Context: an optimization exercise on an open-source flow, tuned for small area and a short achievable clock period. The choices shown serve that exercise and are no tape-out recipe.
Where RTL was checked, it was by simulation tests only, not by an equivalence proof against the original.
Some runs may be left out. An edit can pass the tests and still lose a function that they never use.
Function not checked in runs 1 and 2: the RTL went through the layout flow alone.
Power figures rest on the tool's default switching activity, not on a simulated workload. The flow treats the clock pin as an ideal source, which a real chip does not have.

## flow/flow/run.sh

```bash
#!/bin/bash
# Layout flow: the standard flow (standard.sh, the ORFS make targets), run
# in two steps.  Synthesis is the standard one, unchanged.  The rest of the
# layout differs from the standard flow in these settings only:
#  - the pins are placed by flow/io.tcl (ORFS IO_CONSTRAINTS): io_in[i] and
#    io_out[i] side by side along the bottom edge in bit order, so that the
#    adder between them can be placed compactly;
#  - the port buffers that buffer_ports inserts are plain buffers (buf_2)
#    rather than the delay cell it would pick on its own;
#  - the resizer may swap a cell for one of another footprint
#    (MATCH_CELL_FOOTPRINT=0; sky130hd's platform config sets it to 1).
# Each step's full output goes to its own log file in the work folder.
set -euo pipefail
here=$(pwd)
bash standard.sh synth > run_synth.log 2>&1
bash standard.sh "IO_CONSTRAINTS=$here/flow/io.tcl" IO_PIN_STEP=2 \
  "BUFFER_PORTS_ARGS=-buffer_cell sky130_fd_sc_hd__buf_2" \
  MATCH_CELL_FOOTPRINT=0 finish > run_layout.log 2>&1
```

## flow/flow/io.tcl

```tcl
# Pin placement, sourced at the end of floorplanning (ORFS IO_CONSTRAINTS).
# io_in[i] and io_out[i] sit side by side along the bottom edge, in bit order
# (bit 0 at the left), so that the io_in -> io_out adder can be placed as a
# compact strip next to its pins.  clock and reset go on the left edge.
set die [ord::get_die_area]
set W [expr {[lindex $die 2] - [lindex $die 0]}]
set H [expr {[lindex $die 3] - [lindex $die 1]}]
set pitch 0.46
set offset 0.23
set step $::env(IO_PIN_STEP)
set n 128
set span [expr {($n - 1) * $step * $pitch}]
set k [expr {int((($W - $span) / 2.0 - $offset) / $pitch)}]
for {set i 0} {$i < 64} {incr i} {
  foreach p [list "io_in\[$i\]" "io_out\[$i\]"] {
    place_pin -pin_name $p -layer met2 \
      -location [list [expr {$offset + $k * $pitch}] 0.242] -force_to_die_boundary
    incr k $step
  }
}
# the left edge's horizontal pins use met3 on a 0.68 um pitch (offset 0.34)
set row [expr {int(($H / 2.0 - 0.34) / 0.68)}]
place_pin -pin_name clock -layer met3 \
  -location [list 0.4 [expr {0.34 + $row * 0.68}]] -force_to_die_boundary
place_pin -pin_name reset -layer met3 \
  -location [list 0.4 [expr {0.34 + ($row + 8) * 0.68}]] -force_to_die_boundary
```

## flow/standard.sh

```bash
#!/bin/bash
# synth_recipe.tcl (not shown) runs the flow's synth.tcl, then flattens the netlist and writes it again
# the make line also repeats each setting of config.mk as NAME=value (left out here)
make -C /OpenROAD-flow-scripts/flow DESIGN_CONFIG=/design/flow/config.mk WORK_HOME=/design/flow/orfs CLKGATE_MAP_FILE= SYNTH_SCRIPT=/design/flow/synth_recipe.tcl "${@:-finish}"
```

## flow/config.mk

```make
export PLATFORM = sky130hd
export DESIGN_NAME = Scrambler
export DESIGN_NICKNAME = Scrambler
export VERILOG_FILES = /design/flow/design.v
export SDC_FILE = /design/flow/constraint.sdc
export NUM_CORES = 4
export LEC_CHECK = 0
export CAP_MARGIN = 20
export CORE_MARGIN = 2
export CORE_UTILIZATION = 65
export CTS_CLUSTER_DIAMETER = 80
export CTS_CLUSTER_SIZE = 32
export SETUP_SLACK_MARGIN = 2.5
export SLEW_MARGIN = 20
export SYNTH_HIERARCHICAL = 1
export SYNTH_MINIMUM_KEEP_SIZE = 0
export TNS_END_PERCENT = 5
```

## flow/constraint.sdc

```tcl
create_clock -name core_clock -period 6.0 [get_ports {clock}]
set_input_delay 1.2000 -clock core_clock [delete_from_list [all_inputs] [get_ports {clock}]]
set_output_delay 1.2000 -clock core_clock [all_outputs]
set_load 0.01 [all_outputs]
```

## flow/design.v

```verilog
module sg_nand2(input a, input b, output y);  assign y = ~(a & b); endmodule
module sg_nand3(input a, input b, input c, output y);  assign y = ~(a & b & c); endmodule
module sg_nor2(input a, input b, output y);   assign y = ~(a | b); endmodule
module sg_nor2b(input a, input b_n, output y); assign y = ~(a | ~b_n); endmodule
module sg_inv(input a, output y);             assign y = ~a; endmodule
module sg_xor2(input a, input b, output y);   assign y = a ^ b; endmodule
module sg_xnor2(input a, input b, output y);  assign y = ~(a ^ b); endmodule
module sg_aoi21(input a1, input a2, input b1, output y); assign y = ~((a1 & a2) | b1); endmodule
module sg_oai21(input a1, input a2, input b1, output y); assign y = ~((a1 | a2) & b1); endmodule
module add_out(input [63:0] a, input [63:0] b, output [63:0] s);
  wire g0_0;
  wire p0_0;
  wire x_0;
  wire g0_1;
  wire p0_1;
  wire x_1;
  wire g0_2;
  wire p0_2;
  wire x_2;
  wire g0_3;
  wire p0_3;
  wire x_3;
  wire g0_4;
  wire p0_4;
  wire x_4;
  wire g0_5;
  wire p0_5;
  wire x_5;
  wire g0_6;
  wire p0_6;
  wire x_6;
  wire g0_7;
  wire p0_7;
  wire x_7;
  wire g0_8;
  wire p0_8;
  wire x_8;
  wire g0_9;
  wire p0_9;
  wire x_9;
  wire g0_10;
  wire p0_10;
  wire x_10;
  wire g0_11;
  wire p0_11;
  wire x_11;
  wire g0_12;
  wire p0_12;
  wire x_12;
  wire g0_13;
  wire p0_13;
  wire x_13;
  wire g0_14;
  wire p0_14;
  wire x_14;
  wire g0_15;
  wire p0_15;
  wire x_15;
  wire g0_16;
  wire p0_16;
  wire x_16;
  wire g0_17;
  wire p0_17;
  wire x_17;
  wire g0_18;
  wire p0_18;
  wire x_18;
  wire g0_19;
  wire p0_19;
  wire x_19;
  wire g0_20;
  wire p0_20;
  wire x_20;
  wire g0_21;
  wire p0_21;
  wire x_21;
  wire g0_22;
  wire p0_22;
  wire x_22;
  wire g0_23;
  wire p0_23;
  wire x_23;
  wire g0_24;
  wire p0_24;
  wire x_24;
  wire g0_25;
  wire p0_25;
  wire x_25;
  wire g0_26;
  wire p0_26;
  wire x_26;
  wire g0_27;
  wire p0_27;
  wire x_27;
  wire g0_28;
  wire p0_28;
  wire x_28;
  wire g0_29;
  wire p0_29;
  wire x_29;
  wire g0_30;
  wire p0_30;
  wire x_30;
  wire g0_31;
  wire p0_31;
  wire x_31;
  wire g0_32;
  wire p0_32;
  wire x_32;
  wire g0_33;
  wire p0_33;
  wire x_33;
  wire g0_34;
  wire p0_34;
  wire x_34;
  wire g0_35;
  wire p0_35;
  wire x_35;
  wire g0_36;
  wire p0_36;
  wire x_36;
  wire g0_37;
  wire p0_37;
  wire x_37;
  wire g0_38;
  wire p0_38;
  wire x_38;
  wire g0_39;
  wire p0_39;
  wire x_39;
  wire g0_40;
  wire p0_40;
  wire x_40;
  wire g0_41;
  wire p0_41;
  wire x_41;
  wire g0_42;
  wire p0_42;
  wire x_42;
  wire g0_43;
  wire p0_43;
  wire x_43;
  wire g0_44;
  wire p0_44;
  wire x_44;
  wire g0_45;
  wire p0_45;
  wire x_45;
  wire g0_46;
  wire p0_46;
  wire x_46;
  wire g0_47;
  wire p0_47;
  wire x_47;
  wire g0_48;
  wire p0_48;
  wire x_48;
  wire g0_49;
  wire p0_49;
  wire x_49;
  wire g0_50;
  wire p0_50;
  wire x_50;
  wire g0_51;
  wire p0_51;
  wire x_51;
  wire g0_52;
  wire p0_52;
  wire x_52;
  wire g0_53;
  wire p0_53;
  wire x_53;
  wire g0_54;
  wire p0_54;
  wire x_54;
  wire g0_55;
  wire p0_55;
  wire x_55;
  wire g0_56;
  wire p0_56;
  wire x_56;
  wire g0_57;
  wire p0_57;
  wire x_57;
  wire g0_58;
  wire p0_58;
  wire x_58;
  wire g0_59;
  wire p0_59;
  wire x_59;
  wire g0_60;
  wire p0_60;
  wire x_60;
  wire g0_61;
  wire p0_61;
  wire x_61;
  wire g0_62;
  wire p0_62;
  wire x_62;
  wire g0_63;
  wire p0_63;
  wire x_63;
  wire g1_1;
  wire g1_3;
  wire p1_3;
  wire g1_5;
  wire p1_5;
  wire g1_7;
  wire p1_7;
  wire g1_9;
  wire p1_9;
  wire g1_11;
  wire p1_11;
  wire g1_13;
  wire p1_13;
  wire g1_15;
  wire p1_15;
  wire g1_17;
  wire p1_17;
  wire g1_19;
  wire p1_19;
  wire g1_21;
  wire p1_21;
  wire g1_23;
  wire p1_23;
  wire g1_25;
  wire p1_25;
  wire g1_27;
  wire p1_27;
  wire g1_29;
  wire p1_29;
  wire g1_31;
  wire p1_31;
  wire g1_33;
  wire p1_33;
  wire g1_35;
  wire p1_35;
  wire g1_37;
  wire p1_37;
  wire g1_39;
  wire p1_39;
  wire g1_41;
  wire p1_41;
  wire g1_43;
  wire p1_43;
  wire g1_45;
  wire p1_45;
  wire g1_47;
  wire p1_47;
  wire g1_49;
  wire p1_49;
  wire g1_51;
  wire p1_51;
  wire g1_53;
  wire p1_53;
  wire g1_55;
  wire p1_55;
  wire g1_57;
  wire p1_57;
  wire g1_59;
  wire p1_59;
  wire g1_61;
  wire p1_61;
  wire g1_63;
  wire p1_63;
  wire g2_3;
  wire g2_5;
  wire p2_5;
  wire g2_7;
  wire p2_7;
  wire g2_9;
  wire p2_9;
  wire g2_11;
  wire p2_11;
  wire g2_13;
  wire p2_13;
  wire g2_15;
  wire p2_15;
  wire g2_17;
  wire p2_17;
  wire g2_19;
  wire p2_19;
  wire g2_21;
  wire p2_21;
  wire g2_23;
  wire p2_23;
  wire g2_25;
  wire p2_25;
  wire g2_27;
  wire p2_27;
  wire g2_29;
  wire p2_29;
  wire g2_31;
  wire p2_31;
  wire g2_33;
  wire p2_33;
  wire g2_35;
  wire p2_35;
  wire g2_37;
  wire p2_37;
  wire g2_39;
  wire p2_39;
  wire g2_41;
  wire p2_41;
  wire g2_43;
  wire p2_43;
  wire g2_45;
  wire p2_45;
  wire g2_47;
  wire p2_47;
  wire g2_49;
  wire p2_49;
  wire g2_51;
  wire p2_51;
  wire g2_53;
  wire p2_53;
  wire g2_55;
  wire p2_55;
  wire g2_57;
  wire p2_57;
  wire g2_59;
  wire p2_59;
  wire g2_61;
  wire p2_61;
  wire g2_63;
  wire p2_63;
  wire g1_1_n;
  wire g3_5;
  wire g3_7;
  wire g3_9;
  wire p3_9;
  wire g3_11;
  wire p3_11;
  wire g3_13;
  wire p3_13;
  wire g3_15;
  wire p3_15;
  wire g3_17;
  wire p3_17;
  wire g3_19;
  wire p3_19;
  wire g3_21;
  wire p3_21;
  wire g3_23;
  wire p3_23;
  wire g3_25;
  wire p3_25;
  wire g3_27;
  wire p3_27;
  wire g3_29;
  wire p3_29;
  wire g3_31;
  wire p3_31;
  wire g3_33;
  wire p3_33;
  wire g3_35;
  wire p3_35;
  wire g3_37;
  wire p3_37;
  wire g3_39;
  wire p3_39;
  wire g3_41;
  wire p3_41;
  wire g3_43;
  wire p3_43;
  wire g3_45;
  wire p3_45;
  wire g3_47;
  wire p3_47;
  wire g3_49;
  wire p3_49;
  wire g3_51;
  wire p3_51;
  wire g3_53;
  wire p3_53;
  wire g3_55;
  wire p3_55;
  wire g3_57;
  wire p3_57;
  wire g3_59;
  wire p3_59;
  wire g3_61;
  wire p3_61;
  wire g3_63;
  wire p3_63;
  wire g4_9;
  wire g2_3_n;
  wire g4_11;
  wire g4_13;
  wire g4_15;
  wire g4_17;
  wire p4_17;
  wire g4_19;
  wire p4_19;
  wire g4_21;
  wire p4_21;
  wire g4_23;
  wire p4_23;
  wire g4_25;
  wire p4_25;
  wire g4_27;
  wire p4_27;
  wire g4_29;
  wire p4_29;
  wire g4_31;
  wire p4_31;
  wire g4_33;
  wire p4_33;
  wire g4_35;
  wire p4_35;
  wire g4_37;
  wire p4_37;
  wire g4_39;
  wire p4_39;
  wire g4_41;
  wire p4_41;
  wire g4_43;
  wire p4_43;
  wire g4_45;
  wire p4_45;
  wire g4_47;
  wire p4_47;
  wire g4_49;
  wire p4_49;
  wire g4_51;
  wire p4_51;
  wire g4_53;
  wire p4_53;
  wire g4_55;
  wire p4_55;
  wire g4_57;
  wire p4_57;
  wire g4_59;
  wire p4_59;
  wire g4_61;
  wire p4_61;
  wire g4_63;
  wire p4_63;
  wire g5_17;
  wire g5_19;
  wire g3_5_n;
  wire g5_21;
  wire g3_7_n;
  wire g5_23;
  wire g5_25;
  wire g5_27;
  wire g5_29;
  wire g5_31;
  wire g5_33;
  wire p5_33;
  wire g5_35;
  wire p5_35;
  wire g5_37;
  wire p5_37;
  wire g5_39;
  wire p5_39;
  wire g5_41;
  wire p5_41;
  wire g5_43;
  wire p5_43;
  wire g5_45;
  wire p5_45;
  wire g5_47;
  wire p5_47;
  wire g5_49;
  wire p5_49;
  wire g5_51;
  wire p5_51;
  wire g5_53;
  wire p5_53;
  wire g5_55;
  wire p5_55;
  wire g5_57;
  wire p5_57;
  wire g5_59;
  wire p5_59;
  wire g5_61;
  wire p5_61;
  wire g5_63;
  wire p5_63;
  wire g6_33;
  wire g6_35;
  wire g6_37;
  wire g6_39;
  wire g4_9_n;
  wire g6_41;
  wire g4_11_n;
  wire g6_43;
  wire g4_13_n;
  wire g6_45;
  wire g4_15_n;
  wire g6_47;
  wire g6_49;
  wire g6_51;
  wire g6_53;
  wire g6_55;
  wire g6_57;
  wire g6_59;
  wire g6_61;
  wire g6_63;
  wire g7_2;
  wire g7_4;
  wire g7_6;
  wire g7_8;
  wire g7_10;
  wire g7_12;
  wire g7_14;
  wire g7_16;
  wire g5_17_n;
  wire g7_18;
  wire g5_19_n;
  wire g7_20;
  wire g5_21_n;
  wire g7_22;
  wire g5_23_n;
  wire g7_24;
  wire g5_25_n;
  wire g7_26;
  wire g5_27_n;
  wire g7_28;
  wire g5_29_n;
  wire g7_30;
  wire g5_31_n;
  wire g7_32;
  wire g7_34;
  wire g7_36;
  wire g7_38;
  wire g7_40;
  wire g7_42;
  wire g7_44;
  wire g7_46;
  wire g7_48;
  wire g7_50;
  wire g7_52;
  wire g7_54;
  wire g7_56;
  wire g7_58;
  wire g7_60;
  wire g7_62;
  sg_nand2 u1 (.a(a[0]), .b(b[0]), .y(g0_0));
  sg_nor2 u2 (.a(a[0]), .b(b[0]), .y(p0_0));
  sg_xor2 u3 (.a(a[0]), .b(b[0]), .y(x_0));
  sg_nand2 u4 (.a(a[1]), .b(b[1]), .y(g0_1));
  sg_nor2 u5 (.a(a[1]), .b(b[1]), .y(p0_1));
  sg_xor2 u6 (.a(a[1]), .b(b[1]), .y(x_1));
  sg_nand2 u7 (.a(a[2]), .b(b[2]), .y(g0_2));
  sg_nor2 u8 (.a(a[2]), .b(b[2]), .y(p0_2));
  sg_xor2 u9 (.a(a[2]), .b(b[2]), .y(x_2));
  sg_nand2 u10 (.a(a[3]), .b(b[3]), .y(g0_3));
  sg_nor2 u11 (.a(a[3]), .b(b[3]), .y(p0_3));
  sg_xor2 u12 (.a(a[3]), .b(b[3]), .y(x_3));
  sg_nand2 u13 (.a(a[4]), .b(b[4]), .y(g0_4));
  sg_nor2 u14 (.a(a[4]), .b(b[4]), .y(p0_4));
  sg_xor2 u15 (.a(a[4]), .b(b[4]), .y(x_4));
  sg_nand2 u16 (.a(a[5]), .b(b[5]), .y(g0_5));
  sg_nor2 u17 (.a(a[5]), .b(b[5]), .y(p0_5));
  sg_xor2 u18 (.a(a[5]), .b(b[5]), .y(x_5));
  sg_nand2 u19 (.a(a[6]), .b(b[6]), .y(g0_6));
  sg_nor2 u20 (.a(a[6]), .b(b[6]), .y(p0_6));
  sg_xor2 u21 (.a(a[6]), .b(b[6]), .y(x_6));
  sg_nand2 u22 (.a(a[7]), .b(b[7]), .y(g0_7));
  sg_nor2 u23 (.a(a[7]), .b(b[7]), .y(p0_7));
  sg_xor2 u24 (.a(a[7]), .b(b[7]), .y(x_7));
  sg_nand2 u25 (.a(a[8]), .b(b[8]), .y(g0_8));
  sg_nor2 u26 (.a(a[8]), .b(b[8]), .y(p0_8));
  sg_xor2 u27 (.a(a[8]), .b(b[8]), .y(x_8));
  sg_nand2 u28 (.a(a[9]), .b(b[9]), .y(g0_9));
  sg_nor2 u29 (.a(a[9]), .b(b[9]), .y(p0_9));
  sg_xor2 u30 (.a(a[9]), .b(b[9]), .y(x_9));
  sg_nand2 u31 (.a(a[10]), .b(b[10]), .y(g0_10));
  sg_nor2 u32 (.a(a[10]), .b(b[10]), .y(p0_10));
  sg_xor2 u33 (.a(a[10]), .b(b[10]), .y(x_10));
  sg_nand2 u34 (.a(a[11]), .b(b[11]), .y(g0_11));
  sg_nor2 u35 (.a(a[11]), .b(b[11]), .y(p0_11));
  sg_xor2 u36 (.a(a[11]), .b(b[11]), .y(x_11));
  sg_nand2 u37 (.a(a[12]), .b(b[12]), .y(g0_12));
  sg_nor2 u38 (.a(a[12]), .b(b[12]), .y(p0_12));
  sg_xor2 u39 (.a(a[12]), .b(b[12]), .y(x_12));
  sg_nand2 u40 (.a(a[13]), .b(b[13]), .y(g0_13));
  sg_nor2 u41 (.a(a[13]), .b(b[13]), .y(p0_13));
  sg_xor2 u42 (.a(a[13]), .b(b[13]), .y(x_13));
  sg_nand2 u43 (.a(a[14]), .b(b[14]), .y(g0_14));
  sg_nor2 u44 (.a(a[14]), .b(b[14]), .y(p0_14));
  sg_xor2 u45 (.a(a[14]), .b(b[14]), .y(x_14));
  sg_nand2 u46 (.a(a[15]), .b(b[15]), .y(g0_15));
  sg_nor2 u47 (.a(a[15]), .b(b[15]), .y(p0_15));
  sg_xor2 u48 (.a(a[15]), .b(b[15]), .y(x_15));
  sg_nand2 u49 (.a(a[16]), .b(b[16]), .y(g0_16));
  sg_nor2 u50 (.a(a[16]), .b(b[16]), .y(p0_16));
  sg_xor2 u51 (.a(a[16]), .b(b[16]), .y(x_16));
  sg_nand2 u52 (.a(a[17]), .b(b[17]), .y(g0_17));
  sg_nor2 u53 (.a(a[17]), .b(b[17]), .y(p0_17));
  sg_xor2 u54 (.a(a[17]), .b(b[17]), .y(x_17));
  sg_nand2 u55 (.a(a[18]), .b(b[18]), .y(g0_18));
  sg_nor2 u56 (.a(a[18]), .b(b[18]), .y(p0_18));
  sg_xor2 u57 (.a(a[18]), .b(b[18]), .y(x_18));
  sg_nand2 u58 (.a(a[19]), .b(b[19]), .y(g0_19));
  sg_nor2 u59 (.a(a[19]), .b(b[19]), .y(p0_19));
  sg_xor2 u60 (.a(a[19]), .b(b[19]), .y(x_19));
  sg_nand2 u61 (.a(a[20]), .b(b[20]), .y(g0_20));
  sg_nor2 u62 (.a(a[20]), .b(b[20]), .y(p0_20));
  sg_xor2 u63 (.a(a[20]), .b(b[20]), .y(x_20));
  sg_nand2 u64 (.a(a[21]), .b(b[21]), .y(g0_21));
  sg_nor2 u65 (.a(a[21]), .b(b[21]), .y(p0_21));
  sg_xor2 u66 (.a(a[21]), .b(b[21]), .y(x_21));
  sg_nand2 u67 (.a(a[22]), .b(b[22]), .y(g0_22));
  sg_nor2 u68 (.a(a[22]), .b(b[22]), .y(p0_22));
  sg_xor2 u69 (.a(a[22]), .b(b[22]), .y(x_22));
  sg_nand2 u70 (.a(a[23]), .b(b[23]), .y(g0_23));
  sg_nor2 u71 (.a(a[23]), .b(b[23]), .y(p0_23));
  sg_xor2 u72 (.a(a[23]), .b(b[23]), .y(x_23));
  sg_nand2 u73 (.a(a[24]), .b(b[24]), .y(g0_24));
  sg_nor2 u74 (.a(a[24]), .b(b[24]), .y(p0_24));
  sg_xor2 u75 (.a(a[24]), .b(b[24]), .y(x_24));
  sg_nand2 u76 (.a(a[25]), .b(b[25]), .y(g0_25));
  sg_nor2 u77 (.a(a[25]), .b(b[25]), .y(p0_25));
  sg_xor2 u78 (.a(a[25]), .b(b[25]), .y(x_25));
  sg_nand2 u79 (.a(a[26]), .b(b[26]), .y(g0_26));
  sg_nor2 u80 (.a(a[26]), .b(b[26]), .y(p0_26));
  sg_xor2 u81 (.a(a[26]), .b(b[26]), .y(x_26));
  sg_nand2 u82 (.a(a[27]), .b(b[27]), .y(g0_27));
  sg_nor2 u83 (.a(a[27]), .b(b[27]), .y(p0_27));
  sg_xor2 u84 (.a(a[27]), .b(b[27]), .y(x_27));
  sg_nand2 u85 (.a(a[28]), .b(b[28]), .y(g0_28));
  sg_nor2 u86 (.a(a[28]), .b(b[28]), .y(p0_28));
  sg_xor2 u87 (.a(a[28]), .b(b[28]), .y(x_28));
  sg_nand2 u88 (.a(a[29]), .b(b[29]), .y(g0_29));
  sg_nor2 u89 (.a(a[29]), .b(b[29]), .y(p0_29));
  sg_xor2 u90 (.a(a[29]), .b(b[29]), .y(x_29));
  sg_nand2 u91 (.a(a[30]), .b(b[30]), .y(g0_30));
  sg_nor2 u92 (.a(a[30]), .b(b[30]), .y(p0_30));
  sg_xor2 u93 (.a(a[30]), .b(b[30]), .y(x_30));
  sg_nand2 u94 (.a(a[31]), .b(b[31]), .y(g0_31));
  sg_nor2 u95 (.a(a[31]), .b(b[31]), .y(p0_31));
  sg_xor2 u96 (.a(a[31]), .b(b[31]), .y(x_31));
  sg_nand2 u97 (.a(a[32]), .b(b[32]), .y(g0_32));
  sg_nor2 u98 (.a(a[32]), .b(b[32]), .y(p0_32));
  sg_xor2 u99 (.a(a[32]), .b(b[32]), .y(x_32));
  sg_nand2 u100 (.a(a[33]), .b(b[33]), .y(g0_33));
  sg_nor2 u101 (.a(a[33]), .b(b[33]), .y(p0_33));
  sg_xor2 u102 (.a(a[33]), .b(b[33]), .y(x_33));
  sg_nand2 u103 (.a(a[34]), .b(b[34]), .y(g0_34));
  sg_nor2 u104 (.a(a[34]), .b(b[34]), .y(p0_34));
  sg_xor2 u105 (.a(a[34]), .b(b[34]), .y(x_34));
  sg_nand2 u106 (.a(a[35]), .b(b[35]), .y(g0_35));
  sg_nor2 u107 (.a(a[35]), .b(b[35]), .y(p0_35));
  sg_xor2 u108 (.a(a[35]), .b(b[35]), .y(x_35));
  sg_nand2 u109 (.a(a[36]), .b(b[36]), .y(g0_36));
  sg_nor2 u110 (.a(a[36]), .b(b[36]), .y(p0_36));
  sg_xor2 u111 (.a(a[36]), .b(b[36]), .y(x_36));
  sg_nand2 u112 (.a(a[37]), .b(b[37]), .y(g0_37));
  sg_nor2 u113 (.a(a[37]), .b(b[37]), .y(p0_37));
  sg_xor2 u114 (.a(a[37]), .b(b[37]), .y(x_37));
  sg_nand2 u115 (.a(a[38]), .b(b[38]), .y(g0_38));
  sg_nor2 u116 (.a(a[38]), .b(b[38]), .y(p0_38));
  sg_xor2 u117 (.a(a[38]), .b(b[38]), .y(x_38));
  sg_nand2 u118 (.a(a[39]), .b(b[39]), .y(g0_39));
  sg_nor2 u119 (.a(a[39]), .b(b[39]), .y(p0_39));
  sg_xor2 u120 (.a(a[39]), .b(b[39]), .y(x_39));
  sg_nand2 u121 (.a(a[40]), .b(b[40]), .y(g0_40));
  sg_nor2 u122 (.a(a[40]), .b(b[40]), .y(p0_40));
  sg_xor2 u123 (.a(a[40]), .b(b[40]), .y(x_40));
  sg_nand2 u124 (.a(a[41]), .b(b[41]), .y(g0_41));
  sg_nor2 u125 (.a(a[41]), .b(b[41]), .y(p0_41));
  sg_xor2 u126 (.a(a[41]), .b(b[41]), .y(x_41));
  sg_nand2 u127 (.a(a[42]), .b(b[42]), .y(g0_42));
  sg_nor2 u128 (.a(a[42]), .b(b[42]), .y(p0_42));
  sg_xor2 u129 (.a(a[42]), .b(b[42]), .y(x_42));
  sg_nand2 u130 (.a(a[43]), .b(b[43]), .y(g0_43));
  sg_nor2 u131 (.a(a[43]), .b(b[43]), .y(p0_43));
  sg_xor2 u132 (.a(a[43]), .b(b[43]), .y(x_43));
  sg_nand2 u133 (.a(a[44]), .b(b[44]), .y(g0_44));
  sg_nor2 u134 (.a(a[44]), .b(b[44]), .y(p0_44));
  sg_xor2 u135 (.a(a[44]), .b(b[44]), .y(x_44));
  sg_nand2 u136 (.a(a[45]), .b(b[45]), .y(g0_45));
  sg_nor2 u137 (.a(a[45]), .b(b[45]), .y(p0_45));
  sg_xor2 u138 (.a(a[45]), .b(b[45]), .y(x_45));
  sg_nand2 u139 (.a(a[46]), .b(b[46]), .y(g0_46));
  sg_nor2 u140 (.a(a[46]), .b(b[46]), .y(p0_46));
  sg_xor2 u141 (.a(a[46]), .b(b[46]), .y(x_46));
  sg_nand2 u142 (.a(a[47]), .b(b[47]), .y(g0_47));
  sg_nor2 u143 (.a(a[47]), .b(b[47]), .y(p0_47));
  sg_xor2 u144 (.a(a[47]), .b(b[47]), .y(x_47));
  sg_nand2 u145 (.a(a[48]), .b(b[48]), .y(g0_48));
  sg_nor2 u146 (.a(a[48]), .b(b[48]), .y(p0_48));
  sg_xor2 u147 (.a(a[48]), .b(b[48]), .y(x_48));
  sg_nand2 u148 (.a(a[49]), .b(b[49]), .y(g0_49));
  sg_nor2 u149 (.a(a[49]), .b(b[49]), .y(p0_49));
  sg_xor2 u150 (.a(a[49]), .b(b[49]), .y(x_49));
  sg_nand2 u151 (.a(a[50]), .b(b[50]), .y(g0_50));
  sg_nor2 u152 (.a(a[50]), .b(b[50]), .y(p0_50));
  sg_xor2 u153 (.a(a[50]), .b(b[50]), .y(x_50));
  sg_nand2 u154 (.a(a[51]), .b(b[51]), .y(g0_51));
  sg_nor2 u155 (.a(a[51]), .b(b[51]), .y(p0_51));
  sg_xor2 u156 (.a(a[51]), .b(b[51]), .y(x_51));
  sg_nand2 u157 (.a(a[52]), .b(b[52]), .y(g0_52));
  sg_nor2 u158 (.a(a[52]), .b(b[52]), .y(p0_52));
  sg_xor2 u159 (.a(a[52]), .b(b[52]), .y(x_52));
  sg_nand2 u160 (.a(a[53]), .b(b[53]), .y(g0_53));
  sg_nor2 u161 (.a(a[53]), .b(b[53]), .y(p0_53));
  sg_xor2 u162 (.a(a[53]), .b(b[53]), .y(x_53));
  sg_nand2 u163 (.a(a[54]), .b(b[54]), .y(g0_54));
  sg_nor2 u164 (.a(a[54]), .b(b[54]), .y(p0_54));
  sg_xor2 u165 (.a(a[54]), .b(b[54]), .y(x_54));
  sg_nand2 u166 (.a(a[55]), .b(b[55]), .y(g0_55));
  sg_nor2 u167 (.a(a[55]), .b(b[55]), .y(p0_55));
  sg_xor2 u168 (.a(a[55]), .b(b[55]), .y(x_55));
  sg_nand2 u169 (.a(a[56]), .b(b[56]), .y(g0_56));
  sg_nor2 u170 (.a(a[56]), .b(b[56]), .y(p0_56));
  sg_xor2 u171 (.a(a[56]), .b(b[56]), .y(x_56));
  sg_nand2 u172 (.a(a[57]), .b(b[57]), .y(g0_57));
  sg_nor2 u173 (.a(a[57]), .b(b[57]), .y(p0_57));
  sg_xor2 u174 (.a(a[57]), .b(b[57]), .y(x_57));
  sg_nand2 u175 (.a(a[58]), .b(b[58]), .y(g0_58));
  sg_nor2 u176 (.a(a[58]), .b(b[58]), .y(p0_58));
  sg_xor2 u177 (.a(a[58]), .b(b[58]), .y(x_58));
  sg_nand2 u178 (.a(a[59]), .b(b[59]), .y(g0_59));
  sg_nor2 u179 (.a(a[59]), .b(b[59]), .y(p0_59));
  sg_xor2 u180 (.a(a[59]), .b(b[59]), .y(x_59));
  sg_nand2 u181 (.a(a[60]), .b(b[60]), .y(g0_60));
  sg_nor2 u182 (.a(a[60]), .b(b[60]), .y(p0_60));
  sg_xor2 u183 (.a(a[60]), .b(b[60]), .y(x_60));
  sg_nand2 u184 (.a(a[61]), .b(b[61]), .y(g0_61));
  sg_nor2 u185 (.a(a[61]), .b(b[61]), .y(p0_61));
  sg_xor2 u186 (.a(a[61]), .b(b[61]), .y(x_61));
  sg_nand2 u187 (.a(a[62]), .b(b[62]), .y(g0_62));
  sg_nor2 u188 (.a(a[62]), .b(b[62]), .y(p0_62));
  sg_xor2 u189 (.a(a[62]), .b(b[62]), .y(x_62));
  sg_nand2 u190 (.a(a[63]), .b(b[63]), .y(g0_63));
  sg_nor2 u191 (.a(a[63]), .b(b[63]), .y(p0_63));
  sg_xor2 u192 (.a(a[63]), .b(b[63]), .y(x_63));
  sg_oai21 u193 (.a1(p0_1), .a2(g0_0), .b1(g0_1), .y(g1_1));
  sg_oai21 u194 (.a1(p0_3), .a2(g0_2), .b1(g0_3), .y(g1_3));
  sg_nor2 u195 (.a(p0_3), .b(p0_2), .y(p1_3));
  sg_oai21 u196 (.a1(p0_5), .a2(g0_4), .b1(g0_5), .y(g1_5));
  sg_nor2 u197 (.a(p0_5), .b(p0_4), .y(p1_5));
  sg_oai21 u198 (.a1(p0_7), .a2(g0_6), .b1(g0_7), .y(g1_7));
  sg_nor2 u199 (.a(p0_7), .b(p0_6), .y(p1_7));
  sg_oai21 u200 (.a1(p0_9), .a2(g0_8), .b1(g0_9), .y(g1_9));
  sg_nor2 u201 (.a(p0_9), .b(p0_8), .y(p1_9));
  sg_oai21 u202 (.a1(p0_11), .a2(g0_10), .b1(g0_11), .y(g1_11));
  sg_nor2 u203 (.a(p0_11), .b(p0_10), .y(p1_11));
  sg_oai21 u204 (.a1(p0_13), .a2(g0_12), .b1(g0_13), .y(g1_13));
  sg_nor2 u205 (.a(p0_13), .b(p0_12), .y(p1_13));
  sg_oai21 u206 (.a1(p0_15), .a2(g0_14), .b1(g0_15), .y(g1_15));
  sg_nor2 u207 (.a(p0_15), .b(p0_14), .y(p1_15));
  sg_oai21 u208 (.a1(p0_17), .a2(g0_16), .b1(g0_17), .y(g1_17));
  sg_nor2 u209 (.a(p0_17), .b(p0_16), .y(p1_17));
  sg_oai21 u210 (.a1(p0_19), .a2(g0_18), .b1(g0_19), .y(g1_19));
  sg_nor2 u211 (.a(p0_19), .b(p0_18), .y(p1_19));
  sg_oai21 u212 (.a1(p0_21), .a2(g0_20), .b1(g0_21), .y(g1_21));
  sg_nor2 u213 (.a(p0_21), .b(p0_20), .y(p1_21));
  sg_oai21 u214 (.a1(p0_23), .a2(g0_22), .b1(g0_23), .y(g1_23));
  sg_nor2 u215 (.a(p0_23), .b(p0_22), .y(p1_23));
  sg_oai21 u216 (.a1(p0_25), .a2(g0_24), .b1(g0_25), .y(g1_25));
  sg_nor2 u217 (.a(p0_25), .b(p0_24), .y(p1_25));
  sg_oai21 u218 (.a1(p0_27), .a2(g0_26), .b1(g0_27), .y(g1_27));
  sg_nor2 u219 (.a(p0_27), .b(p0_26), .y(p1_27));
  sg_oai21 u220 (.a1(p0_29), .a2(g0_28), .b1(g0_29), .y(g1_29));
  sg_nor2 u221 (.a(p0_29), .b(p0_28), .y(p1_29));
  sg_oai21 u222 (.a1(p0_31), .a2(g0_30), .b1(g0_31), .y(g1_31));
  sg_nor2 u223 (.a(p0_31), .b(p0_30), .y(p1_31));
  sg_oai21 u224 (.a1(p0_33), .a2(g0_32), .b1(g0_33), .y(g1_33));
  sg_nor2 u225 (.a(p0_33), .b(p0_32), .y(p1_33));
  sg_oai21 u226 (.a1(p0_35), .a2(g0_34), .b1(g0_35), .y(g1_35));
  sg_nor2 u227 (.a(p0_35), .b(p0_34), .y(p1_35));
  sg_oai21 u228 (.a1(p0_37), .a2(g0_36), .b1(g0_37), .y(g1_37));
  sg_nor2 u229 (.a(p0_37), .b(p0_36), .y(p1_37));
  sg_oai21 u230 (.a1(p0_39), .a2(g0_38), .b1(g0_39), .y(g1_39));
  sg_nor2 u231 (.a(p0_39), .b(p0_38), .y(p1_39));
  sg_oai21 u232 (.a1(p0_41), .a2(g0_40), .b1(g0_41), .y(g1_41));
  sg_nor2 u233 (.a(p0_41), .b(p0_40), .y(p1_41));
  sg_oai21 u234 (.a1(p0_43), .a2(g0_42), .b1(g0_43), .y(g1_43));
  sg_nor2 u235 (.a(p0_43), .b(p0_42), .y(p1_43));
  sg_oai21 u236 (.a1(p0_45), .a2(g0_44), .b1(g0_45), .y(g1_45));
  sg_nor2 u237 (.a(p0_45), .b(p0_44), .y(p1_45));
  sg_oai21 u238 (.a1(p0_47), .a2(g0_46), .b1(g0_47), .y(g1_47));
  sg_nor2 u239 (.a(p0_47), .b(p0_46), .y(p1_47));
  sg_oai21 u240 (.a1(p0_49), .a2(g0_48), .b1(g0_49), .y(g1_49));
  sg_nor2 u241 (.a(p0_49), .b(p0_48), .y(p1_49));
  sg_oai21 u242 (.a1(p0_51), .a2(g0_50), .b1(g0_51), .y(g1_51));
  sg_nor2 u243 (.a(p0_51), .b(p0_50), .y(p1_51));
  sg_oai21 u244 (.a1(p0_53), .a2(g0_52), .b1(g0_53), .y(g1_53));
  sg_nor2 u245 (.a(p0_53), .b(p0_52), .y(p1_53));
  sg_oai21 u246 (.a1(p0_55), .a2(g0_54), .b1(g0_55), .y(g1_55));
  sg_nor2 u247 (.a(p0_55), .b(p0_54), .y(p1_55));
  sg_oai21 u248 (.a1(p0_57), .a2(g0_56), .b1(g0_57), .y(g1_57));
  sg_nor2 u249 (.a(p0_57), .b(p0_56), .y(p1_57));
  sg_oai21 u250 (.a1(p0_59), .a2(g0_58), .b1(g0_59), .y(g1_59));
  sg_nor2 u251 (.a(p0_59), .b(p0_58), .y(p1_59));
  sg_oai21 u252 (.a1(p0_61), .a2(g0_60), .b1(g0_61), .y(g1_61));
  sg_nor2 u253 (.a(p0_61), .b(p0_60), .y(p1_61));
  sg_oai21 u254 (.a1(p0_63), .a2(g0_62), .b1(g0_63), .y(g1_63));
  sg_nor2 u255 (.a(p0_63), .b(p0_62), .y(p1_63));
  sg_aoi21 u256 (.a1(p1_3), .a2(g1_1), .b1(g1_3), .y(g2_3));
  sg_aoi21 u257 (.a1(p1_5), .a2(g1_3), .b1(g1_5), .y(g2_5));
  sg_nand2 u258 (.a(p1_5), .b(p1_3), .y(p2_5));
  sg_aoi21 u259 (.a1(p1_7), .a2(g1_5), .b1(g1_7), .y(g2_7));
  sg_nand2 u260 (.a(p1_7), .b(p1_5), .y(p2_7));
  sg_aoi21 u261 (.a1(p1_9), .a2(g1_7), .b1(g1_9), .y(g2_9));
  sg_nand2 u262 (.a(p1_9), .b(p1_7), .y(p2_9));
  sg_aoi21 u263 (.a1(p1_11), .a2(g1_9), .b1(g1_11), .y(g2_11));
  sg_nand2 u264 (.a(p1_11), .b(p1_9), .y(p2_11));
  sg_aoi21 u265 (.a1(p1_13), .a2(g1_11), .b1(g1_13), .y(g2_13));
  sg_nand2 u266 (.a(p1_13), .b(p1_11), .y(p2_13));
  sg_aoi21 u267 (.a1(p1_15), .a2(g1_13), .b1(g1_15), .y(g2_15));
  sg_nand2 u268 (.a(p1_15), .b(p1_13), .y(p2_15));
  sg_aoi21 u269 (.a1(p1_17), .a2(g1_15), .b1(g1_17), .y(g2_17));
  sg_nand2 u270 (.a(p1_17), .b(p1_15), .y(p2_17));
  sg_aoi21 u271 (.a1(p1_19), .a2(g1_17), .b1(g1_19), .y(g2_19));
  sg_nand2 u272 (.a(p1_19), .b(p1_17), .y(p2_19));
  sg_aoi21 u273 (.a1(p1_21), .a2(g1_19), .b1(g1_21), .y(g2_21));
  sg_nand2 u274 (.a(p1_21), .b(p1_19), .y(p2_21));
  sg_aoi21 u275 (.a1(p1_23), .a2(g1_21), .b1(g1_23), .y(g2_23));
  sg_nand2 u276 (.a(p1_23), .b(p1_21), .y(p2_23));
  sg_aoi21 u277 (.a1(p1_25), .a2(g1_23), .b1(g1_25), .y(g2_25));
  sg_nand2 u278 (.a(p1_25), .b(p1_23), .y(p2_25));
  sg_aoi21 u279 (.a1(p1_27), .a2(g1_25), .b1(g1_27), .y(g2_27));
  sg_nand2 u280 (.a(p1_27), .b(p1_25), .y(p2_27));
  sg_aoi21 u281 (.a1(p1_29), .a2(g1_27), .b1(g1_29), .y(g2_29));
  sg_nand2 u282 (.a(p1_29), .b(p1_27), .y(p2_29));
  sg_aoi21 u283 (.a1(p1_31), .a2(g1_29), .b1(g1_31), .y(g2_31));
  sg_nand2 u284 (.a(p1_31), .b(p1_29), .y(p2_31));
  sg_aoi21 u285 (.a1(p1_33), .a2(g1_31), .b1(g1_33), .y(g2_33));
  sg_nand2 u286 (.a(p1_33), .b(p1_31), .y(p2_33));
  sg_aoi21 u287 (.a1(p1_35), .a2(g1_33), .b1(g1_35), .y(g2_35));
  sg_nand2 u288 (.a(p1_35), .b(p1_33), .y(p2_35));
  sg_aoi21 u289 (.a1(p1_37), .a2(g1_35), .b1(g1_37), .y(g2_37));
  sg_nand2 u290 (.a(p1_37), .b(p1_35), .y(p2_37));
  sg_aoi21 u291 (.a1(p1_39), .a2(g1_37), .b1(g1_39), .y(g2_39));
  sg_nand2 u292 (.a(p1_39), .b(p1_37), .y(p2_39));
  sg_aoi21 u293 (.a1(p1_41), .a2(g1_39), .b1(g1_41), .y(g2_41));
  sg_nand2 u294 (.a(p1_41), .b(p1_39), .y(p2_41));
  sg_aoi21 u295 (.a1(p1_43), .a2(g1_41), .b1(g1_43), .y(g2_43));
  sg_nand2 u296 (.a(p1_43), .b(p1_41), .y(p2_43));
  sg_aoi21 u297 (.a1(p1_45), .a2(g1_43), .b1(g1_45), .y(g2_45));
  sg_nand2 u298 (.a(p1_45), .b(p1_43), .y(p2_45));
  sg_aoi21 u299 (.a1(p1_47), .a2(g1_45), .b1(g1_47), .y(g2_47));
  sg_nand2 u300 (.a(p1_47), .b(p1_45), .y(p2_47));
  sg_aoi21 u301 (.a1(p1_49), .a2(g1_47), .b1(g1_49), .y(g2_49));
  sg_nand2 u302 (.a(p1_49), .b(p1_47), .y(p2_49));
  sg_aoi21 u303 (.a1(p1_51), .a2(g1_49), .b1(g1_51), .y(g2_51));
  sg_nand2 u304 (.a(p1_51), .b(p1_49), .y(p2_51));
  sg_aoi21 u305 (.a1(p1_53), .a2(g1_51), .b1(g1_53), .y(g2_53));
  sg_nand2 u306 (.a(p1_53), .b(p1_51), .y(p2_53));
  sg_aoi21 u307 (.a1(p1_55), .a2(g1_53), .b1(g1_55), .y(g2_55));
  sg_nand2 u308 (.a(p1_55), .b(p1_53), .y(p2_55));
  sg_aoi21 u309 (.a1(p1_57), .a2(g1_55), .b1(g1_57), .y(g2_57));
  sg_nand2 u310 (.a(p1_57), .b(p1_55), .y(p2_57));
  sg_aoi21 u311 (.a1(p1_59), .a2(g1_57), .b1(g1_59), .y(g2_59));
  sg_nand2 u312 (.a(p1_59), .b(p1_57), .y(p2_59));
  sg_aoi21 u313 (.a1(p1_61), .a2(g1_59), .b1(g1_61), .y(g2_61));
  sg_nand2 u314 (.a(p1_61), .b(p1_59), .y(p2_61));
  sg_aoi21 u315 (.a1(p1_63), .a2(g1_61), .b1(g1_63), .y(g2_63));
  sg_nand2 u316 (.a(p1_63), .b(p1_61), .y(p2_63));
  sg_inv u317 (.a(g1_1), .y(g1_1_n));
  sg_oai21 u318 (.a1(p2_5), .a2(g1_1_n), .b1(g2_5), .y(g3_5));
  sg_oai21 u319 (.a1(p2_7), .a2(g2_3), .b1(g2_7), .y(g3_7));
  sg_oai21 u320 (.a1(p2_9), .a2(g2_5), .b1(g2_9), .y(g3_9));
  sg_nor2 u321 (.a(p2_9), .b(p2_5), .y(p3_9));
  sg_oai21 u322 (.a1(p2_11), .a2(g2_7), .b1(g2_11), .y(g3_11));
  sg_nor2 u323 (.a(p2_11), .b(p2_7), .y(p3_11));
  sg_oai21 u324 (.a1(p2_13), .a2(g2_9), .b1(g2_13), .y(g3_13));
  sg_nor2 u325 (.a(p2_13), .b(p2_9), .y(p3_13));
  sg_oai21 u326 (.a1(p2_15), .a2(g2_11), .b1(g2_15), .y(g3_15));
  sg_nor2 u327 (.a(p2_15), .b(p2_11), .y(p3_15));
  sg_oai21 u328 (.a1(p2_17), .a2(g2_13), .b1(g2_17), .y(g3_17));
  sg_nor2 u329 (.a(p2_17), .b(p2_13), .y(p3_17));
  sg_oai21 u330 (.a1(p2_19), .a2(g2_15), .b1(g2_19), .y(g3_19));
  sg_nor2 u331 (.a(p2_19), .b(p2_15), .y(p3_19));
  sg_oai21 u332 (.a1(p2_21), .a2(g2_17), .b1(g2_21), .y(g3_21));
  sg_nor2 u333 (.a(p2_21), .b(p2_17), .y(p3_21));
  sg_oai21 u334 (.a1(p2_23), .a2(g2_19), .b1(g2_23), .y(g3_23));
  sg_nor2 u335 (.a(p2_23), .b(p2_19), .y(p3_23));
  sg_oai21 u336 (.a1(p2_25), .a2(g2_21), .b1(g2_25), .y(g3_25));
  sg_nor2 u337 (.a(p2_25), .b(p2_21), .y(p3_25));
  sg_oai21 u338 (.a1(p2_27), .a2(g2_23), .b1(g2_27), .y(g3_27));
  sg_nor2 u339 (.a(p2_27), .b(p2_23), .y(p3_27));
  sg_oai21 u340 (.a1(p2_29), .a2(g2_25), .b1(g2_29), .y(g3_29));
  sg_nor2 u341 (.a(p2_29), .b(p2_25), .y(p3_29));
  sg_oai21 u342 (.a1(p2_31), .a2(g2_27), .b1(g2_31), .y(g3_31));
  sg_nor2 u343 (.a(p2_31), .b(p2_27), .y(p3_31));
  sg_oai21 u344 (.a1(p2_33), .a2(g2_29), .b1(g2_33), .y(g3_33));
  sg_nor2 u345 (.a(p2_33), .b(p2_29), .y(p3_33));
  sg_oai21 u346 (.a1(p2_35), .a2(g2_31), .b1(g2_35), .y(g3_35));
  sg_nor2 u347 (.a(p2_35), .b(p2_31), .y(p3_35));
  sg_oai21 u348 (.a1(p2_37), .a2(g2_33), .b1(g2_37), .y(g3_37));
  sg_nor2 u349 (.a(p2_37), .b(p2_33), .y(p3_37));
  sg_oai21 u350 (.a1(p2_39), .a2(g2_35), .b1(g2_39), .y(g3_39));
  sg_nor2 u351 (.a(p2_39), .b(p2_35), .y(p3_39));
  sg_oai21 u352 (.a1(p2_41), .a2(g2_37), .b1(g2_41), .y(g3_41));
  sg_nor2 u353 (.a(p2_41), .b(p2_37), .y(p3_41));
  sg_oai21 u354 (.a1(p2_43), .a2(g2_39), .b1(g2_43), .y(g3_43));
  sg_nor2 u355 (.a(p2_43), .b(p2_39), .y(p3_43));
  sg_oai21 u356 (.a1(p2_45), .a2(g2_41), .b1(g2_45), .y(g3_45));
  sg_nor2 u357 (.a(p2_45), .b(p2_41), .y(p3_45));
  sg_oai21 u358 (.a1(p2_47), .a2(g2_43), .b1(g2_47), .y(g3_47));
  sg_nor2 u359 (.a(p2_47), .b(p2_43), .y(p3_47));
  sg_oai21 u360 (.a1(p2_49), .a2(g2_45), .b1(g2_49), .y(g3_49));
  sg_nor2 u361 (.a(p2_49), .b(p2_45), .y(p3_49));
  sg_oai21 u362 (.a1(p2_51), .a2(g2_47), .b1(g2_51), .y(g3_51));
  sg_nor2 u363 (.a(p2_51), .b(p2_47), .y(p3_51));
  sg_oai21 u364 (.a1(p2_53), .a2(g2_49), .b1(g2_53), .y(g3_53));
  sg_nor2 u365 (.a(p2_53), .b(p2_49), .y(p3_53));
  sg_oai21 u366 (.a1(p2_55), .a2(g2_51), .b1(g2_55), .y(g3_55));
  sg_nor2 u367 (.a(p2_55), .b(p2_51), .y(p3_55));
  sg_oai21 u368 (.a1(p2_57), .a2(g2_53), .b1(g2_57), .y(g3_57));
  sg_nor2 u369 (.a(p2_57), .b(p2_53), .y(p3_57));
  sg_oai21 u370 (.a1(p2_59), .a2(g2_55), .b1(g2_59), .y(g3_59));
  sg_nor2 u371 (.a(p2_59), .b(p2_55), .y(p3_59));
  sg_oai21 u372 (.a1(p2_61), .a2(g2_57), .b1(g2_61), .y(g3_61));
  sg_nor2 u373 (.a(p2_61), .b(p2_57), .y(p3_61));
  sg_oai21 u374 (.a1(p2_63), .a2(g2_59), .b1(g2_63), .y(g3_63));
  sg_nor2 u375 (.a(p2_63), .b(p2_59), .y(p3_63));
  sg_aoi21 u376 (.a1(p3_9), .a2(g1_1), .b1(g3_9), .y(g4_9));
  sg_inv u377 (.a(g2_3), .y(g2_3_n));
  sg_aoi21 u378 (.a1(p3_11), .a2(g2_3_n), .b1(g3_11), .y(g4_11));
  sg_aoi21 u379 (.a1(p3_13), .a2(g3_5), .b1(g3_13), .y(g4_13));
  sg_aoi21 u380 (.a1(p3_15), .a2(g3_7), .b1(g3_15), .y(g4_15));
  sg_aoi21 u381 (.a1(p3_17), .a2(g3_9), .b1(g3_17), .y(g4_17));
  sg_nand2 u382 (.a(p3_17), .b(p3_9), .y(p4_17));
  sg_aoi21 u383 (.a1(p3_19), .a2(g3_11), .b1(g3_19), .y(g4_19));
  sg_nand2 u384 (.a(p3_19), .b(p3_11), .y(p4_19));
  sg_aoi21 u385 (.a1(p3_21), .a2(g3_13), .b1(g3_21), .y(g4_21));
  sg_nand2 u386 (.a(p3_21), .b(p3_13), .y(p4_21));
  sg_aoi21 u387 (.a1(p3_23), .a2(g3_15), .b1(g3_23), .y(g4_23));
  sg_nand2 u388 (.a(p3_23), .b(p3_15), .y(p4_23));
  sg_aoi21 u389 (.a1(p3_25), .a2(g3_17), .b1(g3_25), .y(g4_25));
  sg_nand2 u390 (.a(p3_25), .b(p3_17), .y(p4_25));
  sg_aoi21 u391 (.a1(p3_27), .a2(g3_19), .b1(g3_27), .y(g4_27));
  sg_nand2 u392 (.a(p3_27), .b(p3_19), .y(p4_27));
  sg_aoi21 u393 (.a1(p3_29), .a2(g3_21), .b1(g3_29), .y(g4_29));
  sg_nand2 u394 (.a(p3_29), .b(p3_21), .y(p4_29));
  sg_aoi21 u395 (.a1(p3_31), .a2(g3_23), .b1(g3_31), .y(g4_31));
  sg_nand2 u396 (.a(p3_31), .b(p3_23), .y(p4_31));
  sg_aoi21 u397 (.a1(p3_33), .a2(g3_25), .b1(g3_33), .y(g4_33));
  sg_nand2 u398 (.a(p3_33), .b(p3_25), .y(p4_33));
  sg_aoi21 u399 (.a1(p3_35), .a2(g3_27), .b1(g3_35), .y(g4_35));
  sg_nand2 u400 (.a(p3_35), .b(p3_27), .y(p4_35));
  sg_aoi21 u401 (.a1(p3_37), .a2(g3_29), .b1(g3_37), .y(g4_37));
  sg_nand2 u402 (.a(p3_37), .b(p3_29), .y(p4_37));
  sg_aoi21 u403 (.a1(p3_39), .a2(g3_31), .b1(g3_39), .y(g4_39));
  sg_nand2 u404 (.a(p3_39), .b(p3_31), .y(p4_39));
  sg_aoi21 u405 (.a1(p3_41), .a2(g3_33), .b1(g3_41), .y(g4_41));
  sg_nand2 u406 (.a(p3_41), .b(p3_33), .y(p4_41));
  sg_aoi21 u407 (.a1(p3_43), .a2(g3_35), .b1(g3_43), .y(g4_43));
  sg_nand2 u408 (.a(p3_43), .b(p3_35), .y(p4_43));
  sg_aoi21 u409 (.a1(p3_45), .a2(g3_37), .b1(g3_45), .y(g4_45));
  sg_nand2 u410 (.a(p3_45), .b(p3_37), .y(p4_45));
  sg_aoi21 u411 (.a1(p3_47), .a2(g3_39), .b1(g3_47), .y(g4_47));
  sg_nand2 u412 (.a(p3_47), .b(p3_39), .y(p4_47));
  sg_aoi21 u413 (.a1(p3_49), .a2(g3_41), .b1(g3_49), .y(g4_49));
  sg_nand2 u414 (.a(p3_49), .b(p3_41), .y(p4_49));
  sg_aoi21 u415 (.a1(p3_51), .a2(g3_43), .b1(g3_51), .y(g4_51));
  sg_nand2 u416 (.a(p3_51), .b(p3_43), .y(p4_51));
  sg_aoi21 u417 (.a1(p3_53), .a2(g3_45), .b1(g3_53), .y(g4_53));
  sg_nand2 u418 (.a(p3_53), .b(p3_45), .y(p4_53));
  sg_aoi21 u419 (.a1(p3_55), .a2(g3_47), .b1(g3_55), .y(g4_55));
  sg_nand2 u420 (.a(p3_55), .b(p3_47), .y(p4_55));
  sg_aoi21 u421 (.a1(p3_57), .a2(g3_49), .b1(g3_57), .y(g4_57));
  sg_nand2 u422 (.a(p3_57), .b(p3_49), .y(p4_57));
  sg_aoi21 u423 (.a1(p3_59), .a2(g3_51), .b1(g3_59), .y(g4_59));
  sg_nand2 u424 (.a(p3_59), .b(p3_51), .y(p4_59));
  sg_aoi21 u425 (.a1(p3_61), .a2(g3_53), .b1(g3_61), .y(g4_61));
  sg_nand2 u426 (.a(p3_61), .b(p3_53), .y(p4_61));
  sg_aoi21 u427 (.a1(p3_63), .a2(g3_55), .b1(g3_63), .y(g4_63));
  sg_nand2 u428 (.a(p3_63), .b(p3_55), .y(p4_63));
  sg_oai21 u429 (.a1(p4_17), .a2(g1_1_n), .b1(g4_17), .y(g5_17));
  sg_oai21 u430 (.a1(p4_19), .a2(g2_3), .b1(g4_19), .y(g5_19));
  sg_inv u431 (.a(g3_5), .y(g3_5_n));
  sg_oai21 u432 (.a1(p4_21), .a2(g3_5_n), .b1(g4_21), .y(g5_21));
  sg_inv u433 (.a(g3_7), .y(g3_7_n));
  sg_oai21 u434 (.a1(p4_23), .a2(g3_7_n), .b1(g4_23), .y(g5_23));
  sg_oai21 u435 (.a1(p4_25), .a2(g4_9), .b1(g4_25), .y(g5_25));
  sg_oai21 u436 (.a1(p4_27), .a2(g4_11), .b1(g4_27), .y(g5_27));
  sg_oai21 u437 (.a1(p4_29), .a2(g4_13), .b1(g4_29), .y(g5_29));
  sg_oai21 u438 (.a1(p4_31), .a2(g4_15), .b1(g4_31), .y(g5_31));
  sg_oai21 u439 (.a1(p4_33), .a2(g4_17), .b1(g4_33), .y(g5_33));
  sg_nor2 u440 (.a(p4_33), .b(p4_17), .y(p5_33));
  sg_oai21 u441 (.a1(p4_35), .a2(g4_19), .b1(g4_35), .y(g5_35));
  sg_nor2 u442 (.a(p4_35), .b(p4_19), .y(p5_35));
  sg_oai21 u443 (.a1(p4_37), .a2(g4_21), .b1(g4_37), .y(g5_37));
  sg_nor2 u444 (.a(p4_37), .b(p4_21), .y(p5_37));
  sg_oai21 u445 (.a1(p4_39), .a2(g4_23), .b1(g4_39), .y(g5_39));
  sg_nor2 u446 (.a(p4_39), .b(p4_23), .y(p5_39));
  sg_oai21 u447 (.a1(p4_41), .a2(g4_25), .b1(g4_41), .y(g5_41));
  sg_nor2 u448 (.a(p4_41), .b(p4_25), .y(p5_41));
  sg_oai21 u449 (.a1(p4_43), .a2(g4_27), .b1(g4_43), .y(g5_43));
  sg_nor2 u450 (.a(p4_43), .b(p4_27), .y(p5_43));
  sg_oai21 u451 (.a1(p4_45), .a2(g4_29), .b1(g4_45), .y(g5_45));
  sg_nor2 u452 (.a(p4_45), .b(p4_29), .y(p5_45));
  sg_oai21 u453 (.a1(p4_47), .a2(g4_31), .b1(g4_47), .y(g5_47));
  sg_nor2 u454 (.a(p4_47), .b(p4_31), .y(p5_47));
  sg_oai21 u455 (.a1(p4_49), .a2(g4_33), .b1(g4_49), .y(g5_49));
  sg_nor2 u456 (.a(p4_49), .b(p4_33), .y(p5_49));
  sg_oai21 u457 (.a1(p4_51), .a2(g4_35), .b1(g4_51), .y(g5_51));
  sg_nor2 u458 (.a(p4_51), .b(p4_35), .y(p5_51));
  sg_oai21 u459 (.a1(p4_53), .a2(g4_37), .b1(g4_53), .y(g5_53));
  sg_nor2 u460 (.a(p4_53), .b(p4_37), .y(p5_53));
  sg_oai21 u461 (.a1(p4_55), .a2(g4_39), .b1(g4_55), .y(g5_55));
  sg_nor2 u462 (.a(p4_55), .b(p4_39), .y(p5_55));
  sg_oai21 u463 (.a1(p4_57), .a2(g4_41), .b1(g4_57), .y(g5_57));
  sg_nor2 u464 (.a(p4_57), .b(p4_41), .y(p5_57));
  sg_oai21 u465 (.a1(p4_59), .a2(g4_43), .b1(g4_59), .y(g5_59));
  sg_nor2 u466 (.a(p4_59), .b(p4_43), .y(p5_59));
  sg_oai21 u467 (.a1(p4_61), .a2(g4_45), .b1(g4_61), .y(g5_61));
  sg_nor2 u468 (.a(p4_61), .b(p4_45), .y(p5_61));
  sg_oai21 u469 (.a1(p4_63), .a2(g4_47), .b1(g4_63), .y(g5_63));
  sg_nor2 u470 (.a(p4_63), .b(p4_47), .y(p5_63));
  sg_aoi21 u471 (.a1(p5_33), .a2(g1_1), .b1(g5_33), .y(g6_33));
  sg_aoi21 u472 (.a1(p5_35), .a2(g2_3_n), .b1(g5_35), .y(g6_35));
  sg_aoi21 u473 (.a1(p5_37), .a2(g3_5), .b1(g5_37), .y(g6_37));
  sg_aoi21 u474 (.a1(p5_39), .a2(g3_7), .b1(g5_39), .y(g6_39));
  sg_inv u475 (.a(g4_9), .y(g4_9_n));
  sg_aoi21 u476 (.a1(p5_41), .a2(g4_9_n), .b1(g5_41), .y(g6_41));
  sg_inv u477 (.a(g4_11), .y(g4_11_n));
  sg_aoi21 u478 (.a1(p5_43), .a2(g4_11_n), .b1(g5_43), .y(g6_43));
  sg_inv u479 (.a(g4_13), .y(g4_13_n));
  sg_aoi21 u480 (.a1(p5_45), .a2(g4_13_n), .b1(g5_45), .y(g6_45));
  sg_inv u481 (.a(g4_15), .y(g4_15_n));
  sg_aoi21 u482 (.a1(p5_47), .a2(g4_15_n), .b1(g5_47), .y(g6_47));
  sg_aoi21 u483 (.a1(p5_49), .a2(g5_17), .b1(g5_49), .y(g6_49));
  sg_aoi21 u484 (.a1(p5_51), .a2(g5_19), .b1(g5_51), .y(g6_51));
  sg_aoi21 u485 (.a1(p5_53), .a2(g5_21), .b1(g5_53), .y(g6_53));
  sg_aoi21 u486 (.a1(p5_55), .a2(g5_23), .b1(g5_55), .y(g6_55));
  sg_aoi21 u487 (.a1(p5_57), .a2(g5_25), .b1(g5_57), .y(g6_57));
  sg_aoi21 u488 (.a1(p5_59), .a2(g5_27), .b1(g5_59), .y(g6_59));
  sg_aoi21 u489 (.a1(p5_61), .a2(g5_29), .b1(g5_61), .y(g6_61));
  sg_aoi21 u490 (.a1(p5_63), .a2(g5_31), .b1(g5_63), .y(g6_63));
  sg_oai21 u491 (.a1(p0_2), .a2(g1_1_n), .b1(g0_2), .y(g7_2));
  sg_oai21 u492 (.a1(p0_4), .a2(g2_3), .b1(g0_4), .y(g7_4));
  sg_oai21 u493 (.a1(p0_6), .a2(g3_5_n), .b1(g0_6), .y(g7_6));
  sg_oai21 u494 (.a1(p0_8), .a2(g3_7_n), .b1(g0_8), .y(g7_8));
  sg_oai21 u495 (.a1(p0_10), .a2(g4_9), .b1(g0_10), .y(g7_10));
  sg_oai21 u496 (.a1(p0_12), .a2(g4_11), .b1(g0_12), .y(g7_12));
  sg_oai21 u497 (.a1(p0_14), .a2(g4_13), .b1(g0_14), .y(g7_14));
  sg_oai21 u498 (.a1(p0_16), .a2(g4_15), .b1(g0_16), .y(g7_16));
  sg_inv u499 (.a(g5_17), .y(g5_17_n));
  sg_oai21 u500 (.a1(p0_18), .a2(g5_17_n), .b1(g0_18), .y(g7_18));
  sg_inv u501 (.a(g5_19), .y(g5_19_n));
  sg_oai21 u502 (.a1(p0_20), .a2(g5_19_n), .b1(g0_20), .y(g7_20));
  sg_inv u503 (.a(g5_21), .y(g5_21_n));
  sg_oai21 u504 (.a1(p0_22), .a2(g5_21_n), .b1(g0_22), .y(g7_22));
  sg_inv u505 (.a(g5_23), .y(g5_23_n));
  sg_oai21 u506 (.a1(p0_24), .a2(g5_23_n), .b1(g0_24), .y(g7_24));
  sg_inv u507 (.a(g5_25), .y(g5_25_n));
  sg_oai21 u508 (.a1(p0_26), .a2(g5_25_n), .b1(g0_26), .y(g7_26));
  sg_inv u509 (.a(g5_27), .y(g5_27_n));
  sg_oai21 u510 (.a1(p0_28), .a2(g5_27_n), .b1(g0_28), .y(g7_28));
  sg_inv u511 (.a(g5_29), .y(g5_29_n));
  sg_oai21 u512 (.a1(p0_30), .a2(g5_29_n), .b1(g0_30), .y(g7_30));
  sg_inv u513 (.a(g5_31), .y(g5_31_n));
  sg_oai21 u514 (.a1(p0_32), .a2(g5_31_n), .b1(g0_32), .y(g7_32));
  sg_oai21 u515 (.a1(p0_34), .a2(g6_33), .b1(g0_34), .y(g7_34));
  sg_oai21 u516 (.a1(p0_36), .a2(g6_35), .b1(g0_36), .y(g7_36));
  sg_oai21 u517 (.a1(p0_38), .a2(g6_37), .b1(g0_38), .y(g7_38));
  sg_oai21 u518 (.a1(p0_40), .a2(g6_39), .b1(g0_40), .y(g7_40));
  sg_oai21 u519 (.a1(p0_42), .a2(g6_41), .b1(g0_42), .y(g7_42));
  sg_oai21 u520 (.a1(p0_44), .a2(g6_43), .b1(g0_44), .y(g7_44));
  sg_oai21 u521 (.a1(p0_46), .a2(g6_45), .b1(g0_46), .y(g7_46));
  sg_oai21 u522 (.a1(p0_48), .a2(g6_47), .b1(g0_48), .y(g7_48));
  sg_oai21 u523 (.a1(p0_50), .a2(g6_49), .b1(g0_50), .y(g7_50));
  sg_oai21 u524 (.a1(p0_52), .a2(g6_51), .b1(g0_52), .y(g7_52));
  sg_oai21 u525 (.a1(p0_54), .a2(g6_53), .b1(g0_54), .y(g7_54));
  sg_oai21 u526 (.a1(p0_56), .a2(g6_55), .b1(g0_56), .y(g7_56));
  sg_oai21 u527 (.a1(p0_58), .a2(g6_57), .b1(g0_58), .y(g7_58));
  sg_oai21 u528 (.a1(p0_60), .a2(g6_59), .b1(g0_60), .y(g7_60));
  sg_oai21 u529 (.a1(p0_62), .a2(g6_61), .b1(g0_62), .y(g7_62));
  assign s[0] = x_0;
  sg_xnor2 u530 (.a(x_1), .b(g0_0), .y(s[1]));
  sg_xor2 u531 (.a(x_2), .b(g1_1), .y(s[2]));
  sg_xor2 u532 (.a(x_3), .b(g7_2), .y(s[3]));
  sg_xnor2 u533 (.a(x_4), .b(g2_3), .y(s[4]));
  sg_xor2 u534 (.a(x_5), .b(g7_4), .y(s[5]));
  sg_xor2 u535 (.a(x_6), .b(g3_5), .y(s[6]));
  sg_xor2 u536 (.a(x_7), .b(g7_6), .y(s[7]));
  sg_xor2 u537 (.a(x_8), .b(g3_7), .y(s[8]));
  sg_xor2 u538 (.a(x_9), .b(g7_8), .y(s[9]));
  sg_xnor2 u539 (.a(x_10), .b(g4_9), .y(s[10]));
  sg_xor2 u540 (.a(x_11), .b(g7_10), .y(s[11]));
  sg_xnor2 u541 (.a(x_12), .b(g4_11), .y(s[12]));
  sg_xor2 u542 (.a(x_13), .b(g7_12), .y(s[13]));
  sg_xnor2 u543 (.a(x_14), .b(g4_13), .y(s[14]));
  sg_xor2 u544 (.a(x_15), .b(g7_14), .y(s[15]));
  sg_xnor2 u545 (.a(x_16), .b(g4_15), .y(s[16]));
  sg_xor2 u546 (.a(x_17), .b(g7_16), .y(s[17]));
  sg_xor2 u547 (.a(x_18), .b(g5_17), .y(s[18]));
  sg_xor2 u548 (.a(x_19), .b(g7_18), .y(s[19]));
  sg_xor2 u549 (.a(x_20), .b(g5_19), .y(s[20]));
  sg_xor2 u550 (.a(x_21), .b(g7_20), .y(s[21]));
  sg_xor2 u551 (.a(x_22), .b(g5_21), .y(s[22]));
  sg_xor2 u552 (.a(x_23), .b(g7_22), .y(s[23]));
  sg_xor2 u553 (.a(x_24), .b(g5_23), .y(s[24]));
  sg_xor2 u554 (.a(x_25), .b(g7_24), .y(s[25]));
  sg_xor2 u555 (.a(x_26), .b(g5_25), .y(s[26]));
  sg_xor2 u556 (.a(x_27), .b(g7_26), .y(s[27]));
  sg_xor2 u557 (.a(x_28), .b(g5_27), .y(s[28]));
  sg_xor2 u558 (.a(x_29), .b(g7_28), .y(s[29]));
  sg_xor2 u559 (.a(x_30), .b(g5_29), .y(s[30]));
  sg_xor2 u560 (.a(x_31), .b(g7_30), .y(s[31]));
  sg_xor2 u561 (.a(x_32), .b(g5_31), .y(s[32]));
  sg_xor2 u562 (.a(x_33), .b(g7_32), .y(s[33]));
  sg_xnor2 u563 (.a(x_34), .b(g6_33), .y(s[34]));
  sg_xor2 u564 (.a(x_35), .b(g7_34), .y(s[35]));
  sg_xnor2 u565 (.a(x_36), .b(g6_35), .y(s[36]));
  sg_xor2 u566 (.a(x_37), .b(g7_36), .y(s[37]));
  sg_xnor2 u567 (.a(x_38), .b(g6_37), .y(s[38]));
  sg_xor2 u568 (.a(x_39), .b(g7_38), .y(s[39]));
  sg_xnor2 u569 (.a(x_40), .b(g6_39), .y(s[40]));
  sg_xor2 u570 (.a(x_41), .b(g7_40), .y(s[41]));
  sg_xnor2 u571 (.a(x_42), .b(g6_41), .y(s[42]));
  sg_xor2 u572 (.a(x_43), .b(g7_42), .y(s[43]));
  sg_xnor2 u573 (.a(x_44), .b(g6_43), .y(s[44]));
  sg_xor2 u574 (.a(x_45), .b(g7_44), .y(s[45]));
  sg_xnor2 u575 (.a(x_46), .b(g6_45), .y(s[46]));
  sg_xor2 u576 (.a(x_47), .b(g7_46), .y(s[47]));
  sg_xnor2 u577 (.a(x_48), .b(g6_47), .y(s[48]));
  sg_xor2 u578 (.a(x_49), .b(g7_48), .y(s[49]));
  sg_xnor2 u579 (.a(x_50), .b(g6_49), .y(s[50]));
  sg_xor2 u580 (.a(x_51), .b(g7_50), .y(s[51]));
  sg_xnor2 u581 (.a(x_52), .b(g6_51), .y(s[52]));
  sg_xor2 u582 (.a(x_53), .b(g7_52), .y(s[53]));
  sg_xnor2 u583 (.a(x_54), .b(g6_53), .y(s[54]));
  sg_xor2 u584 (.a(x_55), .b(g7_54), .y(s[55]));
  sg_xnor2 u585 (.a(x_56), .b(g6_55), .y(s[56]));
  sg_xor2 u586 (.a(x_57), .b(g7_56), .y(s[57]));
  sg_xnor2 u587 (.a(x_58), .b(g6_57), .y(s[58]));
  sg_xor2 u588 (.a(x_59), .b(g7_58), .y(s[59]));
  sg_xnor2 u589 (.a(x_60), .b(g6_59), .y(s[60]));
  sg_xor2 u590 (.a(x_61), .b(g7_60), .y(s[61]));
  sg_xnor2 u591 (.a(x_62), .b(g6_61), .y(s[62]));
  sg_xor2 u592 (.a(x_63), .b(g7_62), .y(s[63]));
endmodule
module add_q(input [63:0] a, input [63:0] b, output [63:0] s);
  wire g0_0;
  wire p0_0;
  wire x_0;
  wire g0_1;
  wire p0_1;
  wire x_1;
  wire g0_2;
  wire p0_2;
  wire x_2;
  wire g0_3;
  wire p0_3;
  wire x_3;
  wire g0_4;
  wire p0_4;
  wire x_4;
  wire g0_5;
  wire p0_5;
  wire x_5;
  wire g0_6;
  wire p0_6;
  wire x_6;
  wire g0_7;
  wire p0_7;
  wire x_7;
  wire g0_8;
  wire p0_8;
  wire x_8;
  wire g0_9;
  wire p0_9;
  wire x_9;
  wire g0_10;
  wire p0_10;
  wire x_10;
  wire g0_11;
  wire p0_11;
  wire x_11;
  wire g0_12;
  wire p0_12;
  wire x_12;
  wire g0_13;
  wire p0_13;
  wire x_13;
  wire g0_14;
  wire p0_14;
  wire x_14;
  wire g0_15;
  wire p0_15;
  wire x_15;
  wire g0_16;
  wire p0_16;
  wire x_16;
  wire g0_17;
  wire p0_17;
  wire x_17;
  wire g0_18;
  wire p0_18;
  wire x_18;
  wire g0_19;
  wire p0_19;
  wire x_19;
  wire g0_20;
  wire p0_20;
  wire x_20;
  wire g0_21;
  wire p0_21;
  wire x_21;
  wire g0_22;
  wire p0_22;
  wire x_22;
  wire g0_23;
  wire p0_23;
  wire x_23;
  wire g0_24;
  wire p0_24;
  wire x_24;
  wire g0_25;
  wire p0_25;
  wire x_25;
  wire g0_26;
  wire p0_26;
  wire x_26;
  wire g0_27;
  wire p0_27;
  wire x_27;
  wire g0_28;
  wire p0_28;
  wire x_28;
  wire g0_29;
  wire p0_29;
  wire x_29;
  wire g0_30;
  wire p0_30;
  wire x_30;
  wire g0_31;
  wire p0_31;
  wire x_31;
  wire g0_32;
  wire p0_32;
  wire x_32;
  wire g0_33;
  wire p0_33;
  wire x_33;
  wire g0_34;
  wire p0_34;
  wire x_34;
  wire g0_35;
  wire p0_35;
  wire x_35;
  wire g0_36;
  wire p0_36;
  wire x_36;
  wire g0_37;
  wire p0_37;
  wire x_37;
  wire g0_38;
  wire p0_38;
  wire x_38;
  wire g0_39;
  wire p0_39;
  wire x_39;
  wire g0_40;
  wire p0_40;
  wire x_40;
  wire g0_41;
  wire p0_41;
  wire x_41;
  wire g0_42;
  wire p0_42;
  wire x_42;
  wire g0_43;
  wire p0_43;
  wire x_43;
  wire g0_44;
  wire p0_44;
  wire x_44;
  wire g0_45;
  wire p0_45;
  wire x_45;
  wire g0_46;
  wire p0_46;
  wire x_46;
  wire g0_47;
  wire p0_47;
  wire x_47;
  wire g0_48;
  wire p0_48;
  wire x_48;
  wire g0_49;
  wire p0_49;
  wire x_49;
  wire g0_50;
  wire p0_50;
  wire x_50;
  wire g0_51;
  wire p0_51;
  wire x_51;
  wire g0_52;
  wire p0_52;
  wire x_52;
  wire g0_53;
  wire p0_53;
  wire x_53;
  wire g0_54;
  wire p0_54;
  wire x_54;
  wire g0_55;
  wire p0_55;
  wire x_55;
  wire g0_56;
  wire p0_56;
  wire x_56;
  wire g0_57;
  wire p0_57;
  wire x_57;
  wire g0_58;
  wire p0_58;
  wire x_58;
  wire g0_59;
  wire p0_59;
  wire x_59;
  wire g0_60;
  wire p0_60;
  wire x_60;
  wire g0_61;
  wire p0_61;
  wire x_61;
  wire g0_62;
  wire p0_62;
  wire x_62;
  wire g0_63;
  wire p0_63;
  wire x_63;
  wire g1_1;
  wire g1_3;
  wire p1_3;
  wire g1_5;
  wire p1_5;
  wire g1_7;
  wire p1_7;
  wire g1_9;
  wire p1_9;
  wire g1_11;
  wire p1_11;
  wire g1_13;
  wire p1_13;
  wire g1_15;
  wire p1_15;
  wire g1_17;
  wire p1_17;
  wire g1_19;
  wire p1_19;
  wire g1_21;
  wire p1_21;
  wire g1_23;
  wire p1_23;
  wire g1_25;
  wire p1_25;
  wire g1_27;
  wire p1_27;
  wire g1_29;
  wire p1_29;
  wire g1_31;
  wire p1_31;
  wire g1_33;
  wire p1_33;
  wire g1_35;
  wire p1_35;
  wire g1_37;
  wire p1_37;
  wire g1_39;
  wire p1_39;
  wire g1_41;
  wire p1_41;
  wire g1_43;
  wire p1_43;
  wire g1_45;
  wire p1_45;
  wire g1_47;
  wire p1_47;
  wire g1_49;
  wire p1_49;
  wire g1_51;
  wire p1_51;
  wire g1_53;
  wire p1_53;
  wire g1_55;
  wire p1_55;
  wire g1_57;
  wire p1_57;
  wire g1_59;
  wire p1_59;
  wire g1_61;
  wire p1_61;
  wire g1_63;
  wire p1_63;
  wire g2_3;
  wire g2_7;
  wire p2_7;
  wire g2_11;
  wire p2_11;
  wire g2_15;
  wire p2_15;
  wire g2_19;
  wire p2_19;
  wire g2_23;
  wire p2_23;
  wire g2_27;
  wire p2_27;
  wire g2_31;
  wire p2_31;
  wire g2_35;
  wire p2_35;
  wire g2_39;
  wire p2_39;
  wire g2_43;
  wire p2_43;
  wire g2_47;
  wire p2_47;
  wire g2_51;
  wire p2_51;
  wire g2_55;
  wire p2_55;
  wire g2_59;
  wire p2_59;
  wire g2_63;
  wire p2_63;
  wire g3_7;
  wire g3_15;
  wire p3_15;
  wire g3_23;
  wire p3_23;
  wire g3_31;
  wire p3_31;
  wire g3_39;
  wire p3_39;
  wire g3_47;
  wire p3_47;
  wire g3_55;
  wire p3_55;
  wire g3_63;
  wire p3_63;
  wire g4_15;
  wire g4_31;
  wire p4_31;
  wire g4_47;
  wire p4_47;
  wire g4_63;
  wire p4_63;
  wire g5_31;
  wire g5_63;
  wire p5_63;
  wire g6_63;
  wire g5_31_n;
  wire g7_47;
  wire g4_15_n;
  wire g8_23;
  wire g8_39;
  wire g8_55;
  wire g3_7_n;
  wire g9_11;
  wire g9_19;
  wire g9_27;
  wire g9_35;
  wire g9_43;
  wire g7_47_n;
  wire g9_51;
  wire g9_59;
  wire g2_3_n;
  wire g10_5;
  wire g10_9;
  wire g10_13;
  wire g10_17;
  wire g10_21;
  wire g8_23_n;
  wire g10_25;
  wire g10_29;
  wire g10_33;
  wire g10_37;
  wire g8_39_n;
  wire g10_41;
  wire g10_45;
  wire g10_49;
  wire g10_53;
  wire g8_55_n;
  wire g10_57;
  wire g10_61;
  wire g1_1_n;
  wire g11_2;
  wire g11_4;
  wire g11_6;
  wire g11_8;
  wire g11_10;
  wire g9_11_n;
  wire g11_12;
  wire g11_14;
  wire g11_16;
  wire g11_18;
  wire g9_19_n;
  wire g11_20;
  wire g11_22;
  wire g11_24;
  wire g11_26;
  wire g9_27_n;
  wire g11_28;
  wire g11_30;
  wire g11_32;
  wire g11_34;
  wire g9_35_n;
  wire g11_36;
  wire g11_38;
  wire g11_40;
  wire g11_42;
  wire g9_43_n;
  wire g11_44;
  wire g11_46;
  wire g11_48;
  wire g11_50;
  wire g9_51_n;
  wire g11_52;
  wire g11_54;
  wire g11_56;
  wire g11_58;
  wire g9_59_n;
  wire g11_60;
  wire g11_62;
  sg_nand2 u1 (.a(a[0]), .b(b[0]), .y(g0_0));
  sg_nor2 u2 (.a(a[0]), .b(b[0]), .y(p0_0));
  sg_xor2 u3 (.a(a[0]), .b(b[0]), .y(x_0));
  sg_nand2 u4 (.a(a[1]), .b(b[1]), .y(g0_1));
  sg_nor2 u5 (.a(a[1]), .b(b[1]), .y(p0_1));
  sg_xor2 u6 (.a(a[1]), .b(b[1]), .y(x_1));
  sg_nand2 u7 (.a(a[2]), .b(b[2]), .y(g0_2));
  sg_nor2 u8 (.a(a[2]), .b(b[2]), .y(p0_2));
  sg_xor2 u9 (.a(a[2]), .b(b[2]), .y(x_2));
  sg_nand2 u10 (.a(a[3]), .b(b[3]), .y(g0_3));
  sg_nor2 u11 (.a(a[3]), .b(b[3]), .y(p0_3));
  sg_xor2 u12 (.a(a[3]), .b(b[3]), .y(x_3));
  sg_nand2 u13 (.a(a[4]), .b(b[4]), .y(g0_4));
  sg_nor2 u14 (.a(a[4]), .b(b[4]), .y(p0_4));
  sg_xor2 u15 (.a(a[4]), .b(b[4]), .y(x_4));
  sg_nand2 u16 (.a(a[5]), .b(b[5]), .y(g0_5));
  sg_nor2 u17 (.a(a[5]), .b(b[5]), .y(p0_5));
  sg_xor2 u18 (.a(a[5]), .b(b[5]), .y(x_5));
  sg_nand2 u19 (.a(a[6]), .b(b[6]), .y(g0_6));
  sg_nor2 u20 (.a(a[6]), .b(b[6]), .y(p0_6));
  sg_xor2 u21 (.a(a[6]), .b(b[6]), .y(x_6));
  sg_nand2 u22 (.a(a[7]), .b(b[7]), .y(g0_7));
  sg_nor2 u23 (.a(a[7]), .b(b[7]), .y(p0_7));
  sg_xor2 u24 (.a(a[7]), .b(b[7]), .y(x_7));
  sg_nand2 u25 (.a(a[8]), .b(b[8]), .y(g0_8));
  sg_nor2 u26 (.a(a[8]), .b(b[8]), .y(p0_8));
  sg_xor2 u27 (.a(a[8]), .b(b[8]), .y(x_8));
  sg_nand2 u28 (.a(a[9]), .b(b[9]), .y(g0_9));
  sg_nor2 u29 (.a(a[9]), .b(b[9]), .y(p0_9));
  sg_xor2 u30 (.a(a[9]), .b(b[9]), .y(x_9));
  sg_nand2 u31 (.a(a[10]), .b(b[10]), .y(g0_10));
  sg_nor2 u32 (.a(a[10]), .b(b[10]), .y(p0_10));
  sg_xor2 u33 (.a(a[10]), .b(b[10]), .y(x_10));
  sg_nand2 u34 (.a(a[11]), .b(b[11]), .y(g0_11));
  sg_nor2 u35 (.a(a[11]), .b(b[11]), .y(p0_11));
  sg_xor2 u36 (.a(a[11]), .b(b[11]), .y(x_11));
  sg_nand2 u37 (.a(a[12]), .b(b[12]), .y(g0_12));
  sg_nor2 u38 (.a(a[12]), .b(b[12]), .y(p0_12));
  sg_xor2 u39 (.a(a[12]), .b(b[12]), .y(x_12));
  sg_nand2 u40 (.a(a[13]), .b(b[13]), .y(g0_13));
  sg_nor2 u41 (.a(a[13]), .b(b[13]), .y(p0_13));
  sg_xor2 u42 (.a(a[13]), .b(b[13]), .y(x_13));
  sg_nand2 u43 (.a(a[14]), .b(b[14]), .y(g0_14));
  sg_nor2 u44 (.a(a[14]), .b(b[14]), .y(p0_14));
  sg_xor2 u45 (.a(a[14]), .b(b[14]), .y(x_14));
  sg_nand2 u46 (.a(a[15]), .b(b[15]), .y(g0_15));
  sg_nor2 u47 (.a(a[15]), .b(b[15]), .y(p0_15));
  sg_xor2 u48 (.a(a[15]), .b(b[15]), .y(x_15));
  sg_nand2 u49 (.a(a[16]), .b(b[16]), .y(g0_16));
  sg_nor2 u50 (.a(a[16]), .b(b[16]), .y(p0_16));
  sg_xor2 u51 (.a(a[16]), .b(b[16]), .y(x_16));
  sg_nand2 u52 (.a(a[17]), .b(b[17]), .y(g0_17));
  sg_nor2 u53 (.a(a[17]), .b(b[17]), .y(p0_17));
  sg_xor2 u54 (.a(a[17]), .b(b[17]), .y(x_17));
  sg_nand2 u55 (.a(a[18]), .b(b[18]), .y(g0_18));
  sg_nor2 u56 (.a(a[18]), .b(b[18]), .y(p0_18));
  sg_xor2 u57 (.a(a[18]), .b(b[18]), .y(x_18));
  sg_nand2 u58 (.a(a[19]), .b(b[19]), .y(g0_19));
  sg_nor2 u59 (.a(a[19]), .b(b[19]), .y(p0_19));
  sg_xor2 u60 (.a(a[19]), .b(b[19]), .y(x_19));
  sg_nand2 u61 (.a(a[20]), .b(b[20]), .y(g0_20));
  sg_nor2 u62 (.a(a[20]), .b(b[20]), .y(p0_20));
  sg_xor2 u63 (.a(a[20]), .b(b[20]), .y(x_20));
  sg_nand2 u64 (.a(a[21]), .b(b[21]), .y(g0_21));
  sg_nor2 u65 (.a(a[21]), .b(b[21]), .y(p0_21));
  sg_xor2 u66 (.a(a[21]), .b(b[21]), .y(x_21));
  sg_nand2 u67 (.a(a[22]), .b(b[22]), .y(g0_22));
  sg_nor2 u68 (.a(a[22]), .b(b[22]), .y(p0_22));
  sg_xor2 u69 (.a(a[22]), .b(b[22]), .y(x_22));
  sg_nand2 u70 (.a(a[23]), .b(b[23]), .y(g0_23));
  sg_nor2 u71 (.a(a[23]), .b(b[23]), .y(p0_23));
  sg_xor2 u72 (.a(a[23]), .b(b[23]), .y(x_23));
  sg_nand2 u73 (.a(a[24]), .b(b[24]), .y(g0_24));
  sg_nor2 u74 (.a(a[24]), .b(b[24]), .y(p0_24));
  sg_xor2 u75 (.a(a[24]), .b(b[24]), .y(x_24));
  sg_nand2 u76 (.a(a[25]), .b(b[25]), .y(g0_25));
  sg_nor2 u77 (.a(a[25]), .b(b[25]), .y(p0_25));
  sg_xor2 u78 (.a(a[25]), .b(b[25]), .y(x_25));
  sg_nand2 u79 (.a(a[26]), .b(b[26]), .y(g0_26));
  sg_nor2 u80 (.a(a[26]), .b(b[26]), .y(p0_26));
  sg_xor2 u81 (.a(a[26]), .b(b[26]), .y(x_26));
  sg_nand2 u82 (.a(a[27]), .b(b[27]), .y(g0_27));
  sg_nor2 u83 (.a(a[27]), .b(b[27]), .y(p0_27));
  sg_xor2 u84 (.a(a[27]), .b(b[27]), .y(x_27));
  sg_nand2 u85 (.a(a[28]), .b(b[28]), .y(g0_28));
  sg_nor2 u86 (.a(a[28]), .b(b[28]), .y(p0_28));
  sg_xor2 u87 (.a(a[28]), .b(b[28]), .y(x_28));
  sg_nand2 u88 (.a(a[29]), .b(b[29]), .y(g0_29));
  sg_nor2 u89 (.a(a[29]), .b(b[29]), .y(p0_29));
  sg_xor2 u90 (.a(a[29]), .b(b[29]), .y(x_29));
  sg_nand2 u91 (.a(a[30]), .b(b[30]), .y(g0_30));
  sg_nor2 u92 (.a(a[30]), .b(b[30]), .y(p0_30));
  sg_xor2 u93 (.a(a[30]), .b(b[30]), .y(x_30));
  sg_nand2 u94 (.a(a[31]), .b(b[31]), .y(g0_31));
  sg_nor2 u95 (.a(a[31]), .b(b[31]), .y(p0_31));
  sg_xor2 u96 (.a(a[31]), .b(b[31]), .y(x_31));
  sg_nand2 u97 (.a(a[32]), .b(b[32]), .y(g0_32));
  sg_nor2 u98 (.a(a[32]), .b(b[32]), .y(p0_32));
  sg_xor2 u99 (.a(a[32]), .b(b[32]), .y(x_32));
  sg_nand2 u100 (.a(a[33]), .b(b[33]), .y(g0_33));
  sg_nor2 u101 (.a(a[33]), .b(b[33]), .y(p0_33));
  sg_xor2 u102 (.a(a[33]), .b(b[33]), .y(x_33));
  sg_nand2 u103 (.a(a[34]), .b(b[34]), .y(g0_34));
  sg_nor2 u104 (.a(a[34]), .b(b[34]), .y(p0_34));
  sg_xor2 u105 (.a(a[34]), .b(b[34]), .y(x_34));
  sg_nand2 u106 (.a(a[35]), .b(b[35]), .y(g0_35));
  sg_nor2 u107 (.a(a[35]), .b(b[35]), .y(p0_35));
  sg_xor2 u108 (.a(a[35]), .b(b[35]), .y(x_35));
  sg_nand2 u109 (.a(a[36]), .b(b[36]), .y(g0_36));
  sg_nor2 u110 (.a(a[36]), .b(b[36]), .y(p0_36));
  sg_xor2 u111 (.a(a[36]), .b(b[36]), .y(x_36));
  sg_nand2 u112 (.a(a[37]), .b(b[37]), .y(g0_37));
  sg_nor2 u113 (.a(a[37]), .b(b[37]), .y(p0_37));
  sg_xor2 u114 (.a(a[37]), .b(b[37]), .y(x_37));
  sg_nand2 u115 (.a(a[38]), .b(b[38]), .y(g0_38));
  sg_nor2 u116 (.a(a[38]), .b(b[38]), .y(p0_38));
  sg_xor2 u117 (.a(a[38]), .b(b[38]), .y(x_38));
  sg_nand2 u118 (.a(a[39]), .b(b[39]), .y(g0_39));
  sg_nor2 u119 (.a(a[39]), .b(b[39]), .y(p0_39));
  sg_xor2 u120 (.a(a[39]), .b(b[39]), .y(x_39));
  sg_nand2 u121 (.a(a[40]), .b(b[40]), .y(g0_40));
  sg_nor2 u122 (.a(a[40]), .b(b[40]), .y(p0_40));
  sg_xor2 u123 (.a(a[40]), .b(b[40]), .y(x_40));
  sg_nand2 u124 (.a(a[41]), .b(b[41]), .y(g0_41));
  sg_nor2 u125 (.a(a[41]), .b(b[41]), .y(p0_41));
  sg_xor2 u126 (.a(a[41]), .b(b[41]), .y(x_41));
  sg_nand2 u127 (.a(a[42]), .b(b[42]), .y(g0_42));
  sg_nor2 u128 (.a(a[42]), .b(b[42]), .y(p0_42));
  sg_xor2 u129 (.a(a[42]), .b(b[42]), .y(x_42));
  sg_nand2 u130 (.a(a[43]), .b(b[43]), .y(g0_43));
  sg_nor2 u131 (.a(a[43]), .b(b[43]), .y(p0_43));
  sg_xor2 u132 (.a(a[43]), .b(b[43]), .y(x_43));
  sg_nand2 u133 (.a(a[44]), .b(b[44]), .y(g0_44));
  sg_nor2 u134 (.a(a[44]), .b(b[44]), .y(p0_44));
  sg_xor2 u135 (.a(a[44]), .b(b[44]), .y(x_44));
  sg_nand2 u136 (.a(a[45]), .b(b[45]), .y(g0_45));
  sg_nor2 u137 (.a(a[45]), .b(b[45]), .y(p0_45));
  sg_xor2 u138 (.a(a[45]), .b(b[45]), .y(x_45));
  sg_nand2 u139 (.a(a[46]), .b(b[46]), .y(g0_46));
  sg_nor2 u140 (.a(a[46]), .b(b[46]), .y(p0_46));
  sg_xor2 u141 (.a(a[46]), .b(b[46]), .y(x_46));
  sg_nand2 u142 (.a(a[47]), .b(b[47]), .y(g0_47));
  sg_nor2 u143 (.a(a[47]), .b(b[47]), .y(p0_47));
  sg_xor2 u144 (.a(a[47]), .b(b[47]), .y(x_47));
  sg_nand2 u145 (.a(a[48]), .b(b[48]), .y(g0_48));
  sg_nor2 u146 (.a(a[48]), .b(b[48]), .y(p0_48));
  sg_xor2 u147 (.a(a[48]), .b(b[48]), .y(x_48));
  sg_nand2 u148 (.a(a[49]), .b(b[49]), .y(g0_49));
  sg_nor2 u149 (.a(a[49]), .b(b[49]), .y(p0_49));
  sg_xor2 u150 (.a(a[49]), .b(b[49]), .y(x_49));
  sg_nand2 u151 (.a(a[50]), .b(b[50]), .y(g0_50));
  sg_nor2 u152 (.a(a[50]), .b(b[50]), .y(p0_50));
  sg_xor2 u153 (.a(a[50]), .b(b[50]), .y(x_50));
  sg_nand2 u154 (.a(a[51]), .b(b[51]), .y(g0_51));
  sg_nor2 u155 (.a(a[51]), .b(b[51]), .y(p0_51));
  sg_xor2 u156 (.a(a[51]), .b(b[51]), .y(x_51));
  sg_nand2 u157 (.a(a[52]), .b(b[52]), .y(g0_52));
  sg_nor2 u158 (.a(a[52]), .b(b[52]), .y(p0_52));
  sg_xor2 u159 (.a(a[52]), .b(b[52]), .y(x_52));
  sg_nand2 u160 (.a(a[53]), .b(b[53]), .y(g0_53));
  sg_nor2 u161 (.a(a[53]), .b(b[53]), .y(p0_53));
  sg_xor2 u162 (.a(a[53]), .b(b[53]), .y(x_53));
  sg_nand2 u163 (.a(a[54]), .b(b[54]), .y(g0_54));
  sg_nor2 u164 (.a(a[54]), .b(b[54]), .y(p0_54));
  sg_xor2 u165 (.a(a[54]), .b(b[54]), .y(x_54));
  sg_nand2 u166 (.a(a[55]), .b(b[55]), .y(g0_55));
  sg_nor2 u167 (.a(a[55]), .b(b[55]), .y(p0_55));
  sg_xor2 u168 (.a(a[55]), .b(b[55]), .y(x_55));
  sg_nand2 u169 (.a(a[56]), .b(b[56]), .y(g0_56));
  sg_nor2 u170 (.a(a[56]), .b(b[56]), .y(p0_56));
  sg_xor2 u171 (.a(a[56]), .b(b[56]), .y(x_56));
  sg_nand2 u172 (.a(a[57]), .b(b[57]), .y(g0_57));
  sg_nor2 u173 (.a(a[57]), .b(b[57]), .y(p0_57));
  sg_xor2 u174 (.a(a[57]), .b(b[57]), .y(x_57));
  sg_nand2 u175 (.a(a[58]), .b(b[58]), .y(g0_58));
  sg_nor2 u176 (.a(a[58]), .b(b[58]), .y(p0_58));
  sg_xor2 u177 (.a(a[58]), .b(b[58]), .y(x_58));
  sg_nand2 u178 (.a(a[59]), .b(b[59]), .y(g0_59));
  sg_nor2 u179 (.a(a[59]), .b(b[59]), .y(p0_59));
  sg_xor2 u180 (.a(a[59]), .b(b[59]), .y(x_59));
  sg_nand2 u181 (.a(a[60]), .b(b[60]), .y(g0_60));
  sg_nor2 u182 (.a(a[60]), .b(b[60]), .y(p0_60));
  sg_xor2 u183 (.a(a[60]), .b(b[60]), .y(x_60));
  sg_nand2 u184 (.a(a[61]), .b(b[61]), .y(g0_61));
  sg_nor2 u185 (.a(a[61]), .b(b[61]), .y(p0_61));
  sg_xor2 u186 (.a(a[61]), .b(b[61]), .y(x_61));
  sg_nand2 u187 (.a(a[62]), .b(b[62]), .y(g0_62));
  sg_nor2 u188 (.a(a[62]), .b(b[62]), .y(p0_62));
  sg_xor2 u189 (.a(a[62]), .b(b[62]), .y(x_62));
  sg_nand2 u190 (.a(a[63]), .b(b[63]), .y(g0_63));
  sg_nor2 u191 (.a(a[63]), .b(b[63]), .y(p0_63));
  sg_xor2 u192 (.a(a[63]), .b(b[63]), .y(x_63));
  sg_oai21 u193 (.a1(p0_1), .a2(g0_0), .b1(g0_1), .y(g1_1));
  sg_oai21 u194 (.a1(p0_3), .a2(g0_2), .b1(g0_3), .y(g1_3));
  sg_nor2 u195 (.a(p0_3), .b(p0_2), .y(p1_3));
  sg_oai21 u196 (.a1(p0_5), .a2(g0_4), .b1(g0_5), .y(g1_5));
  sg_nor2 u197 (.a(p0_5), .b(p0_4), .y(p1_5));
  sg_oai21 u198 (.a1(p0_7), .a2(g0_6), .b1(g0_7), .y(g1_7));
  sg_nor2 u199 (.a(p0_7), .b(p0_6), .y(p1_7));
  sg_oai21 u200 (.a1(p0_9), .a2(g0_8), .b1(g0_9), .y(g1_9));
  sg_nor2 u201 (.a(p0_9), .b(p0_8), .y(p1_9));
  sg_oai21 u202 (.a1(p0_11), .a2(g0_10), .b1(g0_11), .y(g1_11));
  sg_nor2 u203 (.a(p0_11), .b(p0_10), .y(p1_11));
  sg_oai21 u204 (.a1(p0_13), .a2(g0_12), .b1(g0_13), .y(g1_13));
  sg_nor2 u205 (.a(p0_13), .b(p0_12), .y(p1_13));
  sg_oai21 u206 (.a1(p0_15), .a2(g0_14), .b1(g0_15), .y(g1_15));
  sg_nor2 u207 (.a(p0_15), .b(p0_14), .y(p1_15));
  sg_oai21 u208 (.a1(p0_17), .a2(g0_16), .b1(g0_17), .y(g1_17));
  sg_nor2 u209 (.a(p0_17), .b(p0_16), .y(p1_17));
  sg_oai21 u210 (.a1(p0_19), .a2(g0_18), .b1(g0_19), .y(g1_19));
  sg_nor2 u211 (.a(p0_19), .b(p0_18), .y(p1_19));
  sg_oai21 u212 (.a1(p0_21), .a2(g0_20), .b1(g0_21), .y(g1_21));
  sg_nor2 u213 (.a(p0_21), .b(p0_20), .y(p1_21));
  sg_oai21 u214 (.a1(p0_23), .a2(g0_22), .b1(g0_23), .y(g1_23));
  sg_nor2 u215 (.a(p0_23), .b(p0_22), .y(p1_23));
  sg_oai21 u216 (.a1(p0_25), .a2(g0_24), .b1(g0_25), .y(g1_25));
  sg_nor2 u217 (.a(p0_25), .b(p0_24), .y(p1_25));
  sg_oai21 u218 (.a1(p0_27), .a2(g0_26), .b1(g0_27), .y(g1_27));
  sg_nor2 u219 (.a(p0_27), .b(p0_26), .y(p1_27));
  sg_oai21 u220 (.a1(p0_29), .a2(g0_28), .b1(g0_29), .y(g1_29));
  sg_nor2 u221 (.a(p0_29), .b(p0_28), .y(p1_29));
  sg_oai21 u222 (.a1(p0_31), .a2(g0_30), .b1(g0_31), .y(g1_31));
  sg_nor2 u223 (.a(p0_31), .b(p0_30), .y(p1_31));
  sg_oai21 u224 (.a1(p0_33), .a2(g0_32), .b1(g0_33), .y(g1_33));
  sg_nor2 u225 (.a(p0_33), .b(p0_32), .y(p1_33));
  sg_oai21 u226 (.a1(p0_35), .a2(g0_34), .b1(g0_35), .y(g1_35));
  sg_nor2 u227 (.a(p0_35), .b(p0_34), .y(p1_35));
  sg_oai21 u228 (.a1(p0_37), .a2(g0_36), .b1(g0_37), .y(g1_37));
  sg_nor2 u229 (.a(p0_37), .b(p0_36), .y(p1_37));
  sg_oai21 u230 (.a1(p0_39), .a2(g0_38), .b1(g0_39), .y(g1_39));
  sg_nor2 u231 (.a(p0_39), .b(p0_38), .y(p1_39));
  sg_oai21 u232 (.a1(p0_41), .a2(g0_40), .b1(g0_41), .y(g1_41));
  sg_nor2 u233 (.a(p0_41), .b(p0_40), .y(p1_41));
  sg_oai21 u234 (.a1(p0_43), .a2(g0_42), .b1(g0_43), .y(g1_43));
  sg_nor2 u235 (.a(p0_43), .b(p0_42), .y(p1_43));
  sg_oai21 u236 (.a1(p0_45), .a2(g0_44), .b1(g0_45), .y(g1_45));
  sg_nor2 u237 (.a(p0_45), .b(p0_44), .y(p1_45));
  sg_oai21 u238 (.a1(p0_47), .a2(g0_46), .b1(g0_47), .y(g1_47));
  sg_nor2 u239 (.a(p0_47), .b(p0_46), .y(p1_47));
  sg_oai21 u240 (.a1(p0_49), .a2(g0_48), .b1(g0_49), .y(g1_49));
  sg_nor2 u241 (.a(p0_49), .b(p0_48), .y(p1_49));
  sg_oai21 u242 (.a1(p0_51), .a2(g0_50), .b1(g0_51), .y(g1_51));
  sg_nor2 u243 (.a(p0_51), .b(p0_50), .y(p1_51));
  sg_oai21 u244 (.a1(p0_53), .a2(g0_52), .b1(g0_53), .y(g1_53));
  sg_nor2 u245 (.a(p0_53), .b(p0_52), .y(p1_53));
  sg_oai21 u246 (.a1(p0_55), .a2(g0_54), .b1(g0_55), .y(g1_55));
  sg_nor2 u247 (.a(p0_55), .b(p0_54), .y(p1_55));
  sg_oai21 u248 (.a1(p0_57), .a2(g0_56), .b1(g0_57), .y(g1_57));
  sg_nor2 u249 (.a(p0_57), .b(p0_56), .y(p1_57));
  sg_oai21 u250 (.a1(p0_59), .a2(g0_58), .b1(g0_59), .y(g1_59));
  sg_nor2 u251 (.a(p0_59), .b(p0_58), .y(p1_59));
  sg_oai21 u252 (.a1(p0_61), .a2(g0_60), .b1(g0_61), .y(g1_61));
  sg_nor2 u253 (.a(p0_61), .b(p0_60), .y(p1_61));
  sg_oai21 u254 (.a1(p0_63), .a2(g0_62), .b1(g0_63), .y(g1_63));
  sg_nor2 u255 (.a(p0_63), .b(p0_62), .y(p1_63));
  sg_aoi21 u256 (.a1(p1_3), .a2(g1_1), .b1(g1_3), .y(g2_3));
  sg_aoi21 u257 (.a1(p1_7), .a2(g1_5), .b1(g1_7), .y(g2_7));
  sg_nand2 u258 (.a(p1_7), .b(p1_5), .y(p2_7));
  sg_aoi21 u259 (.a1(p1_11), .a2(g1_9), .b1(g1_11), .y(g2_11));
  sg_nand2 u260 (.a(p1_11), .b(p1_9), .y(p2_11));
  sg_aoi21 u261 (.a1(p1_15), .a2(g1_13), .b1(g1_15), .y(g2_15));
  sg_nand2 u262 (.a(p1_15), .b(p1_13), .y(p2_15));
  sg_aoi21 u263 (.a1(p1_19), .a2(g1_17), .b1(g1_19), .y(g2_19));
  sg_nand2 u264 (.a(p1_19), .b(p1_17), .y(p2_19));
  sg_aoi21 u265 (.a1(p1_23), .a2(g1_21), .b1(g1_23), .y(g2_23));
  sg_nand2 u266 (.a(p1_23), .b(p1_21), .y(p2_23));
  sg_aoi21 u267 (.a1(p1_27), .a2(g1_25), .b1(g1_27), .y(g2_27));
  sg_nand2 u268 (.a(p1_27), .b(p1_25), .y(p2_27));
  sg_aoi21 u269 (.a1(p1_31), .a2(g1_29), .b1(g1_31), .y(g2_31));
  sg_nand2 u270 (.a(p1_31), .b(p1_29), .y(p2_31));
  sg_aoi21 u271 (.a1(p1_35), .a2(g1_33), .b1(g1_35), .y(g2_35));
  sg_nand2 u272 (.a(p1_35), .b(p1_33), .y(p2_35));
  sg_aoi21 u273 (.a1(p1_39), .a2(g1_37), .b1(g1_39), .y(g2_39));
  sg_nand2 u274 (.a(p1_39), .b(p1_37), .y(p2_39));
  sg_aoi21 u275 (.a1(p1_43), .a2(g1_41), .b1(g1_43), .y(g2_43));
  sg_nand2 u276 (.a(p1_43), .b(p1_41), .y(p2_43));
  sg_aoi21 u277 (.a1(p1_47), .a2(g1_45), .b1(g1_47), .y(g2_47));
  sg_nand2 u278 (.a(p1_47), .b(p1_45), .y(p2_47));
  sg_aoi21 u279 (.a1(p1_51), .a2(g1_49), .b1(g1_51), .y(g2_51));
  sg_nand2 u280 (.a(p1_51), .b(p1_49), .y(p2_51));
  sg_aoi21 u281 (.a1(p1_55), .a2(g1_53), .b1(g1_55), .y(g2_55));
  sg_nand2 u282 (.a(p1_55), .b(p1_53), .y(p2_55));
  sg_aoi21 u283 (.a1(p1_59), .a2(g1_57), .b1(g1_59), .y(g2_59));
  sg_nand2 u284 (.a(p1_59), .b(p1_57), .y(p2_59));
  sg_aoi21 u285 (.a1(p1_63), .a2(g1_61), .b1(g1_63), .y(g2_63));
  sg_nand2 u286 (.a(p1_63), .b(p1_61), .y(p2_63));
  sg_oai21 u287 (.a1(p2_7), .a2(g2_3), .b1(g2_7), .y(g3_7));
  sg_oai21 u288 (.a1(p2_15), .a2(g2_11), .b1(g2_15), .y(g3_15));
  sg_nor2 u289 (.a(p2_15), .b(p2_11), .y(p3_15));
  sg_oai21 u290 (.a1(p2_23), .a2(g2_19), .b1(g2_23), .y(g3_23));
  sg_nor2 u291 (.a(p2_23), .b(p2_19), .y(p3_23));
  sg_oai21 u292 (.a1(p2_31), .a2(g2_27), .b1(g2_31), .y(g3_31));
  sg_nor2 u293 (.a(p2_31), .b(p2_27), .y(p3_31));
  sg_oai21 u294 (.a1(p2_39), .a2(g2_35), .b1(g2_39), .y(g3_39));
  sg_nor2 u295 (.a(p2_39), .b(p2_35), .y(p3_39));
  sg_oai21 u296 (.a1(p2_47), .a2(g2_43), .b1(g2_47), .y(g3_47));
  sg_nor2 u297 (.a(p2_47), .b(p2_43), .y(p3_47));
  sg_oai21 u298 (.a1(p2_55), .a2(g2_51), .b1(g2_55), .y(g3_55));
  sg_nor2 u299 (.a(p2_55), .b(p2_51), .y(p3_55));
  sg_oai21 u300 (.a1(p2_63), .a2(g2_59), .b1(g2_63), .y(g3_63));
  sg_nor2 u301 (.a(p2_63), .b(p2_59), .y(p3_63));
  sg_aoi21 u302 (.a1(p3_15), .a2(g3_7), .b1(g3_15), .y(g4_15));
  sg_aoi21 u303 (.a1(p3_31), .a2(g3_23), .b1(g3_31), .y(g4_31));
  sg_nand2 u304 (.a(p3_31), .b(p3_23), .y(p4_31));
  sg_aoi21 u305 (.a1(p3_47), .a2(g3_39), .b1(g3_47), .y(g4_47));
  sg_nand2 u306 (.a(p3_47), .b(p3_39), .y(p4_47));
  sg_aoi21 u307 (.a1(p3_63), .a2(g3_55), .b1(g3_63), .y(g4_63));
  sg_nand2 u308 (.a(p3_63), .b(p3_55), .y(p4_63));
  sg_oai21 u309 (.a1(p4_31), .a2(g4_15), .b1(g4_31), .y(g5_31));
  sg_oai21 u310 (.a1(p4_63), .a2(g4_47), .b1(g4_63), .y(g5_63));
  sg_nor2 u311 (.a(p4_63), .b(p4_47), .y(p5_63));
  sg_aoi21 u312 (.a1(p5_63), .a2(g5_31), .b1(g5_63), .y(g6_63));
  sg_inv u313 (.a(g5_31), .y(g5_31_n));
  sg_oai21 u314 (.a1(p4_47), .a2(g5_31_n), .b1(g4_47), .y(g7_47));
  sg_inv u315 (.a(g4_15), .y(g4_15_n));
  sg_aoi21 u316 (.a1(p3_23), .a2(g4_15_n), .b1(g3_23), .y(g8_23));
  sg_aoi21 u317 (.a1(p3_39), .a2(g5_31), .b1(g3_39), .y(g8_39));
  sg_aoi21 u318 (.a1(p3_55), .a2(g7_47), .b1(g3_55), .y(g8_55));
  sg_inv u319 (.a(g3_7), .y(g3_7_n));
  sg_oai21 u320 (.a1(p2_11), .a2(g3_7_n), .b1(g2_11), .y(g9_11));
  sg_oai21 u321 (.a1(p2_19), .a2(g4_15), .b1(g2_19), .y(g9_19));
  sg_oai21 u322 (.a1(p2_27), .a2(g8_23), .b1(g2_27), .y(g9_27));
  sg_oai21 u323 (.a1(p2_35), .a2(g5_31_n), .b1(g2_35), .y(g9_35));
  sg_oai21 u324 (.a1(p2_43), .a2(g8_39), .b1(g2_43), .y(g9_43));
  sg_inv u325 (.a(g7_47), .y(g7_47_n));
  sg_oai21 u326 (.a1(p2_51), .a2(g7_47_n), .b1(g2_51), .y(g9_51));
  sg_oai21 u327 (.a1(p2_59), .a2(g8_55), .b1(g2_59), .y(g9_59));
  sg_inv u328 (.a(g2_3), .y(g2_3_n));
  sg_aoi21 u329 (.a1(p1_5), .a2(g2_3_n), .b1(g1_5), .y(g10_5));
  sg_aoi21 u330 (.a1(p1_9), .a2(g3_7), .b1(g1_9), .y(g10_9));
  sg_aoi21 u331 (.a1(p1_13), .a2(g9_11), .b1(g1_13), .y(g10_13));
  sg_aoi21 u332 (.a1(p1_17), .a2(g4_15_n), .b1(g1_17), .y(g10_17));
  sg_aoi21 u333 (.a1(p1_21), .a2(g9_19), .b1(g1_21), .y(g10_21));
  sg_inv u334 (.a(g8_23), .y(g8_23_n));
  sg_aoi21 u335 (.a1(p1_25), .a2(g8_23_n), .b1(g1_25), .y(g10_25));
  sg_aoi21 u336 (.a1(p1_29), .a2(g9_27), .b1(g1_29), .y(g10_29));
  sg_aoi21 u337 (.a1(p1_33), .a2(g5_31), .b1(g1_33), .y(g10_33));
  sg_aoi21 u338 (.a1(p1_37), .a2(g9_35), .b1(g1_37), .y(g10_37));
  sg_inv u339 (.a(g8_39), .y(g8_39_n));
  sg_aoi21 u340 (.a1(p1_41), .a2(g8_39_n), .b1(g1_41), .y(g10_41));
  sg_aoi21 u341 (.a1(p1_45), .a2(g9_43), .b1(g1_45), .y(g10_45));
  sg_aoi21 u342 (.a1(p1_49), .a2(g7_47), .b1(g1_49), .y(g10_49));
  sg_aoi21 u343 (.a1(p1_53), .a2(g9_51), .b1(g1_53), .y(g10_53));
  sg_inv u344 (.a(g8_55), .y(g8_55_n));
  sg_aoi21 u345 (.a1(p1_57), .a2(g8_55_n), .b1(g1_57), .y(g10_57));
  sg_aoi21 u346 (.a1(p1_61), .a2(g9_59), .b1(g1_61), .y(g10_61));
  sg_inv u347 (.a(g1_1), .y(g1_1_n));
  sg_oai21 u348 (.a1(p0_2), .a2(g1_1_n), .b1(g0_2), .y(g11_2));
  sg_oai21 u349 (.a1(p0_4), .a2(g2_3), .b1(g0_4), .y(g11_4));
  sg_oai21 u350 (.a1(p0_6), .a2(g10_5), .b1(g0_6), .y(g11_6));
  sg_oai21 u351 (.a1(p0_8), .a2(g3_7_n), .b1(g0_8), .y(g11_8));
  sg_oai21 u352 (.a1(p0_10), .a2(g10_9), .b1(g0_10), .y(g11_10));
  sg_inv u353 (.a(g9_11), .y(g9_11_n));
  sg_oai21 u354 (.a1(p0_12), .a2(g9_11_n), .b1(g0_12), .y(g11_12));
  sg_oai21 u355 (.a1(p0_14), .a2(g10_13), .b1(g0_14), .y(g11_14));
  sg_oai21 u356 (.a1(p0_16), .a2(g4_15), .b1(g0_16), .y(g11_16));
  sg_oai21 u357 (.a1(p0_18), .a2(g10_17), .b1(g0_18), .y(g11_18));
  sg_inv u358 (.a(g9_19), .y(g9_19_n));
  sg_oai21 u359 (.a1(p0_20), .a2(g9_19_n), .b1(g0_20), .y(g11_20));
  sg_oai21 u360 (.a1(p0_22), .a2(g10_21), .b1(g0_22), .y(g11_22));
  sg_oai21 u361 (.a1(p0_24), .a2(g8_23), .b1(g0_24), .y(g11_24));
  sg_oai21 u362 (.a1(p0_26), .a2(g10_25), .b1(g0_26), .y(g11_26));
  sg_inv u363 (.a(g9_27), .y(g9_27_n));
  sg_oai21 u364 (.a1(p0_28), .a2(g9_27_n), .b1(g0_28), .y(g11_28));
  sg_oai21 u365 (.a1(p0_30), .a2(g10_29), .b1(g0_30), .y(g11_30));
  sg_oai21 u366 (.a1(p0_32), .a2(g5_31_n), .b1(g0_32), .y(g11_32));
  sg_oai21 u367 (.a1(p0_34), .a2(g10_33), .b1(g0_34), .y(g11_34));
  sg_inv u368 (.a(g9_35), .y(g9_35_n));
  sg_oai21 u369 (.a1(p0_36), .a2(g9_35_n), .b1(g0_36), .y(g11_36));
  sg_oai21 u370 (.a1(p0_38), .a2(g10_37), .b1(g0_38), .y(g11_38));
  sg_oai21 u371 (.a1(p0_40), .a2(g8_39), .b1(g0_40), .y(g11_40));
  sg_oai21 u372 (.a1(p0_42), .a2(g10_41), .b1(g0_42), .y(g11_42));
  sg_inv u373 (.a(g9_43), .y(g9_43_n));
  sg_oai21 u374 (.a1(p0_44), .a2(g9_43_n), .b1(g0_44), .y(g11_44));
  sg_oai21 u375 (.a1(p0_46), .a2(g10_45), .b1(g0_46), .y(g11_46));
  sg_oai21 u376 (.a1(p0_48), .a2(g7_47_n), .b1(g0_48), .y(g11_48));
  sg_oai21 u377 (.a1(p0_50), .a2(g10_49), .b1(g0_50), .y(g11_50));
  sg_inv u378 (.a(g9_51), .y(g9_51_n));
  sg_oai21 u379 (.a1(p0_52), .a2(g9_51_n), .b1(g0_52), .y(g11_52));
  sg_oai21 u380 (.a1(p0_54), .a2(g10_53), .b1(g0_54), .y(g11_54));
  sg_oai21 u381 (.a1(p0_56), .a2(g8_55), .b1(g0_56), .y(g11_56));
  sg_oai21 u382 (.a1(p0_58), .a2(g10_57), .b1(g0_58), .y(g11_58));
  sg_inv u383 (.a(g9_59), .y(g9_59_n));
  sg_oai21 u384 (.a1(p0_60), .a2(g9_59_n), .b1(g0_60), .y(g11_60));
  sg_oai21 u385 (.a1(p0_62), .a2(g10_61), .b1(g0_62), .y(g11_62));
  assign s[0] = x_0;
  sg_xnor2 u386 (.a(x_1), .b(g0_0), .y(s[1]));
  sg_xor2 u387 (.a(x_2), .b(g1_1), .y(s[2]));
  sg_xor2 u388 (.a(x_3), .b(g11_2), .y(s[3]));
  sg_xnor2 u389 (.a(x_4), .b(g2_3), .y(s[4]));
  sg_xor2 u390 (.a(x_5), .b(g11_4), .y(s[5]));
  sg_xnor2 u391 (.a(x_6), .b(g10_5), .y(s[6]));
  sg_xor2 u392 (.a(x_7), .b(g11_6), .y(s[7]));
  sg_xor2 u393 (.a(x_8), .b(g3_7), .y(s[8]));
  sg_xor2 u394 (.a(x_9), .b(g11_8), .y(s[9]));
  sg_xnor2 u395 (.a(x_10), .b(g10_9), .y(s[10]));
  sg_xor2 u396 (.a(x_11), .b(g11_10), .y(s[11]));
  sg_xor2 u397 (.a(x_12), .b(g9_11), .y(s[12]));
  sg_xor2 u398 (.a(x_13), .b(g11_12), .y(s[13]));
  sg_xnor2 u399 (.a(x_14), .b(g10_13), .y(s[14]));
  sg_xor2 u400 (.a(x_15), .b(g11_14), .y(s[15]));
  sg_xnor2 u401 (.a(x_16), .b(g4_15), .y(s[16]));
  sg_xor2 u402 (.a(x_17), .b(g11_16), .y(s[17]));
  sg_xnor2 u403 (.a(x_18), .b(g10_17), .y(s[18]));
  sg_xor2 u404 (.a(x_19), .b(g11_18), .y(s[19]));
  sg_xor2 u405 (.a(x_20), .b(g9_19), .y(s[20]));
  sg_xor2 u406 (.a(x_21), .b(g11_20), .y(s[21]));
  sg_xnor2 u407 (.a(x_22), .b(g10_21), .y(s[22]));
  sg_xor2 u408 (.a(x_23), .b(g11_22), .y(s[23]));
  sg_xnor2 u409 (.a(x_24), .b(g8_23), .y(s[24]));
  sg_xor2 u410 (.a(x_25), .b(g11_24), .y(s[25]));
  sg_xnor2 u411 (.a(x_26), .b(g10_25), .y(s[26]));
  sg_xor2 u412 (.a(x_27), .b(g11_26), .y(s[27]));
  sg_xor2 u413 (.a(x_28), .b(g9_27), .y(s[28]));
  sg_xor2 u414 (.a(x_29), .b(g11_28), .y(s[29]));
  sg_xnor2 u415 (.a(x_30), .b(g10_29), .y(s[30]));
  sg_xor2 u416 (.a(x_31), .b(g11_30), .y(s[31]));
  sg_xor2 u417 (.a(x_32), .b(g5_31), .y(s[32]));
  sg_xor2 u418 (.a(x_33), .b(g11_32), .y(s[33]));
  sg_xnor2 u419 (.a(x_34), .b(g10_33), .y(s[34]));
  sg_xor2 u420 (.a(x_35), .b(g11_34), .y(s[35]));
  sg_xor2 u421 (.a(x_36), .b(g9_35), .y(s[36]));
  sg_xor2 u422 (.a(x_37), .b(g11_36), .y(s[37]));
  sg_xnor2 u423 (.a(x_38), .b(g10_37), .y(s[38]));
  sg_xor2 u424 (.a(x_39), .b(g11_38), .y(s[39]));
  sg_xnor2 u425 (.a(x_40), .b(g8_39), .y(s[40]));
  sg_xor2 u426 (.a(x_41), .b(g11_40), .y(s[41]));
  sg_xnor2 u427 (.a(x_42), .b(g10_41), .y(s[42]));
  sg_xor2 u428 (.a(x_43), .b(g11_42), .y(s[43]));
  sg_xor2 u429 (.a(x_44), .b(g9_43), .y(s[44]));
  sg_xor2 u430 (.a(x_45), .b(g11_44), .y(s[45]));
  sg_xnor2 u431 (.a(x_46), .b(g10_45), .y(s[46]));
  sg_xor2 u432 (.a(x_47), .b(g11_46), .y(s[47]));
  sg_xor2 u433 (.a(x_48), .b(g7_47), .y(s[48]));
  sg_xor2 u434 (.a(x_49), .b(g11_48), .y(s[49]));
  sg_xnor2 u435 (.a(x_50), .b(g10_49), .y(s[50]));
  sg_xor2 u436 (.a(x_51), .b(g11_50), .y(s[51]));
  sg_xor2 u437 (.a(x_52), .b(g9_51), .y(s[52]));
  sg_xor2 u438 (.a(x_53), .b(g11_52), .y(s[53]));
  sg_xnor2 u439 (.a(x_54), .b(g10_53), .y(s[54]));
  sg_xor2 u440 (.a(x_55), .b(g11_54), .y(s[55]));
  sg_xnor2 u441 (.a(x_56), .b(g8_55), .y(s[56]));
  sg_xor2 u442 (.a(x_57), .b(g11_56), .y(s[57]));
  sg_xnor2 u443 (.a(x_58), .b(g10_57), .y(s[58]));
  sg_xor2 u444 (.a(x_59), .b(g11_58), .y(s[59]));
  sg_xor2 u445 (.a(x_60), .b(g9_59), .y(s[60]));
  sg_xor2 u446 (.a(x_61), .b(g11_60), .y(s[61]));
  sg_xnor2 u447 (.a(x_62), .b(g10_61), .y(s[62]));
  sg_xor2 u448 (.a(x_63), .b(g11_62), .y(s[63]));
endmodule
module Scrambler(
  input         clock,
  input         reset,
  input  [63:0] io_in,
  output [63:0] io_out
);
  reg [63:0] p1;
  reg [63:0] p2;
  reg [63:0] p3;
  reg [63:0] p4;
  reg [63:0] p5;
  reg [63:0] p6;
  reg [63:0] q1;
  reg [63:0] q2;
  reg [63:0] q3;
  reg [63:0] q4;
  reg [63:0] q5;
  reg [63:0] q6;
  reg [63:0] q7;
  reg [63:0] q8;
  reg [63:0] q9;
  reg [63:0] q10;
  reg [63:0] q11;
  reg [63:0] q12;
  reg [63:0] q13;
  reg [63:0] q14;
  reg [63:0] q15;
  reg [63:0] q16;
  reg [63:0] q17;
  reg  [4:0] cnt;    
  reg        m6;     
  reg        m18;    
  wire m18_next = !reset && (m18 || cnt == 5'd17);
  wire m6_next  = !reset && (m6 || cnt == 5'd5);
  add_out u_out (.a(io_in), .b(q17), .s(io_out));
  wire [63:0] q1_next;   
  add_q u_q (.a(p1), .b(p6), .s(q1_next));
  always @(posedge clock) begin
    p1  <= io_out;
    p2  <= p1;
    p3  <= p2;
    p4  <= p3;
    p5  <= p4;
    p6  <= m6_next ? p5 : 64'h0;
    q1  <= q1_next;
    q2 <= q1;
    q3 <= q2;
    q4 <= q3;
    q5 <= q4;
    q6 <= q5;
    q7 <= q6;
    q8 <= q7;
    q9 <= q8;
    q10 <= q9;
    q11 <= q10;
    q12 <= q11;
    q13 <= q12;
    q14 <= q13;
    q15 <= q14;
    q16 <= q15;
    q17 <= m18_next ? q16 : 64'h0;
  end
  always @(posedge clock) begin
    if (reset) begin
      cnt <= 5'd0;
    end else if (!m18) begin
      cnt <= cnt + 5'd1;
    end
    m6  <= m6_next;
    m18 <= m18_next;
  end
endmodule
```

Fig. 1: run 1, cell sizes after repair
(2 px per µm)
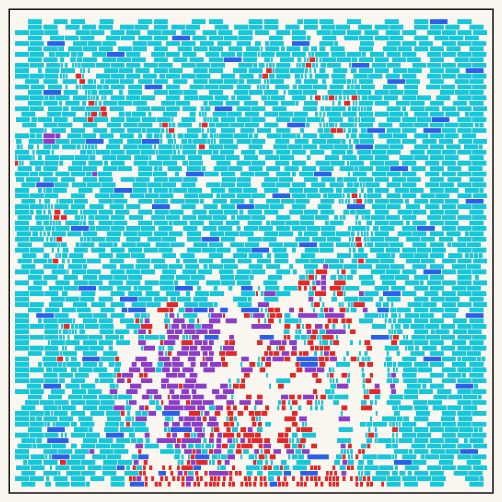
_0 and _1 cells: shown in cyan, cells 2,299, share 79%, most used dfxtp_1. _3 and _4 cells: shown in purple, cells 189, share 6.5%, most used buf_4. _2 cells: shown in red, cells 337, share 12%, most used buf_2. _6 and larger: shown in blue, cells 75, share 2.6%, most used clkbuf_16.
post-route cell area: 41,800 µm²
setup ws final: 1700 ps

Fig. 2: run 1, clock distribution
(2 px per µm)
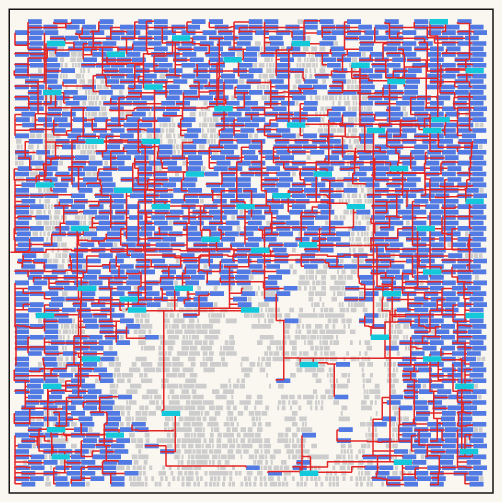
clock wires: shown in red, length 11,600 µm. clock drivers: shown in cyan, count 55. flip-flops: shown in blue, count 1,479.
Position of the flops: all over the die.
worst-skew pair later-pin latency: 650 ps
clock network fraction of total power: 28.8%
Power Clock: 4.49 mW
Worst Skew: 42.4 ps

Fig. 3: run 1, clock wiring as the flow saved it
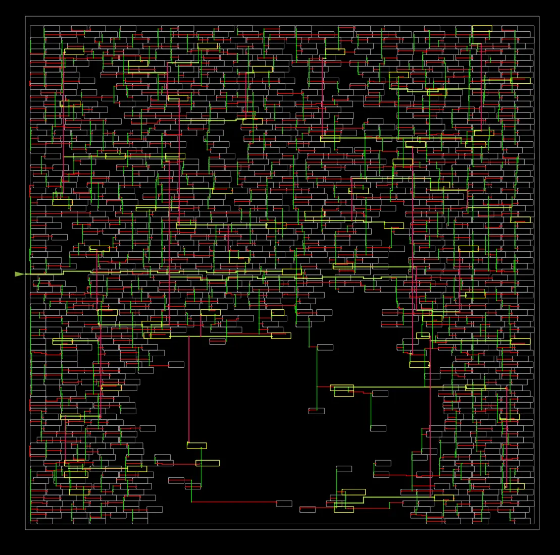
clock tree sinks: 1,479
CLK BUF: 56
total CTS buffers: 55
sequential cell count: 1,479

==> reports/metrics.csv, run 1 <==
metric,value,unit
outcome,"complete, no violations",
Pwr Density,373,nW/µm²
Top delay family on crit path,buffers and inverters,
main combinational cell family by area after synthesis,simple AND/OR/NAND/NOR gates,
Vias,17600,
RSZ-0062 raised after global routing,yes,
met1 Resource Use GR,26.6,%
largest net degree at the start of global routing,66,
Stages on worst setup path,9,
"critical path, cell by cell","buf_8, nand2_8, o21ai_4, inv_2, o21ai_4, a21oi_4, buf_4, xnor2_1, buf_2",
Seq. cell area,29600,µm²
quantity of I/O buffers inserted on ports,129,
worst reg2reg setup slack,1960,ps
share of layout cells above drive strength 1,20.7,%
WP data arrival,3100,ps
vias in the first global route,18100,
grt peak-use layer,met2,
Most common cell on crit path,o21ai_4,
grt met3 use,3.41,%
Final Hold Fails,0,
synthesized-area fraction occupied by adder cells,0.0685,%
max_cap viols,0,
drc violations,0,
FMAX,233,MHz
CTS hold repair buffers,0,
syn nets,2726,
placed instance area,38200,µm²
Worst Path Required,4800,ps
register area share after synthesis,81.0,%
"slowest stage delay, CP",570,ps
Vias per Instance,4.83,
CTS tree,yes,
Setup crit end kind,primary output,
first-pass GRT wire length,104000,µm
area delta synth->final,14.4,%
footprint of the multi-input gates,8330,µm²
Worst-path clk slew,110,ps
Crit Reg-Reg Endpoint,q1[63],
fin crit period,4300,ps
Root Buffer,clkbuf_16,
Slew @ Worst Pin,803,ps
synth warn,7,
# rows,86,
Leak,17.4,nW
dpl ws,1130,ps
Slew HR,46.5,%
worst hold path class,flop to flop,
mapped cell area,36500,µm²
die area,58100,µm²
Pwr Total,15.6,mW
grt ovf,0,
NumNets Final,2962,
met2 Track Usage GR,43.7,%
hold path endpoint,q16[27],
Slew Limit Fails,0,
VDD IR max,0.346,mV
hpwl dp,49100,µm
Die W,241,µm
mux contribution to synthesized area,0,%
period utilisation layout,71.7,%
worst hold slack,310,ps
worst hold start,q15[27],
WP buf/inv,4,
GP Congestion,0.947,
crit path to,io_out[14],
Reg2Reg Depth,13,
DR WL met2,35600,µm
Bufs on Longest Clock Path,3,
crit-path max FO,4,
Util after Layout,75.6,%
TNS Setup,0,ps
DP Cell Count,3522,
"slowest stage cell, crit path",xnor2_1,
ANT nets after route,0,
routed wire length,69900,µm
highest metal used,met5,
Crit Path Class,primary input to primary output,
xor/xnor share of the synthesized area,6.18,%
met3 WL,1990,µm
Yosys cell types,17,
Initial DRC Count,705,
"commonest non-fill, non-tap cell in the layout",dfxtp_1,
Initial Util,66.1,%
M1 WL,27000,µm
wire length per cell,19.1,µm
critical path startpoint category,primary input,
Worst setup startpoint,io_in[0],
synthesized area per cell,13.8,µm²
DR pass1 iterations,5,
-- run 1: cell usage after synthesis, drive strengths merged --
cell type  number  area [µm²]
xnor2          43         377
nand4b          2        17.5
a21oi         111         961
nand2         194         728
nor2          238         893
nor2b           1        6.26
dfxtp        1479       29600
ha              2        25.0
inv            35         131
o21ai         192         961
buf            16         134
nand4bb         2        22.5
and2          128         801
xor2          215        1880
-- run 1: timing repair --
| item | in CTS | in global routing |
|---|---|---|
| resized for setup | 223 | 114 |
| setup endpoints to repair | 77 | 75 |
| pin swaps | 70 | 61 |
| buffers inserted | 52 | 11 |
| cloned | 0 | 0 |
-- run 1: report_power, final --
part	switching (mW)	internal [mW]	leakage, nW
Combinational	0.229	0.131	4.25
Clock	2.75	1.74	0.754
Sequential	0.218	10.5	12.4
-- run 1: area by class of cell --
| type | instances | share of cell area, % |
|---|---|---|
| Clock buffer | 56 | 3.35 |
| Clock inverter | 7 | 0.386 |
| Antenna cell | 5 | 0.0299 |
| Inverter | 35 | 0.314 |
| Tap cell | 748 | 2.24 |
| Multi-Input combinational cell | 1128 | 19.9 |
| Sequential cell | 1479 | 70.8 |
| Timing Repair Buffer | 195 | 2.97 |
## Run 2: large edit since run 1, in outline
flow/design.v: 2041 -> 1958 lines; modules unchanged: 10
  add_out: edited, 1124 -> 1040 lines
  Scrambler: edited, 72 -> 73 lines
==> module Scrambler as of run 2 <==
module Scrambler(
  input         clock,
  input         reset,
  input  [63:0] io_in,
  output [63:0] io_out
);
  reg [63:0] p1;
  reg [63:0] p2;
  reg [63:0] p3;
  reg [63:0] p4;
  reg [63:0] p5;
  reg [63:0] p6;
  reg [63:0] q1;
  reg [63:0] q2;
  reg [63:0] q3;
  reg [63:0] q4;
  reg [63:0] q5;
  reg [63:0] q6;
  reg [63:0] q7;
  reg [63:0] q8;
  reg [63:0] q9;
  reg [63:0] q10;
  reg [63:0] q11;
  reg [63:0] q12;
  reg [63:0] q13;
  reg [63:0] q14;
  reg [63:0] q15;
  reg [63:0] q16;
  reg [63:0] q17;
  reg  [4:0] cnt;    
  reg        m6;     
  reg        m18;    
  wire m18_next = !reset && (m18 || cnt == 5'd17);
  wire m6_next  = !reset && (m6 || cnt == 5'd5);
  wire [63:0] io_out2;   
  add_out u_out (.a(io_in), .b(q17), .s(io_out), .s2(io_out2));
  wire [63:0] q1_next;   
  add_q u_q (.a(p1), .b(p6), .s(q1_next));
  always @(posedge clock) begin
    p1  <= io_out2;
    p2  <= p1;
    p3  <= p2;
    p4  <= p3;
    p5  <= p4;
    p6  <= m6_next ? p5 : 64'h0;
    q1  <= q1_next;
    q2 <= q1;
    q3 <= q2;
    q4 <= q3;
    q5 <= q4;
    q6 <= q5;
    q7 <= q6;
    q8 <= q7;
    q9 <= q8;
    q10 <= q9;
    q11 <= q10;
    q12 <= q11;
    q13 <= q12;
    q14 <= q13;
    q15 <= q14;
    q16 <= q15;
    q17 <= m18_next ? q16 : 64'h0;
  end
  always @(posedge clock) begin
    if (reset) begin
      cnt <= 5'd0;
    end else if (!m18) begin
      cnt <= cnt + 5'd1;
    end
    m6  <= m6_next;
    m18 <= m18_next;
  end
endmodule
Fig. 4: run 2, wiring by layer
(2 px per µm) Two of the layers only.
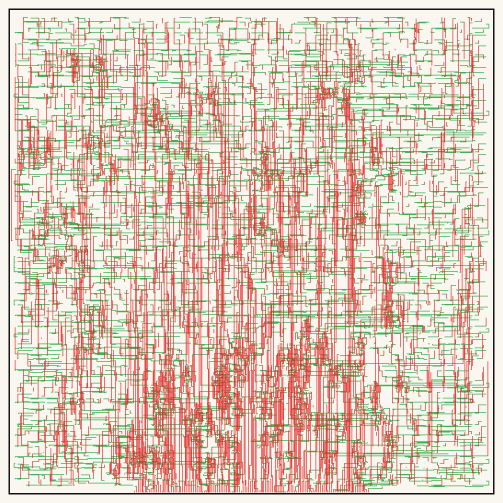
metal 1: shown in green, wire length 24.6 mm. metal 2: shown in red, wire length 32.4 mm.
GRT Total Usage: 21.1%
routed wire length: 62,400 µm

==> reports/metrics.csv, run 2 <==
metric,value,unit,change
Vias per Instance,4.70,,was 4.83
die area,58300,µm²,"was 58,100 µm²"
worst-skew pair later-pin latency,640,ps,was 650 ps
"critical path, cell by cell","buf_2, nand2_1, o21ai_2, a21oi_2, o21ai_4, inv_1, o21ai_1, a21oi_4, o21ai_1, xor2_1, buf_2",,"was buf_8, nand2_8, o21ai_4, inv_2, o21ai_4, a21oi_4, buf_4, xnor2_1, buf_2"
"slowest stage cell, crit path",xor2_1,,was xnor2_1
Worst-path clk slew,110,ps,about the same
Non-CTS buffers,180,,was 195
Worst setup startpoint,io_in[16],,was io_in[0]
CTS hold repair buffers,0,,unchanged
fraction of area in multi-input gates,18.1,%,was 19.9%
crit path to,io_out[29],,was io_out[14]
sequential share of cell area,72.8,%,was 70.8%
RSZ-0062 raised after global routing,yes,,unchanged
Vias,17000,,"was 17,600"
Bufs on Longest Clock Path,3,,unchanged
met1 Resource Use GR,23.4,%,was 26.6%
TNS Setup,0,ps,unchanged
WP data arrival,3160,ps,was 3100 ps
critical path startpoint category,primary input,,unchanged
crit-path max FO,4,,unchanged
fin crit period,4360,ps,was 4300 ps
Yosys top cell area share,80.7,%,was 81.0%
M1 WL,24600,µm,"was 27,000 µm"
clk cell area share,3.45,%,was 3.74%
Largest cell class,sequential cells,,unchanged
GP Congestion,0.869,,was 0.947
Final Hold Fails,0,,unchanged
highest metal used,met4,,was met5
hpwl dp,43100,µm,"was 49,100 µm"
NumNets Final,2934,,"was 2,962"
share of layout cells above drive strength 1,15.4,%,was 20.7%
top post-synthesis cells by area,"dfxtp_1 (81%), xor2_1 (6.4%), o21ai_1 (2.3%), and2_1 (2.2%), nor2_1 (2.2%)",,"was dfxtp_1 (81%), xor2_1 (5.2%), o21ai_1 (2.6%), a21oi_2 (2.6%), nor2_1 (2.4%)"
Pwr Density,377,nW/µm²,was 373 nW/µm²
synth warn,7,,unchanged
outcome,"complete, no violations",,unchanged
Setup crit end kind,primary output,,unchanged
area delta synth->final,10.9,%,was 14.4%
Synth Flop Type,dfxtp_1,,unchanged
xor/xnor share of the synthesized area,7.67,%,was 6.18%
grt met3 use,2.63,%,was 3.41%
Slew @ Worst Pin,839,ps,was 803 ps
CTS tree,yes,,unchanged
Synth area leader,dfxtp_1,,unchanged
Top delay family on crit path,compound AO/OA/AOI/OAI gates,,was buffers and inverters
tap cells,756,,was 748
"FFs w/ async S/R, synth",0,%,unchanged
synthesized area per cell,13.8,µm²,about the same
FMAX,229,MHz,was 233 MHz
DR WL met2,32400,µm,"was 35,600 µm"
mux contribution to synthesized area,0,%,unchanged
synthesized instance count,2648,,"was 2,658"
Leak,17.5,nW,was 17.4 nW
Initial Util,65.4,%,was 66.1%
first-pass GRT wire length,94200,µm,"was 104,000 µm"
most common cell in the netlist,dfxtp_1,,unchanged
Crit Path Class,primary input to primary output,,unchanged
Stages on worst setup path,11,,was 9
CLK BUF,54,,was 56
#MultiIn Comb,1093,,"was 1,128"
Non-clk invs,60,,was 35
max_cap viols,0,,unchanged
# rows,87,,was 86
mapped cell area,36700,µm²,"was 36,500 µm²"
register area share after synthesis,80.7,%,was 81.0%
vias in the first global route,17300,,"was 18,100"
grt peak-use layer,met2,,unchanged
Reg2Reg Depth,13,,unchanged
Post-CTS Resized,75,,was 223
Die W,242,µm,was 241 µm
postcts setup bufs,32,,was 52
Slew Limit Fails,0,,unchanged
sequential cell count,1479,,unchanged
Post-synth EDFFs,0,,unchanged
met3 WL,1270,µm,was 1990 µm
synthesized-area fraction occupied by adder cells,0.0682,%,was 0.0685%
Seq. cell area,29600,µm²,unchanged
DR pass1 iterations,4,,was 5
worst hold path class,flop to flop,,unchanged
syn nets,2716,,"was 2,726"
largest net degree at the start of global routing,65,,was 66
met2 Track Usage GR,38.7,%,was 43.7%
period utilisation layout,72.7,%,was 71.7%
Yosys cell types,17,,unchanged
"top cells by count, synth","dfxtp_1 (1,479), xor2_1 (267), nor2_1 (211)",,"was dfxtp_1 (1,479), nor2_1 (238), xor2_1 (215)"
ANT nets after route,0,,unchanged
"commonest non-fill, non-tap cell in the layout",dfxtp_1,,unchanged
VDD IR max,0.328,mV,was 0.346 mV
worst reg2reg setup slack,2070,ps,was 1960 ps
hold path endpoint,q4[19],,was q16[27]
drc violations,0,,unchanged
main combinational cell family by area after synthesis,XOR/XNOR gates,,was simple AND/OR/NAND/NOR gates
Slew HR,43.9,%,was 46.5%
wire length per cell,17.2,µm,was 19.1 µm
grt ovf,0,,unchanged
worst hold start,q3[19],,was q15[27]
Initial DRC Count,799,,was 705
Fig. 5: run 2, clock tree after CTS
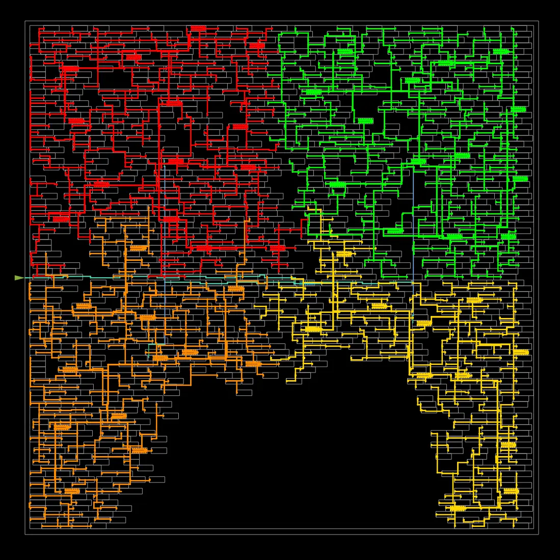
Root Buffer: clkbuf_16
htree depth: 2
total CTS buffers: 52

run 2: cell families after synthesis:
group,Yosys count
AO/OA/AOI/OAI,254
AND/OR/NAND/NOR,516
flip-flops,1479
XOR/XNOR,321
buffers and inverters,76
adder cells (fa/ha/maj),2
run 2: power breakdown:
group          leakage, nW  internal [mW]  total, mW  switching (mW)
Combinational         4.36          0.121      0.328           0.206
Clock                0.691           1.66       4.28            2.62
Sequential            12.4           10.5       10.7           0.207
Total                 17.5           12.3       15.4            3.04
run 2: metrics by stage:
stage	hold WS, ps	setup slack (ps)	total power, mW	cell area, µm²	cells
4_1_cts	313	1680	15.5	40300	3609
6_report	316	1640	15.4	40700	3629
5_1_grt	326	1600	15.9	40700	3629
3_5_place_dp	312	1010	11.3	38300	3518
3_3_place_gp	310	1030	11.2	38300	3518
2_1_floorplan	310	1650	11.0	36900	2648
run 2: modules after synthesis (local to each module, per instance):
module,flops+latches,cells inside,times used
Scrambler,1479,1644,1
add_out,0,2,1
add_q,0,1,1
sg_oai21,0,1,170
sg_inv,0,1,56
sg_xor2,0,1,264
sg_nor2,0,1,205
sg_xnor2,0,1,53
sg_aoi21,0,1,81
sg_nand2,0,1,172
--- run 3 (diff from run 2) ---
--- a/flow/design.v
+++ b/flow/design.v
@@ -7,7 +7,7 @@
 module sg_xnor2(input a, input b, output y);  assign y = ~(a ^ b); endmodule
 module sg_aoi21(input a1, input a2, input b1, output y); assign y = ~((a1 & a2) | b1); endmodule
 module sg_oai21(input a1, input a2, input b1, output y); assign y = ~((a1 | a2) & b1); endmodule
-module add_out(input [63:0] a, input [63:0] b, output [63:0] s, output [63:0] s2);
+module add_out(input [63:0] a, input [63:0] b, output [63:0] s);
   wire g0_0;
   wire p0_0;
   wire x_0;
@@ -919,133 +919,69 @@
   sg_inv u454 (.a(g6_61), .y(g6_61_n));
   sg_oai21 u455 (.a1(p0_62), .a2(g6_61_n), .b1(g0_62), .y(g7_62));
   assign s[0] = x_0;
-  assign s2[0] = x_0;
   sg_xnor2 u456 (.a(x_1), .b(g0_0), .y(s[1]));
-  sg_xnor2 u457 (.a(x_1), .b(g0_0), .y(s2[1]));
-  sg_xor2 u458 (.a(x_2), .b(g1_1), .y(s[2]));
-  sg_xor2 u459 (.a(x_2), .b(g1_1), .y(s2[2]));
-  sg_xor2 u460 (.a(x_3), .b(g7_2), .y(s[3]));
-  sg_xor2 u461 (.a(x_3), .b(g7_2), .y(s2[3]));
-  sg_xnor2 u462 (.a(x_4), .b(g2_3), .y(s[4]));
-  sg_xnor2 u463 (.a(x_4), .b(g2_3), .y(s2[4]));
-  sg_xor2 u464 (.a(x_5), .b(g7_4), .y(s[5]));
-  sg_xor2 u465 (.a(x_5), .b(g7_4), .y(s2[5]));
-  sg_xnor2 u466 (.a(x_6), .b(g3_5), .y(s[6]));
-  sg_xnor2 u467 (.a(x_6), .b(g3_5), .y(s2[6]));
-  sg_xor2 u468 (.a(x_7), .b(g7_6), .y(s[7]));
-  sg_xor2 u469 (.a(x_7), .b(g7_6), .y(s2[7]));
-  sg_xor2 u470 (.a(x_8), .b(g3_7), .y(s[8]));
-  sg_xor2 u471 (.a(x_8), .b(g3_7), .y(s2[8]));
-  sg_xor2 u472 (.a(x_9), .b(g7_8), .y(s[9]));
-  sg_xor2 u473 (.a(x_9), .b(g7_8), .y(s2[9]));
-  sg_xnor2 u474 (.a(x_10), .b(g4_9), .y(s[10]));
-  sg_xnor2 u475 (.a(x_10), .b(g4_9), .y(s2[10]));
-  sg_xor2 u476 (.a(x_11), .b(g7_10), .y(s[11]));
-  sg_xor2 u477 (.a(x_11), .b(g7_10), .y(s2[11]));
-  sg_xor2 u478 (.a(x_12), .b(g4_11), .y(s[12]));
-  sg_xor2 u479 (.a(x_12), .b(g4_11), .y(s2[12]));
-  sg_xor2 u480 (.a(x_13), .b(g7_12), .y(s[13]));
-  sg_xor2 u481 (.a(x_13), .b(g7_12), .y(s2[13]));
-  sg_xor2 u482 (.a(x_14), .b(g4_13), .y(s[14]));
-  sg_xor2 u483 (.a(x_14), .b(g4_13), .y(s2[14]));
-  sg_xor2 u484 (.a(x_15), .b(g7_14), .y(s[15]));
-  sg_xor2 u485 (.a(x_15), .b(g7_14), .y(s2[15]));
-  sg_xnor2 u486 (.a(x_16), .b(g4_15), .y(s[16]));
-  sg_xnor2 u487 (.a(x_16), .b(g4_15), .y(s2[16]));
-  sg_xor2 u488 (.a(x_17), .b(g7_16), .y(s[17]));
-  sg_xor2 u489 (.a(x_17), .b(g7_16), .y(s2[17]));
-  sg_xnor2 u490 (.a(x_18), .b(g5_17), .y(s[18]));
-  sg_xnor2 u491 (.a(x_18), .b(g5_17), .y(s2[18]));
-  sg_xor2 u492 (.a(x_19), .b(g7_18), .y(s[19]));
-  sg_xor2 u493 (.a(x_19), .b(g7_18), .y(s2[19]));
-  sg_xor2 u494 (.a(x_20), .b(g5_19), .y(s[20]));
-  sg_xor2 u495 (.a(x_20), .b(g5_19), .y(s2[20]));
-  sg_xor2 u496 (.a(x_21), .b(g7_20), .y(s[21]));
-  sg_xor2 u497 (.a(x_21), .b(g7_20), .y(s2[21]));
-  sg_xor2 u498 (.a(x_22), .b(g5_21), .y(s[22]));
-  sg_xor2 u499 (.a(x_22), .b(g5_21), .y(s2[22]));
-  sg_xor2 u500 (.a(x_23), .b(g7_22), .y(s[23]));
-  sg_xor2 u501 (.a(x_23), .b(g7_22), .y(s2[23]));
-  sg_xnor2 u502 (.a(x_24), .b(g5_23), .y(s[24]));
-  sg_xnor2 u503 (.a(x_24), .b(g5_23), .y(s2[24]));
-  sg_xor2 u504 (.a(x_25), .b(g7_24), .y(s[25]));
-  sg_xor2 u505 (.a(x_25), .b(g7_24), .y(s2[25]));
-  sg_xor2 u506 (.a(x_26), .b(g5_25), .y(s[26]));
-  sg_xor2 u507 (.a(x_26), .b(g5_25), .y(s2[26]));
-  sg_xor2 u508 (.a(x_27), .b(g7_26), .y(s[27]));
-  sg_xor2 u509 (.a(x_27), .b(g7_26), .y(s2[27]));
-  sg_xnor2 u510 (.a(x_28), .b(g5_27), .y(s[28]));
-  sg_xnor2 u511 (.a(x_28), .b(g5_27), .y(s2[28]));
-  sg_xor2 u512 (.a(x_29), .b(g7_28), .y(s[29]));
-  sg_xor2 u513 (.a(x_29), .b(g7_28), .y(s2[29]));
-  sg_xnor2 u514 (.a(x_30), .b(g5_29), .y(s[30]));
-  sg_xnor2 u515 (.a(x_30), .b(g5_29), .y(s2[30]));
-  sg_xor2 u516 (.a(x_31), .b(g7_30), .y(s[31]));
-  sg_xor2 u517 (.a(x_31), .b(g7_30), .y(s2[31]));
-  sg_xor2 u518 (.a(x_32), .b(g5_31), .y(s[32]));
-  sg_xor2 u519 (.a(x_32), .b(g5_31), .y(s2[32]));
-  sg_xor2 u520 (.a(x_33), .b(g7_32), .y(s[33]));
-  sg_xor2 u521 (.a(x_33), .b(g7_32), .y(s2[33]));
-  sg_xnor2 u522 (.a(x_34), .b(g6_33), .y(s[34]));
-  sg_xnor2 u523 (.a(x_34), .b(g6_33), .y(s2[34]));
-  sg_xor2 u524 (.a(x_35), .b(g7_34), .y(s[35]));
-  sg_xor2 u525 (.a(x_35), .b(g7_34), .y(s2[35]));
-  sg_xor2 u526 (.a(x_36), .b(g6_35), .y(s[36]));
-  sg_xor2 u527 (.a(x_36), .b(g6_35), .y(s2[36]));
-  sg_xor2 u528 (.a(x_37), .b(g7_36), .y(s[37]));
-  sg_xor2 u529 (.a(x_37), .b(g7_36), .y(s2[37]));
-  sg_xor2 u530 (.a(x_38), .b(g6_37), .y(s[38]));
-  sg_xor2 u531 (.a(x_38), .b(g6_37), .y(s2[38]));
-  sg_xor2 u532 (.a(x_39), .b(g7_38), .y(s[39]));
-  sg_xor2 u533 (.a(x_39), .b(g7_38), .y(s2[39]));
-  sg_xnor2 u534 (.a(x_40), .b(g6_39), .y(s[40]));
-  sg_xnor2 u535 (.a(x_40), .b(g6_39), .y(s2[40]));
-  sg_xor2 u536 (.a(x_41), .b(g7_40), .y(s[41]));
-  sg_xor2 u537 (.a(x_41), .b(g7_40), .y(s2[41]));
-  sg_xor2 u538 (.a(x_42), .b(g6_41), .y(s[42]));
-  sg_xor2 u539 (.a(x_42), .b(g6_41), .y(s2[42]));
-  sg_xor2 u540 (.a(x_43), .b(g7_42), .y(s[43]));
-  sg_xor2 u541 (.a(x_43), .b(g7_42), .y(s2[43]));
-  sg_xnor2 u542 (.a(x_44), .b(g6_43), .y(s[44]));
-  sg_xnor2 u543 (.a(x_44), .b(g6_43), .y(s2[44]));
-  sg_xor2 u544 (.a(x_45), .b(g7_44), .y(s[45]));
-  sg_xor2 u545 (.a(x_45), .b(g7_44), .y(s2[45]));
-  sg_xnor2 u546 (.a(x_46), .b(g6_45), .y(s[46]));
-  sg_xnor2 u547 (.a(x_46), .b(g6_45), .y(s2[46]));
-  sg_xor2 u548 (.a(x_47), .b(g7_46), .y(s[47]));
-  sg_xor2 u549 (.a(x_47), .b(g7_46), .y(s2[47]));
-  sg_xor2 u550 (.a(x_48), .b(g6_47), .y(s[48]));
-  sg_xor2 u551 (.a(x_48), .b(g6_47), .y(s2[48]));
-  sg_xor2 u552 (.a(x_49), .b(g7_48), .y(s[49]));
-  sg_xor2 u553 (.a(x_49), .b(g7_48), .y(s2[49]));
-  sg_xor2 u554 (.a(x_50), .b(g6_49), .y(s[50]));
-  sg_xor2 u555 (.a(x_50), .b(g6_49), .y(s2[50]));
-  sg_xor2 u556 (.a(x_51), .b(g7_50), .y(s[51]));
-  sg_xor2 u557 (.a(x_51), .b(g7_50), .y(s2[51]));
-  sg_xnor2 u558 (.a(x_52), .b(g6_51), .y(s[52]));
-  sg_xnor2 u559 (.a(x_52), .b(g6_51), .y(s2[52]));
-  sg_xor2 u560 (.a(x_53), .b(g7_52), .y(s[53]));
-  sg_xor2 u561 (.a(x_53), .b(g7_52), .y(s2[53]));
-  sg_xnor2 u562 (.a(x_54), .b(g6_53), .y(s[54]));
-  sg_xnor2 u563 (.a(x_54), .b(g6_53), .y(s2[54]));
-  sg_xor2 u564 (.a(x_55), .b(g7_54), .y(s[55]));
-  sg_xor2 u565 (.a(x_55), .b(g7_54), .y(s2[55]));
-  sg_xor2 u566 (.a(x_56), .b(g6_55), .y(s[56]));
-  sg_xor2 u567 (.a(x_56), .b(g6_55), .y(s2[56]));
-  sg_xor2 u568 (.a(x_57), .b(g7_56), .y(s[57]));
-  sg_xor2 u569 (.a(x_57), .b(g7_56), .y(s2[57]));
-  sg_xnor2 u570 (.a(x_58), .b(g6_57), .y(s[58]));
-  sg_xnor2 u571 (.a(x_58), .b(g6_57), .y(s2[58]));
-  sg_xor2 u572 (.a(x_59), .b(g7_58), .y(s[59]));
-  sg_xor2 u573 (.a(x_59), .b(g7_58), .y(s2[59]));
-  sg_xor2 u574 (.a(x_60), .b(g6_59), .y(s[60]));
-  sg_xor2 u575 (.a(x_60), .b(g6_59), .y(s2[60]));
-  sg_xor2 u576 (.a(x_61), .b(g7_60), .y(s[61]));
-  sg_xor2 u577 (.a(x_61), .b(g7_60), .y(s2[61]));
-  sg_xor2 u578 (.a(x_62), .b(g6_61), .y(s[62]));
-  sg_xor2 u579 (.a(x_62), .b(g6_61), .y(s2[62]));
-  sg_xor2 u580 (.a(x_63), .b(g7_62), .y(s[63]));
-  sg_xor2 u581 (.a(x_63), .b(g7_62), .y(s2[63]));
+  sg_xor2 u457 (.a(x_2), .b(g1_1), .y(s[2]));
+  sg_xor2 u458 (.a(x_3), .b(g7_2), .y(s[3]));
+  sg_xnor2 u459 (.a(x_4), .b(g2_3), .y(s[4]));
+  sg_xor2 u460 (.a(x_5), .b(g7_4), .y(s[5]));
+  sg_xnor2 u461 (.a(x_6), .b(g3_5), .y(s[6]));
+  sg_xor2 u462 (.a(x_7), .b(g7_6), .y(s[7]));
+  sg_xor2 u463 (.a(x_8), .b(g3_7), .y(s[8]));
+  sg_xor2 u464 (.a(x_9), .b(g7_8), .y(s[9]));
+  sg_xnor2 u465 (.a(x_10), .b(g4_9), .y(s[10]));
+  sg_xor2 u466 (.a(x_11), .b(g7_10), .y(s[11]));
+  sg_xor2 u467 (.a(x_12), .b(g4_11), .y(s[12]));
+  sg_xor2 u468 (.a(x_13), .b(g7_12), .y(s[13]));
+  sg_xor2 u469 (.a(x_14), .b(g4_13), .y(s[14]));
+  sg_xor2 u470 (.a(x_15), .b(g7_14), .y(s[15]));
+  sg_xnor2 u471 (.a(x_16), .b(g4_15), .y(s[16]));
+  sg_xor2 u472 (.a(x_17), .b(g7_16), .y(s[17]));
+  sg_xnor2 u473 (.a(x_18), .b(g5_17), .y(s[18]));
+  sg_xor2 u474 (.a(x_19), .b(g7_18), .y(s[19]));
+  sg_xor2 u475 (.a(x_20), .b(g5_19), .y(s[20]));
+  sg_xor2 u476 (.a(x_21), .b(g7_20), .y(s[21]));
+  sg_xor2 u477 (.a(x_22), .b(g5_21), .y(s[22]));
+  sg_xor2 u478 (.a(x_23), .b(g7_22), .y(s[23]));
+  sg_xnor2 u479 (.a(x_24), .b(g5_23), .y(s[24]));
+  sg_xor2 u480 (.a(x_25), .b(g7_24), .y(s[25]));
+  sg_xor2 u481 (.a(x_26), .b(g5_25), .y(s[26]));
+  sg_xor2 u482 (.a(x_27), .b(g7_26), .y(s[27]));
+  sg_xnor2 u483 (.a(x_28), .b(g5_27), .y(s[28]));
+  sg_xor2 u484 (.a(x_29), .b(g7_28), .y(s[29]));
+  sg_xnor2 u485 (.a(x_30), .b(g5_29), .y(s[30]));
+  sg_xor2 u486 (.a(x_31), .b(g7_30), .y(s[31]));
+  sg_xor2 u487 (.a(x_32), .b(g5_31), .y(s[32]));
+  sg_xor2 u488 (.a(x_33), .b(g7_32), .y(s[33]));
+  sg_xnor2 u489 (.a(x_34), .b(g6_33), .y(s[34]));
+  sg_xor2 u490 (.a(x_35), .b(g7_34), .y(s[35]));
+  sg_xor2 u491 (.a(x_36), .b(g6_35), .y(s[36]));
+  sg_xor2 u492 (.a(x_37), .b(g7_36), .y(s[37]));
+  sg_xor2 u493 (.a(x_38), .b(g6_37), .y(s[38]));
+  sg_xor2 u494 (.a(x_39), .b(g7_38), .y(s[39]));
+  sg_xnor2 u495 (.a(x_40), .b(g6_39), .y(s[40]));
+  sg_xor2 u496 (.a(x_41), .b(g7_40), .y(s[41]));
+  sg_xor2 u497 (.a(x_42), .b(g6_41), .y(s[42]));
+  sg_xor2 u498 (.a(x_43), .b(g7_42), .y(s[43]));
+  sg_xnor2 u499 (.a(x_44), .b(g6_43), .y(s[44]));
+  sg_xor2 u500 (.a(x_45), .b(g7_44), .y(s[45]));
+  sg_xnor2 u501 (.a(x_46), .b(g6_45), .y(s[46]));
+  sg_xor2 u502 (.a(x_47), .b(g7_46), .y(s[47]));
+  sg_xor2 u503 (.a(x_48), .b(g6_47), .y(s[48]));
+  sg_xor2 u504 (.a(x_49), .b(g7_48), .y(s[49]));
+  sg_xor2 u505 (.a(x_50), .b(g6_49), .y(s[50]));
+  sg_xor2 u506 (.a(x_51), .b(g7_50), .y(s[51]));
+  sg_xnor2 u507 (.a(x_52), .b(g6_51), .y(s[52]));
+  sg_xor2 u508 (.a(x_53), .b(g7_52), .y(s[53]));
+  sg_xnor2 u509 (.a(x_54), .b(g6_53), .y(s[54]));
+  sg_xor2 u510 (.a(x_55), .b(g7_54), .y(s[55]));
+  sg_xor2 u511 (.a(x_56), .b(g6_55), .y(s[56]));
+  sg_xor2 u512 (.a(x_57), .b(g7_56), .y(s[57]));
+  sg_xnor2 u513 (.a(x_58), .b(g6_57), .y(s[58]));
+  sg_xor2 u514 (.a(x_59), .b(g7_58), .y(s[59]));
+  sg_xor2 u515 (.a(x_60), .b(g6_59), .y(s[60]));
+  sg_xor2 u516 (.a(x_61), .b(g7_60), .y(s[61]));
+  sg_xor2 u517 (.a(x_62), .b(g6_61), .y(s[62]));
+  sg_xor2 u518 (.a(x_63), .b(g7_62), .y(s[63]));
 endmodule
 module add_q(input [63:0] a, input [63:0] b, output [63:0] s);
   wire g0_0;
@@ -1917,12 +1853,11 @@
   reg        m18;    
   wire m18_next = !reset && (m18 || cnt == 5'd17);
   wire m6_next  = !reset && (m6 || cnt == 5'd5);
-  wire [63:0] io_out2;   
-  add_out u_out (.a(io_in), .b(q17), .s(io_out), .s2(io_out2));
+  add_out u_out (.a(io_in), .b(q17), .s(io_out));
   wire [63:0] q1_next;   
   add_q u_q (.a(p1), .b(p6), .s(q1_next));
   always @(posedge clock) begin
-    p1  <= io_out2;
+    p1  <= io_out;
     p2  <= p1;
     p3  <= p2;
     p4  <= p3;
Fig. 6: run 3, wiring by layer
(2 px per µm) Two of the layers only.
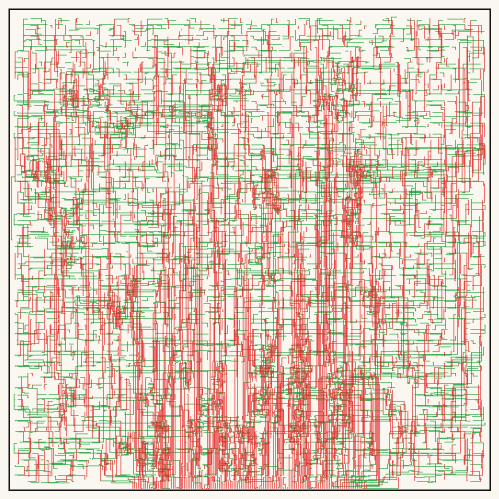
GRT Total Usage: 21.6%
Vias: 16,600
routed wire length: 61,500 µm

==> reports/metrics.csv, run 3 <==
metric,value,unit,change
outcome,"complete, no violations",,unchanged
hold path endpoint,q12[19],,was q4[19]
synthesized area per cell,14.0,µm²,was 13.8 µm²
Slew Limit Fails,0,,unchanged
first-pass GRT wire length,92800,µm,"was 94,200 µm"
main combinational cell family by area after synthesis,simple AND/OR/NAND/NOR gates,,was XOR/XNOR gates
Final Hold Fails,0,,unchanged
synthesized instance count,2584,,"was 2,648"
Leak,17.0,nW,was 17.5 nW
grt peak-use layer,met2,,unchanged
sequential power,10.8,mW,was 10.7 mW
Synth Area in Compound Gates,4.36,%,was 4.30%
clock tree sinks,1479,,unchanged
largest net degree at the start of global routing,66,,was 65
"commonest non-fill, non-tap cell in the layout",dfxtp_1,,unchanged
Post-synth EDFFs,0,,unchanged
synth warn,7,,unchanged
#FFs+latches synth,1479,,unchanged
crit-path max FO,7,,was 4
Top delay family on crit path,compound AO/OA/AOI/OAI gates,,unchanged
max_cap viols,0,,unchanged
RSZ-0062 raised after global routing,yes,,unchanged
Slew @ Worst Pin,817,ps,was 839 ps
met3 WL,1560,µm,was 1270 µm
VDD IR max,0.333,mV,was 0.328 mV
critical register-to-register path startpoint,p1[0],,unchanged
grt ovf,0,,unchanged
Sw Share,20.0,%,was 19.8%
Root Buffer,clkbuf_16,,unchanged
die area,57500,µm²,"was 58,300 µm²"
TNS Setup,0,ps,unchanged
Crit Reg-Reg Endpoint,q1[63],,unchanged
Slew HR,45.5,%,was 43.9%
GP Congestion,0.892,,was 0.869
vias in the first global route,16600,,"was 17,300"
switching pwr,3.09,mW,was 3.04 mW
Yosys cell types,17,,unchanged
Comb pwr share,1.9,%,was 2.1%
Pwr Total,15.5,mW,was 15.4 mW
htree depth,2,,unchanged
"slowest stage delay, CP",340,ps,was 330 ps
Util after Layout,72.4,%,was 72.5%
FMAX,229,MHz,about the same
Bufs on Longest Clock Path,3,,unchanged
area delta synth->final,10.3,%,was 10.9%
clock network fraction of total power,28.6,%,was 27.9%
Power Internal,12.4,mW,was 12.3 mW
synthesized-area fraction occupied by adder cells,0.0693,%,was 0.0682%
ANT nets after route,0,,unchanged
"slowest stage cell, crit path",xor2_1,,unchanged
fin crit period,4370,ps,was 4360 ps
hold depth,0,,unchanged
worst hold start,q11[19],,was q3[19]
Synth area leader,dfxtp_1,,unchanged
Vias per Instance,4.69,,was 4.70
Synth Flop Type,dfxtp_1,,unchanged
num ports,0,,unchanged
critical path startpoint category,primary input,,unchanged
"FFs w/ async S/R, synth",0,%,unchanged
DR WL met2,32300,µm,"was 32,400 µm"
Pwr Density,389,nW/µm²,was 377 nW/µm²
Worst-path clk slew,110,ps,about the same
worst-skew pair later-pin latency,640,ps,about the same
WP buf/inv,3,,unchanged
# rows,86,,was 87
M1 WL,24100,µm,"was 24,600 µm"
simple-gate share of the synthesized area,6.33,%,was 6.23%
Worst Path Required,4800,ps,about the same
largest power group,sequential cells,,unchanged
crit path to,io_out[55],,was io_out[29]
worst hold path class,flop to flop,,unchanged
setup ws final,1630,ps,was 1640 ps
Power Clock,4.43,mW,was 4.28 mW
WP data arrival,3170,ps,was 3160 ps
Yosys top cell area share,82.0,%,was 80.7%
NumNets Final,2852,,"was 2,934"
Die Ht,240,µm,was 242 µm
Setup crit end kind,primary output,,unchanged
worst hold slack,326,ps,was 316 ps
Stages on worst setup path,12,,was 11
wire length per cell,17.4,µm,was 17.2 µm
Worst setup startpoint,io_in[5],,was io_in[16]
Crit Path Class,primary input to primary output,,unchanged
drc violations,0,,unchanged
most common cell in the netlist,dfxtp_1,,unchanged
Layout fillers,3589,,"was 3,663"
dpl ws,1090,ps,was 1010 ps
Core Box Area,55000,µm²,"was 56,100 µm²"
DR pass1 iterations,5,,was 4
setup violators final,0,,unchanged
met2 Track Usage GR,40.5,%,was 38.7%
xor/xnor share of the synthesized area,6.26,%,was 7.67%
initial antenna violation count,6,,was 3
CTS tree,yes,,unchanged
hpwl dp,42200,µm,"was 43,100 µm"
Initial DRC Count,654,,was 799
Die W,240,µm,was 242 µm
quantity of I/O buffers inserted on ports,129,,unchanged
worst reg2reg setup slack,1900,ps,was 2070 ps
period utilisation layout,72.8,%,was 72.7%
"commonest non-fill, non-tap cells in the layout","dfxtp_1 (1,479), xor2_1 (214), nor2_1 (172), nand2_1 (166), o21ai_1 (146)",,"was dfxtp_1 (1,479), xor2_1 (263), nor2_1 (159), nand2_1 (156), o21ai_1 (129)"
register area share after synthesis,82.0,%,was 80.7%
P_comb,0.293,mW,was 0.328 mW
"critical path, cell by cell","buf_2, nor2_2, o21ai_2, a21oi_2, o21ai_4, a21oi_4, o21ai_4, buf_8, a21oi_2, o21ai_1, xor2_1, buf_2",,"was buf_2, nand2_1, o21ai_2, a21oi_2, o21ai_4, inv_1, o21ai_1, a21oi_4, o21ai_1, xor2_1, buf_2"
share of layout cells above drive strength 1,13.9,%,was 15.4%
met1 Resource Use GR,23.6,%,was 23.4%
mapped cell area,36100,µm²,"was 36,700 µm²"
mux contribution to synthesized area,0,%,unchanged
Initial Util,65.7,%,was 65.4%
"top cells by count, synth","dfxtp_1 (1,479), xor2_1 (220), nor2_1 (211)",,"was dfxtp_1 (1,479), xor2_1 (267), nor2_1 (211)"
highest metal used,met4,,unchanged
top post-synthesis cells by area,"dfxtp_1 (82%), xor2_1 (5.3%), o21ai_1 (2.4%), and2_1 (2.2%), nor2_1 (2.2%)",,"was dfxtp_1 (81%), xor2_1 (6.4%), o21ai_1 (2.3%), and2_1 (2.2%), nor2_1 (2.2%)"
syn nets,2652,,"was 2,716"
grt met3 use,3.01,%,was 2.63%
Worst Skew,33.8,ps,was 28.1 ps
Reg power frac,69.5,%,was 70.0%
Reg2Reg Depth,13,,unchanged
Fig. 7: run 3, clock tree after CTS
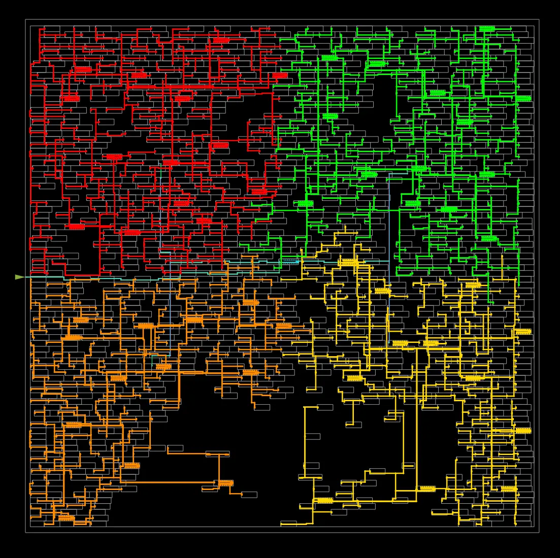
total CTS buffers: 54

## run 3: final cells by class
cell class / instances / area (µm²) / share of cell area [%]
Clock inverter: 7 / 133 / 0.333
Inverter: 59 / 226 / 0.569
Clock buffer: 56 / 1380 / 3.47
Antenna cell: 3 / 7.51 / 0.0188
Timing Repair Buffer: 159 / 925 / 2.32
Sequential cell: 1479 / 29600 / 74.3
Timing Repair inverter: 1 / 6.26 / 0.0157
Tap cell: 748 / 936 / 2.35
Multi-Input combinational cell: 1030 / 6610 / 16.6
## run 3: timing repair
item	CTS	global route
hold buffers	0	0
setup buffers	22	5
cloned	1	0
pin swaps	13	9
endpoints found under the setup margin	75	80
resized for setup	55	39
## run 3: worst register-to-register path, stage by stage (launching register included)
cell,delay (ps)
dfxtp_1,400
nand2_1,100
o21ai_1,320
a21oi_2,170
o21ai_1,490
a21oi_2,250
o21ai_1,630
inv_1,210
o21ai_1,430
a21oi_2,180
o21ai_1,390
a21oi_2,130
o21ai_1,190
xor2_1,150
## run 3: metrics by stage
step,cell area [µm²],instances
after floorplan,36200,2584
after global placement,37700,3448
after detailed placement,37700,3448
after CTS,39700,3534
after global routing,39800,3542
final,39800,3542
--- run 4 (diff from run 3) ---
--- a/flow/config.mk
+++ b/flow/config.mk
@@ -14,4 +14,3 @@
 export SLEW_MARGIN = 20
 export SYNTH_HIERARCHICAL = 1
 export SYNTH_MINIMUM_KEEP_SIZE = 0
-export TNS_END_PERCENT = 5
Fig. 8: run 4, cell sizes after repair
(2 px per µm)
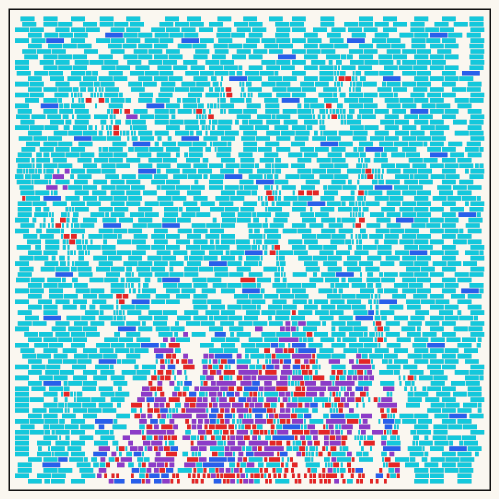
setup ws final: 1560 ps
post-route cell area: 41,900 µm²
area delta synth->final: 16.2%
Non-CTS buffers: 265

==> reports/metrics.csv, run 4 <==
metric,value,unit,change
Slew @ Worst Pin,713,ps,was 817 ps
grt ovf,0,,unchanged
xor/xnor share of the synthesized area,6.26,%,unchanged
critical path startpoint category,flop,,was primary input
met3 WL,2210,µm,was 1560 µm
Largest cell class,sequential cells,,unchanged
Worst Path Required,4800,ps,about the same
RSZ-0062 raised after global routing,yes,,unchanged
DR pass1 iterations,5,,unchanged
initial antenna violation count,4,,was 6
CTS tree,yes,,unchanged
drc violations,0,,unchanged
P_comb,0.385,mW,was 0.293 mW
Yosys top cell area share,82.0,%,unchanged
mapped cell area,36100,µm²,unchanged
"top cells by count, synth","dfxtp_1 (1,479), xor2_1 (220), nor2_1 (211)",,unchanged
Synth Area in Compound Gates,4.36,%,unchanged
"FFs w/ async S/R, synth",0,%,unchanged
GRT Total Usage,22.5,%,was 21.6%
tap cells,748,,unchanged
Reg2Reg Depth,13,,unchanged
first-pass GRT wire length,96900,µm,"was 92,800 µm"
TNS Setup,0,ps,unchanged
# rows,86,,unchanged
largest power group,sequential cells,,unchanged
grt met3 use,3.12,%,was 3.01%
Synth Flop Type,dfxtp_1,,unchanged
most common cell in the netlist,dfxtp_1,,unchanged
synthesized area per cell,14.0,µm²,unchanged
"critical path, cell by cell","nor2_2, nor2_2, nand2_2, nor2_4, nand2_2, o21ai_4, buf_6, inv_8, o21ai_4, inv_1, o21ai_2, xor2_1, buf_2",,"was buf_2, nor2_2, o21ai_2, a21oi_2, o21ai_4, a21oi_4, o21ai_4, buf_8, a21oi_2, o21ai_1, xor2_1, buf_2"
GP Congestion,0.883,,was 0.892
num ports,0,,unchanged
hpwl dp,42800,µm,"was 42,200 µm"
outcome,"complete, no violations",,unchanged
Pwr Density,371,nW/µm²,was 389 nW/µm²
worst hold path class,flop to flop,,unchanged
Sw Share,20.2,%,was 20.0%
Synth area leader,dfxtp_1,,unchanged
Leak,17.9,nW,was 17.0 nW
Core Box Area,55000,µm²,unchanged
crit-path max FO,4,,was 7
Post-synth EDFFs,0,,unchanged
vias in the first global route,17600,,"was 16,600"
routed wire length,66500,µm,"was 61,500 µm"
share of layout cells above drive strength 1,21.5,%,was 13.9%
Top delay family on crit path,simple AND/OR/NAND/NOR gates,,was compound AO/OA/AOI/OAI gates
grt peak-use layer,met2,,unchanged
"slowest stage cell, crit path",dfxtp_1,,was xor2_1
critical register-to-register path startpoint,p1[0],,unchanged
hold path endpoint,q2[54],,was q12[19]
"commonest non-fill, non-tap cells in the layout","dfxtp_1 (1,478), xor2_1 (191), nand2_1 (150), nor2_1 (137), and2_1 (128)",,"was dfxtp_1 (1,479), xor2_1 (214), nor2_1 (172), nand2_1 (166), o21ai_1 (146)"
met2 Track Usage GR,40.7,%,was 40.5%
Power Clock,4.41,mW,was 4.43 mW
mux contribution to synthesized area,0,%,unchanged
DP Cell Count,3448,,unchanged
sequential power,10.8,mW,about the same
#MultiIn Comb,1030,,unchanged
hold depth,0,,unchanged
Crit Path Class,flop to primary output,,was primary input to primary output
synthesized-area fraction occupied by adder cells,0.0693,%,unchanged
Power Internal,12.4,mW,about the same
period utilisation layout,74.0,%,was 72.8%
fin crit period,4440,ps,was 4370 ps
htree depth,2,,unchanged
VDD IR max,0.299,mV,was 0.333 mV
Final Hold Fails,0,,unchanged
total CTS buffers,54,,unchanged
CLK BUF,56,,unchanged
NumNets Final,2958,,"was 2,852"
clk cell area share,3.58,%,was 3.80%
wire length per cell,18.2,µm,was 17.4 µm
Seq. cell area,29600,µm²,about the same
"slowest stage delay, CP",620,ps,was 340 ps
final cell count without fillers,3648,,"was 3,542"
Initial DRC Count,868,,was 654
Reg power frac,69.2,%,was 69.5%
Pwr Total,15.6,mW,was 15.5 mW
footprint of the multi-input gates,7700,µm²,was 6610 µm²
FMAX,225,MHz,was 229 MHz
M1 WL,25600,µm,"was 24,100 µm"
max_cap viols,0,,unchanged
sequential cell count,1479,,unchanged
die area,57500,µm²,unchanged
top post-synthesis cells by area,"dfxtp_1 (82%), xor2_1 (5.3%), o21ai_1 (2.4%), and2_1 (2.2%), nor2_1 (2.2%)",,unchanged
ANT nets after route,0,,unchanged
clock tree sinks,1479,,unchanged
Yosys cell types,17,,unchanged
Slew Limit Fails,0,,unchanged
syn nets,2652,,unchanged
"commonest non-fill, non-tap cell in the layout",dfxtp_1,,unchanged
#FFs+latches synth,1479,,unchanged
Vias,17400,,"was 16,600"
sequential share of cell area,70.6,%,was 74.3%
Ant. Diodes,4,,was 3
Bufs on Longest Clock Path,3,,unchanged
Initial Util,65.7,%,unchanged
met1 Resource Use GR,24.4,%,was 23.6%
main combinational cell family by area after synthesis,simple AND/OR/NAND/NOR gates,,unchanged
DR WL met2,33300,µm,"was 32,300 µm"
Root Buffer,clkbuf_16,,unchanged
fraction of area in multi-input gates,18.4,%,was 16.6%
register area share after synthesis,82.0,%,unchanged
Crit Reg-Reg Endpoint,q1[63],,unchanged
Util after Layout,76.3,%,was 72.4%
Setup crit end kind,primary output,,unchanged
simple-gate share of the synthesized area,6.33,%,unchanged
buffer share of cell area,4.62,%,was 2.32%
synthesized instance count,2584,,unchanged
WP buf/inv,4,,was 3
Layout fillers,3358,,"was 3,589"
Non-clk invs,60,,unchanged
highest metal used,met4,,unchanged
WP data arrival,3240,ps,was 3170 ps
Die Ht,240,µm,unchanged
synth warn,7,,unchanged
worst hold start,q1[54],,was q11[19]
quantity of I/O buffers inserted on ports,129,,unchanged
Comb pwr share,2.5,%,was 1.9%
Worst Skew,30.2,ps,was 33.8 ps
Worst-path clk slew,110,ps,about the same
Slew HR,52.5,%,was 45.5%
Die W,240,µm,unchanged
setup violators final,0,,unchanged
worst reg2reg setup slack,2750,ps,was 1900 ps
largest net degree at the start of global routing,65,,was 66
clock network fraction of total power,28.4,%,was 28.6%
Vias per Instance,4.76,,was 4.69
worst hold slack,329,ps,was 326 ps
switching pwr,3.15,mW,was 3.09 mW
worst-skew pair later-pin latency,640,ps,about the same
Fig. 9: run 4, clock tree after CTS
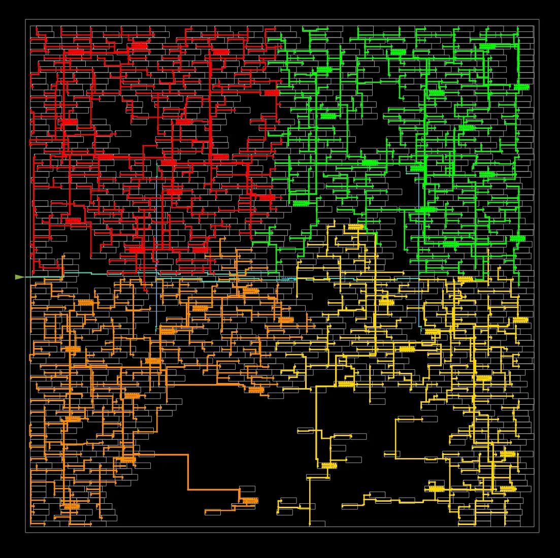

run 4: cell counts after synthesis:
Identical to the previous run, type by type.
run 4: worst max-delay path by stage:
stage            endpoint  slack (ps)  depth (start not counted)      from
6_report       io_out[51]        1560                         13   q17[31]
3_3_place_gp   io_out[37]        1130                         13  io_in[5]
5_1_grt        io_out[37]        1450                         12   q17[31]
4_1_cts        io_out[61]        1680                         13  io_in[0]
2_1_floorplan  io_out[49]        1940                         11  io_in[0]
3_5_place_dp   io_out[37]        1130                         13  io_in[0]
run 4: stage by stage:
step | setup WS (ps) | area (µm²)
floorplan | 1940 | 36300
global placement | 1130 | 37800
CTS | 1680 | 41000
global route | 1450 | 41900
finish | 1560 | 41900
detailed placement | 1130 | 37800
run 4: kinds of logic (layout without fill, tap and decap cells):
kind of cell / count (synthesis) / after routing
flip-flops: 1479 / 1479
AND/OR/NAND/NOR: 516 / 516
XOR/XNOR: 258 / 258
AO/OA/AOI/OAI: 254 / 254
buffers and inverters: 75 / 387
adder cells (fa/ha/maj): 2 / 2
other: 0 / 4
run 4: what timing repair did:
action	in CTS	in global routing
setup buffers	84	49
gates resized for setup	203	142
setup endpoints to repair	70	62
pin swaps	66	73
hold buffers	0	0
gates cloned	1	0
--- run 5 (diff from run 4) ---
--- a/flow/config.mk
+++ b/flow/config.mk
@@ -7,10 +7,11 @@
 export LEC_CHECK = 0
 export CAP_MARGIN = 20
 export CORE_MARGIN = 2
-export CORE_UTILIZATION = 65
+export CORE_UTILIZATION = 72
 export CTS_CLUSTER_DIAMETER = 80
 export CTS_CLUSTER_SIZE = 32
 export SETUP_SLACK_MARGIN = 2.5
 export SLEW_MARGIN = 20
 export SYNTH_HIERARCHICAL = 1
 export SYNTH_MINIMUM_KEEP_SIZE = 0
+export TNS_END_PERCENT = 5
Fig. 10: run 5, cell sizes after repair
(2 px per µm)
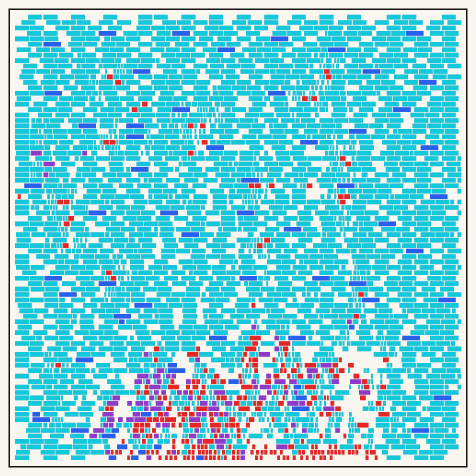
Non-CTS buffers: 172
post-route cell area: 40,000 µm²

==> reports/metrics.csv, run 5 <==
metric,value,unit,change
xor/xnor share of the synthesized area,6.26,%,unchanged
DP Cell Count,3372,,"was 3,448"
GRT Total Usage,24.9,%,was 22.5%
Layout fillers,2726,,"was 3,358"
setup ws final,1640,ps,was 1560 ps
Worst Path Required,4800,ps,about the same
critical path startpoint category,primary input,,was flop
CTS tree,yes,,unchanged
Pwr Density,384,nW/µm²,was 371 nW/µm²
Reg power frac,70.2,%,was 69.2%
mux contribution to synthesized area,0,%,unchanged
synthesized instance count,2584,,unchanged
TNS Setup,0,ps,unchanged
Setup crit end kind,primary output,,unchanged
Slew @ Worst Pin,736,ps,was 713 ps
placed instance area,37600,µm²,"was 37,800 µm²"
Synth Area in Compound Gates,4.36,%,unchanged
setup violators final,0,,unchanged
Leak,17.1,nW,was 17.9 nW
Bufs on Longest Clock Path,3,,unchanged
largest net degree at the start of global routing,65,,unchanged
simple-gate share of the synthesized area,6.33,%,unchanged
worst reg2reg setup slack,1960,ps,was 2750 ps
Sw Share,20.0,%,was 20.2%
Crit Path Class,primary input to primary output,,was flop to primary output
Reg2Reg Depth,13,,unchanged
"commonest non-fill, non-tap cell in the layout",dfxtp_1,,unchanged
Vias,17100,,"was 17,400"
period utilisation layout,72.7,%,was 74.0%
critical register-to-register path startpoint,p1[0],,unchanged
VDD IR max,0.365,mV,was 0.299 mV
vias in the first global route,17400,,"was 17,600"
ANT nets after route,0,,unchanged
routed wire length,65100,µm,"was 66,500 µm"
RSZ-0062 raised after global routing,yes,,unchanged
largest power group,sequential cells,,unchanged
dpl ws,1130,ps,about the same
tap cells,672,,was 748
Worst-path clk slew,110,ps,about the same
Slew HR,51.0,%,was 52.5%
Synth area leader,dfxtp_1,,unchanged
initial antenna violation count,10,,was 4
htree depth,2,,unchanged
quantity of I/O buffers inserted on ports,129,,unchanged
most common cell in the netlist,dfxtp_1,,unchanged
GP Congestion,0.944,,was 0.883
register area share after synthesis,82.0,%,unchanged
#MultiIn Comb,1030,,unchanged
footprint of the multi-input gates,6820,µm²,was 7700 µm²
max_cap viols,0,,unchanged
"FFs w/ async S/R, synth",0,%,unchanged
#FFs+latches synth,1479,,unchanged
Core Box Area,49900,µm²,"was 55,000 µm²"
switching pwr,3.07,mW,was 3.15 mW
# rows,82,,was 86
fraction of area in multi-input gates,17.1,%,was 18.4%
Util after Layout,80.2,%,was 76.3%
worst hold slack,328,ps,was 329 ps
Largest cell class,sequential cells,,unchanged
worst hold path class,flop to flop,,unchanged
top post-synthesis cells by area,"dfxtp_1 (82%), xor2_1 (5.3%), o21ai_1 (2.4%), and2_1 (2.2%), nor2_1 (2.2%)",,unchanged
Slew Limit Fails,0,,unchanged
Pwr Total,15.4,mW,was 15.6 mW
CTS hold repair buffers,0,,unchanged
area delta synth->final,10.7,%,was 16.2%
"slowest stage delay, CP",260,ps,was 620 ps
first-pass GRT wire length,97600,µm,"was 96,900 µm"
Yosys cell types,17,,unchanged
fin crit period,4360,ps,was 4440 ps
Final Hold Fails,0,,unchanged
outcome,"complete, no violations",,unchanged
main combinational cell family by area after synthesis,simple AND/OR/NAND/NOR gates,,unchanged
Fig. 11: run 5, clock distribution
(2 px per µm)
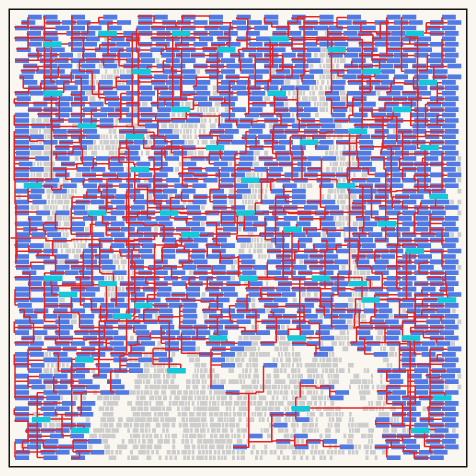
clock wires: shown in red, length 11,300 µm. flip-flops: shown in blue, count 1,479. clock drivers: shown in cyan, count 52.
Position of the flops: all over the die.
Worst Skew: 18.6 ps
worst-skew pair later-pin latency: 640 ps
Power Clock: 4.27 mW
clock network fraction of total power: 27.8%

-- run 5: changes by cell type in the layout (fill, tap and decap cells not counted), moves of 18 or more --
| cell | previous run | this run |
|---|---|---|
| nor2_4 | 35 | 17 |
| buf_4 | 124 | 52 |
| nor2_1 | 137 | 157 |
| o21ai_2 | 43 | 14 |
| buf_6 | 34 | 7 |
| o21ai_1 | 106 | 143 |
-- run 5: how the worst min path moves through the flow --
stage / startpoint / to / slack [ps] / cells past startpoint
3_5_place_dp: p2[45] / p3[45] / 310 / 0
6_report: q2[29] / q3[29] / 330 / 0
2_1_floorplan: p2[0] / p3[0] / 310 / 0
3_3_place_gp: q9[16] / q10[16] / 310 / 0
5_1_grt: q5[7] / q6[7] / 330 / 0
4_1_cts: q9[36] / q10[36] / 330 / 0
-- run 5: what timing repair did --
action	CTS	global route
pin swaps	32	37
setup endpoints to repair	71	81
buffers inserted	25	15
gates resized for setup	63	101
gates cloned	1	0
-- run 5: per-layer routing --
metal  part of all wire, %  wire, µm  GRT usage (%)
met2                    52     33700           45.3
met4                   7.7      5010           16.3
met1                    38     24600           27.1
met3                   2.8      1810           3.41
met5                     0         0              0
--- run 6 (diff from run 5) ---
--- a/flow/flow/run.sh
+++ b/flow/flow/run.sh
@@ -13,6 +13,6 @@
 set -euo pipefail
 here=$(pwd)
 bash standard.sh synth > run_synth.log 2>&1
-bash standard.sh "IO_CONSTRAINTS=$here/flow/io.tcl" IO_PIN_STEP=2 \
+bash standard.sh "IO_CONSTRAINTS=$here/flow/io.tcl" IO_PIN_STEP=4 \
   "BUFFER_PORTS_ARGS=-buffer_cell sky130_fd_sc_hd__buf_2" \
   MATCH_CELL_FOOTPRINT=0 finish > run_layout.log 2>&1
--- a/flow/config.mk
+++ b/flow/config.mk
@@ -7,7 +7,7 @@
 export LEC_CHECK = 0
 export CAP_MARGIN = 20
 export CORE_MARGIN = 2
-export CORE_UTILIZATION = 72
+export CORE_UTILIZATION = 65
 export CTS_CLUSTER_DIAMETER = 80
 export CTS_CLUSTER_SIZE = 32
 export SETUP_SLACK_MARGIN = 2.5
Fig. 12: run 6, clock wiring as the flow saved it
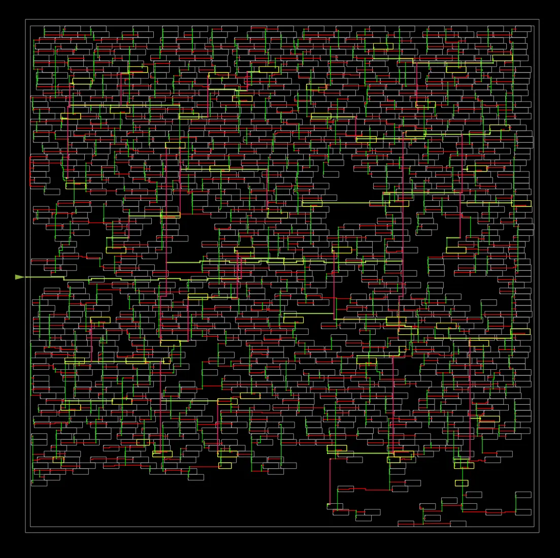
total CTS buffers: 53
worst-skew pair later-pin latency: 630 ps

==> reports/metrics.csv, run 6 <==
metric,value,unit,change
clk cell area share,3.56,%,was 3.46%
most common cell in the netlist,dfxtp_1,,unchanged
placed instance area,37700,µm²,"was 37,600 µm²"
synthesized instance count,2584,,unchanged
synthesized area per cell,14.0,µm²,unchanged
Initial DRC Count,753,,was 803
Pwr Density,385,nW/µm²,was 384 nW/µm²
post-route cell area,40000,µm²,about the same
Post-CTS Resized,47,,was 63
clock tree sinks,1479,,unchanged
mux contribution to synthesized area,0,%,unchanged
dpl ws,1270,ps,was 1130 ps
drc violations,0,,unchanged
footprint of the multi-input gates,6710,µm²,was 6820 µm²
hold depth,0,,unchanged
TNS Setup,0,ps,unchanged
Bufs on Longest Clock Path,3,,unchanged
top post-synthesis cells by area,"dfxtp_1 (82%), xor2_1 (5.3%), o21ai_1 (2.4%), and2_1 (2.2%), nor2_1 (2.2%)",,unchanged
Post-synth EDFFs,0,,unchanged
Comb pwr share,2.0,%,about the same
initial antenna violation count,2,,was 10
Largest cell class,sequential cells,,unchanged
"slowest stage cell, crit path",o21ai_4,,unchanged
final cell count without fillers,3553,,"was 3,479"
GP Congestion,0.882,,was 0.944
fin crit period,4400,ps,was 4360 ps
Setup crit end kind,primary output,,unchanged
Synth area leader,dfxtp_1,,unchanged
DP Cell Count,3447,,"was 3,372"
critical path startpoint category,primary input,,unchanged
Worst-path clk slew,110,ps,about the same
Core Box Area,55000,µm²,"was 49,900 µm²"
Vias,16700,,"was 17,100"
register area share after synthesis,82.0,%,unchanged
grt met3 use,2.39,%,was 3.41%
Worst Path Required,4800,ps,about the same
DR WL met2,34000,µm,"was 33,700 µm"
DR pass1 iterations,5,,unchanged
critical register-to-register path startpoint,p6[0],,was p1[0]
routed wire length,60600,µm,"was 65,100 µm"
"commonest non-fill, non-tap cell in the layout",dfxtp_1,,unchanged
Worst Skew,21.2,ps,was 18.6 ps
Sw Share,20.0,%,about the same
met2 Track Usage GR,42.1,%,was 45.3%
Synth Area in Compound Gates,4.36,%,unchanged
hpwl dp,40700,µm,"was 43,200 µm"
tap cells,748,,was 672
Leak,17.1,nW,about the same
worst hold path class,flop to flop,,unchanged
buffer share of cell area,2.71,%,was 2.66%
xor/xnor share of the synthesized area,6.26,%,unchanged
Slew Limit Fails,0,,unchanged
"top cells by count, synth","dfxtp_1 (1,479), xor2_1 (220), nor2_1 (211)",,unchanged
syn nets,2652,,unchanged
Util after Layout,72.7,%,was 80.2%
hold path endpoint,q15[30],,was q3[29]
#FFs+latches synth,1479,,unchanged
first-pass GRT wire length,90400,µm,"was 97,600 µm"
worst reg2reg setup slack,2020,ps,was 1960 ps
synthesized-area fraction occupied by adder cells,0.0693,%,unchanged
mapped cell area,36100,µm²,unchanged
Final Hold Fails,0,,unchanged
switching pwr,3.08,mW,was 3.07 mW
"FFs w/ async S/R, synth",0,%,unchanged
clock network fraction of total power,28.0,%,was 27.8%
CTS hold repair buffers,0,,unchanged
sequential share of cell area,74.0,%,was 74.1%
highest metal used,met4,,unchanged
#MultiIn Comb,1030,,unchanged
worst hold start,q14[30],,was q2[29]
worst hold slack,324,ps,was 328 ps
ANT nets after route,0,,unchanged
Non-CTS buffers,176,,was 172
Layout fillers,3760,,"was 2,726"
max_cap viols,0,,unchanged
VDD IR max,0.339,mV,was 0.365 mV
Vias per Instance,4.71,,was 4.92
area delta synth->final,10.8,%,was 10.7%
htree depth,2,,unchanged
vias in the first global route,16500,,"was 17,400"
CTS tree,yes,,unchanged
Seq. cell area,29600,µm²,unchanged
sequential cell count,1479,,unchanged
M1 WL,23100,µm,"was 24,600 µm"
NumNets Final,2868,,"was 2,863"
synth warn,7,,unchanged
Yosys cell types,17,,unchanged
Initial Util,65.7,%,was 72.4%
Non-clk invs,60,,unchanged
Die W,240,µm,was 228 µm
die area,57500,µm²,"was 52,000 µm²"
CLK BUF,54,,unchanged
crit-path max FO,5,,unchanged
WP data arrival,3200,ps,was 3160 ps
Pwr Total,15.4,mW,about the same
simple-gate share of the synthesized area,6.33,%,unchanged
RSZ-0062 raised after global routing,yes,,unchanged
period utilisation layout,73.3,%,was 72.7%
Root Buffer,clkbuf_16,,unchanged
Crit Path Class,primary input to primary output,,unchanged
largest net degree at the start of global routing,66,,was 65
grt ovf,0,,unchanged
"slowest stage delay, CP",280,ps,was 260 ps
# rows,86,,was 82
postcts setup bufs,20,,was 25
Reg2Reg Depth,13,,unchanged
Yosys top cell area share,82.0,%,unchanged
Crit Reg-Reg Endpoint,q1[63],,unchanged
outcome,"complete, no violations",,unchanged
Die Ht,240,µm,was 228 µm
Reg power frac,70.0,%,was 70.2%
share of layout cells above drive strength 1,15.3,%,about the same
Power Internal,12.3,mW,about the same
setup violators final,0,,unchanged
GRT Total Usage,20.9,%,was 24.9%
Ant. Diodes,0,,was 8
wire length per cell,17.1,µm,was 18.7 µm
Slew HR,50.8,%,was 51.0%
Slew @ Worst Pin,738,ps,was 736 ps
met1 Resource Use GR,22.2,%,was 27.1%
setup ws final,1600,ps,was 1640 ps
grt peak-use layer,met2,,unchanged
"critical path, cell by cell","buf_2, nor2_2, nor2_2, nand2_2, nor2_4, nand2_2, o21ai_4, clkinv_4, o21ai_4, inv_2, o21ai_2, xor2_1, buf_2",,"was buf_4, nand2_1, o21ai_2, a21oi_4, o21ai_2, a21oi_4, o21ai_4, clkinv_4, o21ai_4, inv_1, o21ai_2, xor2_2, buf_2"
main combinational cell family by area after synthesis,simple AND/OR/NAND/NOR gates,,unchanged
fraction of area in multi-input gates,16.8,%,was 17.1%
FMAX,227,MHz,was 229 MHz
met3 WL,1350,µm,was 1810 µm
"commonest non-fill, non-tap cells in the layout","dfxtp_1 (1,479), xor2_1 (216), nand2_1 (157), nor2_1 (154), o21ai_1 (143)",,"was dfxtp_1 (1,479), xor2_1 (208), nand2_1 (159), nor2_1 (157), o21ai_1 (143)"
Synth Flop Type,dfxtp_1,,unchanged
Fig. 13: run 6, port wiring
(1.5 px per µm)
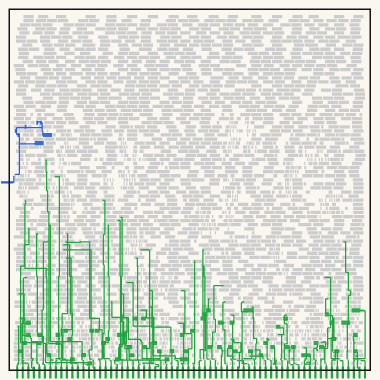
reset: shown in blue, bits 1, direction input, end cells 7, buffers 1, wire 83.3 µm. io_out: shown in green, bits 64, direction output, end cells 64, buffers 64, wire 4,060 µm.
num ports: 0
quantity of I/O buffers inserted on ports: 129

## run 6: logic make-up (layout without fill, tap and decap cells)
group,after synthesis,count (layout)
compound gates,254,254
xor+xnor,258,258
fa+ha+maj,2,2
buf+inv,75,296
flops,1479,1479
simple gates,516,516
## run 6: how the worst max path moves through the flow
| stage | endpoint | slack (ps) | cells past startpoint | startpoint |
|---|---|---|---|---|
| final | io_out[43] | 1600 | 13 | io_in[18] |
| after global routing | io_out[43] | 1510 | 13 | io_in[18] |
| after global placement | io_out[61] | 1320 | 13 | io_in[5] |
| after detailed placement | io_out[61] | 1270 | 13 | io_in[0] |
| after floorplan | io_out[49] | 1940 | 11 | io_in[0] |
| after CTS | io_out[61] | 1650 | 13 | io_in[0] |
## run 6: power by group through the flow
stage / combinational, mW / clock [mW] / sequential [mW]
final: 0.301 / 4.31 / 10.8
after global routing: 0.328 / 4.74 / 10.8
after CTS: 0.281 / 4.41 / 10.8
after detailed placement: 0.267 / 0 / 11.0
after global placement: 0.264 / 0 / 11.0
after floorplan: 0.160 / 0 / 10.9
## run 6: worst max-delay path: cells and delay by family
family	cells	cell delay, ps
buffers and inverters	4	540
and+or+nand+nor	5	550
AOI/OAI and AO/OA	3	620
xor gates and xnor gates	1	250
--- run 7 (diff from run 6) ---
--- a/flow/flow/run.sh
+++ b/flow/flow/run.sh
@@ -13,6 +13,6 @@
 set -euo pipefail
 here=$(pwd)
 bash standard.sh synth > run_synth.log 2>&1
-bash standard.sh "IO_CONSTRAINTS=$here/flow/io.tcl" IO_PIN_STEP=4 \
+bash standard.sh "IO_CONSTRAINTS=$here/flow/io.tcl" IO_PIN_STEP=1 \
   "BUFFER_PORTS_ARGS=-buffer_cell sky130_fd_sc_hd__buf_2" \
   MATCH_CELL_FOOTPRINT=0 finish > run_layout.log 2>&1
Fig. 14: run 7, clock distribution
(2 px per µm)
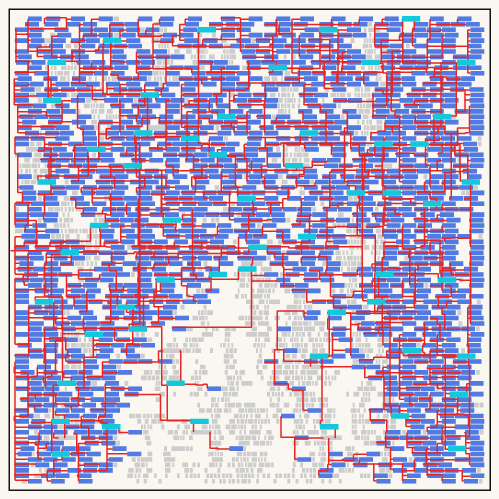
flip-flops: shown in blue, count 1,479. clock wires: shown in red, length 11,700 µm. clock drivers: shown in cyan, count 56.
Position of the flops: all over the die.
Worst Skew: 29.9 ps
worst-skew pair later-pin latency: 640 ps
Power Clock: 4.58 mW
clock network fraction of total power: 29.3%

==> reports/metrics.csv, run 7 <==
metric,value,unit,change
"critical path, cell by cell","buf_2, nor2_1, nor2_2, a21oi_4, o21ai_4, a21oi_4, buf_4, o21ai_1, xor2_1, buf_2",,"was buf_2, nor2_2, nor2_2, nand2_2, nor2_4, nand2_2, o21ai_4, clkinv_4, o21ai_4, inv_2, o21ai_2, xor2_1, buf_2"
Bufs on Longest Clock Path,3,,unchanged
DR WL met2,33300,µm,"was 34,000 µm"
Sw Share,20.4,%,was 20.0%
Power Internal,12.5,mW,was 12.3 mW
Yosys cell types,17,,unchanged
num ports,0,,unchanged
Core Box Area,55000,µm²,unchanged
NumNets Final,2856,,"was 2,868"
Top delay family on crit path,compound AO/OA/AOI/OAI gates,,unchanged
initial antenna violation count,15,,was 2
placed instance area,37800,µm²,"was 37,700 µm²"
TNS Setup,0,ps,unchanged
clock tree sinks,1479,,unchanged
Reg2Reg Depth,13,,unchanged
Worst-path clk slew,100,ps,was 110 ps
Pwr Total,15.6,mW,was 15.4 mW
Worst Path Required,4800,ps,about the same
fin crit period,4420,ps,was 4400 ps
grt ovf,0,,unchanged
Synth Flop Type,dfxtp_1,,unchanged
met3 WL,2140,µm,was 1350 µm
dpl ws,1180,ps,was 1270 ps
Pwr Density,392,nW/µm²,was 385 nW/µm²
max_cap viols,0,,unchanged
#FFs+latches synth,1479,,unchanged
Comb pwr share,2.0,%,about the same
Post-synth EDFFs,0,,unchanged
mapped cell area,36100,µm²,unchanged
FMAX,226,MHz,was 227 MHz
"slowest stage delay, CP",590,ps,was 280 ps
Initial Util,65.7,%,unchanged
Slew Limit Fails,0,,unchanged
DR pass1 iterations,6,,was 5
setup violators final,0,,unchanged
P_comb,0.306,mW,was 0.301 mW
"commonest non-fill, non-tap cells in the layout","dfxtp_1 (1,479), xor2_1 (212), nor2_1 (178), nand2_1 (165), o21ai_1 (148)",,"was dfxtp_1 (1,479), xor2_1 (216), nand2_1 (157), nor2_1 (154), o21ai_1 (143)"
Yosys top cell area share,82.0,%,unchanged
# rows,86,,unchanged
VDD IR max,0.332,mV,was 0.339 mV
worst reg2reg setup slack,1770,ps,was 2020 ps
Crit Path Class,primary input to primary output,,unchanged
outcome,"complete, no violations",,unchanged
crit path to,io_out[17],,was io_out[43]
GP Congestion,0.953,,was 0.882
Vias per Instance,4.81,,was 4.71
CTS hold repair buffers,0,,unchanged
hold depth,0,,unchanged
highest metal used,met5,,was met4
syn nets,2652,,unchanged
synth warn,7,,unchanged
final cell count without fillers,3550,,"was 3,553"
Slew @ Worst Pin,820,ps,was 738 ps
synthesized area per cell,14.0,µm²,unchanged
drc violations,0,,unchanged
"top cells by count, synth","dfxtp_1 (1,479), xor2_1 (220), nor2_1 (211)",,unchanged
setup ws final,1580,ps,was 1600 ps
grt peak-use layer,met2,,unchanged
quantity of I/O buffers inserted on ports,129,,unchanged
Vias,17100,,"was 16,700"
Root Buffer,clkbuf_16,,unchanged
crit-path max FO,6,,was 5
Crit Reg-Reg Endpoint,q1[63],,unchanged
Die W,240,µm,unchanged
DP Cell Count,3456,,"was 3,447"
"commonest non-fill, non-tap cell in the layout",dfxtp_1,,unchanged
vias in the first global route,17100,,"was 16,500"
Fig. 15: run 7, port wiring
(1.5 px per µm)
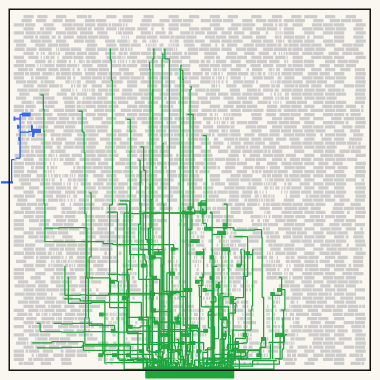
reset: shown in blue, bits 1, direction input, end cells 7, buffers 1, wire 71.1 µm. io_out: shown in green, bits 64, direction output, end cells 64, buffers 71, wire 8,260 µm.

==> run 7: changes by cell type in the layout (fill, tap and decap cells not counted), sizes merged <==
cell,change
inv,-3
diode,+7
clkbuf,+4
clkinv,+3
buf,-14
==> run 7: what timing repair did <==
| action | in CTS | in global routing |
|---|---|---|
| hold endpoints to repair | 0 | 0 |
| setup buffers | 15 | 7 |
| endpoints found under the setup margin | 77 | 81 |
| resized for setup | 44 | 34 |
| pin swaps | 11 | 7 |
==> run 7: cell type report <==
cell class                 count  area (µm²)
fill                        3487       15100
multi-input combinational   1030        6580
sequential                  1479       29600
antenna                        7        17.5
timing repair buffer         162         913
clock inverter                 7         186
clock buffer                  58        1450
tap                          748         936
inverter                      59         226
==> run 7: cell families (layout without fill, tap and decap cells) <==
| family | after synthesis | in the layout | share of synthesized area, % |
|---|---|---|---|
| AOI/OAI and AO/OA | 254 | 254 | 4.36 |
| xor gates and xnor gates | 258 | 258 | 6.26 |
| adders and majority gates | 2 | 2 | 0.0693 |
| buffers and inverters | 75 | 286 | 0.984 |
| and+or+nand+nor | 516 | 516 | 6.33 |
| DFF | 1479 | 1479 | 82.0 |
| other | 0 | 7 | 0 |
--- run 8 (diff from run 7) ---
==> flow/flow/run.sh (replaced) <==
#!/bin/bash
# Layout flow: the standard flow (standard.sh, the ORFS make targets), run
# in two steps.  Synthesis is the standard one, unchanged.  The rest of the
# layout differs from the standard flow in two settings only:
#  - the port buffers that buffer_ports inserts are plain buffers (buf_2)
#    rather than the delay cell it would pick on its own, and
#  - the resizer may swap a cell for one of another footprint
#    (MATCH_CELL_FOOTPRINT=0; sky130hd's platform config sets it to 1).
# Each step's full output goes to its own log file in the work folder.
set -euo pipefail
bash standard.sh synth > run_synth.log 2>&1
bash standard.sh "BUFFER_PORTS_ARGS=-buffer_cell sky130_fd_sc_hd__buf_2" \
  MATCH_CELL_FOOTPRINT=0 finish > run_layout.log 2>&1
removed: flow/flow/io.tcl
Fig. 16: run 8, clock distribution
(2 px per µm)
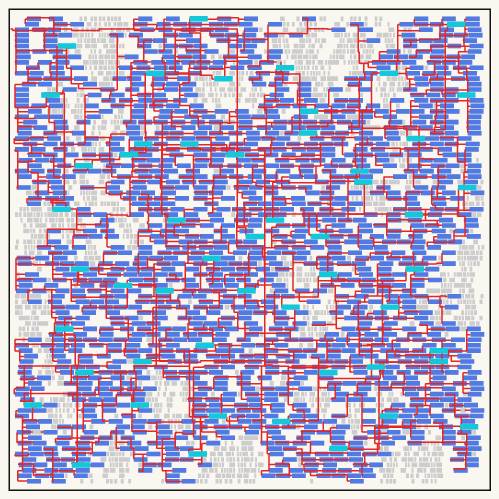
clock network fraction of total power: 27.7%
Power Clock: 4.22 mW
Worst Skew: 23.2 ps

==> reports/metrics.csv, run 8 <==
metric,value,unit,change
#FFs+latches synth,1479,,unchanged
period utilisation layout,75.2,%,was 73.7%
Top delay family on crit path,buffers and inverters,,was compound AO/OA/AOI/OAI gates
mux contribution to synthesized area,0,%,unchanged
WP buf/inv,5,,was 3
Vias,16500,,"was 17,100"
quantity of I/O buffers inserted on ports,129,,unchanged
initial antenna violation count,5,,was 15
Pwr Density,383,nW/µm²,was 392 nW/µm²
post-route cell area,39700,µm²,"was 39,900 µm²"
"slowest stage delay, CP",290,ps,was 590 ps
Yosys top cell area share,82.0,%,unchanged
Worst Path Required,4800,ps,about the same
register area share after synthesis,82.0,%,unchanged
Die W,240,µm,unchanged
setup violators final,0,,unchanged
routed wire length,49200,µm,"was 66,300 µm"
wire length per cell,13.9,µm,was 18.7 µm
Slew @ Worst Pin,894,ps,was 820 ps
Slew HR,40.3,%,was 45.3%
"top cells by count, synth","dfxtp_1 (1,479), xor2_1 (220), nor2_1 (211)",,unchanged
M1 WL,24400,µm,"was 26,000 µm"
hpwl dp,31200,µm,"was 45,300 µm"
Reg2Reg Depth,14,,was 13
max_cap viols,0,,unchanged
outcome,"complete, no violations",,unchanged
# rows,86,,unchanged
highest metal used,met4,,was met5
worst reg2reg setup slack,2080,ps,was 1770 ps
synth warn,7,,unchanged
Root Buffer,clkbuf_16,,unchanged
"FFs w/ async S/R, synth",0,%,unchanged
most common cell in the netlist,dfxtp_1,,unchanged
GRT Total Usage,17.3,%,was 23.2%
fin crit period,4510,ps,was 4420 ps
hold depth,0,,unchanged
synthesized area per cell,14.0,µm²,unchanged
main combinational cell family by area after synthesis,simple AND/OR/NAND/NOR gates,,unchanged
grt met3 use,3.10,%,was 3.87%
Initial Util,65.7,%,unchanged
critical path startpoint category,primary input,,unchanged
Yosys cell types,17,,unchanged
met3 WL,1770,µm,was 2140 µm
DP Cell Count,3449,,"was 3,456"
xor/xnor share of the synthesized area,6.26,%,unchanged
Die Ht,240,µm,unchanged
RSZ-0062 raised after global routing,yes,,unchanged
VDD IR max,0.331,mV,was 0.332 mV
"commonest non-fill, non-tap cells in the layout","dfxtp_1 (1,479), xor2_1 (218), nor2_1 (190), nand2_1 (167), o21ai_1 (146)",,"was dfxtp_1 (1,479), xor2_1 (212), nor2_1 (178), nand2_1 (165), o21ai_1 (148)"
clock tree sinks,1479,,unchanged
Bufs on Longest Clock Path,3,,unchanged
die area,57500,µm²,unchanged
largest net degree at the start of global routing,48,,was 66
Worst-path clk slew,110,ps,was 100 ps
Post-CTS Resized,29,,was 44
FMAX,222,MHz,was 226 MHz
syn nets,2652,,unchanged
dpl ws,817,ps,was 1180 ps
Leak,16.9,nW,was 17.0 nW
Crit Path Class,primary input to primary output,,unchanged
ANT nets after route,0,,unchanged
drc violations,0,,unchanged
grt peak-use layer,met2,,unchanged
synthesized instance count,2584,,unchanged
Initial DRC Count,633,,was 804
mapped cell area,36100,µm²,unchanged
Util after Layout,72.1,%,was 72.6%
total CTS buffers,52,,was 56
CTS hold repair buffers,0,,unchanged
Synth Flop Type,dfxtp_1,,unchanged
worst hold path class,flop to flop,,unchanged
Core Box Area,55000,µm²,unchanged
placed instance area,37700,µm²,"was 37,800 µm²"
TNS Setup,0,ps,unchanged
Slew Limit Fails,0,,unchanged
setup ws final,1490,ps,was 1580 ps
WP data arrival,3310,ps,was 3220 ps
met2 Track Usage GR,27.5,%,was 41.4%
Synth Area in Compound Gates,4.36,%,unchanged
Vias per Instance,4.65,,was 4.81
GP Congestion,0.835,,was 0.953
Stages on worst setup path,12,,was 10
top post-synthesis cells by area,"dfxtp_1 (82%), xor2_1 (5.3%), o21ai_1 (2.4%), and2_1 (2.2%), nor2_1 (2.2%)",,unchanged
crit-path max FO,6,,unchanged
Pwr Total,15.2,mW,was 15.6 mW
Final Hold Fails,0,,unchanged
Fig. 17: run 8, port wiring
(1.5 px per µm)
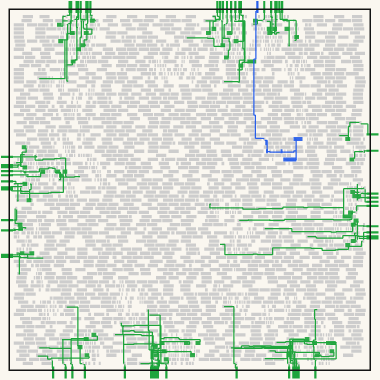
reset: shown in blue, bits 1, direction input, end cells 7, buffers 1, wire 147 µm. io_out: shown in green, bits 64, direction output, end cells 64, buffers 64, wire 2,850 µm.
num ports: 130

-- run 8: changes by cell type in the layout (fill, tap and decap cells not counted), sizes merged --
cell and delta:
clkinv -5, diode -5, clkbuf -5, clkinvlp +1
buf +6, inv +2
-- run 8: final timing paths --
kind / startpoint / end
worst min register to register: q11[50] / q12[50]
worst max register to register: p1[0] / q1[63]
worst max-delay path: io_in[6] / io_out[24]
worst min-delay path: q11[50] / q12[50]
-- run 8: where the power goes --
group          total (mW)  internal, mW  leakage, nW  switching [mW]
registers            10.7          10.5         12.4           0.186
logic               0.270         0.109         3.84           0.161
clock network        4.22          1.61        0.678            2.60
total                15.2          12.3         16.9            2.95
-- run 8: cell type report --
| cell class | instances | area [µm²] |
|---|---|---|
| inverter | 59 | 238 |
| timing repair buffer | 168 | 985 |
| sequential | 1479 | 29600 |
| antenna | 2 | 5.00 |
| fill | 3751 | 15300 |
| clock inverter | 5 | 51.3 |
| multi-input combinational | 1030 | 6520 |
| clock buffer | 53 | 1330 |
| tap | 748 | 936 |
-- run 8: kinds of logic after synthesis --
kind of cell / Yosys count
AOI/OAI and AO/OA: 254
xor gates and xnor gates: 258
adders and majority gates: 2
buffers and inverters: 75
DFF: 1479
and+or+nand+nor: 516
--- run 9 (diff from run 8) ---
==> flow/flow/run.sh (replaced) <==
#!/bin/bash
# Layout flow: the standard flow (standard.sh, the ORFS make targets), run
# in two steps.
#  - Synthesis is the standard one, with ABC told that each gate drives a
#    1 fF load (ABC_LOAD_IN_FF=1; sky130hd's default is 5).  The design's
#    adders are written as one-gate modules that synthesis maps one at a
#    time, and with the default load ABC maps each to a larger drive
#    strength (a21oi_2 for an and-or-invert gate) than most of them need;
#    the resizer later upsizes the gates that timing needs.  The registers
#    are the same as the standard synthesis's.
#  - The port buffers that buffer_ports inserts are plain buffers (buf_2)
#    rather than the delay cell it would pick on its own.
#  - The resizer may swap a cell for one of another footprint
#    (MATCH_CELL_FOOTPRINT=0; sky130hd's platform config sets it to 1).
# Each step's full output goes to its own log file in the work folder.
set -euo pipefail
bash standard.sh ABC_LOAD_IN_FF=1 synth > run_synth.log 2>&1
bash standard.sh "BUFFER_PORTS_ARGS=-buffer_cell sky130_fd_sc_hd__buf_2" \
  MATCH_CELL_FOOTPRINT=0 finish > run_layout.log 2>&1
Fig. 18: run 9, clock tree after CTS
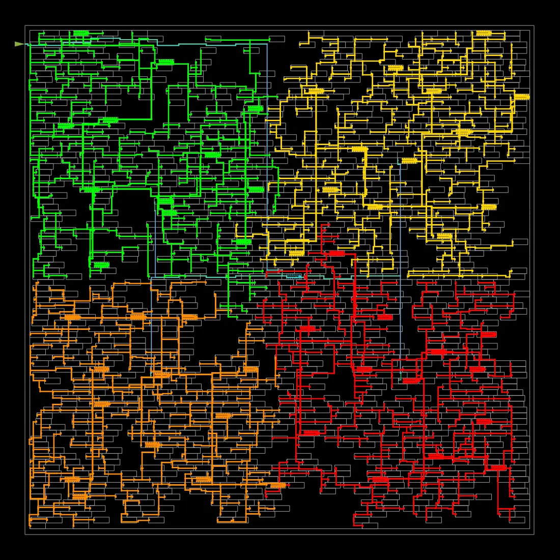
total CTS buffers: 52

==> reports/metrics.csv, run 9 <==
metric,value,unit,change
fin crit period,4520,ps,was 4510 ps
Die Ht,239,µm,was 240 µm
GRT Total Usage,17.3,%,about the same
Pwr Total,15.2,mW,about the same
vias in the first global route,15600,,"was 16,200"
most common cell in the netlist,dfxtp_1,,unchanged
postcts setup bufs,5,,was 27
Worst Path Required,4800,ps,about the same
synthesized instance count,2584,,unchanged
CTS tree,yes,,unchanged
worst hold slack,323,ps,was 315 ps
VDD IR max,0.326,mV,was 0.331 mV
Util after Layout,71.5,%,was 72.1%
hpwl dp,31400,µm,"was 31,200 µm"
#MultiIn Comb,1030,,unchanged
Seq. cell area,29600,µm²,unchanged
drc violations,0,,unchanged
initial antenna violation count,6,,was 5
Root Buffer,clkbuf_16,,unchanged
grt ovf,0,,unchanged
setup violators final,0,,unchanged
#FFs+latches synth,1479,,unchanged
post-route cell area,39200,µm²,"was 39,700 µm²"
FMAX,221,MHz,was 222 MHz
Core Box Area,54900,µm²,"was 55,000 µm²"
Worst-path clk slew,100,ps,was 110 ps
fraction of area in multi-input gates,15.9,%,was 16.4%
Top delay family on crit path,compound AO/OA/AOI/OAI gates,,was buffers and inverters
Slew @ Worst Pin,737,ps,was 894 ps
sequential cell count,1479,,unchanged
Synth Flop Type,dfxtp_1,,unchanged
period utilisation layout,75.3,%,was 75.2%
Ant. Diodes,2,,unchanged
Synth area leader,dfxtp_1,,unchanged
xor/xnor share of the synthesized area,6.30,%,was 6.26%
WP buf/inv,4,,was 5
grt peak-use layer,met2,,unchanged
CTS hold repair buffers,0,,unchanged
area delta synth->final,9.35,%,was 9.87%
Initial DRC Count,841,,was 633
Synth Area in Compound Gates,3.57,%,was 4.36%
simple-gate share of the synthesized area,6.40,%,was 6.33%
grt met3 use,3.16,%,was 3.10%
TNS Setup,0,ps,unchanged
Setup crit end kind,primary output,,unchanged
"commonest non-fill, non-tap cell in the layout",dfxtp_1,,unchanged
main combinational cell family by area after synthesis,simple AND/OR/NAND/NOR gates,,unchanged
Largest cell class,sequential cells,,unchanged
wire length per cell,14.2,µm,was 13.9 µm
footprint of the multi-input gates,6250,µm²,was 6520 µm²
# rows,86,,unchanged
tap cells,704,,was 748
synth warn,7,,unchanged
synthesized area per cell,13.9,µm²,was 14.0 µm²
mapped cell area,35900,µm²,"was 36,100 µm²"
outcome,"complete, no violations",,unchanged
placed instance area,37400,µm²,"was 37,700 µm²"
share of layout cells above drive strength 1,10.3,%,was 13.1%
met2 Track Usage GR,26.3,%,was 27.5%
quantity of I/O buffers inserted on ports,129,,unchanged
dpl ws,878,ps,was 817 ps
Post-synth EDFFs,0,,unchanged
Bufs on Longest Clock Path,3,,unchanged
"critical path, cell by cell","buf_4, nor2_4, o21ai_4, a21oi_4, o21ai_4, a21oi_4, o21ai_4, buf_12, buf_12, a21oi_4, o21ai_1, xor2_1, buf_2",,"was buf_2, nor2_1, nor2_2, a21oi_2, o21ai_4, a21oi_4, buf_12, buf_6, clkinvlp_4, a21oi_2, xnor2_1, buf_2"
"top cells by count, synth","dfxtp_1 (1,479), xor2_1 (220), nor2_1 (211)",,unchanged
DR pass1 iterations,5,,unchanged
die area,57100,µm²,"was 57,500 µm²"
critical path startpoint category,primary input,,unchanged
clock tree sinks,1479,,unchanged
"commonest non-fill, non-tap cells in the layout","dfxtp_1 (1,479), xor2_1 (219), nor2_1 (198), nand2_1 (166), o21ai_1 (146)",,"was dfxtp_1 (1,479), xor2_1 (218), nor2_1 (190), nand2_1 (167), o21ai_1 (146)"
Yosys top cell area share,82.6,%,was 82.0%
mux contribution to synthesized area,0,%,unchanged
Final Hold Fails,0,,unchanged
Slew HR,50.9,%,was 40.3%
num ports,130,,unchanged
GP Congestion,0.795,,was 0.835
Fig. 19: run 9, clock wiring as the flow saved it
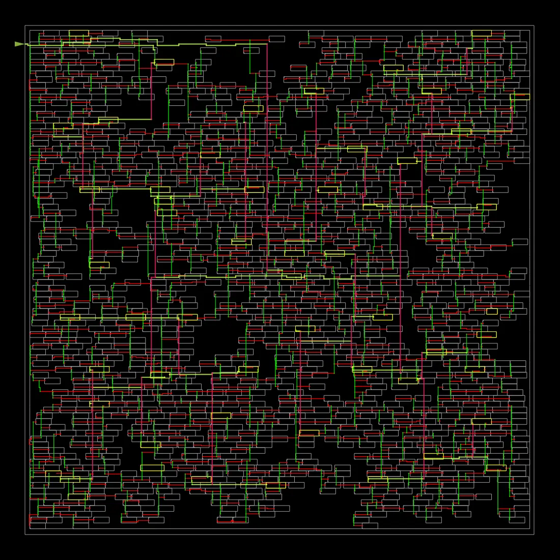
Worst Skew: 21.2 ps
worst-skew pair later-pin latency: 630 ps
Power Clock: 4.27 mW
CLK BUF: 54

run 9: changes by cell type in the layout (fill, tap and decap cells not counted), moves of 2 or more:
cell | before | now
o21ai_2 | 13 | 16
inv_6 | 4 | 0
buf_6 | 1 | 3
nor2_2 | 17 | 9
o21ai_4 | 11 | 8
and2_2 | 0 | 9
nor2_1 | 190 | 198
buf_2 | 127 | 125
and2_0 | 0 | 111
a21oi_1 | 1 | 61
and2_1 | 128 | 8
a21oi_2 | 73 | 13
buf_4 | 37 | 19
run 9: where the power goes:
part	switching, mW	total [mW]	internal [mW]
Combinational	0.156	0.257	0.101
Clock	2.60	4.27	1.66
Sequential	0.186	10.7	10.5
Total	2.94	15.2	12.3
run 9: routing by layer:
| layer | vias up | share of wire (%) |
|---|---|---|
| li1 | 8392 | - |
| met1 | 7622 | 51 |
| met2 | 217 | 42 |
| met3 | 83 | 4.0 |
| met4 | 8 | 2.3 |
| met5 | - | 0.085 |
run 9: final timing paths:
check,to,start,depth (start not counted),slack [ps]
worst min register to register,p3[5],p2[5],0,320
worst min-delay path,p3[5],p2[5],0,320
worst max-delay path,io_out[47],io_in[1],13,1480
worst max register to register,q1[63],p1[0],13,1900
==> run 10: too many edits to list; what changed since run 9 <==
flow/design.v: 1893 -> 1892 lines; modules unchanged: 10
  add_q: edited, 836 -> 836 lines
  Scrambler: edited, 72 -> 71 lines
==> module Scrambler as of run 10 <==
module Scrambler(
  input         clock,
  input         reset,
  input  [63:0] io_in,
  output [63:0] io_out
);
  reg [63:0] p1;
  reg [63:0] p2;
  reg [63:0] p3;
  reg [63:0] p4;
  reg [63:0] p5;
  reg [63:0] p6;
  reg [63:0] q1;
  reg [63:0] q2;
  reg [63:0] q3;
  reg [63:0] q4;
  reg [63:0] q5;
  reg [63:0] q6;
  reg [63:0] q7;
  reg [63:0] q8;
  reg [63:0] q9;
  reg [63:0] q10;
  reg [63:0] q11;
  reg [63:0] q12;
  reg [63:0] q13;
  reg [63:0] q14;
  reg [63:0] q15;
  reg [63:0] q16;
  reg [63:0] q17;
  reg  [4:0] cnt;    
  reg        m6;     
  reg        m18;    
  wire m18_next = !reset && (m18 || cnt == 5'd17);
  add_out u_out (.a(io_in), .b(q17), .s(io_out));
  wire [63:0] q1_next;   
  add_q u_q (.a(p1), .b(p6), .m(m6), .s(q1_next));
  always @(posedge clock) begin
    p1  <= io_out;
    p2  <= p1;
    p3  <= p2;
    p4  <= p3;
    p5  <= p4;
    p6  <= p5;
    q1  <= q1_next;
    q2 <= q1;
    q3 <= q2;
    q4 <= q3;
    q5 <= q4;
    q6 <= q5;
    q7 <= q6;
    q8 <= q7;
    q9 <= q8;
    q10 <= q9;
    q11 <= q10;
    q12 <= q11;
    q13 <= q12;
    q14 <= q13;
    q15 <= q14;
    q16 <= q15;
    q17 <= m18_next ? q16 : 64'h0;
  end
  always @(posedge clock) begin
    if (reset) begin
      cnt <= 5'd0;
    end else if (!m18) begin
      cnt <= cnt + 5'd1;
    end
    m6  <= !reset && (m6 || cnt == 5'd5);
    m18 <= m18_next;
  end
endmodule
==> flow/flow/run.sh (replaced) <==
#!/bin/bash
# Layout flow: the standard flow (standard.sh, the ORFS make targets), run
# in two steps.  Synthesis is the standard one, unchanged.  The rest of the
# layout differs from the standard flow in three settings only:
#  - the port buffers that buffer_ports inserts are plain buffers (buf_2)
#    rather than the delay cell it would pick on its own,
#  - the resizer may swap a cell for one of another footprint
#    (MATCH_CELL_FOOTPRINT=0; sky130hd's platform config sets it to 1), and
#  - after global routing, ORFS's power recovery downsizes gates on paths
#    with slack to spare (RECOVER_POWER, percent of those paths).
# Each step's full output goes to its own log file in the work folder.
set -euo pipefail
bash standard.sh synth > run_synth.log 2>&1
bash standard.sh "BUFFER_PORTS_ARGS=-buffer_cell sky130_fd_sc_hd__buf_2" \
  MATCH_CELL_FOOTPRINT=0 RECOVER_POWER=40 finish > run_layout.log 2>&1
Fig. 20: run 10, port wiring
(1.5 px per µm)
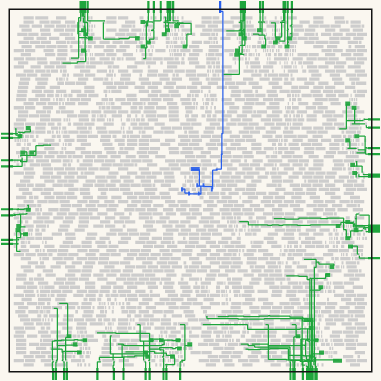
io_out: shown in green, bits 64, direction output, end cells 64, buffers 64, wire 2,760 µm. reset: shown in blue, bits 1, direction input, end cells 7, buffers 1, wire 176 µm.

==> reports/metrics.csv, run 10 <==
metric,value,unit,change
outcome,"complete, no violations",,unchanged
Sw Share,19.6,%,was 19.3%
drc violations,0,,unchanged
Die W,241,µm,was 239 µm
worst hold path class,flop to flop,,unchanged
CLK BUF,54,,unchanged
simple-gate share of the synthesized area,7.21,%,was 6.40%
post-route cell area,40100,µm²,"was 39,200 µm²"
xor/xnor share of the synthesized area,4.67,%,was 6.30%
WP buf/inv,5,,was 4
Reg power frac,70.0,%,was 70.3%
"critical path, cell by cell","buf_4, nand2_2, o21ai_2, a21oi_4, o21ai_4, a21oi_4, buf_12, o21ai_4, buf_12, buf_16, a21oi_4, o21ai_2, xor2_1, buf_2",,"was buf_4, nor2_4, o21ai_4, a21oi_4, o21ai_4, a21oi_4, o21ai_4, buf_12, buf_12, a21oi_4, o21ai_1, xor2_1, buf_2"
sequential power,10.7,mW,about the same
"slowest stage delay, CP",240,ps,was 290 ps
area delta synth->final,10.2,%,was 9.35%
Non-CTS buffers,162,,was 149
mapped cell area,36400,µm²,"was 35,900 µm²"
Stages on worst setup path,14,,was 13
GP Congestion,0.811,,was 0.795
quantity of I/O buffers inserted on ports,129,,unchanged
Initial DRC Count,719,,was 841
crit-path max FO,8,,unchanged
Initial Util,65.9,%,was 65.4%
final cell count without fillers,3475,,"was 3,479"
crit path to,io_out[45],,was io_out[47]
clock tree sinks,1479,,unchanged
DR pass1 iterations,5,,unchanged
largest net degree at the start of global routing,52,,was 48
WP data arrival,3210,ps,was 3320 ps
Core Box Area,55200,µm²,"was 54,900 µm²"
Crit Reg-Reg Endpoint,q1[63],,unchanged
Setup crit end kind,primary output,,unchanged
die area,57900,µm²,"was 57,100 µm²"
Pwr Density,382,nW/µm²,was 389 nW/µm²
TNS Setup,0,ps,unchanged
sequential share of cell area,73.9,%,was 75.5%
FMAX,227,MHz,was 221 MHz
# rows,86,,unchanged
Leak,17.1,nW,was 16.7 nW
worst reg2reg setup slack,2690,ps,was 1900 ps
CTS tree,yes,,unchanged
largest power group,sequential cells,,unchanged
critical path startpoint category,primary input,,unchanged
Root Buffer,clkbuf_16,,unchanged
P_comb,0.319,mW,was 0.257 mW
GRT Total Usage,17.1,%,was 17.3%
Yosys top cell area share,81.4,%,was 82.6%
register area share after synthesis,81.4,%,was 82.6%
"FFs w/ async S/R, synth",0,%,unchanged
Most common cell on crit path,a21oi_4,,
initial antenna violation count,2,,was 6
sequential cell count,1479,,unchanged
Worst setup startpoint,io_in[2],,was io_in[1]
ANT nets after route,0,,unchanged
"top cells by count, synth","dfxtp_1 (1,479), o21ai_1 (170), xor2_1 (156)",,"was dfxtp_1 (1,479), xor2_1 (220), nor2_1 (211)"
period utilisation layout,73.5,%,was 75.3%
"commonest non-fill, non-tap cell in the layout",dfxtp_1,,unchanged
Slew Limit Fails,0,,unchanged
routed wire length,50500,µm,"was 49,200 µm"
top post-synthesis cells by area,"dfxtp_1 (81%), xor2_1 (3.8%), a21oi_2 (3.5%), nor2b_4 (2.4%), o21ai_1 (2.3%)",,"was dfxtp_1 (83%), xor2_1 (5.4%), o21ai_1 (2.4%), nor2_1 (2.2%), and2_0 (1.9%)"
Pwr Total,15.3,mW,was 15.2 mW
Power Clock,4.27,mW,about the same
share of layout cells above drive strength 1,18.7,%,was 10.3%
Layout fillers,3727,,"was 3,771"
clock network fraction of total power,27.9,%,was 28.0%
synthesized-area fraction occupied by adder cells,0.0688,%,was 0.0698%
hold depth,0,,unchanged
Power Internal,12.3,mW,about the same
Comb pwr share,2.1,%,was 1.7%
critical register-to-register path startpoint,m6,,was p1[0]
hold path endpoint,p6[17],,was p3[5]
Synth area leader,dfxtp_1,,unchanged
fin crit period,4410,ps,was 4520 ps
main combinational cell family by area after synthesis,simple AND/OR/NAND/NOR gates,,unchanged
NumNets Final,2791,,"was 2,839"
VDD IR max,0.272,mV,was 0.326 mV
buffer share of cell area,2.53,%,was 2.15%
vias in the first global route,16000,,"was 15,600"
Slew @ Worst Pin,937,ps,was 737 ps
Worst-path clk slew,110,ps,was 100 ps
DP Cell Count,3388,,"was 3,405"
"commonest non-fill, non-tap cells in the layout","dfxtp_1 (1,478), xor2_1 (155), o21ai_1 (138), a21oi_2 (138), buf_2 (126)",,"was dfxtp_1 (1,479), xor2_1 (219), nor2_1 (198), nand2_1 (166), o21ai_1 (146)"
Bufs on Longest Clock Path,3,,unchanged
grt ovf,0,,unchanged
Synth Area in Compound Gates,5.86,%,was 3.57%
worst hold slack,323,ps,about the same
Slew HR,37.4,%,was 50.9%
Top delay family on crit path,compound AO/OA/AOI/OAI gates,,unchanged
synth warn,7,,unchanged
switching pwr,3.00,mW,was 2.94 mW
syn nets,2584,,"was 2,652"
Final Hold Fails,0,,unchanged
Fig. 21: run 10, clock wiring as the flow saved it
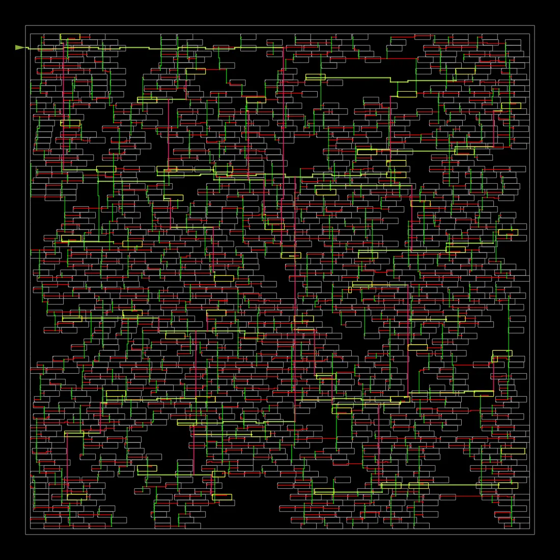
Worst Skew: 29.0 ps
worst-skew pair later-pin latency: 640 ps

## run 10: cell count changes after synthesis, moves of 64 or more
| cell | previous run | this run |
|---|---|---|
| nor2b_4 | 0 | 64 |
| and2_0 | 111 | 0 |
| nand3_1 | 0 | 64 |
| a21oi_2 | 2 | 145 |
| a21oi_1 | 82 | 2 |
| xor2_1 | 220 | 156 |
## run 10: stage by stage
step	utilization, %	setup slack, ps
3_3_place_gp	69.0	1270
6_report	72.6	1590
3_5_place_dp	69.0	1190
4_1_cts	72.0	1530
2_1_floorplan	-	1940
5_1_grt	72.6	1520
## run 10: what timing repair did
action                                  4_1_cts  5_1_grt
buffers inserted                             14       15
resized for setup                            44       49
pin swaps                                    14       16
hold buffers                                  0        0
endpoints found under the setup margin       82       90
## run 10: per-layer routing
metal | track usage [%] | vias up | wire, µm
li1 | - | 8364 | -
met5 | 0 | - | 0
met1 | 23.6 | 7796 | 24800
met2 | 27.7 | 175 | 22800
met4 | 4.89 | 0 | 1130
met3 | 3.55 | 77 | 1740
--- run 11 (diff from run 10) ---
==> flow/flow/run.sh (replaced) <==
#!/bin/bash
# Layout flow: the standard flow (standard.sh, the ORFS make targets), run
# in two steps.  Synthesis is the standard one, unchanged.  The rest of the
# layout differs from the standard flow in two settings only:
#  - the port buffers that buffer_ports inserts are plain buffers (buf_2)
#    rather than the delay cell it would pick on its own, and
#  - the resizer may swap a cell for one of another footprint
#    (MATCH_CELL_FOOTPRINT=0; sky130hd's platform config sets it to 1).
# Each step's full output goes to its own log file in the work folder.
set -euo pipefail
bash standard.sh synth > run_synth.log 2>&1
bash standard.sh "BUFFER_PORTS_ARGS=-buffer_cell sky130_fd_sc_hd__buf_2" \
  MATCH_CELL_FOOTPRINT=0 finish > run_layout.log 2>&1
Fig. 22: run 11, clock distribution
(2 px per µm)
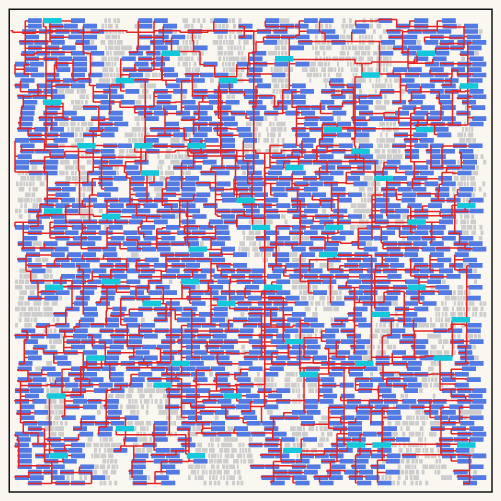
clock network fraction of total power: 27.9%

==> reports/metrics.csv, run 11 <==
metric,value,unit,change
"critical path, cell by cell","buf_4, nand2_2, o21ai_2, a21oi_4, o21ai_4, a21oi_4, buf_12, o21ai_4, buf_12, buf_16, a21oi_4, o21ai_2, xor2_1, buf_2",,unchanged
Pwr Density,382,nW/µm²,unchanged
"commonest non-fill, non-tap cell in the layout",dfxtp_1,,unchanged
GRT Total Usage,17.1,%,unchanged
Crit Path Class,primary input to primary output,,unchanged
initial antenna violation count,2,,unchanged
Worst Path Required,4800,ps,about the same
Power Internal,12.3,mW,unchanged
die area,57900,µm²,unchanged
Initial DRC Count,719,,unchanged
grt met3 use,3.55,%,unchanged
switching pwr,3.00,mW,unchanged
"top cells by count, synth","dfxtp_1 (1,479), o21ai_1 (170), xor2_1 (156)",,unchanged
#FFs+latches synth,1479,,unchanged
NumNets Final,2791,,unchanged
num ports,130,,unchanged
fin crit period,4410,ps,unchanged
grt ovf,0,,unchanged
top post-synthesis cells by area,"dfxtp_1 (81%), xor2_1 (3.8%), a21oi_2 (3.5%), nor2b_4 (2.4%), o21ai_1 (2.3%)",,unchanged
period utilisation layout,73.5,%,unchanged
htree depth,2,,unchanged
"commonest non-fill, non-tap cells in the layout","dfxtp_1 (1,478), xor2_1 (155), o21ai_1 (138), a21oi_2 (138), buf_2 (126)",,unchanged
"FFs w/ async S/R, synth",0,%,unchanged
CTS tree,yes,,unchanged
DR pass1 iterations,5,,unchanged
worst-skew pair later-pin latency,640,ps,about the same
Post-synth EDFFs,0,,unchanged
quantity of I/O buffers inserted on ports,129,,unchanged
register area share after synthesis,81.4,%,unchanged
Pwr Total,15.3,mW,unchanged
met2 Track Usage GR,27.7,%,unchanged
M1 WL,24800,µm,unchanged
DP Cell Count,3388,,unchanged
mapped cell area,36400,µm²,unchanged
Sw Share,19.6,%,unchanged
Root Buffer,clkbuf_16,,unchanged
placed instance area,38100,µm²,unchanged
P_comb,0.319,mW,about the same
largest power group,sequential cells,,unchanged
Leak,17.1,nW,unchanged
RSZ-0062 raised after global routing,yes,,unchanged
Die Ht,241,µm,unchanged
worst hold slack,323,ps,unchanged
worst hold path class,flop to flop,,unchanged
hpwl dp,31800,µm,unchanged
total CTS buffers,52,,unchanged
Initial Util,65.9,%,unchanged
Reg power frac,70.0,%,about the same
Slew HR,37.4,%,unchanged
first-pass GRT wire length,78400,µm,unchanged
routed wire length,50500,µm,unchanged
setup violators final,0,,unchanged
grt peak-use layer,met2,,unchanged
Core Box Area,55200,µm²,unchanged
Synth area leader,dfxtp_1,,unchanged
final cell count without fillers,3475,,unchanged
clock tree sinks,1479,,unchanged
synthesized area per cell,14.5,µm²,unchanged
Setup crit end kind,primary output,,unchanged
Vias,16400,,unchanged
WP buf/inv,5,,unchanged
Die W,241,µm,unchanged
Most common cell on crit path,a21oi_4,,unchanged
largest net degree at the start of global routing,52,,unchanged
Util after Layout,72.6,%,unchanged
TNS Setup,0,ps,unchanged
Power Clock,4.27,mW,about the same
dpl ws,1190,ps,unchanged
synth warn,7,,unchanged
Comb pwr share,2.1,%,about the same
WP data arrival,3210,ps,about the same
critical path startpoint category,primary input,,unchanged
Synth Flop Type,dfxtp_1,,unchanged
wire length per cell,14.5,µm,unchanged
VDD IR max,0.272,mV,unchanged
drc violations,0,,unchanged
Yosys cell types,20,,unchanged
vias in the first global route,16000,,unchanged
Final Hold Fails,0,,unchanged
# rows,86,,unchanged
Slew @ Worst Pin,937,ps,unchanged
Yosys top cell area share,81.4,%,unchanged
share of layout cells above drive strength 1,18.7,%,unchanged
sequential power,10.7,mW,about the same
FMAX,227,MHz,unchanged
max_cap viols,0,,unchanged
outcome,"complete, no violations",,unchanged
Worst Skew,29.0,ps,unchanged
Worst-path clk slew,110,ps,about the same
met3 WL,1740,µm,unchanged
met1 Resource Use GR,23.6,%,unchanged
Bufs on Longest Clock Path,3,,unchanged
most common cell in the netlist,dfxtp_1,,unchanged
Slew Limit Fails,0,,unchanged
crit-path max FO,8,,unchanged
DR WL met2,22800,µm,unchanged
"slowest stage cell, crit path",xor2_1,,unchanged
CTS hold repair buffers,0,,unchanged
ANT nets after route,0,,unchanged
synthesized instance count,2516,,unchanged
syn nets,2584,,unchanged
GP Congestion,0.811,,unchanged
"slowest stage delay, CP",240,ps,about the same
highest metal used,met4,,unchanged
Top delay family on crit path,compound AO/OA/AOI/OAI gates,,unchanged
Vias per Instance,4.72,,unchanged
Fig. 23: run 11, cell sizes after repair
(2 px per µm)
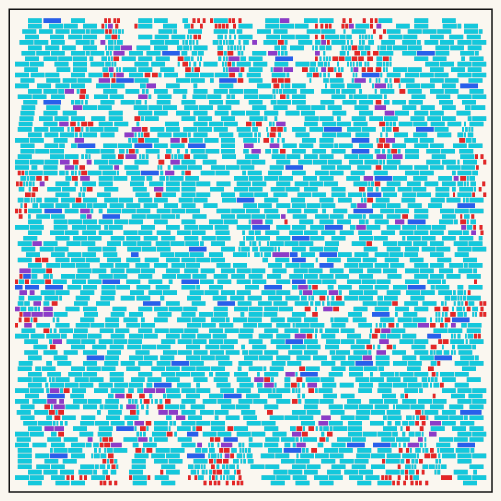
area delta synth->final: 10.2%
setup ws final: 1590 ps
post-route cell area: 40,100 µm²

## run 11: cell counts after synthesis
Identical to the previous run, type by type.
## run 11: logic make-up (layout without fill, tap and decap cells)
group | after synthesis | in the layout | synth area share, %
AO/OA/AOI/OAI | 317 | 317 | 5.86
XOR/XNOR | 194 | 194 | 4.67
adder cells (fa/ha/maj) | 2 | 2 | 0.0688
buffers and inverters | 67 | 277 | 0.829
flip-flops | 1479 | 1479 | 81.4
other | 0 | 1 | 0
AND/OR/NAND/NOR | 457 | 457 | 7.21
## run 11: worst paths after layout
kind                endpoint  slack, ps  depth (start not counted)      from
hold / removal        p6[17]        320                          0    p5[17]
hold reg to reg       p6[17]        320                          0    p5[17]
setup reg to reg      q1[63]       2690                         14        m6
setup / recovery  io_out[45]       1590                         14  io_in[2]
## run 11: final cells by class
cell class	count	area (µm²)
timing repair buffer	162	1020
multi-input combinational	970	6910
inverter	58	234
clock buffer	54	1330
sequential	1479	29600
fill	3727	15100
clock inverter	3	53.8
tap	748	936
antenna	1	2.50
## run 11: repair_timing
item / in CTS / in global routing
pin swaps: 14 / 16
resized for setup: 44 / 49
setup buffers: 14 / 15
endpoints found under the setup margin: 82 / 90
==> run 12: too many edits to list; what changed since run 11 <==
flow/design.v: 1892 -> 1893 lines; modules unchanged: 9
  add_out: edited, 976 -> 976 lines
  add_q: edited, 836 -> 836 lines
  Scrambler: edited, 71 -> 72 lines
==> module Scrambler as of run 12 <==
module Scrambler(
  input         clock,
  input         reset,
  input  [63:0] io_in,
  output [63:0] io_out
);
  reg [63:0] p1;
  reg [63:0] p2;
  reg [63:0] p3;
  reg [63:0] p4;
  reg [63:0] p5;
  reg [63:0] p6;
  reg [63:0] q1;
  reg [63:0] q2;
  reg [63:0] q3;
  reg [63:0] q4;
  reg [63:0] q5;
  reg [63:0] q6;
  reg [63:0] q7;
  reg [63:0] q8;
  reg [63:0] q9;
  reg [63:0] q10;
  reg [63:0] q11;
  reg [63:0] q12;
  reg [63:0] q13;
  reg [63:0] q14;
  reg [63:0] q15;
  reg [63:0] q16;
  reg [63:0] q17;
  reg  [4:0] cnt;    
  reg        m6;     
  reg        m18;    
  wire m18_next = !reset && (m18 || cnt == 5'd17);
  wire m6_next  = !reset && (m6 || cnt == 5'd5);
  add_out u_out (.a(io_in), .b(q17), .s(io_out));
  wire [63:0] q1_next;   
  add_q u_q (.a(p1), .b(p6), .m(m6), .s(q1_next));
  always @(posedge clock) begin
    p1  <= io_out;
    p2  <= p1;
    p3  <= p2;
    p4  <= p3;
    p5  <= p4;
    p6  <= p5;
    q1  <= q1_next;
    q2 <= q1;
    q3 <= q2;
    q4 <= q3;
    q5 <= q4;
    q6 <= q5;
    q7 <= q6;
    q8 <= q7;
    q9 <= q8;
    q10 <= q9;
    q11 <= q10;
    q12 <= q11;
    q13 <= q12;
    q14 <= q13;
    q15 <= q14;
    q16 <= q15;
    q17 <= m18_next ? ~q16 : 64'h0;
  end
  always @(posedge clock) begin
    if (reset) begin
      cnt <= 5'd0;
    end else if (!m18) begin
      cnt <= cnt + 5'd1;
    end
    m6  <= m6_next;
    m18 <= m18_next;
  end
endmodule
==> flow/flow/run.sh (replaced) <==
#!/bin/bash
# Layout flow: the standard flow (standard.sh, the ORFS make targets), run
# in two steps.  The layout differs from the standard flow in these settings
# only:
#  - synthesis is the standard one with ABC told that each gate drives a
#    1 fF load (ABC_LOAD_IN_FF=1; sky130hd's default is 5).  The adders are
#    written as one-gate modules that synthesis maps one at a time, and with
#    the default load ABC maps each to a larger drive strength than most
#    need (a21oi_2, nor2b_4); the resizer later upsizes the gates that timing
#    needs.  The registers are those of the standard synthesis;
#  - the pins are placed by flow/io.tcl (ORFS IO_CONSTRAINTS): io_in[i] and
#    io_out[i] side by side along the bottom edge in bit order, so that the
#    adder between them can be placed compactly;
#  - the port buffers that buffer_ports inserts are plain buffers (buf_2)
#    rather than the delay cell it would pick on its own;
#  - the resizer may swap a cell for one of another footprint
#    (MATCH_CELL_FOOTPRINT=0; sky130hd's platform config sets it to 1).
# Each step's full output goes to its own log file in the work folder.
set -euo pipefail
here=$(pwd)
bash standard.sh ABC_LOAD_IN_FF=1 synth > run_synth.log 2>&1
bash standard.sh "IO_CONSTRAINTS=$here/flow/io.tcl" IO_PIN_STEP=2 \
  "BUFFER_PORTS_ARGS=-buffer_cell sky130_fd_sc_hd__buf_2" \
  MATCH_CELL_FOOTPRINT=0 finish > run_layout.log 2>&1
==> flow/flow/io.tcl (new file) <==
# Pin placement, sourced at the end of floorplanning (ORFS IO_CONSTRAINTS).
# io_in[i] and io_out[i] sit side by side along the bottom edge, in bit order
# (bit 0 at the left), so that the io_in -> io_out adder can be placed as a
# compact strip next to its pins.  clock and reset go on the left edge.
set die [ord::get_die_area]
set W [expr {[lindex $die 2] - [lindex $die 0]}]
set H [expr {[lindex $die 3] - [lindex $die 1]}]
set pitch 0.46
set offset 0.23
set step $::env(IO_PIN_STEP)
set n 128
set span [expr {($n - 1) * $step * $pitch}]
set k [expr {int((($W - $span) / 2.0 - $offset) / $pitch)}]
for {set i 0} {$i < 64} {incr i} {
  foreach p [list "io_in\[$i\]" "io_out\[$i\]"] {
    place_pin -pin_name $p -layer met2 \
      -location [list [expr {$offset + $k * $pitch}] 0.242] -force_to_die_boundary
    incr k $step
  }
}
# the left edge's horizontal pins use met3 on a 0.68 um pitch (offset 0.34)
set row [expr {int(($H / 2.0 - 0.34) / 0.68)}]
place_pin -pin_name clock -layer met3 \
  -location [list 0.4 [expr {0.34 + $row * 0.68}]] -force_to_die_boundary
place_pin -pin_name reset -layer met3 \
  -location [list 0.4 [expr {0.34 + ($row + 8) * 0.68}]] -force_to_die_boundary
Fig. 24: run 12, cell sizes after repair
(2 px per µm)
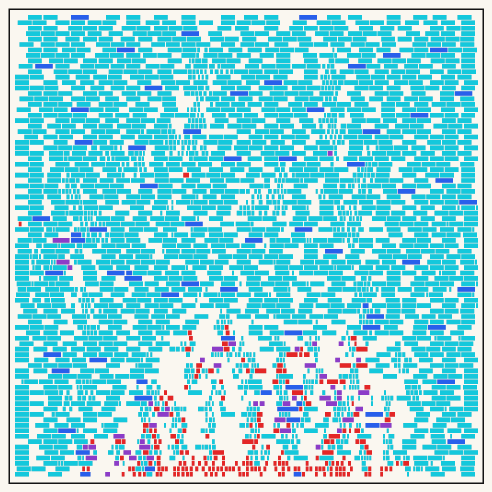
_2 cells: shown in red, cells 210, share 7.7%, most used buf_2. _3 and _4 cells: shown in purple, cells 47, share 1.7%, most used buf_4. _6 and larger: shown in blue, cells 68, share 2.5%, most used clkbuf_16. _0 and _1 cells: shown in cyan, cells 2,403, share 88%, most used dfxtp_1.
setup ws final: 1630 ps
area delta synth->final: 10.6%
post-route cell area: 38,800 µm²

==> reports/metrics.csv, run 12 <==
metric,value,unit,change
Initial Util,65.4,%,was 65.9%
met3 WL,1520,µm,was 1740 µm
clk cell area share,3.67,%,was 3.45%
syn nets,2588,,"was 2,584"
largest power group,sequential cells,,unchanged
Yosys top cell area share,84.5,%,was 81.4%
Sw Share,20.2,%,was 19.6%
FMAX,229,MHz,was 227 MHz
largest net degree at the start of global routing,66,,was 52
#FFs+latches synth,1479,,unchanged
P_comb,0.309,mW,was 0.319 mW
Crit Path Class,primary input to primary output,,unchanged
setup violators final,0,,unchanged
Worst Path Required,4800,ps,about the same
Die Ht,236,µm,was 241 µm
num ports,0,,was 130
Power Internal,12.3,mW,about the same
outcome,"complete, no violations",,unchanged
fraction of area in multi-input gates,14.7,%,was 17.2%
hpwl dp,42700,µm,"was 31,800 µm"
"commonest non-fill, non-tap cells in the layout","dfxtp_1 (1,478), nor2_1 (177), o21ai_1 (144), nor2b_1 (129), a21oi_1 (126)",,"was dfxtp_1 (1,478), xor2_1 (155), o21ai_1 (138), a21oi_2 (138), buf_2 (126)"
clock network fraction of total power,28.0,%,was 27.9%
vias in the first global route,16800,,"was 16,000"
Non-CTS buffers,154,,was 162
highest metal used,met4,,unchanged
synthesized area per cell,13.9,µm²,was 14.5 µm²
Reg power frac,70.0,%,about the same
mapped cell area,35100,µm²,"was 36,400 µm²"
RSZ-0062 raised after global routing,yes,,unchanged
Final Hold Fails,0,,unchanged
grt met3 use,2.96,%,was 3.55%
Vias,16700,,"was 16,400"
DR pass1 iterations,7,,was 5
Layout fillers,3514,,"was 3,727"
die area,55800,µm²,"was 57,900 µm²"
Non-clk invs,62,,was 58
Post-CTS Resized,47,,was 44
ANT nets after route,0,,unchanged
Top delay family on crit path,compound AO/OA/AOI/OAI gates,,unchanged
Pwr Density,397,nW/µm²,was 382 nW/µm²
worst hold path class,flop to flop,,unchanged
"critical path, cell by cell","buf_2, nor2_1, nor2_1, a21oi_1, o21ai_2, a21oi_2, o21ai_4, buf_12, buf_12, a21oi_4, o21ai_1, xor2_1, buf_2",,"was buf_4, nand2_2, o21ai_2, a21oi_4, o21ai_4, a21oi_4, buf_12, o21ai_4, buf_12, buf_16, a21oi_4, o21ai_2, xor2_1, buf_2"
M1 WL,24200,µm,"was 24,800 µm"
synth warn,7,,unchanged
Post-synth EDFFs,0,,unchanged
met2 Track Usage GR,42.1,%,was 27.7%
final cell count without fillers,3429,,"was 3,475"
sequential power,10.8,mW,was 10.7 mW
CTS hold repair buffers,0,,unchanged
grt ovf,0,,unchanged
met1 Resource Use GR,23.7,%,was 23.6%
CTS tree,yes,,unchanged
"slowest stage delay, CP",240,ps,about the same
htree depth,2,,unchanged
worst-skew pair later-pin latency,640,ps,about the same
Vias per Instance,4.86,,was 4.72
GRT Total Usage,22.3,%,was 17.1%
"commonest non-fill, non-tap cell in the layout",dfxtp_1,,unchanged
most common cell in the netlist,dfxtp_1,,unchanged
clock tree sinks,1479,,unchanged
NumNets Final,2790,,"was 2,791"
Initial DRC Count,741,,was 719
Root Buffer,clkbuf_16,,unchanged
DP Cell Count,3339,,"was 3,388"
max_cap viols,0,,unchanged
Setup crit end kind,primary output,,unchanged
share of layout cells above drive strength 1,11.9,%,was 18.7%
Bufs on Longest Clock Path,3,,unchanged
grt peak-use layer,met2,,unchanged
Yosys cell types,18,,was 20
drc violations,0,,unchanged
register area share after synthesis,84.5,%,was 81.4%
GP Congestion,0.904,,was 0.811
Worst-path clk slew,110,ps,about the same
Leak,15.9,nW,was 17.1 nW
Slew @ Worst Pin,820,ps,was 937 ps
# rows,85,,was 86
first-pass GRT wire length,93500,µm,"was 78,400 µm"
Comb pwr share,2.0,%,was 2.1%
sequential cell count,1479,,unchanged
postcts setup bufs,20,,was 14
"FFs w/ async S/R, synth",0,%,unchanged
VDD IR max,0.343,mV,was 0.272 mV
DR WL met2,33300,µm,"was 22,800 µm"
#MultiIn Comb,972,,was 970
tap cells,696,,was 748
Core Box Area,53600,µm²,"was 55,200 µm²"
wire length per cell,18.4,µm,was 14.5 µm
Slew Limit Fails,0,,unchanged
Die W,236,µm,was 241 µm
initial antenna violation count,7,,was 2
quantity of I/O buffers inserted on ports,129,,unchanged
Slew HR,44.9,%,was 37.4%
routed wire length,63000,µm,"was 50,500 µm"
fin crit period,4370,ps,was 4410 ps
switching pwr,3.11,mW,was 3.00 mW
Seq. cell area,29600,µm²,unchanged
buffer share of cell area,2.34,%,was 2.53%
WP data arrival,3170,ps,was 3210 ps
top post-synthesis cells by area,"dfxtp_1 (84%), o21ai_1 (2.4%), nor2_1 (2.3%), nor2b_1 (2.3%), a21oi_1 (2.1%)",,"was dfxtp_1 (81%), xor2_1 (3.8%), a21oi_2 (3.5%), nor2b_4 (2.4%), o21ai_1 (2.3%)"
WP buf/inv,4,,was 5
synthesized instance count,2520,,"was 2,516"
footprint of the multi-input gates,5690,µm²,was 6910 µm²
Synth area leader,dfxtp_1,,unchanged
Ant. Diodes,5,,was 1
TNS Setup,0,ps,unchanged
"slowest stage cell, crit path",xor2_1,,unchanged
sequential share of cell area,76.4,%,was 73.9%
crit-path max FO,6,,was 8
period utilisation layout,72.9,%,was 73.5%
Synth Flop Type,dfxtp_1,,unchanged
critical path startpoint category,primary input,,unchanged
Largest cell class,sequential cells,,unchanged
"top cells by count, synth","dfxtp_1 (1,479), nor2_1 (216), o21ai_1 (170)",,"was dfxtp_1 (1,479), o21ai_1 (170), xor2_1 (156)"
Pwr Total,15.4,mW,was 15.3 mW
Fig. 25: run 12, clock wiring as the flow saved it
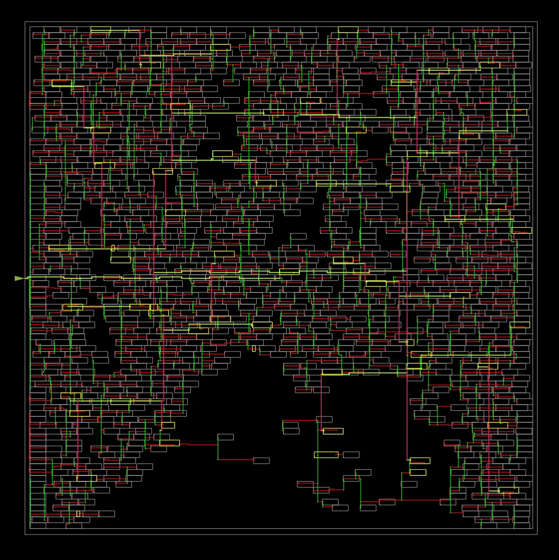
Power Clock: 4.31 mW
CLK BUF: 56
total CTS buffers: 53
Worst Skew: 36.5 ps

run 12: changes by cell type after synthesis, moves of 3 or more:
| cell | change |
|---|---|
| nor2b_1 | +128 |
| a21oi_2 | -145 |
| xor2_1 | -87 |
| inv_1 | +3 |
| and2_1 | -64 |
| a21oi_1 | +144 |
| nor2_1 | +65 |
| xnor2_1 | +23 |
| nor2b_4 | -64 |
run 12: final timing paths:
check	cells after the start	to	start	slack (ps)
min	0	p4[34]	p3[34]	320
max reg2reg	13	q1[63]	m6	2070
min reg2reg	0	p4[34]	p3[34]	320
max	13	io_out[55]	io_in[22]	1630
run 12: logic make-up after synthesis:
logic type	synth area share, %
compound gates	4.56
xor+xnor	3.25
fa+ha+maj	0.0714
buf+inv	0.867
flops	84.5
simple gates	6.79
run 12: metrics by stage:
step / hold slack [ps] / util, % / setup slack (ps) / cell area (µm²)
2_1_floorplan: 310 / - / 2040 / 35200
4_1_cts: 316 / 71.7 / 1580 / 38500
5_1_grt: 321 / 72.3 / 1550 / 38800
6_report: 315 / 72.3 / 1630 / 38800
3_5_place_dp: 312 / 68.4 / 1030 / 36600
3_3_place_gp: 309 / 68.4 / 1040 / 36600
--- run 13 (diff from run 12) ---
--- a/flow/config.mk
+++ b/flow/config.mk
@@ -7,7 +7,7 @@
 export LEC_CHECK = 0
 export CAP_MARGIN = 20
 export CORE_MARGIN = 2
-export CORE_UTILIZATION = 65
+export CORE_UTILIZATION = 60
 export CTS_CLUSTER_DIAMETER = 80
 export CTS_CLUSTER_SIZE = 32
 export SETUP_SLACK_MARGIN = 2.5
Fig. 26: run 13, wiring by layer
(2 px per µm) Two of the layers only.
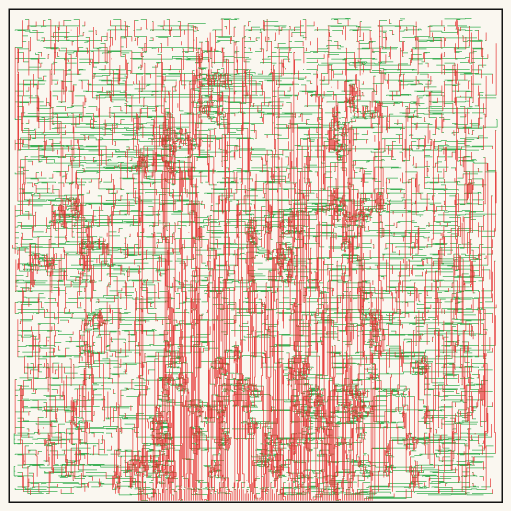
metal 1: shown in green, wire length 23.6 mm. metal 2: shown in red, wire length 31.9 mm.
Vias: 16,600
routed wire length: 61,600 µm
wire length per cell: 17.6 µm
GRT Total Usage: 20.2%

==> reports/metrics.csv, run 13 <==
metric,value,unit,change
Synth Flop Type,dfxtp_1,,unchanged
Slew Limit Fails,0,,unchanged
NumNets Final,2792,,"was 2,790"
crit path to,io_out[49],,was io_out[55]
Reg power frac,69.5,%,was 70.0%
Sw Share,20.2,%,about the same
worst hold slack,303,ps,was 315 ps
#FFs+latches synth,1479,,unchanged
num ports,0,,unchanged
Die W,246,µm,was 236 µm
sequential power,10.8,mW,about the same
M1 WL,23600,µm,"was 24,200 µm"
hpwl dp,42900,µm,"was 42,700 µm"
P_comb,0.308,mW,was 0.309 mW
clock tree sinks,1479,,unchanged
area delta synth->final,11.3,%,was 10.6%
synthesized instance count,2520,,unchanged
"FFs w/ async S/R, synth",0,%,unchanged
final cell count without fillers,3500,,"was 3,429"
Pwr Density,397,nW/µm²,about the same
post-route cell area,39000,µm²,"was 38,800 µm²"
quantity of I/O buffers inserted on ports,129,,unchanged
Die Ht,246,µm,was 236 µm
mux contribution to synthesized area,0,%,unchanged
worst hold start,p5[0],,was p3[34]
CTS hold repair buffers,0,,unchanged
met2 Track Usage GR,37.4,%,was 42.1%
Seq. cell area,29600,µm²,unchanged
Leak,15.9,nW,about the same
"commonest non-fill, non-tap cells in the layout","dfxtp_1 (1,478), nor2_1 (174), o21ai_1 (146), nor2b_1 (129), buf_2 (125)",,"was dfxtp_1 (1,478), nor2_1 (177), o21ai_1 (144), nor2b_1 (129), a21oi_1 (126)"
Post-CTS Resized,54,,was 47
worst hold path class,flop to flop,,unchanged
crit-path max FO,9,,was 6
DR WL met2,31900,µm,"was 33,300 µm"
critical register-to-register path startpoint,m6,,unchanged
DP Cell Count,3408,,"was 3,339"
hold depth,0,,unchanged
placed instance area,36700,µm²,"was 36,600 µm²"
ANT nets after route,0,,unchanged
setup ws final,1660,ps,was 1630 ps
Core Box Area,57700,µm²,"was 53,600 µm²"
Synth area leader,dfxtp_1,,unchanged
most common cell in the netlist,dfxtp_1,,unchanged
worst-skew pair later-pin latency,650,ps,was 640 ps
outcome,"complete, no violations",,unchanged
footprint of the multi-input gates,5770,µm²,was 5690 µm²
critical path startpoint category,primary input,,unchanged
Setup crit end kind,primary output,,unchanged
Pwr Total,15.5,mW,was 15.4 mW
Comb pwr share,2.0,%,about the same
Util after Layout,67.6,%,was 72.3%
clock network fraction of total power,28.6,%,was 28.0%
met3 WL,1520,µm,about the same
Synth Area in Compound Gates,4.56,%,unchanged
synthesized-area fraction occupied by adder cells,0.0714,%,unchanged
vias in the first global route,16400,,"was 16,800"
highest metal used,met4,,unchanged
register area share after synthesis,84.5,%,unchanged
grt ovf,0,,unchanged
synth warn,7,,unchanged
Initial DRC Count,728,,was 741
Power Internal,12.4,mW,was 12.3 mW
Worst Path Required,4800,ps,about the same
hold path endpoint,p6[0],,was p4[34]
FMAX,230,MHz,was 229 MHz
fin crit period,4340,ps,was 4370 ps
max_cap viols,0,,unchanged
CTS tree,yes,,unchanged
Crit Path Class,primary input to primary output,,unchanged
grt peak-use layer,met2,,unchanged
die area,60400,µm²,"was 55,800 µm²"
met1 Resource Use GR,21.8,%,was 23.7%
Post-synth EDFFs,0,,unchanged
Worst setup startpoint,io_in[0],,was io_in[22]
Root Buffer,clkbuf_16,,unchanged
switching pwr,3.13,mW,was 3.11 mW
Yosys top cell area share,84.5,%,unchanged
VDD IR max,0.340,mV,was 0.343 mV
main combinational cell family by area after synthesis,simple AND/OR/NAND/NOR gates,,unchanged
RSZ-0062 raised after global routing,yes,,unchanged
htree depth,2,,unchanged
DR pass1 iterations,5,,was 7
Power Clock,4.43,mW,was 4.31 mW
postcts setup bufs,17,,was 20
Worst Skew,35.1,ps,was 36.5 ps
synthesized area per cell,13.9,µm²,unchanged
Crit Reg-Reg Endpoint,q1[63],,unchanged
Slew HR,45.4,%,was 44.9%
dpl ws,1060,ps,was 1030 ps
mapped cell area,35100,µm²,unchanged
grt met3 use,2.64,%,was 2.96%
largest power group,sequential cells,,unchanged
period utilisation layout,72.4,%,was 72.9%
Vias per Instance,4.75,,was 4.86
xor/xnor share of the synthesized area,3.25,%,unchanged
Worst-path clk slew,110,ps,about the same
Final Hold Fails,0,,unchanged
Initial Util,60.8,%,was 65.4%
share of layout cells above drive strength 1,12.4,%,was 11.9%
WP data arrival,3140,ps,was 3170 ps
# rows,88,,was 85
Bufs on Longest Clock Path,3,,unchanged
drc violations,0,,unchanged
Reg2Reg Depth,13,,unchanged
TNS Setup,0,ps,unchanged
worst reg2reg setup slack,2630,ps,was 2070 ps
GP Congestion,0.882,,was 0.904
top post-synthesis cells by area,"dfxtp_1 (84%), o21ai_1 (2.4%), nor2_1 (2.3%), nor2b_1 (2.3%), a21oi_1 (2.1%)",,unchanged
initial antenna violation count,6,,was 7
Layout fillers,4105,,"was 3,514"
Yosys cell types,18,,unchanged
syn nets,2588,,unchanged
"commonest non-fill, non-tap cell in the layout",dfxtp_1,,unchanged
Slew @ Worst Pin,818,ps,was 820 ps
largest net degree at the start of global routing,66,,unchanged
first-pass GRT wire length,90900,µm,"was 93,500 µm"
"top cells by count, synth","dfxtp_1 (1,479), nor2_1 (216), o21ai_1 (170)",,unchanged
simple-gate share of the synthesized area,6.79,%,unchanged
setup violators final,0,,unchanged
Fig. 27: run 13, clock tree after CTS
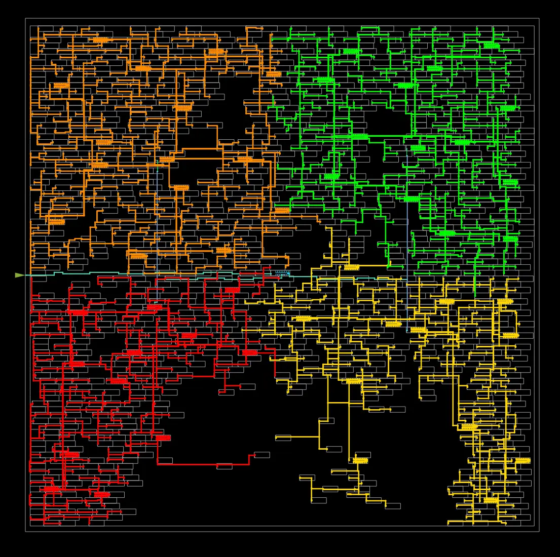
total CTS buffers: 54

-- run 13: cell type report --
class	instances	share of cell area [%]
clock inverters	7	0.362
repair buffers	156	2.30
diodes	3	0.0192
well taps	765	2.45
multi-input cells	972	14.8
inverters	61	0.593
clock buffers	57	3.57
flip-flops and latches	1479	75.9
-- run 13: critical path: stages --
cell and delay (ps):
clkbuf_4 150, nand2_8 60, o21ai_4 160, a21oi_4 90, o21ai_4 190, a21oi_4 120, o21ai_4 210, inv_4 130
o21ai_2 160, inv_1 60, o21ai_1 200, xor2_2 230, buf_2 170
-- run 13: cells by family (layout without fill, tap and decap cells) --
| group | Yosys count | after routing |
|---|---|---|
| other cells | 0 | 3 |
| buf+inv | 69 | 281 |
| compound gates | 318 | 318 |
| simple gates | 522 | 522 |
| xor+xnor | 130 | 130 |
| fa+ha+maj | 2 | 2 |
| flops | 1479 | 1479 |
-- run 13: Yosys stat by module (local to each module, per instance), a selection --
module     copies in the design  cells  flops+latches
Scrambler                     1   1574           1479
sg_xnor2                     58      1              0
sg_nor2b                    128      1              0
sg_aoi21                    145      1              0
sg_nand3                     64      1              0
sg_oai21                    170      1              0
sg_nand2                    110      1              0
sg_nor2                     145      1              0
--- run 14 (diff from run 13) ---
--- a/flow/config.mk
+++ b/flow/config.mk
@@ -7,7 +7,7 @@
 export LEC_CHECK = 0
 export CAP_MARGIN = 20
 export CORE_MARGIN = 2
-export CORE_UTILIZATION = 60
+export CORE_UTILIZATION = 70
 export CTS_CLUSTER_DIAMETER = 80
 export CTS_CLUSTER_SIZE = 32
 export SETUP_SLACK_MARGIN = 2.5
Fig. 28: run 14, port wiring
(1.5 px per µm)
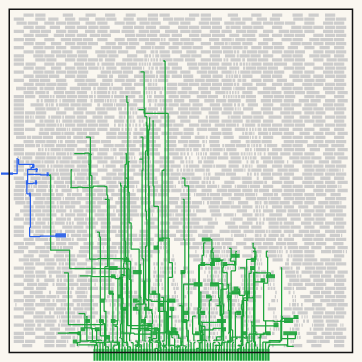
io_out: shown in green, bits 64, direction output, end cells 64, buffers 65, wire 5,550 µm. reset: shown in blue, bits 1, direction input, end cells 7, buffers 1, wire 129 µm.
num ports: 0

==> reports/metrics.csv, run 14 <==
metric,value,unit,change
synth warn,7,,unchanged
outcome,"complete, no violations",,unchanged
hpwl dp,44300,µm,"was 42,900 µm"
DR pass1 iterations,5,,unchanged
crit path to,io_out[45],,was io_out[49]
Yosys top cell area share,84.5,%,unchanged
Power Internal,12.3,mW,was 12.4 mW
"commonest non-fill, non-tap cell in the layout",dfxtp_1,,unchanged
Reg2Reg Depth,14,,was 13
worst reg2reg setup slack,2430,ps,was 2630 ps
routed wire length,69000,µm,"was 61,600 µm"
quantity of I/O buffers inserted on ports,129,,unchanged
initial antenna violation count,6,,unchanged
register area share after synthesis,84.5,%,unchanged
Post-CTS Resized,59,,was 54
Sw Share,20.5,%,was 20.2%
syn nets,2588,,unchanged
Synth area leader,dfxtp_1,,unchanged
Initial DRC Count,999,,was 728
Ant. Diodes,4,,was 3
Vias per Instance,5.04,,was 4.75
final cell count without fillers,3416,,"was 3,500"
Reg power frac,69.6,%,was 69.5%
FMAX,228,MHz,was 230 MHz
Worst Skew,31.2,ps,was 35.1 ps
Slew HR,44.2,%,was 45.4%
post-route cell area,38900,µm²,"was 39,000 µm²"
Die Ht,228,µm,was 246 µm
Slew @ Worst Pin,837,ps,was 818 ps
NumNets Final,2803,,"was 2,792"
"commonest non-fill, non-tap cells in the layout","dfxtp_1 (1,478), nor2_1 (182), o21ai_1 (136), nor2b_1 (129)",,"was dfxtp_1 (1,478), nor2_1 (174), o21ai_1 (146), nor2b_1 (129), buf_2 (125)"
worst hold path class,flop to flop,,unchanged
worst hold start,p4[39],,was p5[0]
ANT nets after route,0,,unchanged
sequential cell count,1479,,unchanged
synthesized instance count,2520,,unchanged
clk cell area share,3.73,%,was 3.94%
clock tree sinks,1479,,unchanged
RSZ-0062 raised after global routing,yes,,unchanged
most common cell in the netlist,dfxtp_1,,unchanged
postcts setup bufs,29,,was 17
Crit Path Class,primary input to primary output,,unchanged
CTS tree,yes,,unchanged
mapped cell area,35100,µm²,unchanged
TNS Setup,0,ps,unchanged
Crit Reg-Reg Endpoint,q1[63],,unchanged
Worst-path clk slew,110,ps,about the same
area delta synth->final,10.9,%,was 11.3%
Yosys cell types,18,,unchanged
Worst Path Required,4800,ps,about the same
period utilisation layout,73.2,%,was 72.4%
VDD IR max,0.317,mV,was 0.340 mV
buffer share of cell area,2.57,%,was 2.30%
max_cap viols,0,,unchanged
Initial Util,70.4,%,was 60.8%
Root Buffer,clkbuf_16,,unchanged
GP Congestion,0.862,,was 0.882
largest power group,sequential cells,,unchanged
sequential share of cell area,76.2,%,was 75.9%
largest net degree at the start of global routing,66,,unchanged
Layout fillers,2732,,"was 4,105"
"top cells by count, synth","dfxtp_1 (1,479), nor2_1 (216), o21ai_1 (170)",,unchanged
Largest cell class,sequential cells,,unchanged
Pwr Total,15.5,mW,about the same
Non-clk invs,61,,unchanged
CTS hold repair buffers,0,,unchanged
hold path endpoint,p5[39],,was p6[0]
Comb pwr share,2.0,%,about the same
Bufs on Longest Clock Path,3,,unchanged
vias in the first global route,18100,,"was 16,400"
die area,51900,µm²,"was 60,400 µm²"
#MultiIn Comb,972,,unchanged
Non-CTS buffers,168,,was 156
placed instance area,36600,µm²,"was 36,700 µm²"
synthesized area per cell,13.9,µm²,unchanged
Die W,228,µm,was 246 µm
crit-path max FO,6,,was 9
critical register-to-register path startpoint,m6,,unchanged
Seq. cell area,29600,µm²,unchanged
hold depth,0,,unchanged
grt ovf,0,,unchanged
wire length per cell,20.2,µm,was 17.6 µm
DP Cell Count,3315,,"was 3,408"
Worst setup startpoint,io_in[14],,was io_in[0]
"FFs w/ async S/R, synth",0,%,unchanged
setup violators final,0,,unchanged
worst hold slack,323,ps,was 303 ps
first-pass GRT wire length,104000,µm,"was 90,900 µm"
#FFs+latches synth,1479,,unchanged
Leak,16.0,nW,was 15.9 nW
Vias,17200,,"was 16,600"
Core Box Area,49800,µm²,"was 57,700 µm²"
footprint of the multi-input gates,5730,µm²,was 5770 µm²
Post-synth EDFFs,0,,unchanged
Synth Flop Type,dfxtp_1,,unchanged
Final Hold Fails,0,,unchanged
drc violations,0,,unchanged
tap cells,672,,was 765
Pwr Density,399,nW/µm²,was 397 nW/µm²
P_comb,0.316,mW,was 0.308 mW
htree depth,2,,unchanged
total CTS buffers,53,,was 54
fin crit period,4390,ps,was 4340 ps
worst-skew pair later-pin latency,640,ps,was 650 ps
Setup crit end kind,primary output,,unchanged
CLK BUF,56,,was 57
switching pwr,3.18,mW,was 3.13 mW
GRT Total Usage,26.5,%,was 20.2%
share of layout cells above drive strength 1,12.4,%,about the same
WP data arrival,3190,ps,was 3140 ps
# rows,82,,was 88
critical path startpoint category,primary input,,unchanged
top post-synthesis cells by area,"dfxtp_1 (84%), o21ai_1 (2.4%), nor2_1 (2.3%), nor2b_1 (2.3%), a21oi_1 (2.1%)",,unchanged
fraction of area in multi-input gates,14.7,%,was 14.8%
Slew Limit Fails,0,,unchanged
sequential power,10.8,mW,about the same
Fig. 29: run 14, clock distribution
(2 px per µm)
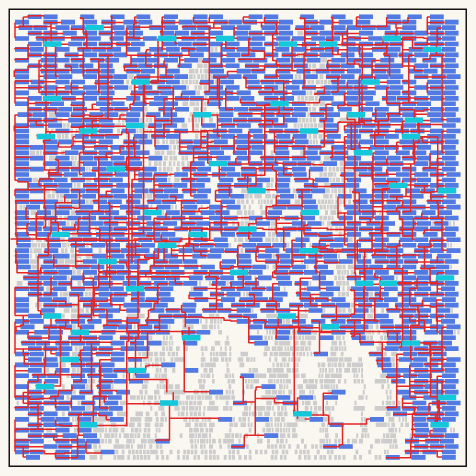
Power Clock: 4.40 mW
clock network fraction of total power: 28.3%

-- run 14: cell counts after synthesis --
Identical to the previous run, type by type.
-- run 14: through the flow --
step / util, % / worst slack, ps
5_1_grt: 78.1 / 1520
6_report: 78.1 / 1610
3_5_place_dp: 73.6 / 1180
3_3_place_gp: 73.6 / 1250
4_1_cts: 77.5 / 1600
2_1_floorplan: - / 2040
-- run 14: logic make-up after synthesis --
group | share of synthesized area (%)
AO/OA/AOI/OAI | 4.56
XOR/XNOR | 3.25
adder cells (fa/ha/maj) | 0.0714
buffers and inverters | 0.867
flip-flops | 84.5
AND/OR/NAND/NOR | 6.79
-- run 14: critical path: stages --
cell	delay (ps)
buf_2	110
nor2_1	170
nor2_1	90
a21oi_1	200
o21ai_2	100
a21oi_4	230
o21ai_4	110
buf_6	140
buf_4	150
a21oi_4	150
o21ai_2	100
xor2_2	240
buf_2	180
-- run 14: routing by layer --
metal | global-route usage (%) | part of all wire [%] | vias up
met1 | 27.4 | 36 | 8191
met2 | 49.9 | 53 | 421
li1 | - | - | 8392
met4 | 17.8 | 7.5 | 0
met5 | 0 | 0 | -
met3 | 3.56 | 3.0 | 221
--- run 15 (diff from run 14) ---
--- a/flow/config.mk
+++ b/flow/config.mk
@@ -7,9 +7,10 @@
 export LEC_CHECK = 0
 export CAP_MARGIN = 20
 export CORE_MARGIN = 2
-export CORE_UTILIZATION = 70
-export CTS_CLUSTER_DIAMETER = 80
-export CTS_CLUSTER_SIZE = 32
+export CORE_UTILIZATION = 65
+export CTS_BUF_LIST = sky130_fd_sc_hd__clkbuf_8
+export CTS_CLUSTER_DIAMETER = 60
+export CTS_CLUSTER_SIZE = 20
 export SETUP_SLACK_MARGIN = 2.5
 export SLEW_MARGIN = 20
 export SYNTH_HIERARCHICAL = 1
Fig. 30: run 15, port wiring
(1.5 px per µm)
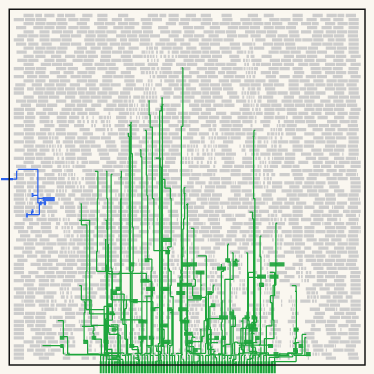
io_out: shown in green, bits 64, direction output, end cells 64, buffers 65, wire 6,020 µm. reset: shown in blue, bits 1, direction input, end cells 7, buffers 1, wire 78.1 µm.

==> reports/metrics.csv, run 15 <==
metric,value,unit,change
outcome,"complete, no violations",,unchanged
Bufs on Longest Clock Path,3,,unchanged
Root Buffer,clkbuf_8,,was clkbuf_16
met3 WL,1780,µm,was 2060 µm
total CTS buffers,87,,was 53
Final Hold Fails,0,,unchanged
TNS Setup,0,ps,unchanged
met1 Resource Use GR,23.4,%,was 27.4%
VDD IR max,0.375,mV,was 0.317 mV
Initial Util,65.4,%,was 70.4%
worst hold path class,flop to flop,,unchanged
P_comb,0.326,mW,was 0.316 mW
worst hold slack,322,ps,was 323 ps
FMAX,227,MHz,was 228 MHz
DP Cell Count,3339,,"was 3,315"
Seq. cell area,29600,µm²,about the same
Slew Limit Fails,0,,unchanged
DR WL met2,32000,µm,"was 36,700 µm"
Sw Share,20.6,%,was 20.5%
Worst Path Required,4800,ps,about the same
max_cap viols,0,,unchanged
Util after Layout,73.1,%,was 78.1%
CTS tree,yes,,unchanged
footprint of the multi-input gates,6070,µm²,was 5730 µm²
most common cell in the netlist,dfxtp_1,,unchanged
Comb pwr share,2.1,%,was 2.0%
share of layout cells above drive strength 1,15.7,%,was 12.4%
"slowest stage cell, crit path",xor2_2,,unchanged
Slew @ Worst Pin,801,ps,was 837 ps
Worst-path clk slew,110,ps,about the same
Die W,236,µm,was 228 µm
Slew HR,46.6,%,was 44.2%
met2 Track Usage GR,40.5,%,was 49.9%
top post-synthesis cells by area,"dfxtp_1 (84%), o21ai_1 (2.4%), nor2_1 (2.3%), nor2b_1 (2.3%), a21oi_1 (2.1%)",,unchanged
# rows,85,,was 82
routed wire length,62000,µm,"was 69,000 µm"
CTS hold repair buffers,0,,unchanged
Top delay family on crit path,compound AO/OA/AOI/OAI gates,,unchanged
"top cells by count, synth","dfxtp_1 (1,479), nor2_1 (216), o21ai_1 (170)",,unchanged
highest metal used,met5,,was met4
fin crit period,4410,ps,was 4390 ps
Post-CTS Resized,44,,was 59
register area share after synthesis,84.5,%,unchanged
WP buf/inv,4,,unchanged
quantity of I/O buffers inserted on ports,129,,unchanged
wire length per cell,17.8,µm,was 20.2 µm
Yosys cell types,18,,unchanged
Layout fillers,3502,,"was 2,732"
initial antenna violation count,6,,unchanged
Yosys top cell area share,84.5,%,unchanged
grt met3 use,3.90,%,was 3.56%
WP data arrival,3210,ps,was 3190 ps
synthesized area per cell,13.9,µm²,unchanged
ANT nets after route,0,,unchanged
htree depth,3,,was 2
DR pass1 iterations,5,,unchanged
#FFs+latches synth,1479,,unchanged
hpwl dp,42700,µm,"was 44,300 µm"
NumNets Final,2839,,"was 2,803"
synth warn,7,,unchanged
"critical path, cell by cell","buf_2, nor2_2, nor2_4, a21oi_2, o21ai_4, a21oi_4, buf_6, clkinvlp_4, a21oi_4, o21ai_2, xor2_2, buf_2",,"was buf_2, nor2_1, nor2_1, a21oi_1, o21ai_2, a21oi_4, o21ai_4, buf_6, buf_4, a21oi_4, o21ai_2, xor2_2, buf_2"
Pwr Total,15.2,mW,was 15.5 mW
syn nets,2588,,unchanged
setup violators final,0,,unchanged
Reg power frac,70.8,%,was 69.6%
synthesized instance count,2520,,unchanged
critical path startpoint category,primary input,,unchanged
RSZ-0062 raised after global routing,yes,,unchanged
Power Internal,12.1,mW,was 12.3 mW
Core Box Area,53600,µm²,"was 49,800 µm²"
num ports,0,,unchanged
Synth area leader,dfxtp_1,,unchanged
final cell count without fillers,3480,,"was 3,416"
sequential power,10.8,mW,about the same
drc violations,0,,unchanged
Initial DRC Count,761,,was 999
Die Ht,236,µm,was 228 µm
grt peak-use layer,met2,,unchanged
"commonest non-fill, non-tap cell in the layout",dfxtp_1,,unchanged
grt ovf,0,,unchanged
dpl ws,1030,ps,was 1180 ps
GP Congestion,0.904,,was 0.862
Pwr Density,388,nW/µm²,was 399 nW/µm²
M1 WL,23900,µm,"was 25,100 µm"
worst-skew pair later-pin latency,700,ps,was 640 ps
Vias per Instance,4.86,,was 5.04
largest net degree at the start of global routing,66,,unchanged
Fig. 31: run 15, cell sizes after repair
(2 px per µm)
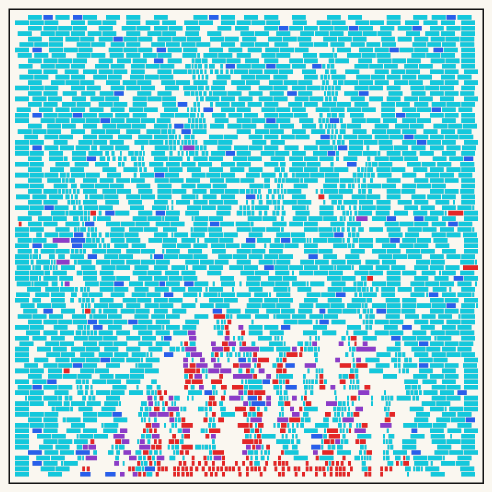
area delta synth->final: 11.8%
setup ws final: 1590 ps

run 15: cell counts after synthesis:
Identical to the previous run, type by type.
run 15: logic make-up after synthesis:
group | after synthesis | share of synthesized area [%]
flip-flops | 1479 | 84.5
AND/OR/NAND/NOR | 522 | 6.79
AO/OA/AOI/OAI | 318 | 4.56
XOR/XNOR | 130 | 3.25
buffers and inverters | 69 | 0.867
adder cells (fa/ha/maj) | 2 | 0.0714
run 15: worst paths after layout:
kind / startpoint / end / slack [ps] / cells after the start
setup / recovery: io_in[6] / io_out[31] / 1590 / 12
hold / removal: p2[62] / p3[62] / 320 / 0
setup reg to reg: m6 / q1[63] / 2740 / 15
hold reg to reg: p2[62] / p3[62] / 320 / 0
run 15: cell type report:
type / count / area share (%)
tap: 696 / 2.22
antenna: 1 / 0.00638
timing repair buffer: 169 / 2.62
clock inverter: 10 / 0.300
clock buffer: 91 / 3.20
sequential: 1479 / 75.6
timing repair inverter: 1 / 0.0160
inverter: 61 / 0.607
multi-input combinational: 972 / 15.5

==> notes/layouts.md <==
Pictures saved along the way, in no particular order.

Clock tree after CTS.
shot_01.png
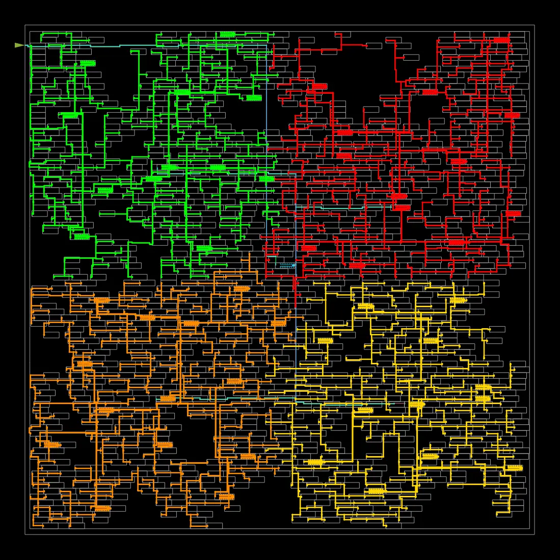
shot_02.png
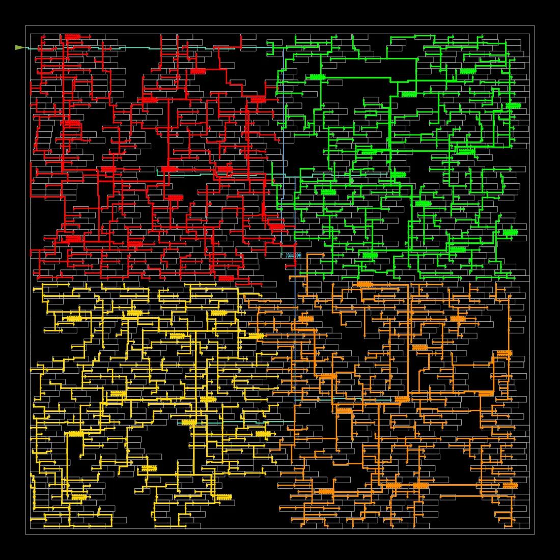
shot_03.png
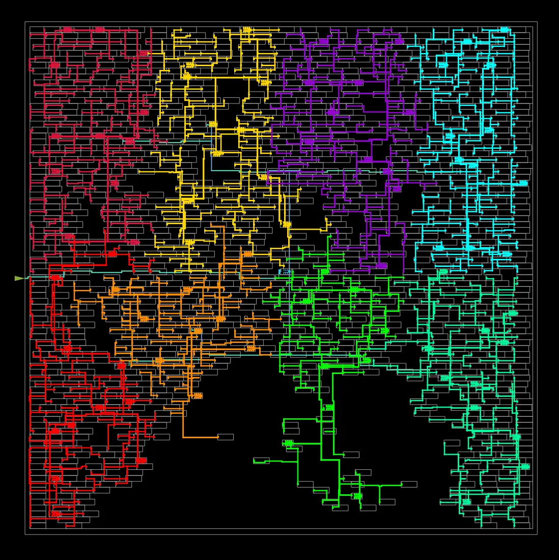
shot_04.png
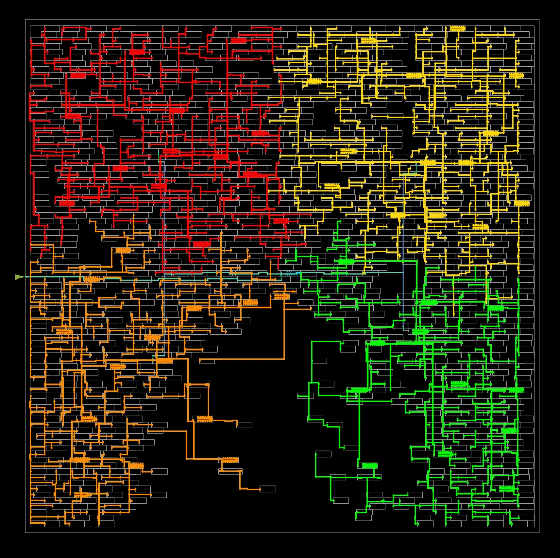
shot_05.png
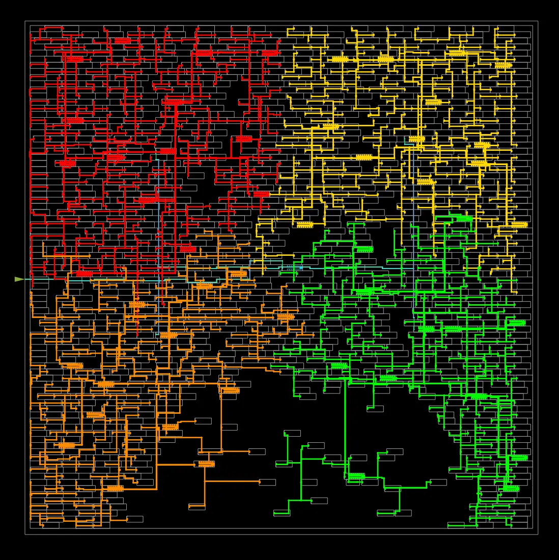
shot_06.png
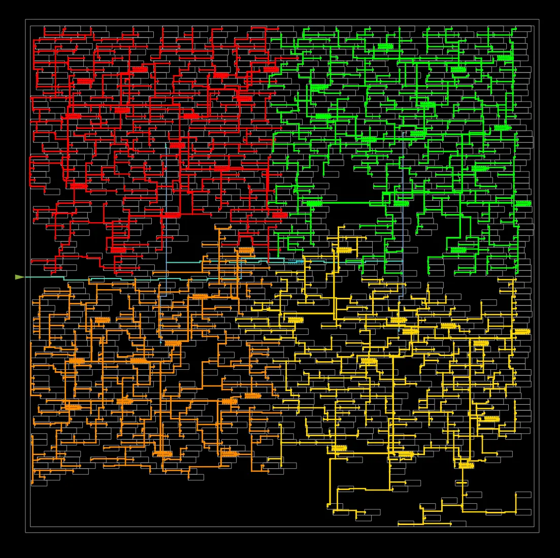
- shot_05.png = run 14
- shot_02.png = run 11
- shot_06.png = run 6
- shot_01.png = run 8
- shot_03.png = run 15
- shot_04.png = run 7

## static timing again, ports no longer ideal
In the flow no input, the clock included, has a driving cell. The finished layouts below were timed again as built, in two steps. Step 1 sets driving cells, clkbuf_16 on the clock port and buf_2 on the other inputs (assumed; they add their load-dependent delay and slew). Step 2 times the ports against the registers' clock, not the clock port: input delays grow and output delays shrink by t, the midpoint of the rising clock arrivals with the driver on. Three values: no drivers, after step 1, after step 2; two values: the first two.
run	t, ns	setup WS [ns]	clock arrival spread, ns	slew at the worst register clock pin (ns)	worst data-port slew with drivers (ns)
run 1	0.677	1.701 / 1.638 / 1.638	0.043 / 0.043	0.11 / 0.11	0.11
run 2	0.665	1.639 / 1.597 / 1.597	0.030 / 0.030	0.11 / 0.11	0.09
run 3	0.663	1.630 / 1.577 / 1.577	0.034 / 0.034	0.11 / 0.11	0.09
run 4	0.667	1.562 / 1.500 / 1.500	0.033 / 0.033	0.11 / 0.11	0.14
run 5	0.672	1.637 / 1.577 / 1.577	0.020 / 0.020	0.11 / 0.11	0.13
run 6	0.669	1.603 / 1.562 / 1.562	0.023 / 0.023	0.11 / 0.11	0.06
run 7	0.669	1.578 / 1.456 / 1.456	0.032 / 0.031	0.11 / 0.11	0.19
run 8	0.685	1.486 / 1.466 / 1.466	0.023 / 0.024	0.11 / 0.11	0.08
run 9	0.673	1.481 / 1.457 / 1.457	0.031 / 0.031	0.11 / 0.11	0.08
run 10	0.679	1.592 / 1.568 / 1.568	0.030 / 0.030	0.12 / 0.12	0.08
run 11	0.679	1.592 / 1.568 / 1.568	0.030 / 0.030	0.12 / 0.12	0.08
run 12	0.665	1.628 / 1.605 / 1.605	0.037 / 0.036	0.11 / 0.11	0.08
run 13	0.668	1.658 / 1.618 / 1.618	0.054 / 0.054	0.12 / 0.12	0.07
run 14	0.670	1.606 / 1.561 / 1.561	0.034 / 0.034	0.12 / 0.12	0.06
run 15	0.728	1.595 / 1.567 / 1.567	0.030 / 0.030	0.11 / 0.11	0.07
After both steps setup and hold are still met in every run listed. The setup slack of run 7, which loses most, moves by -0.122 ns with the drivers and by -0.122 ns with both steps.
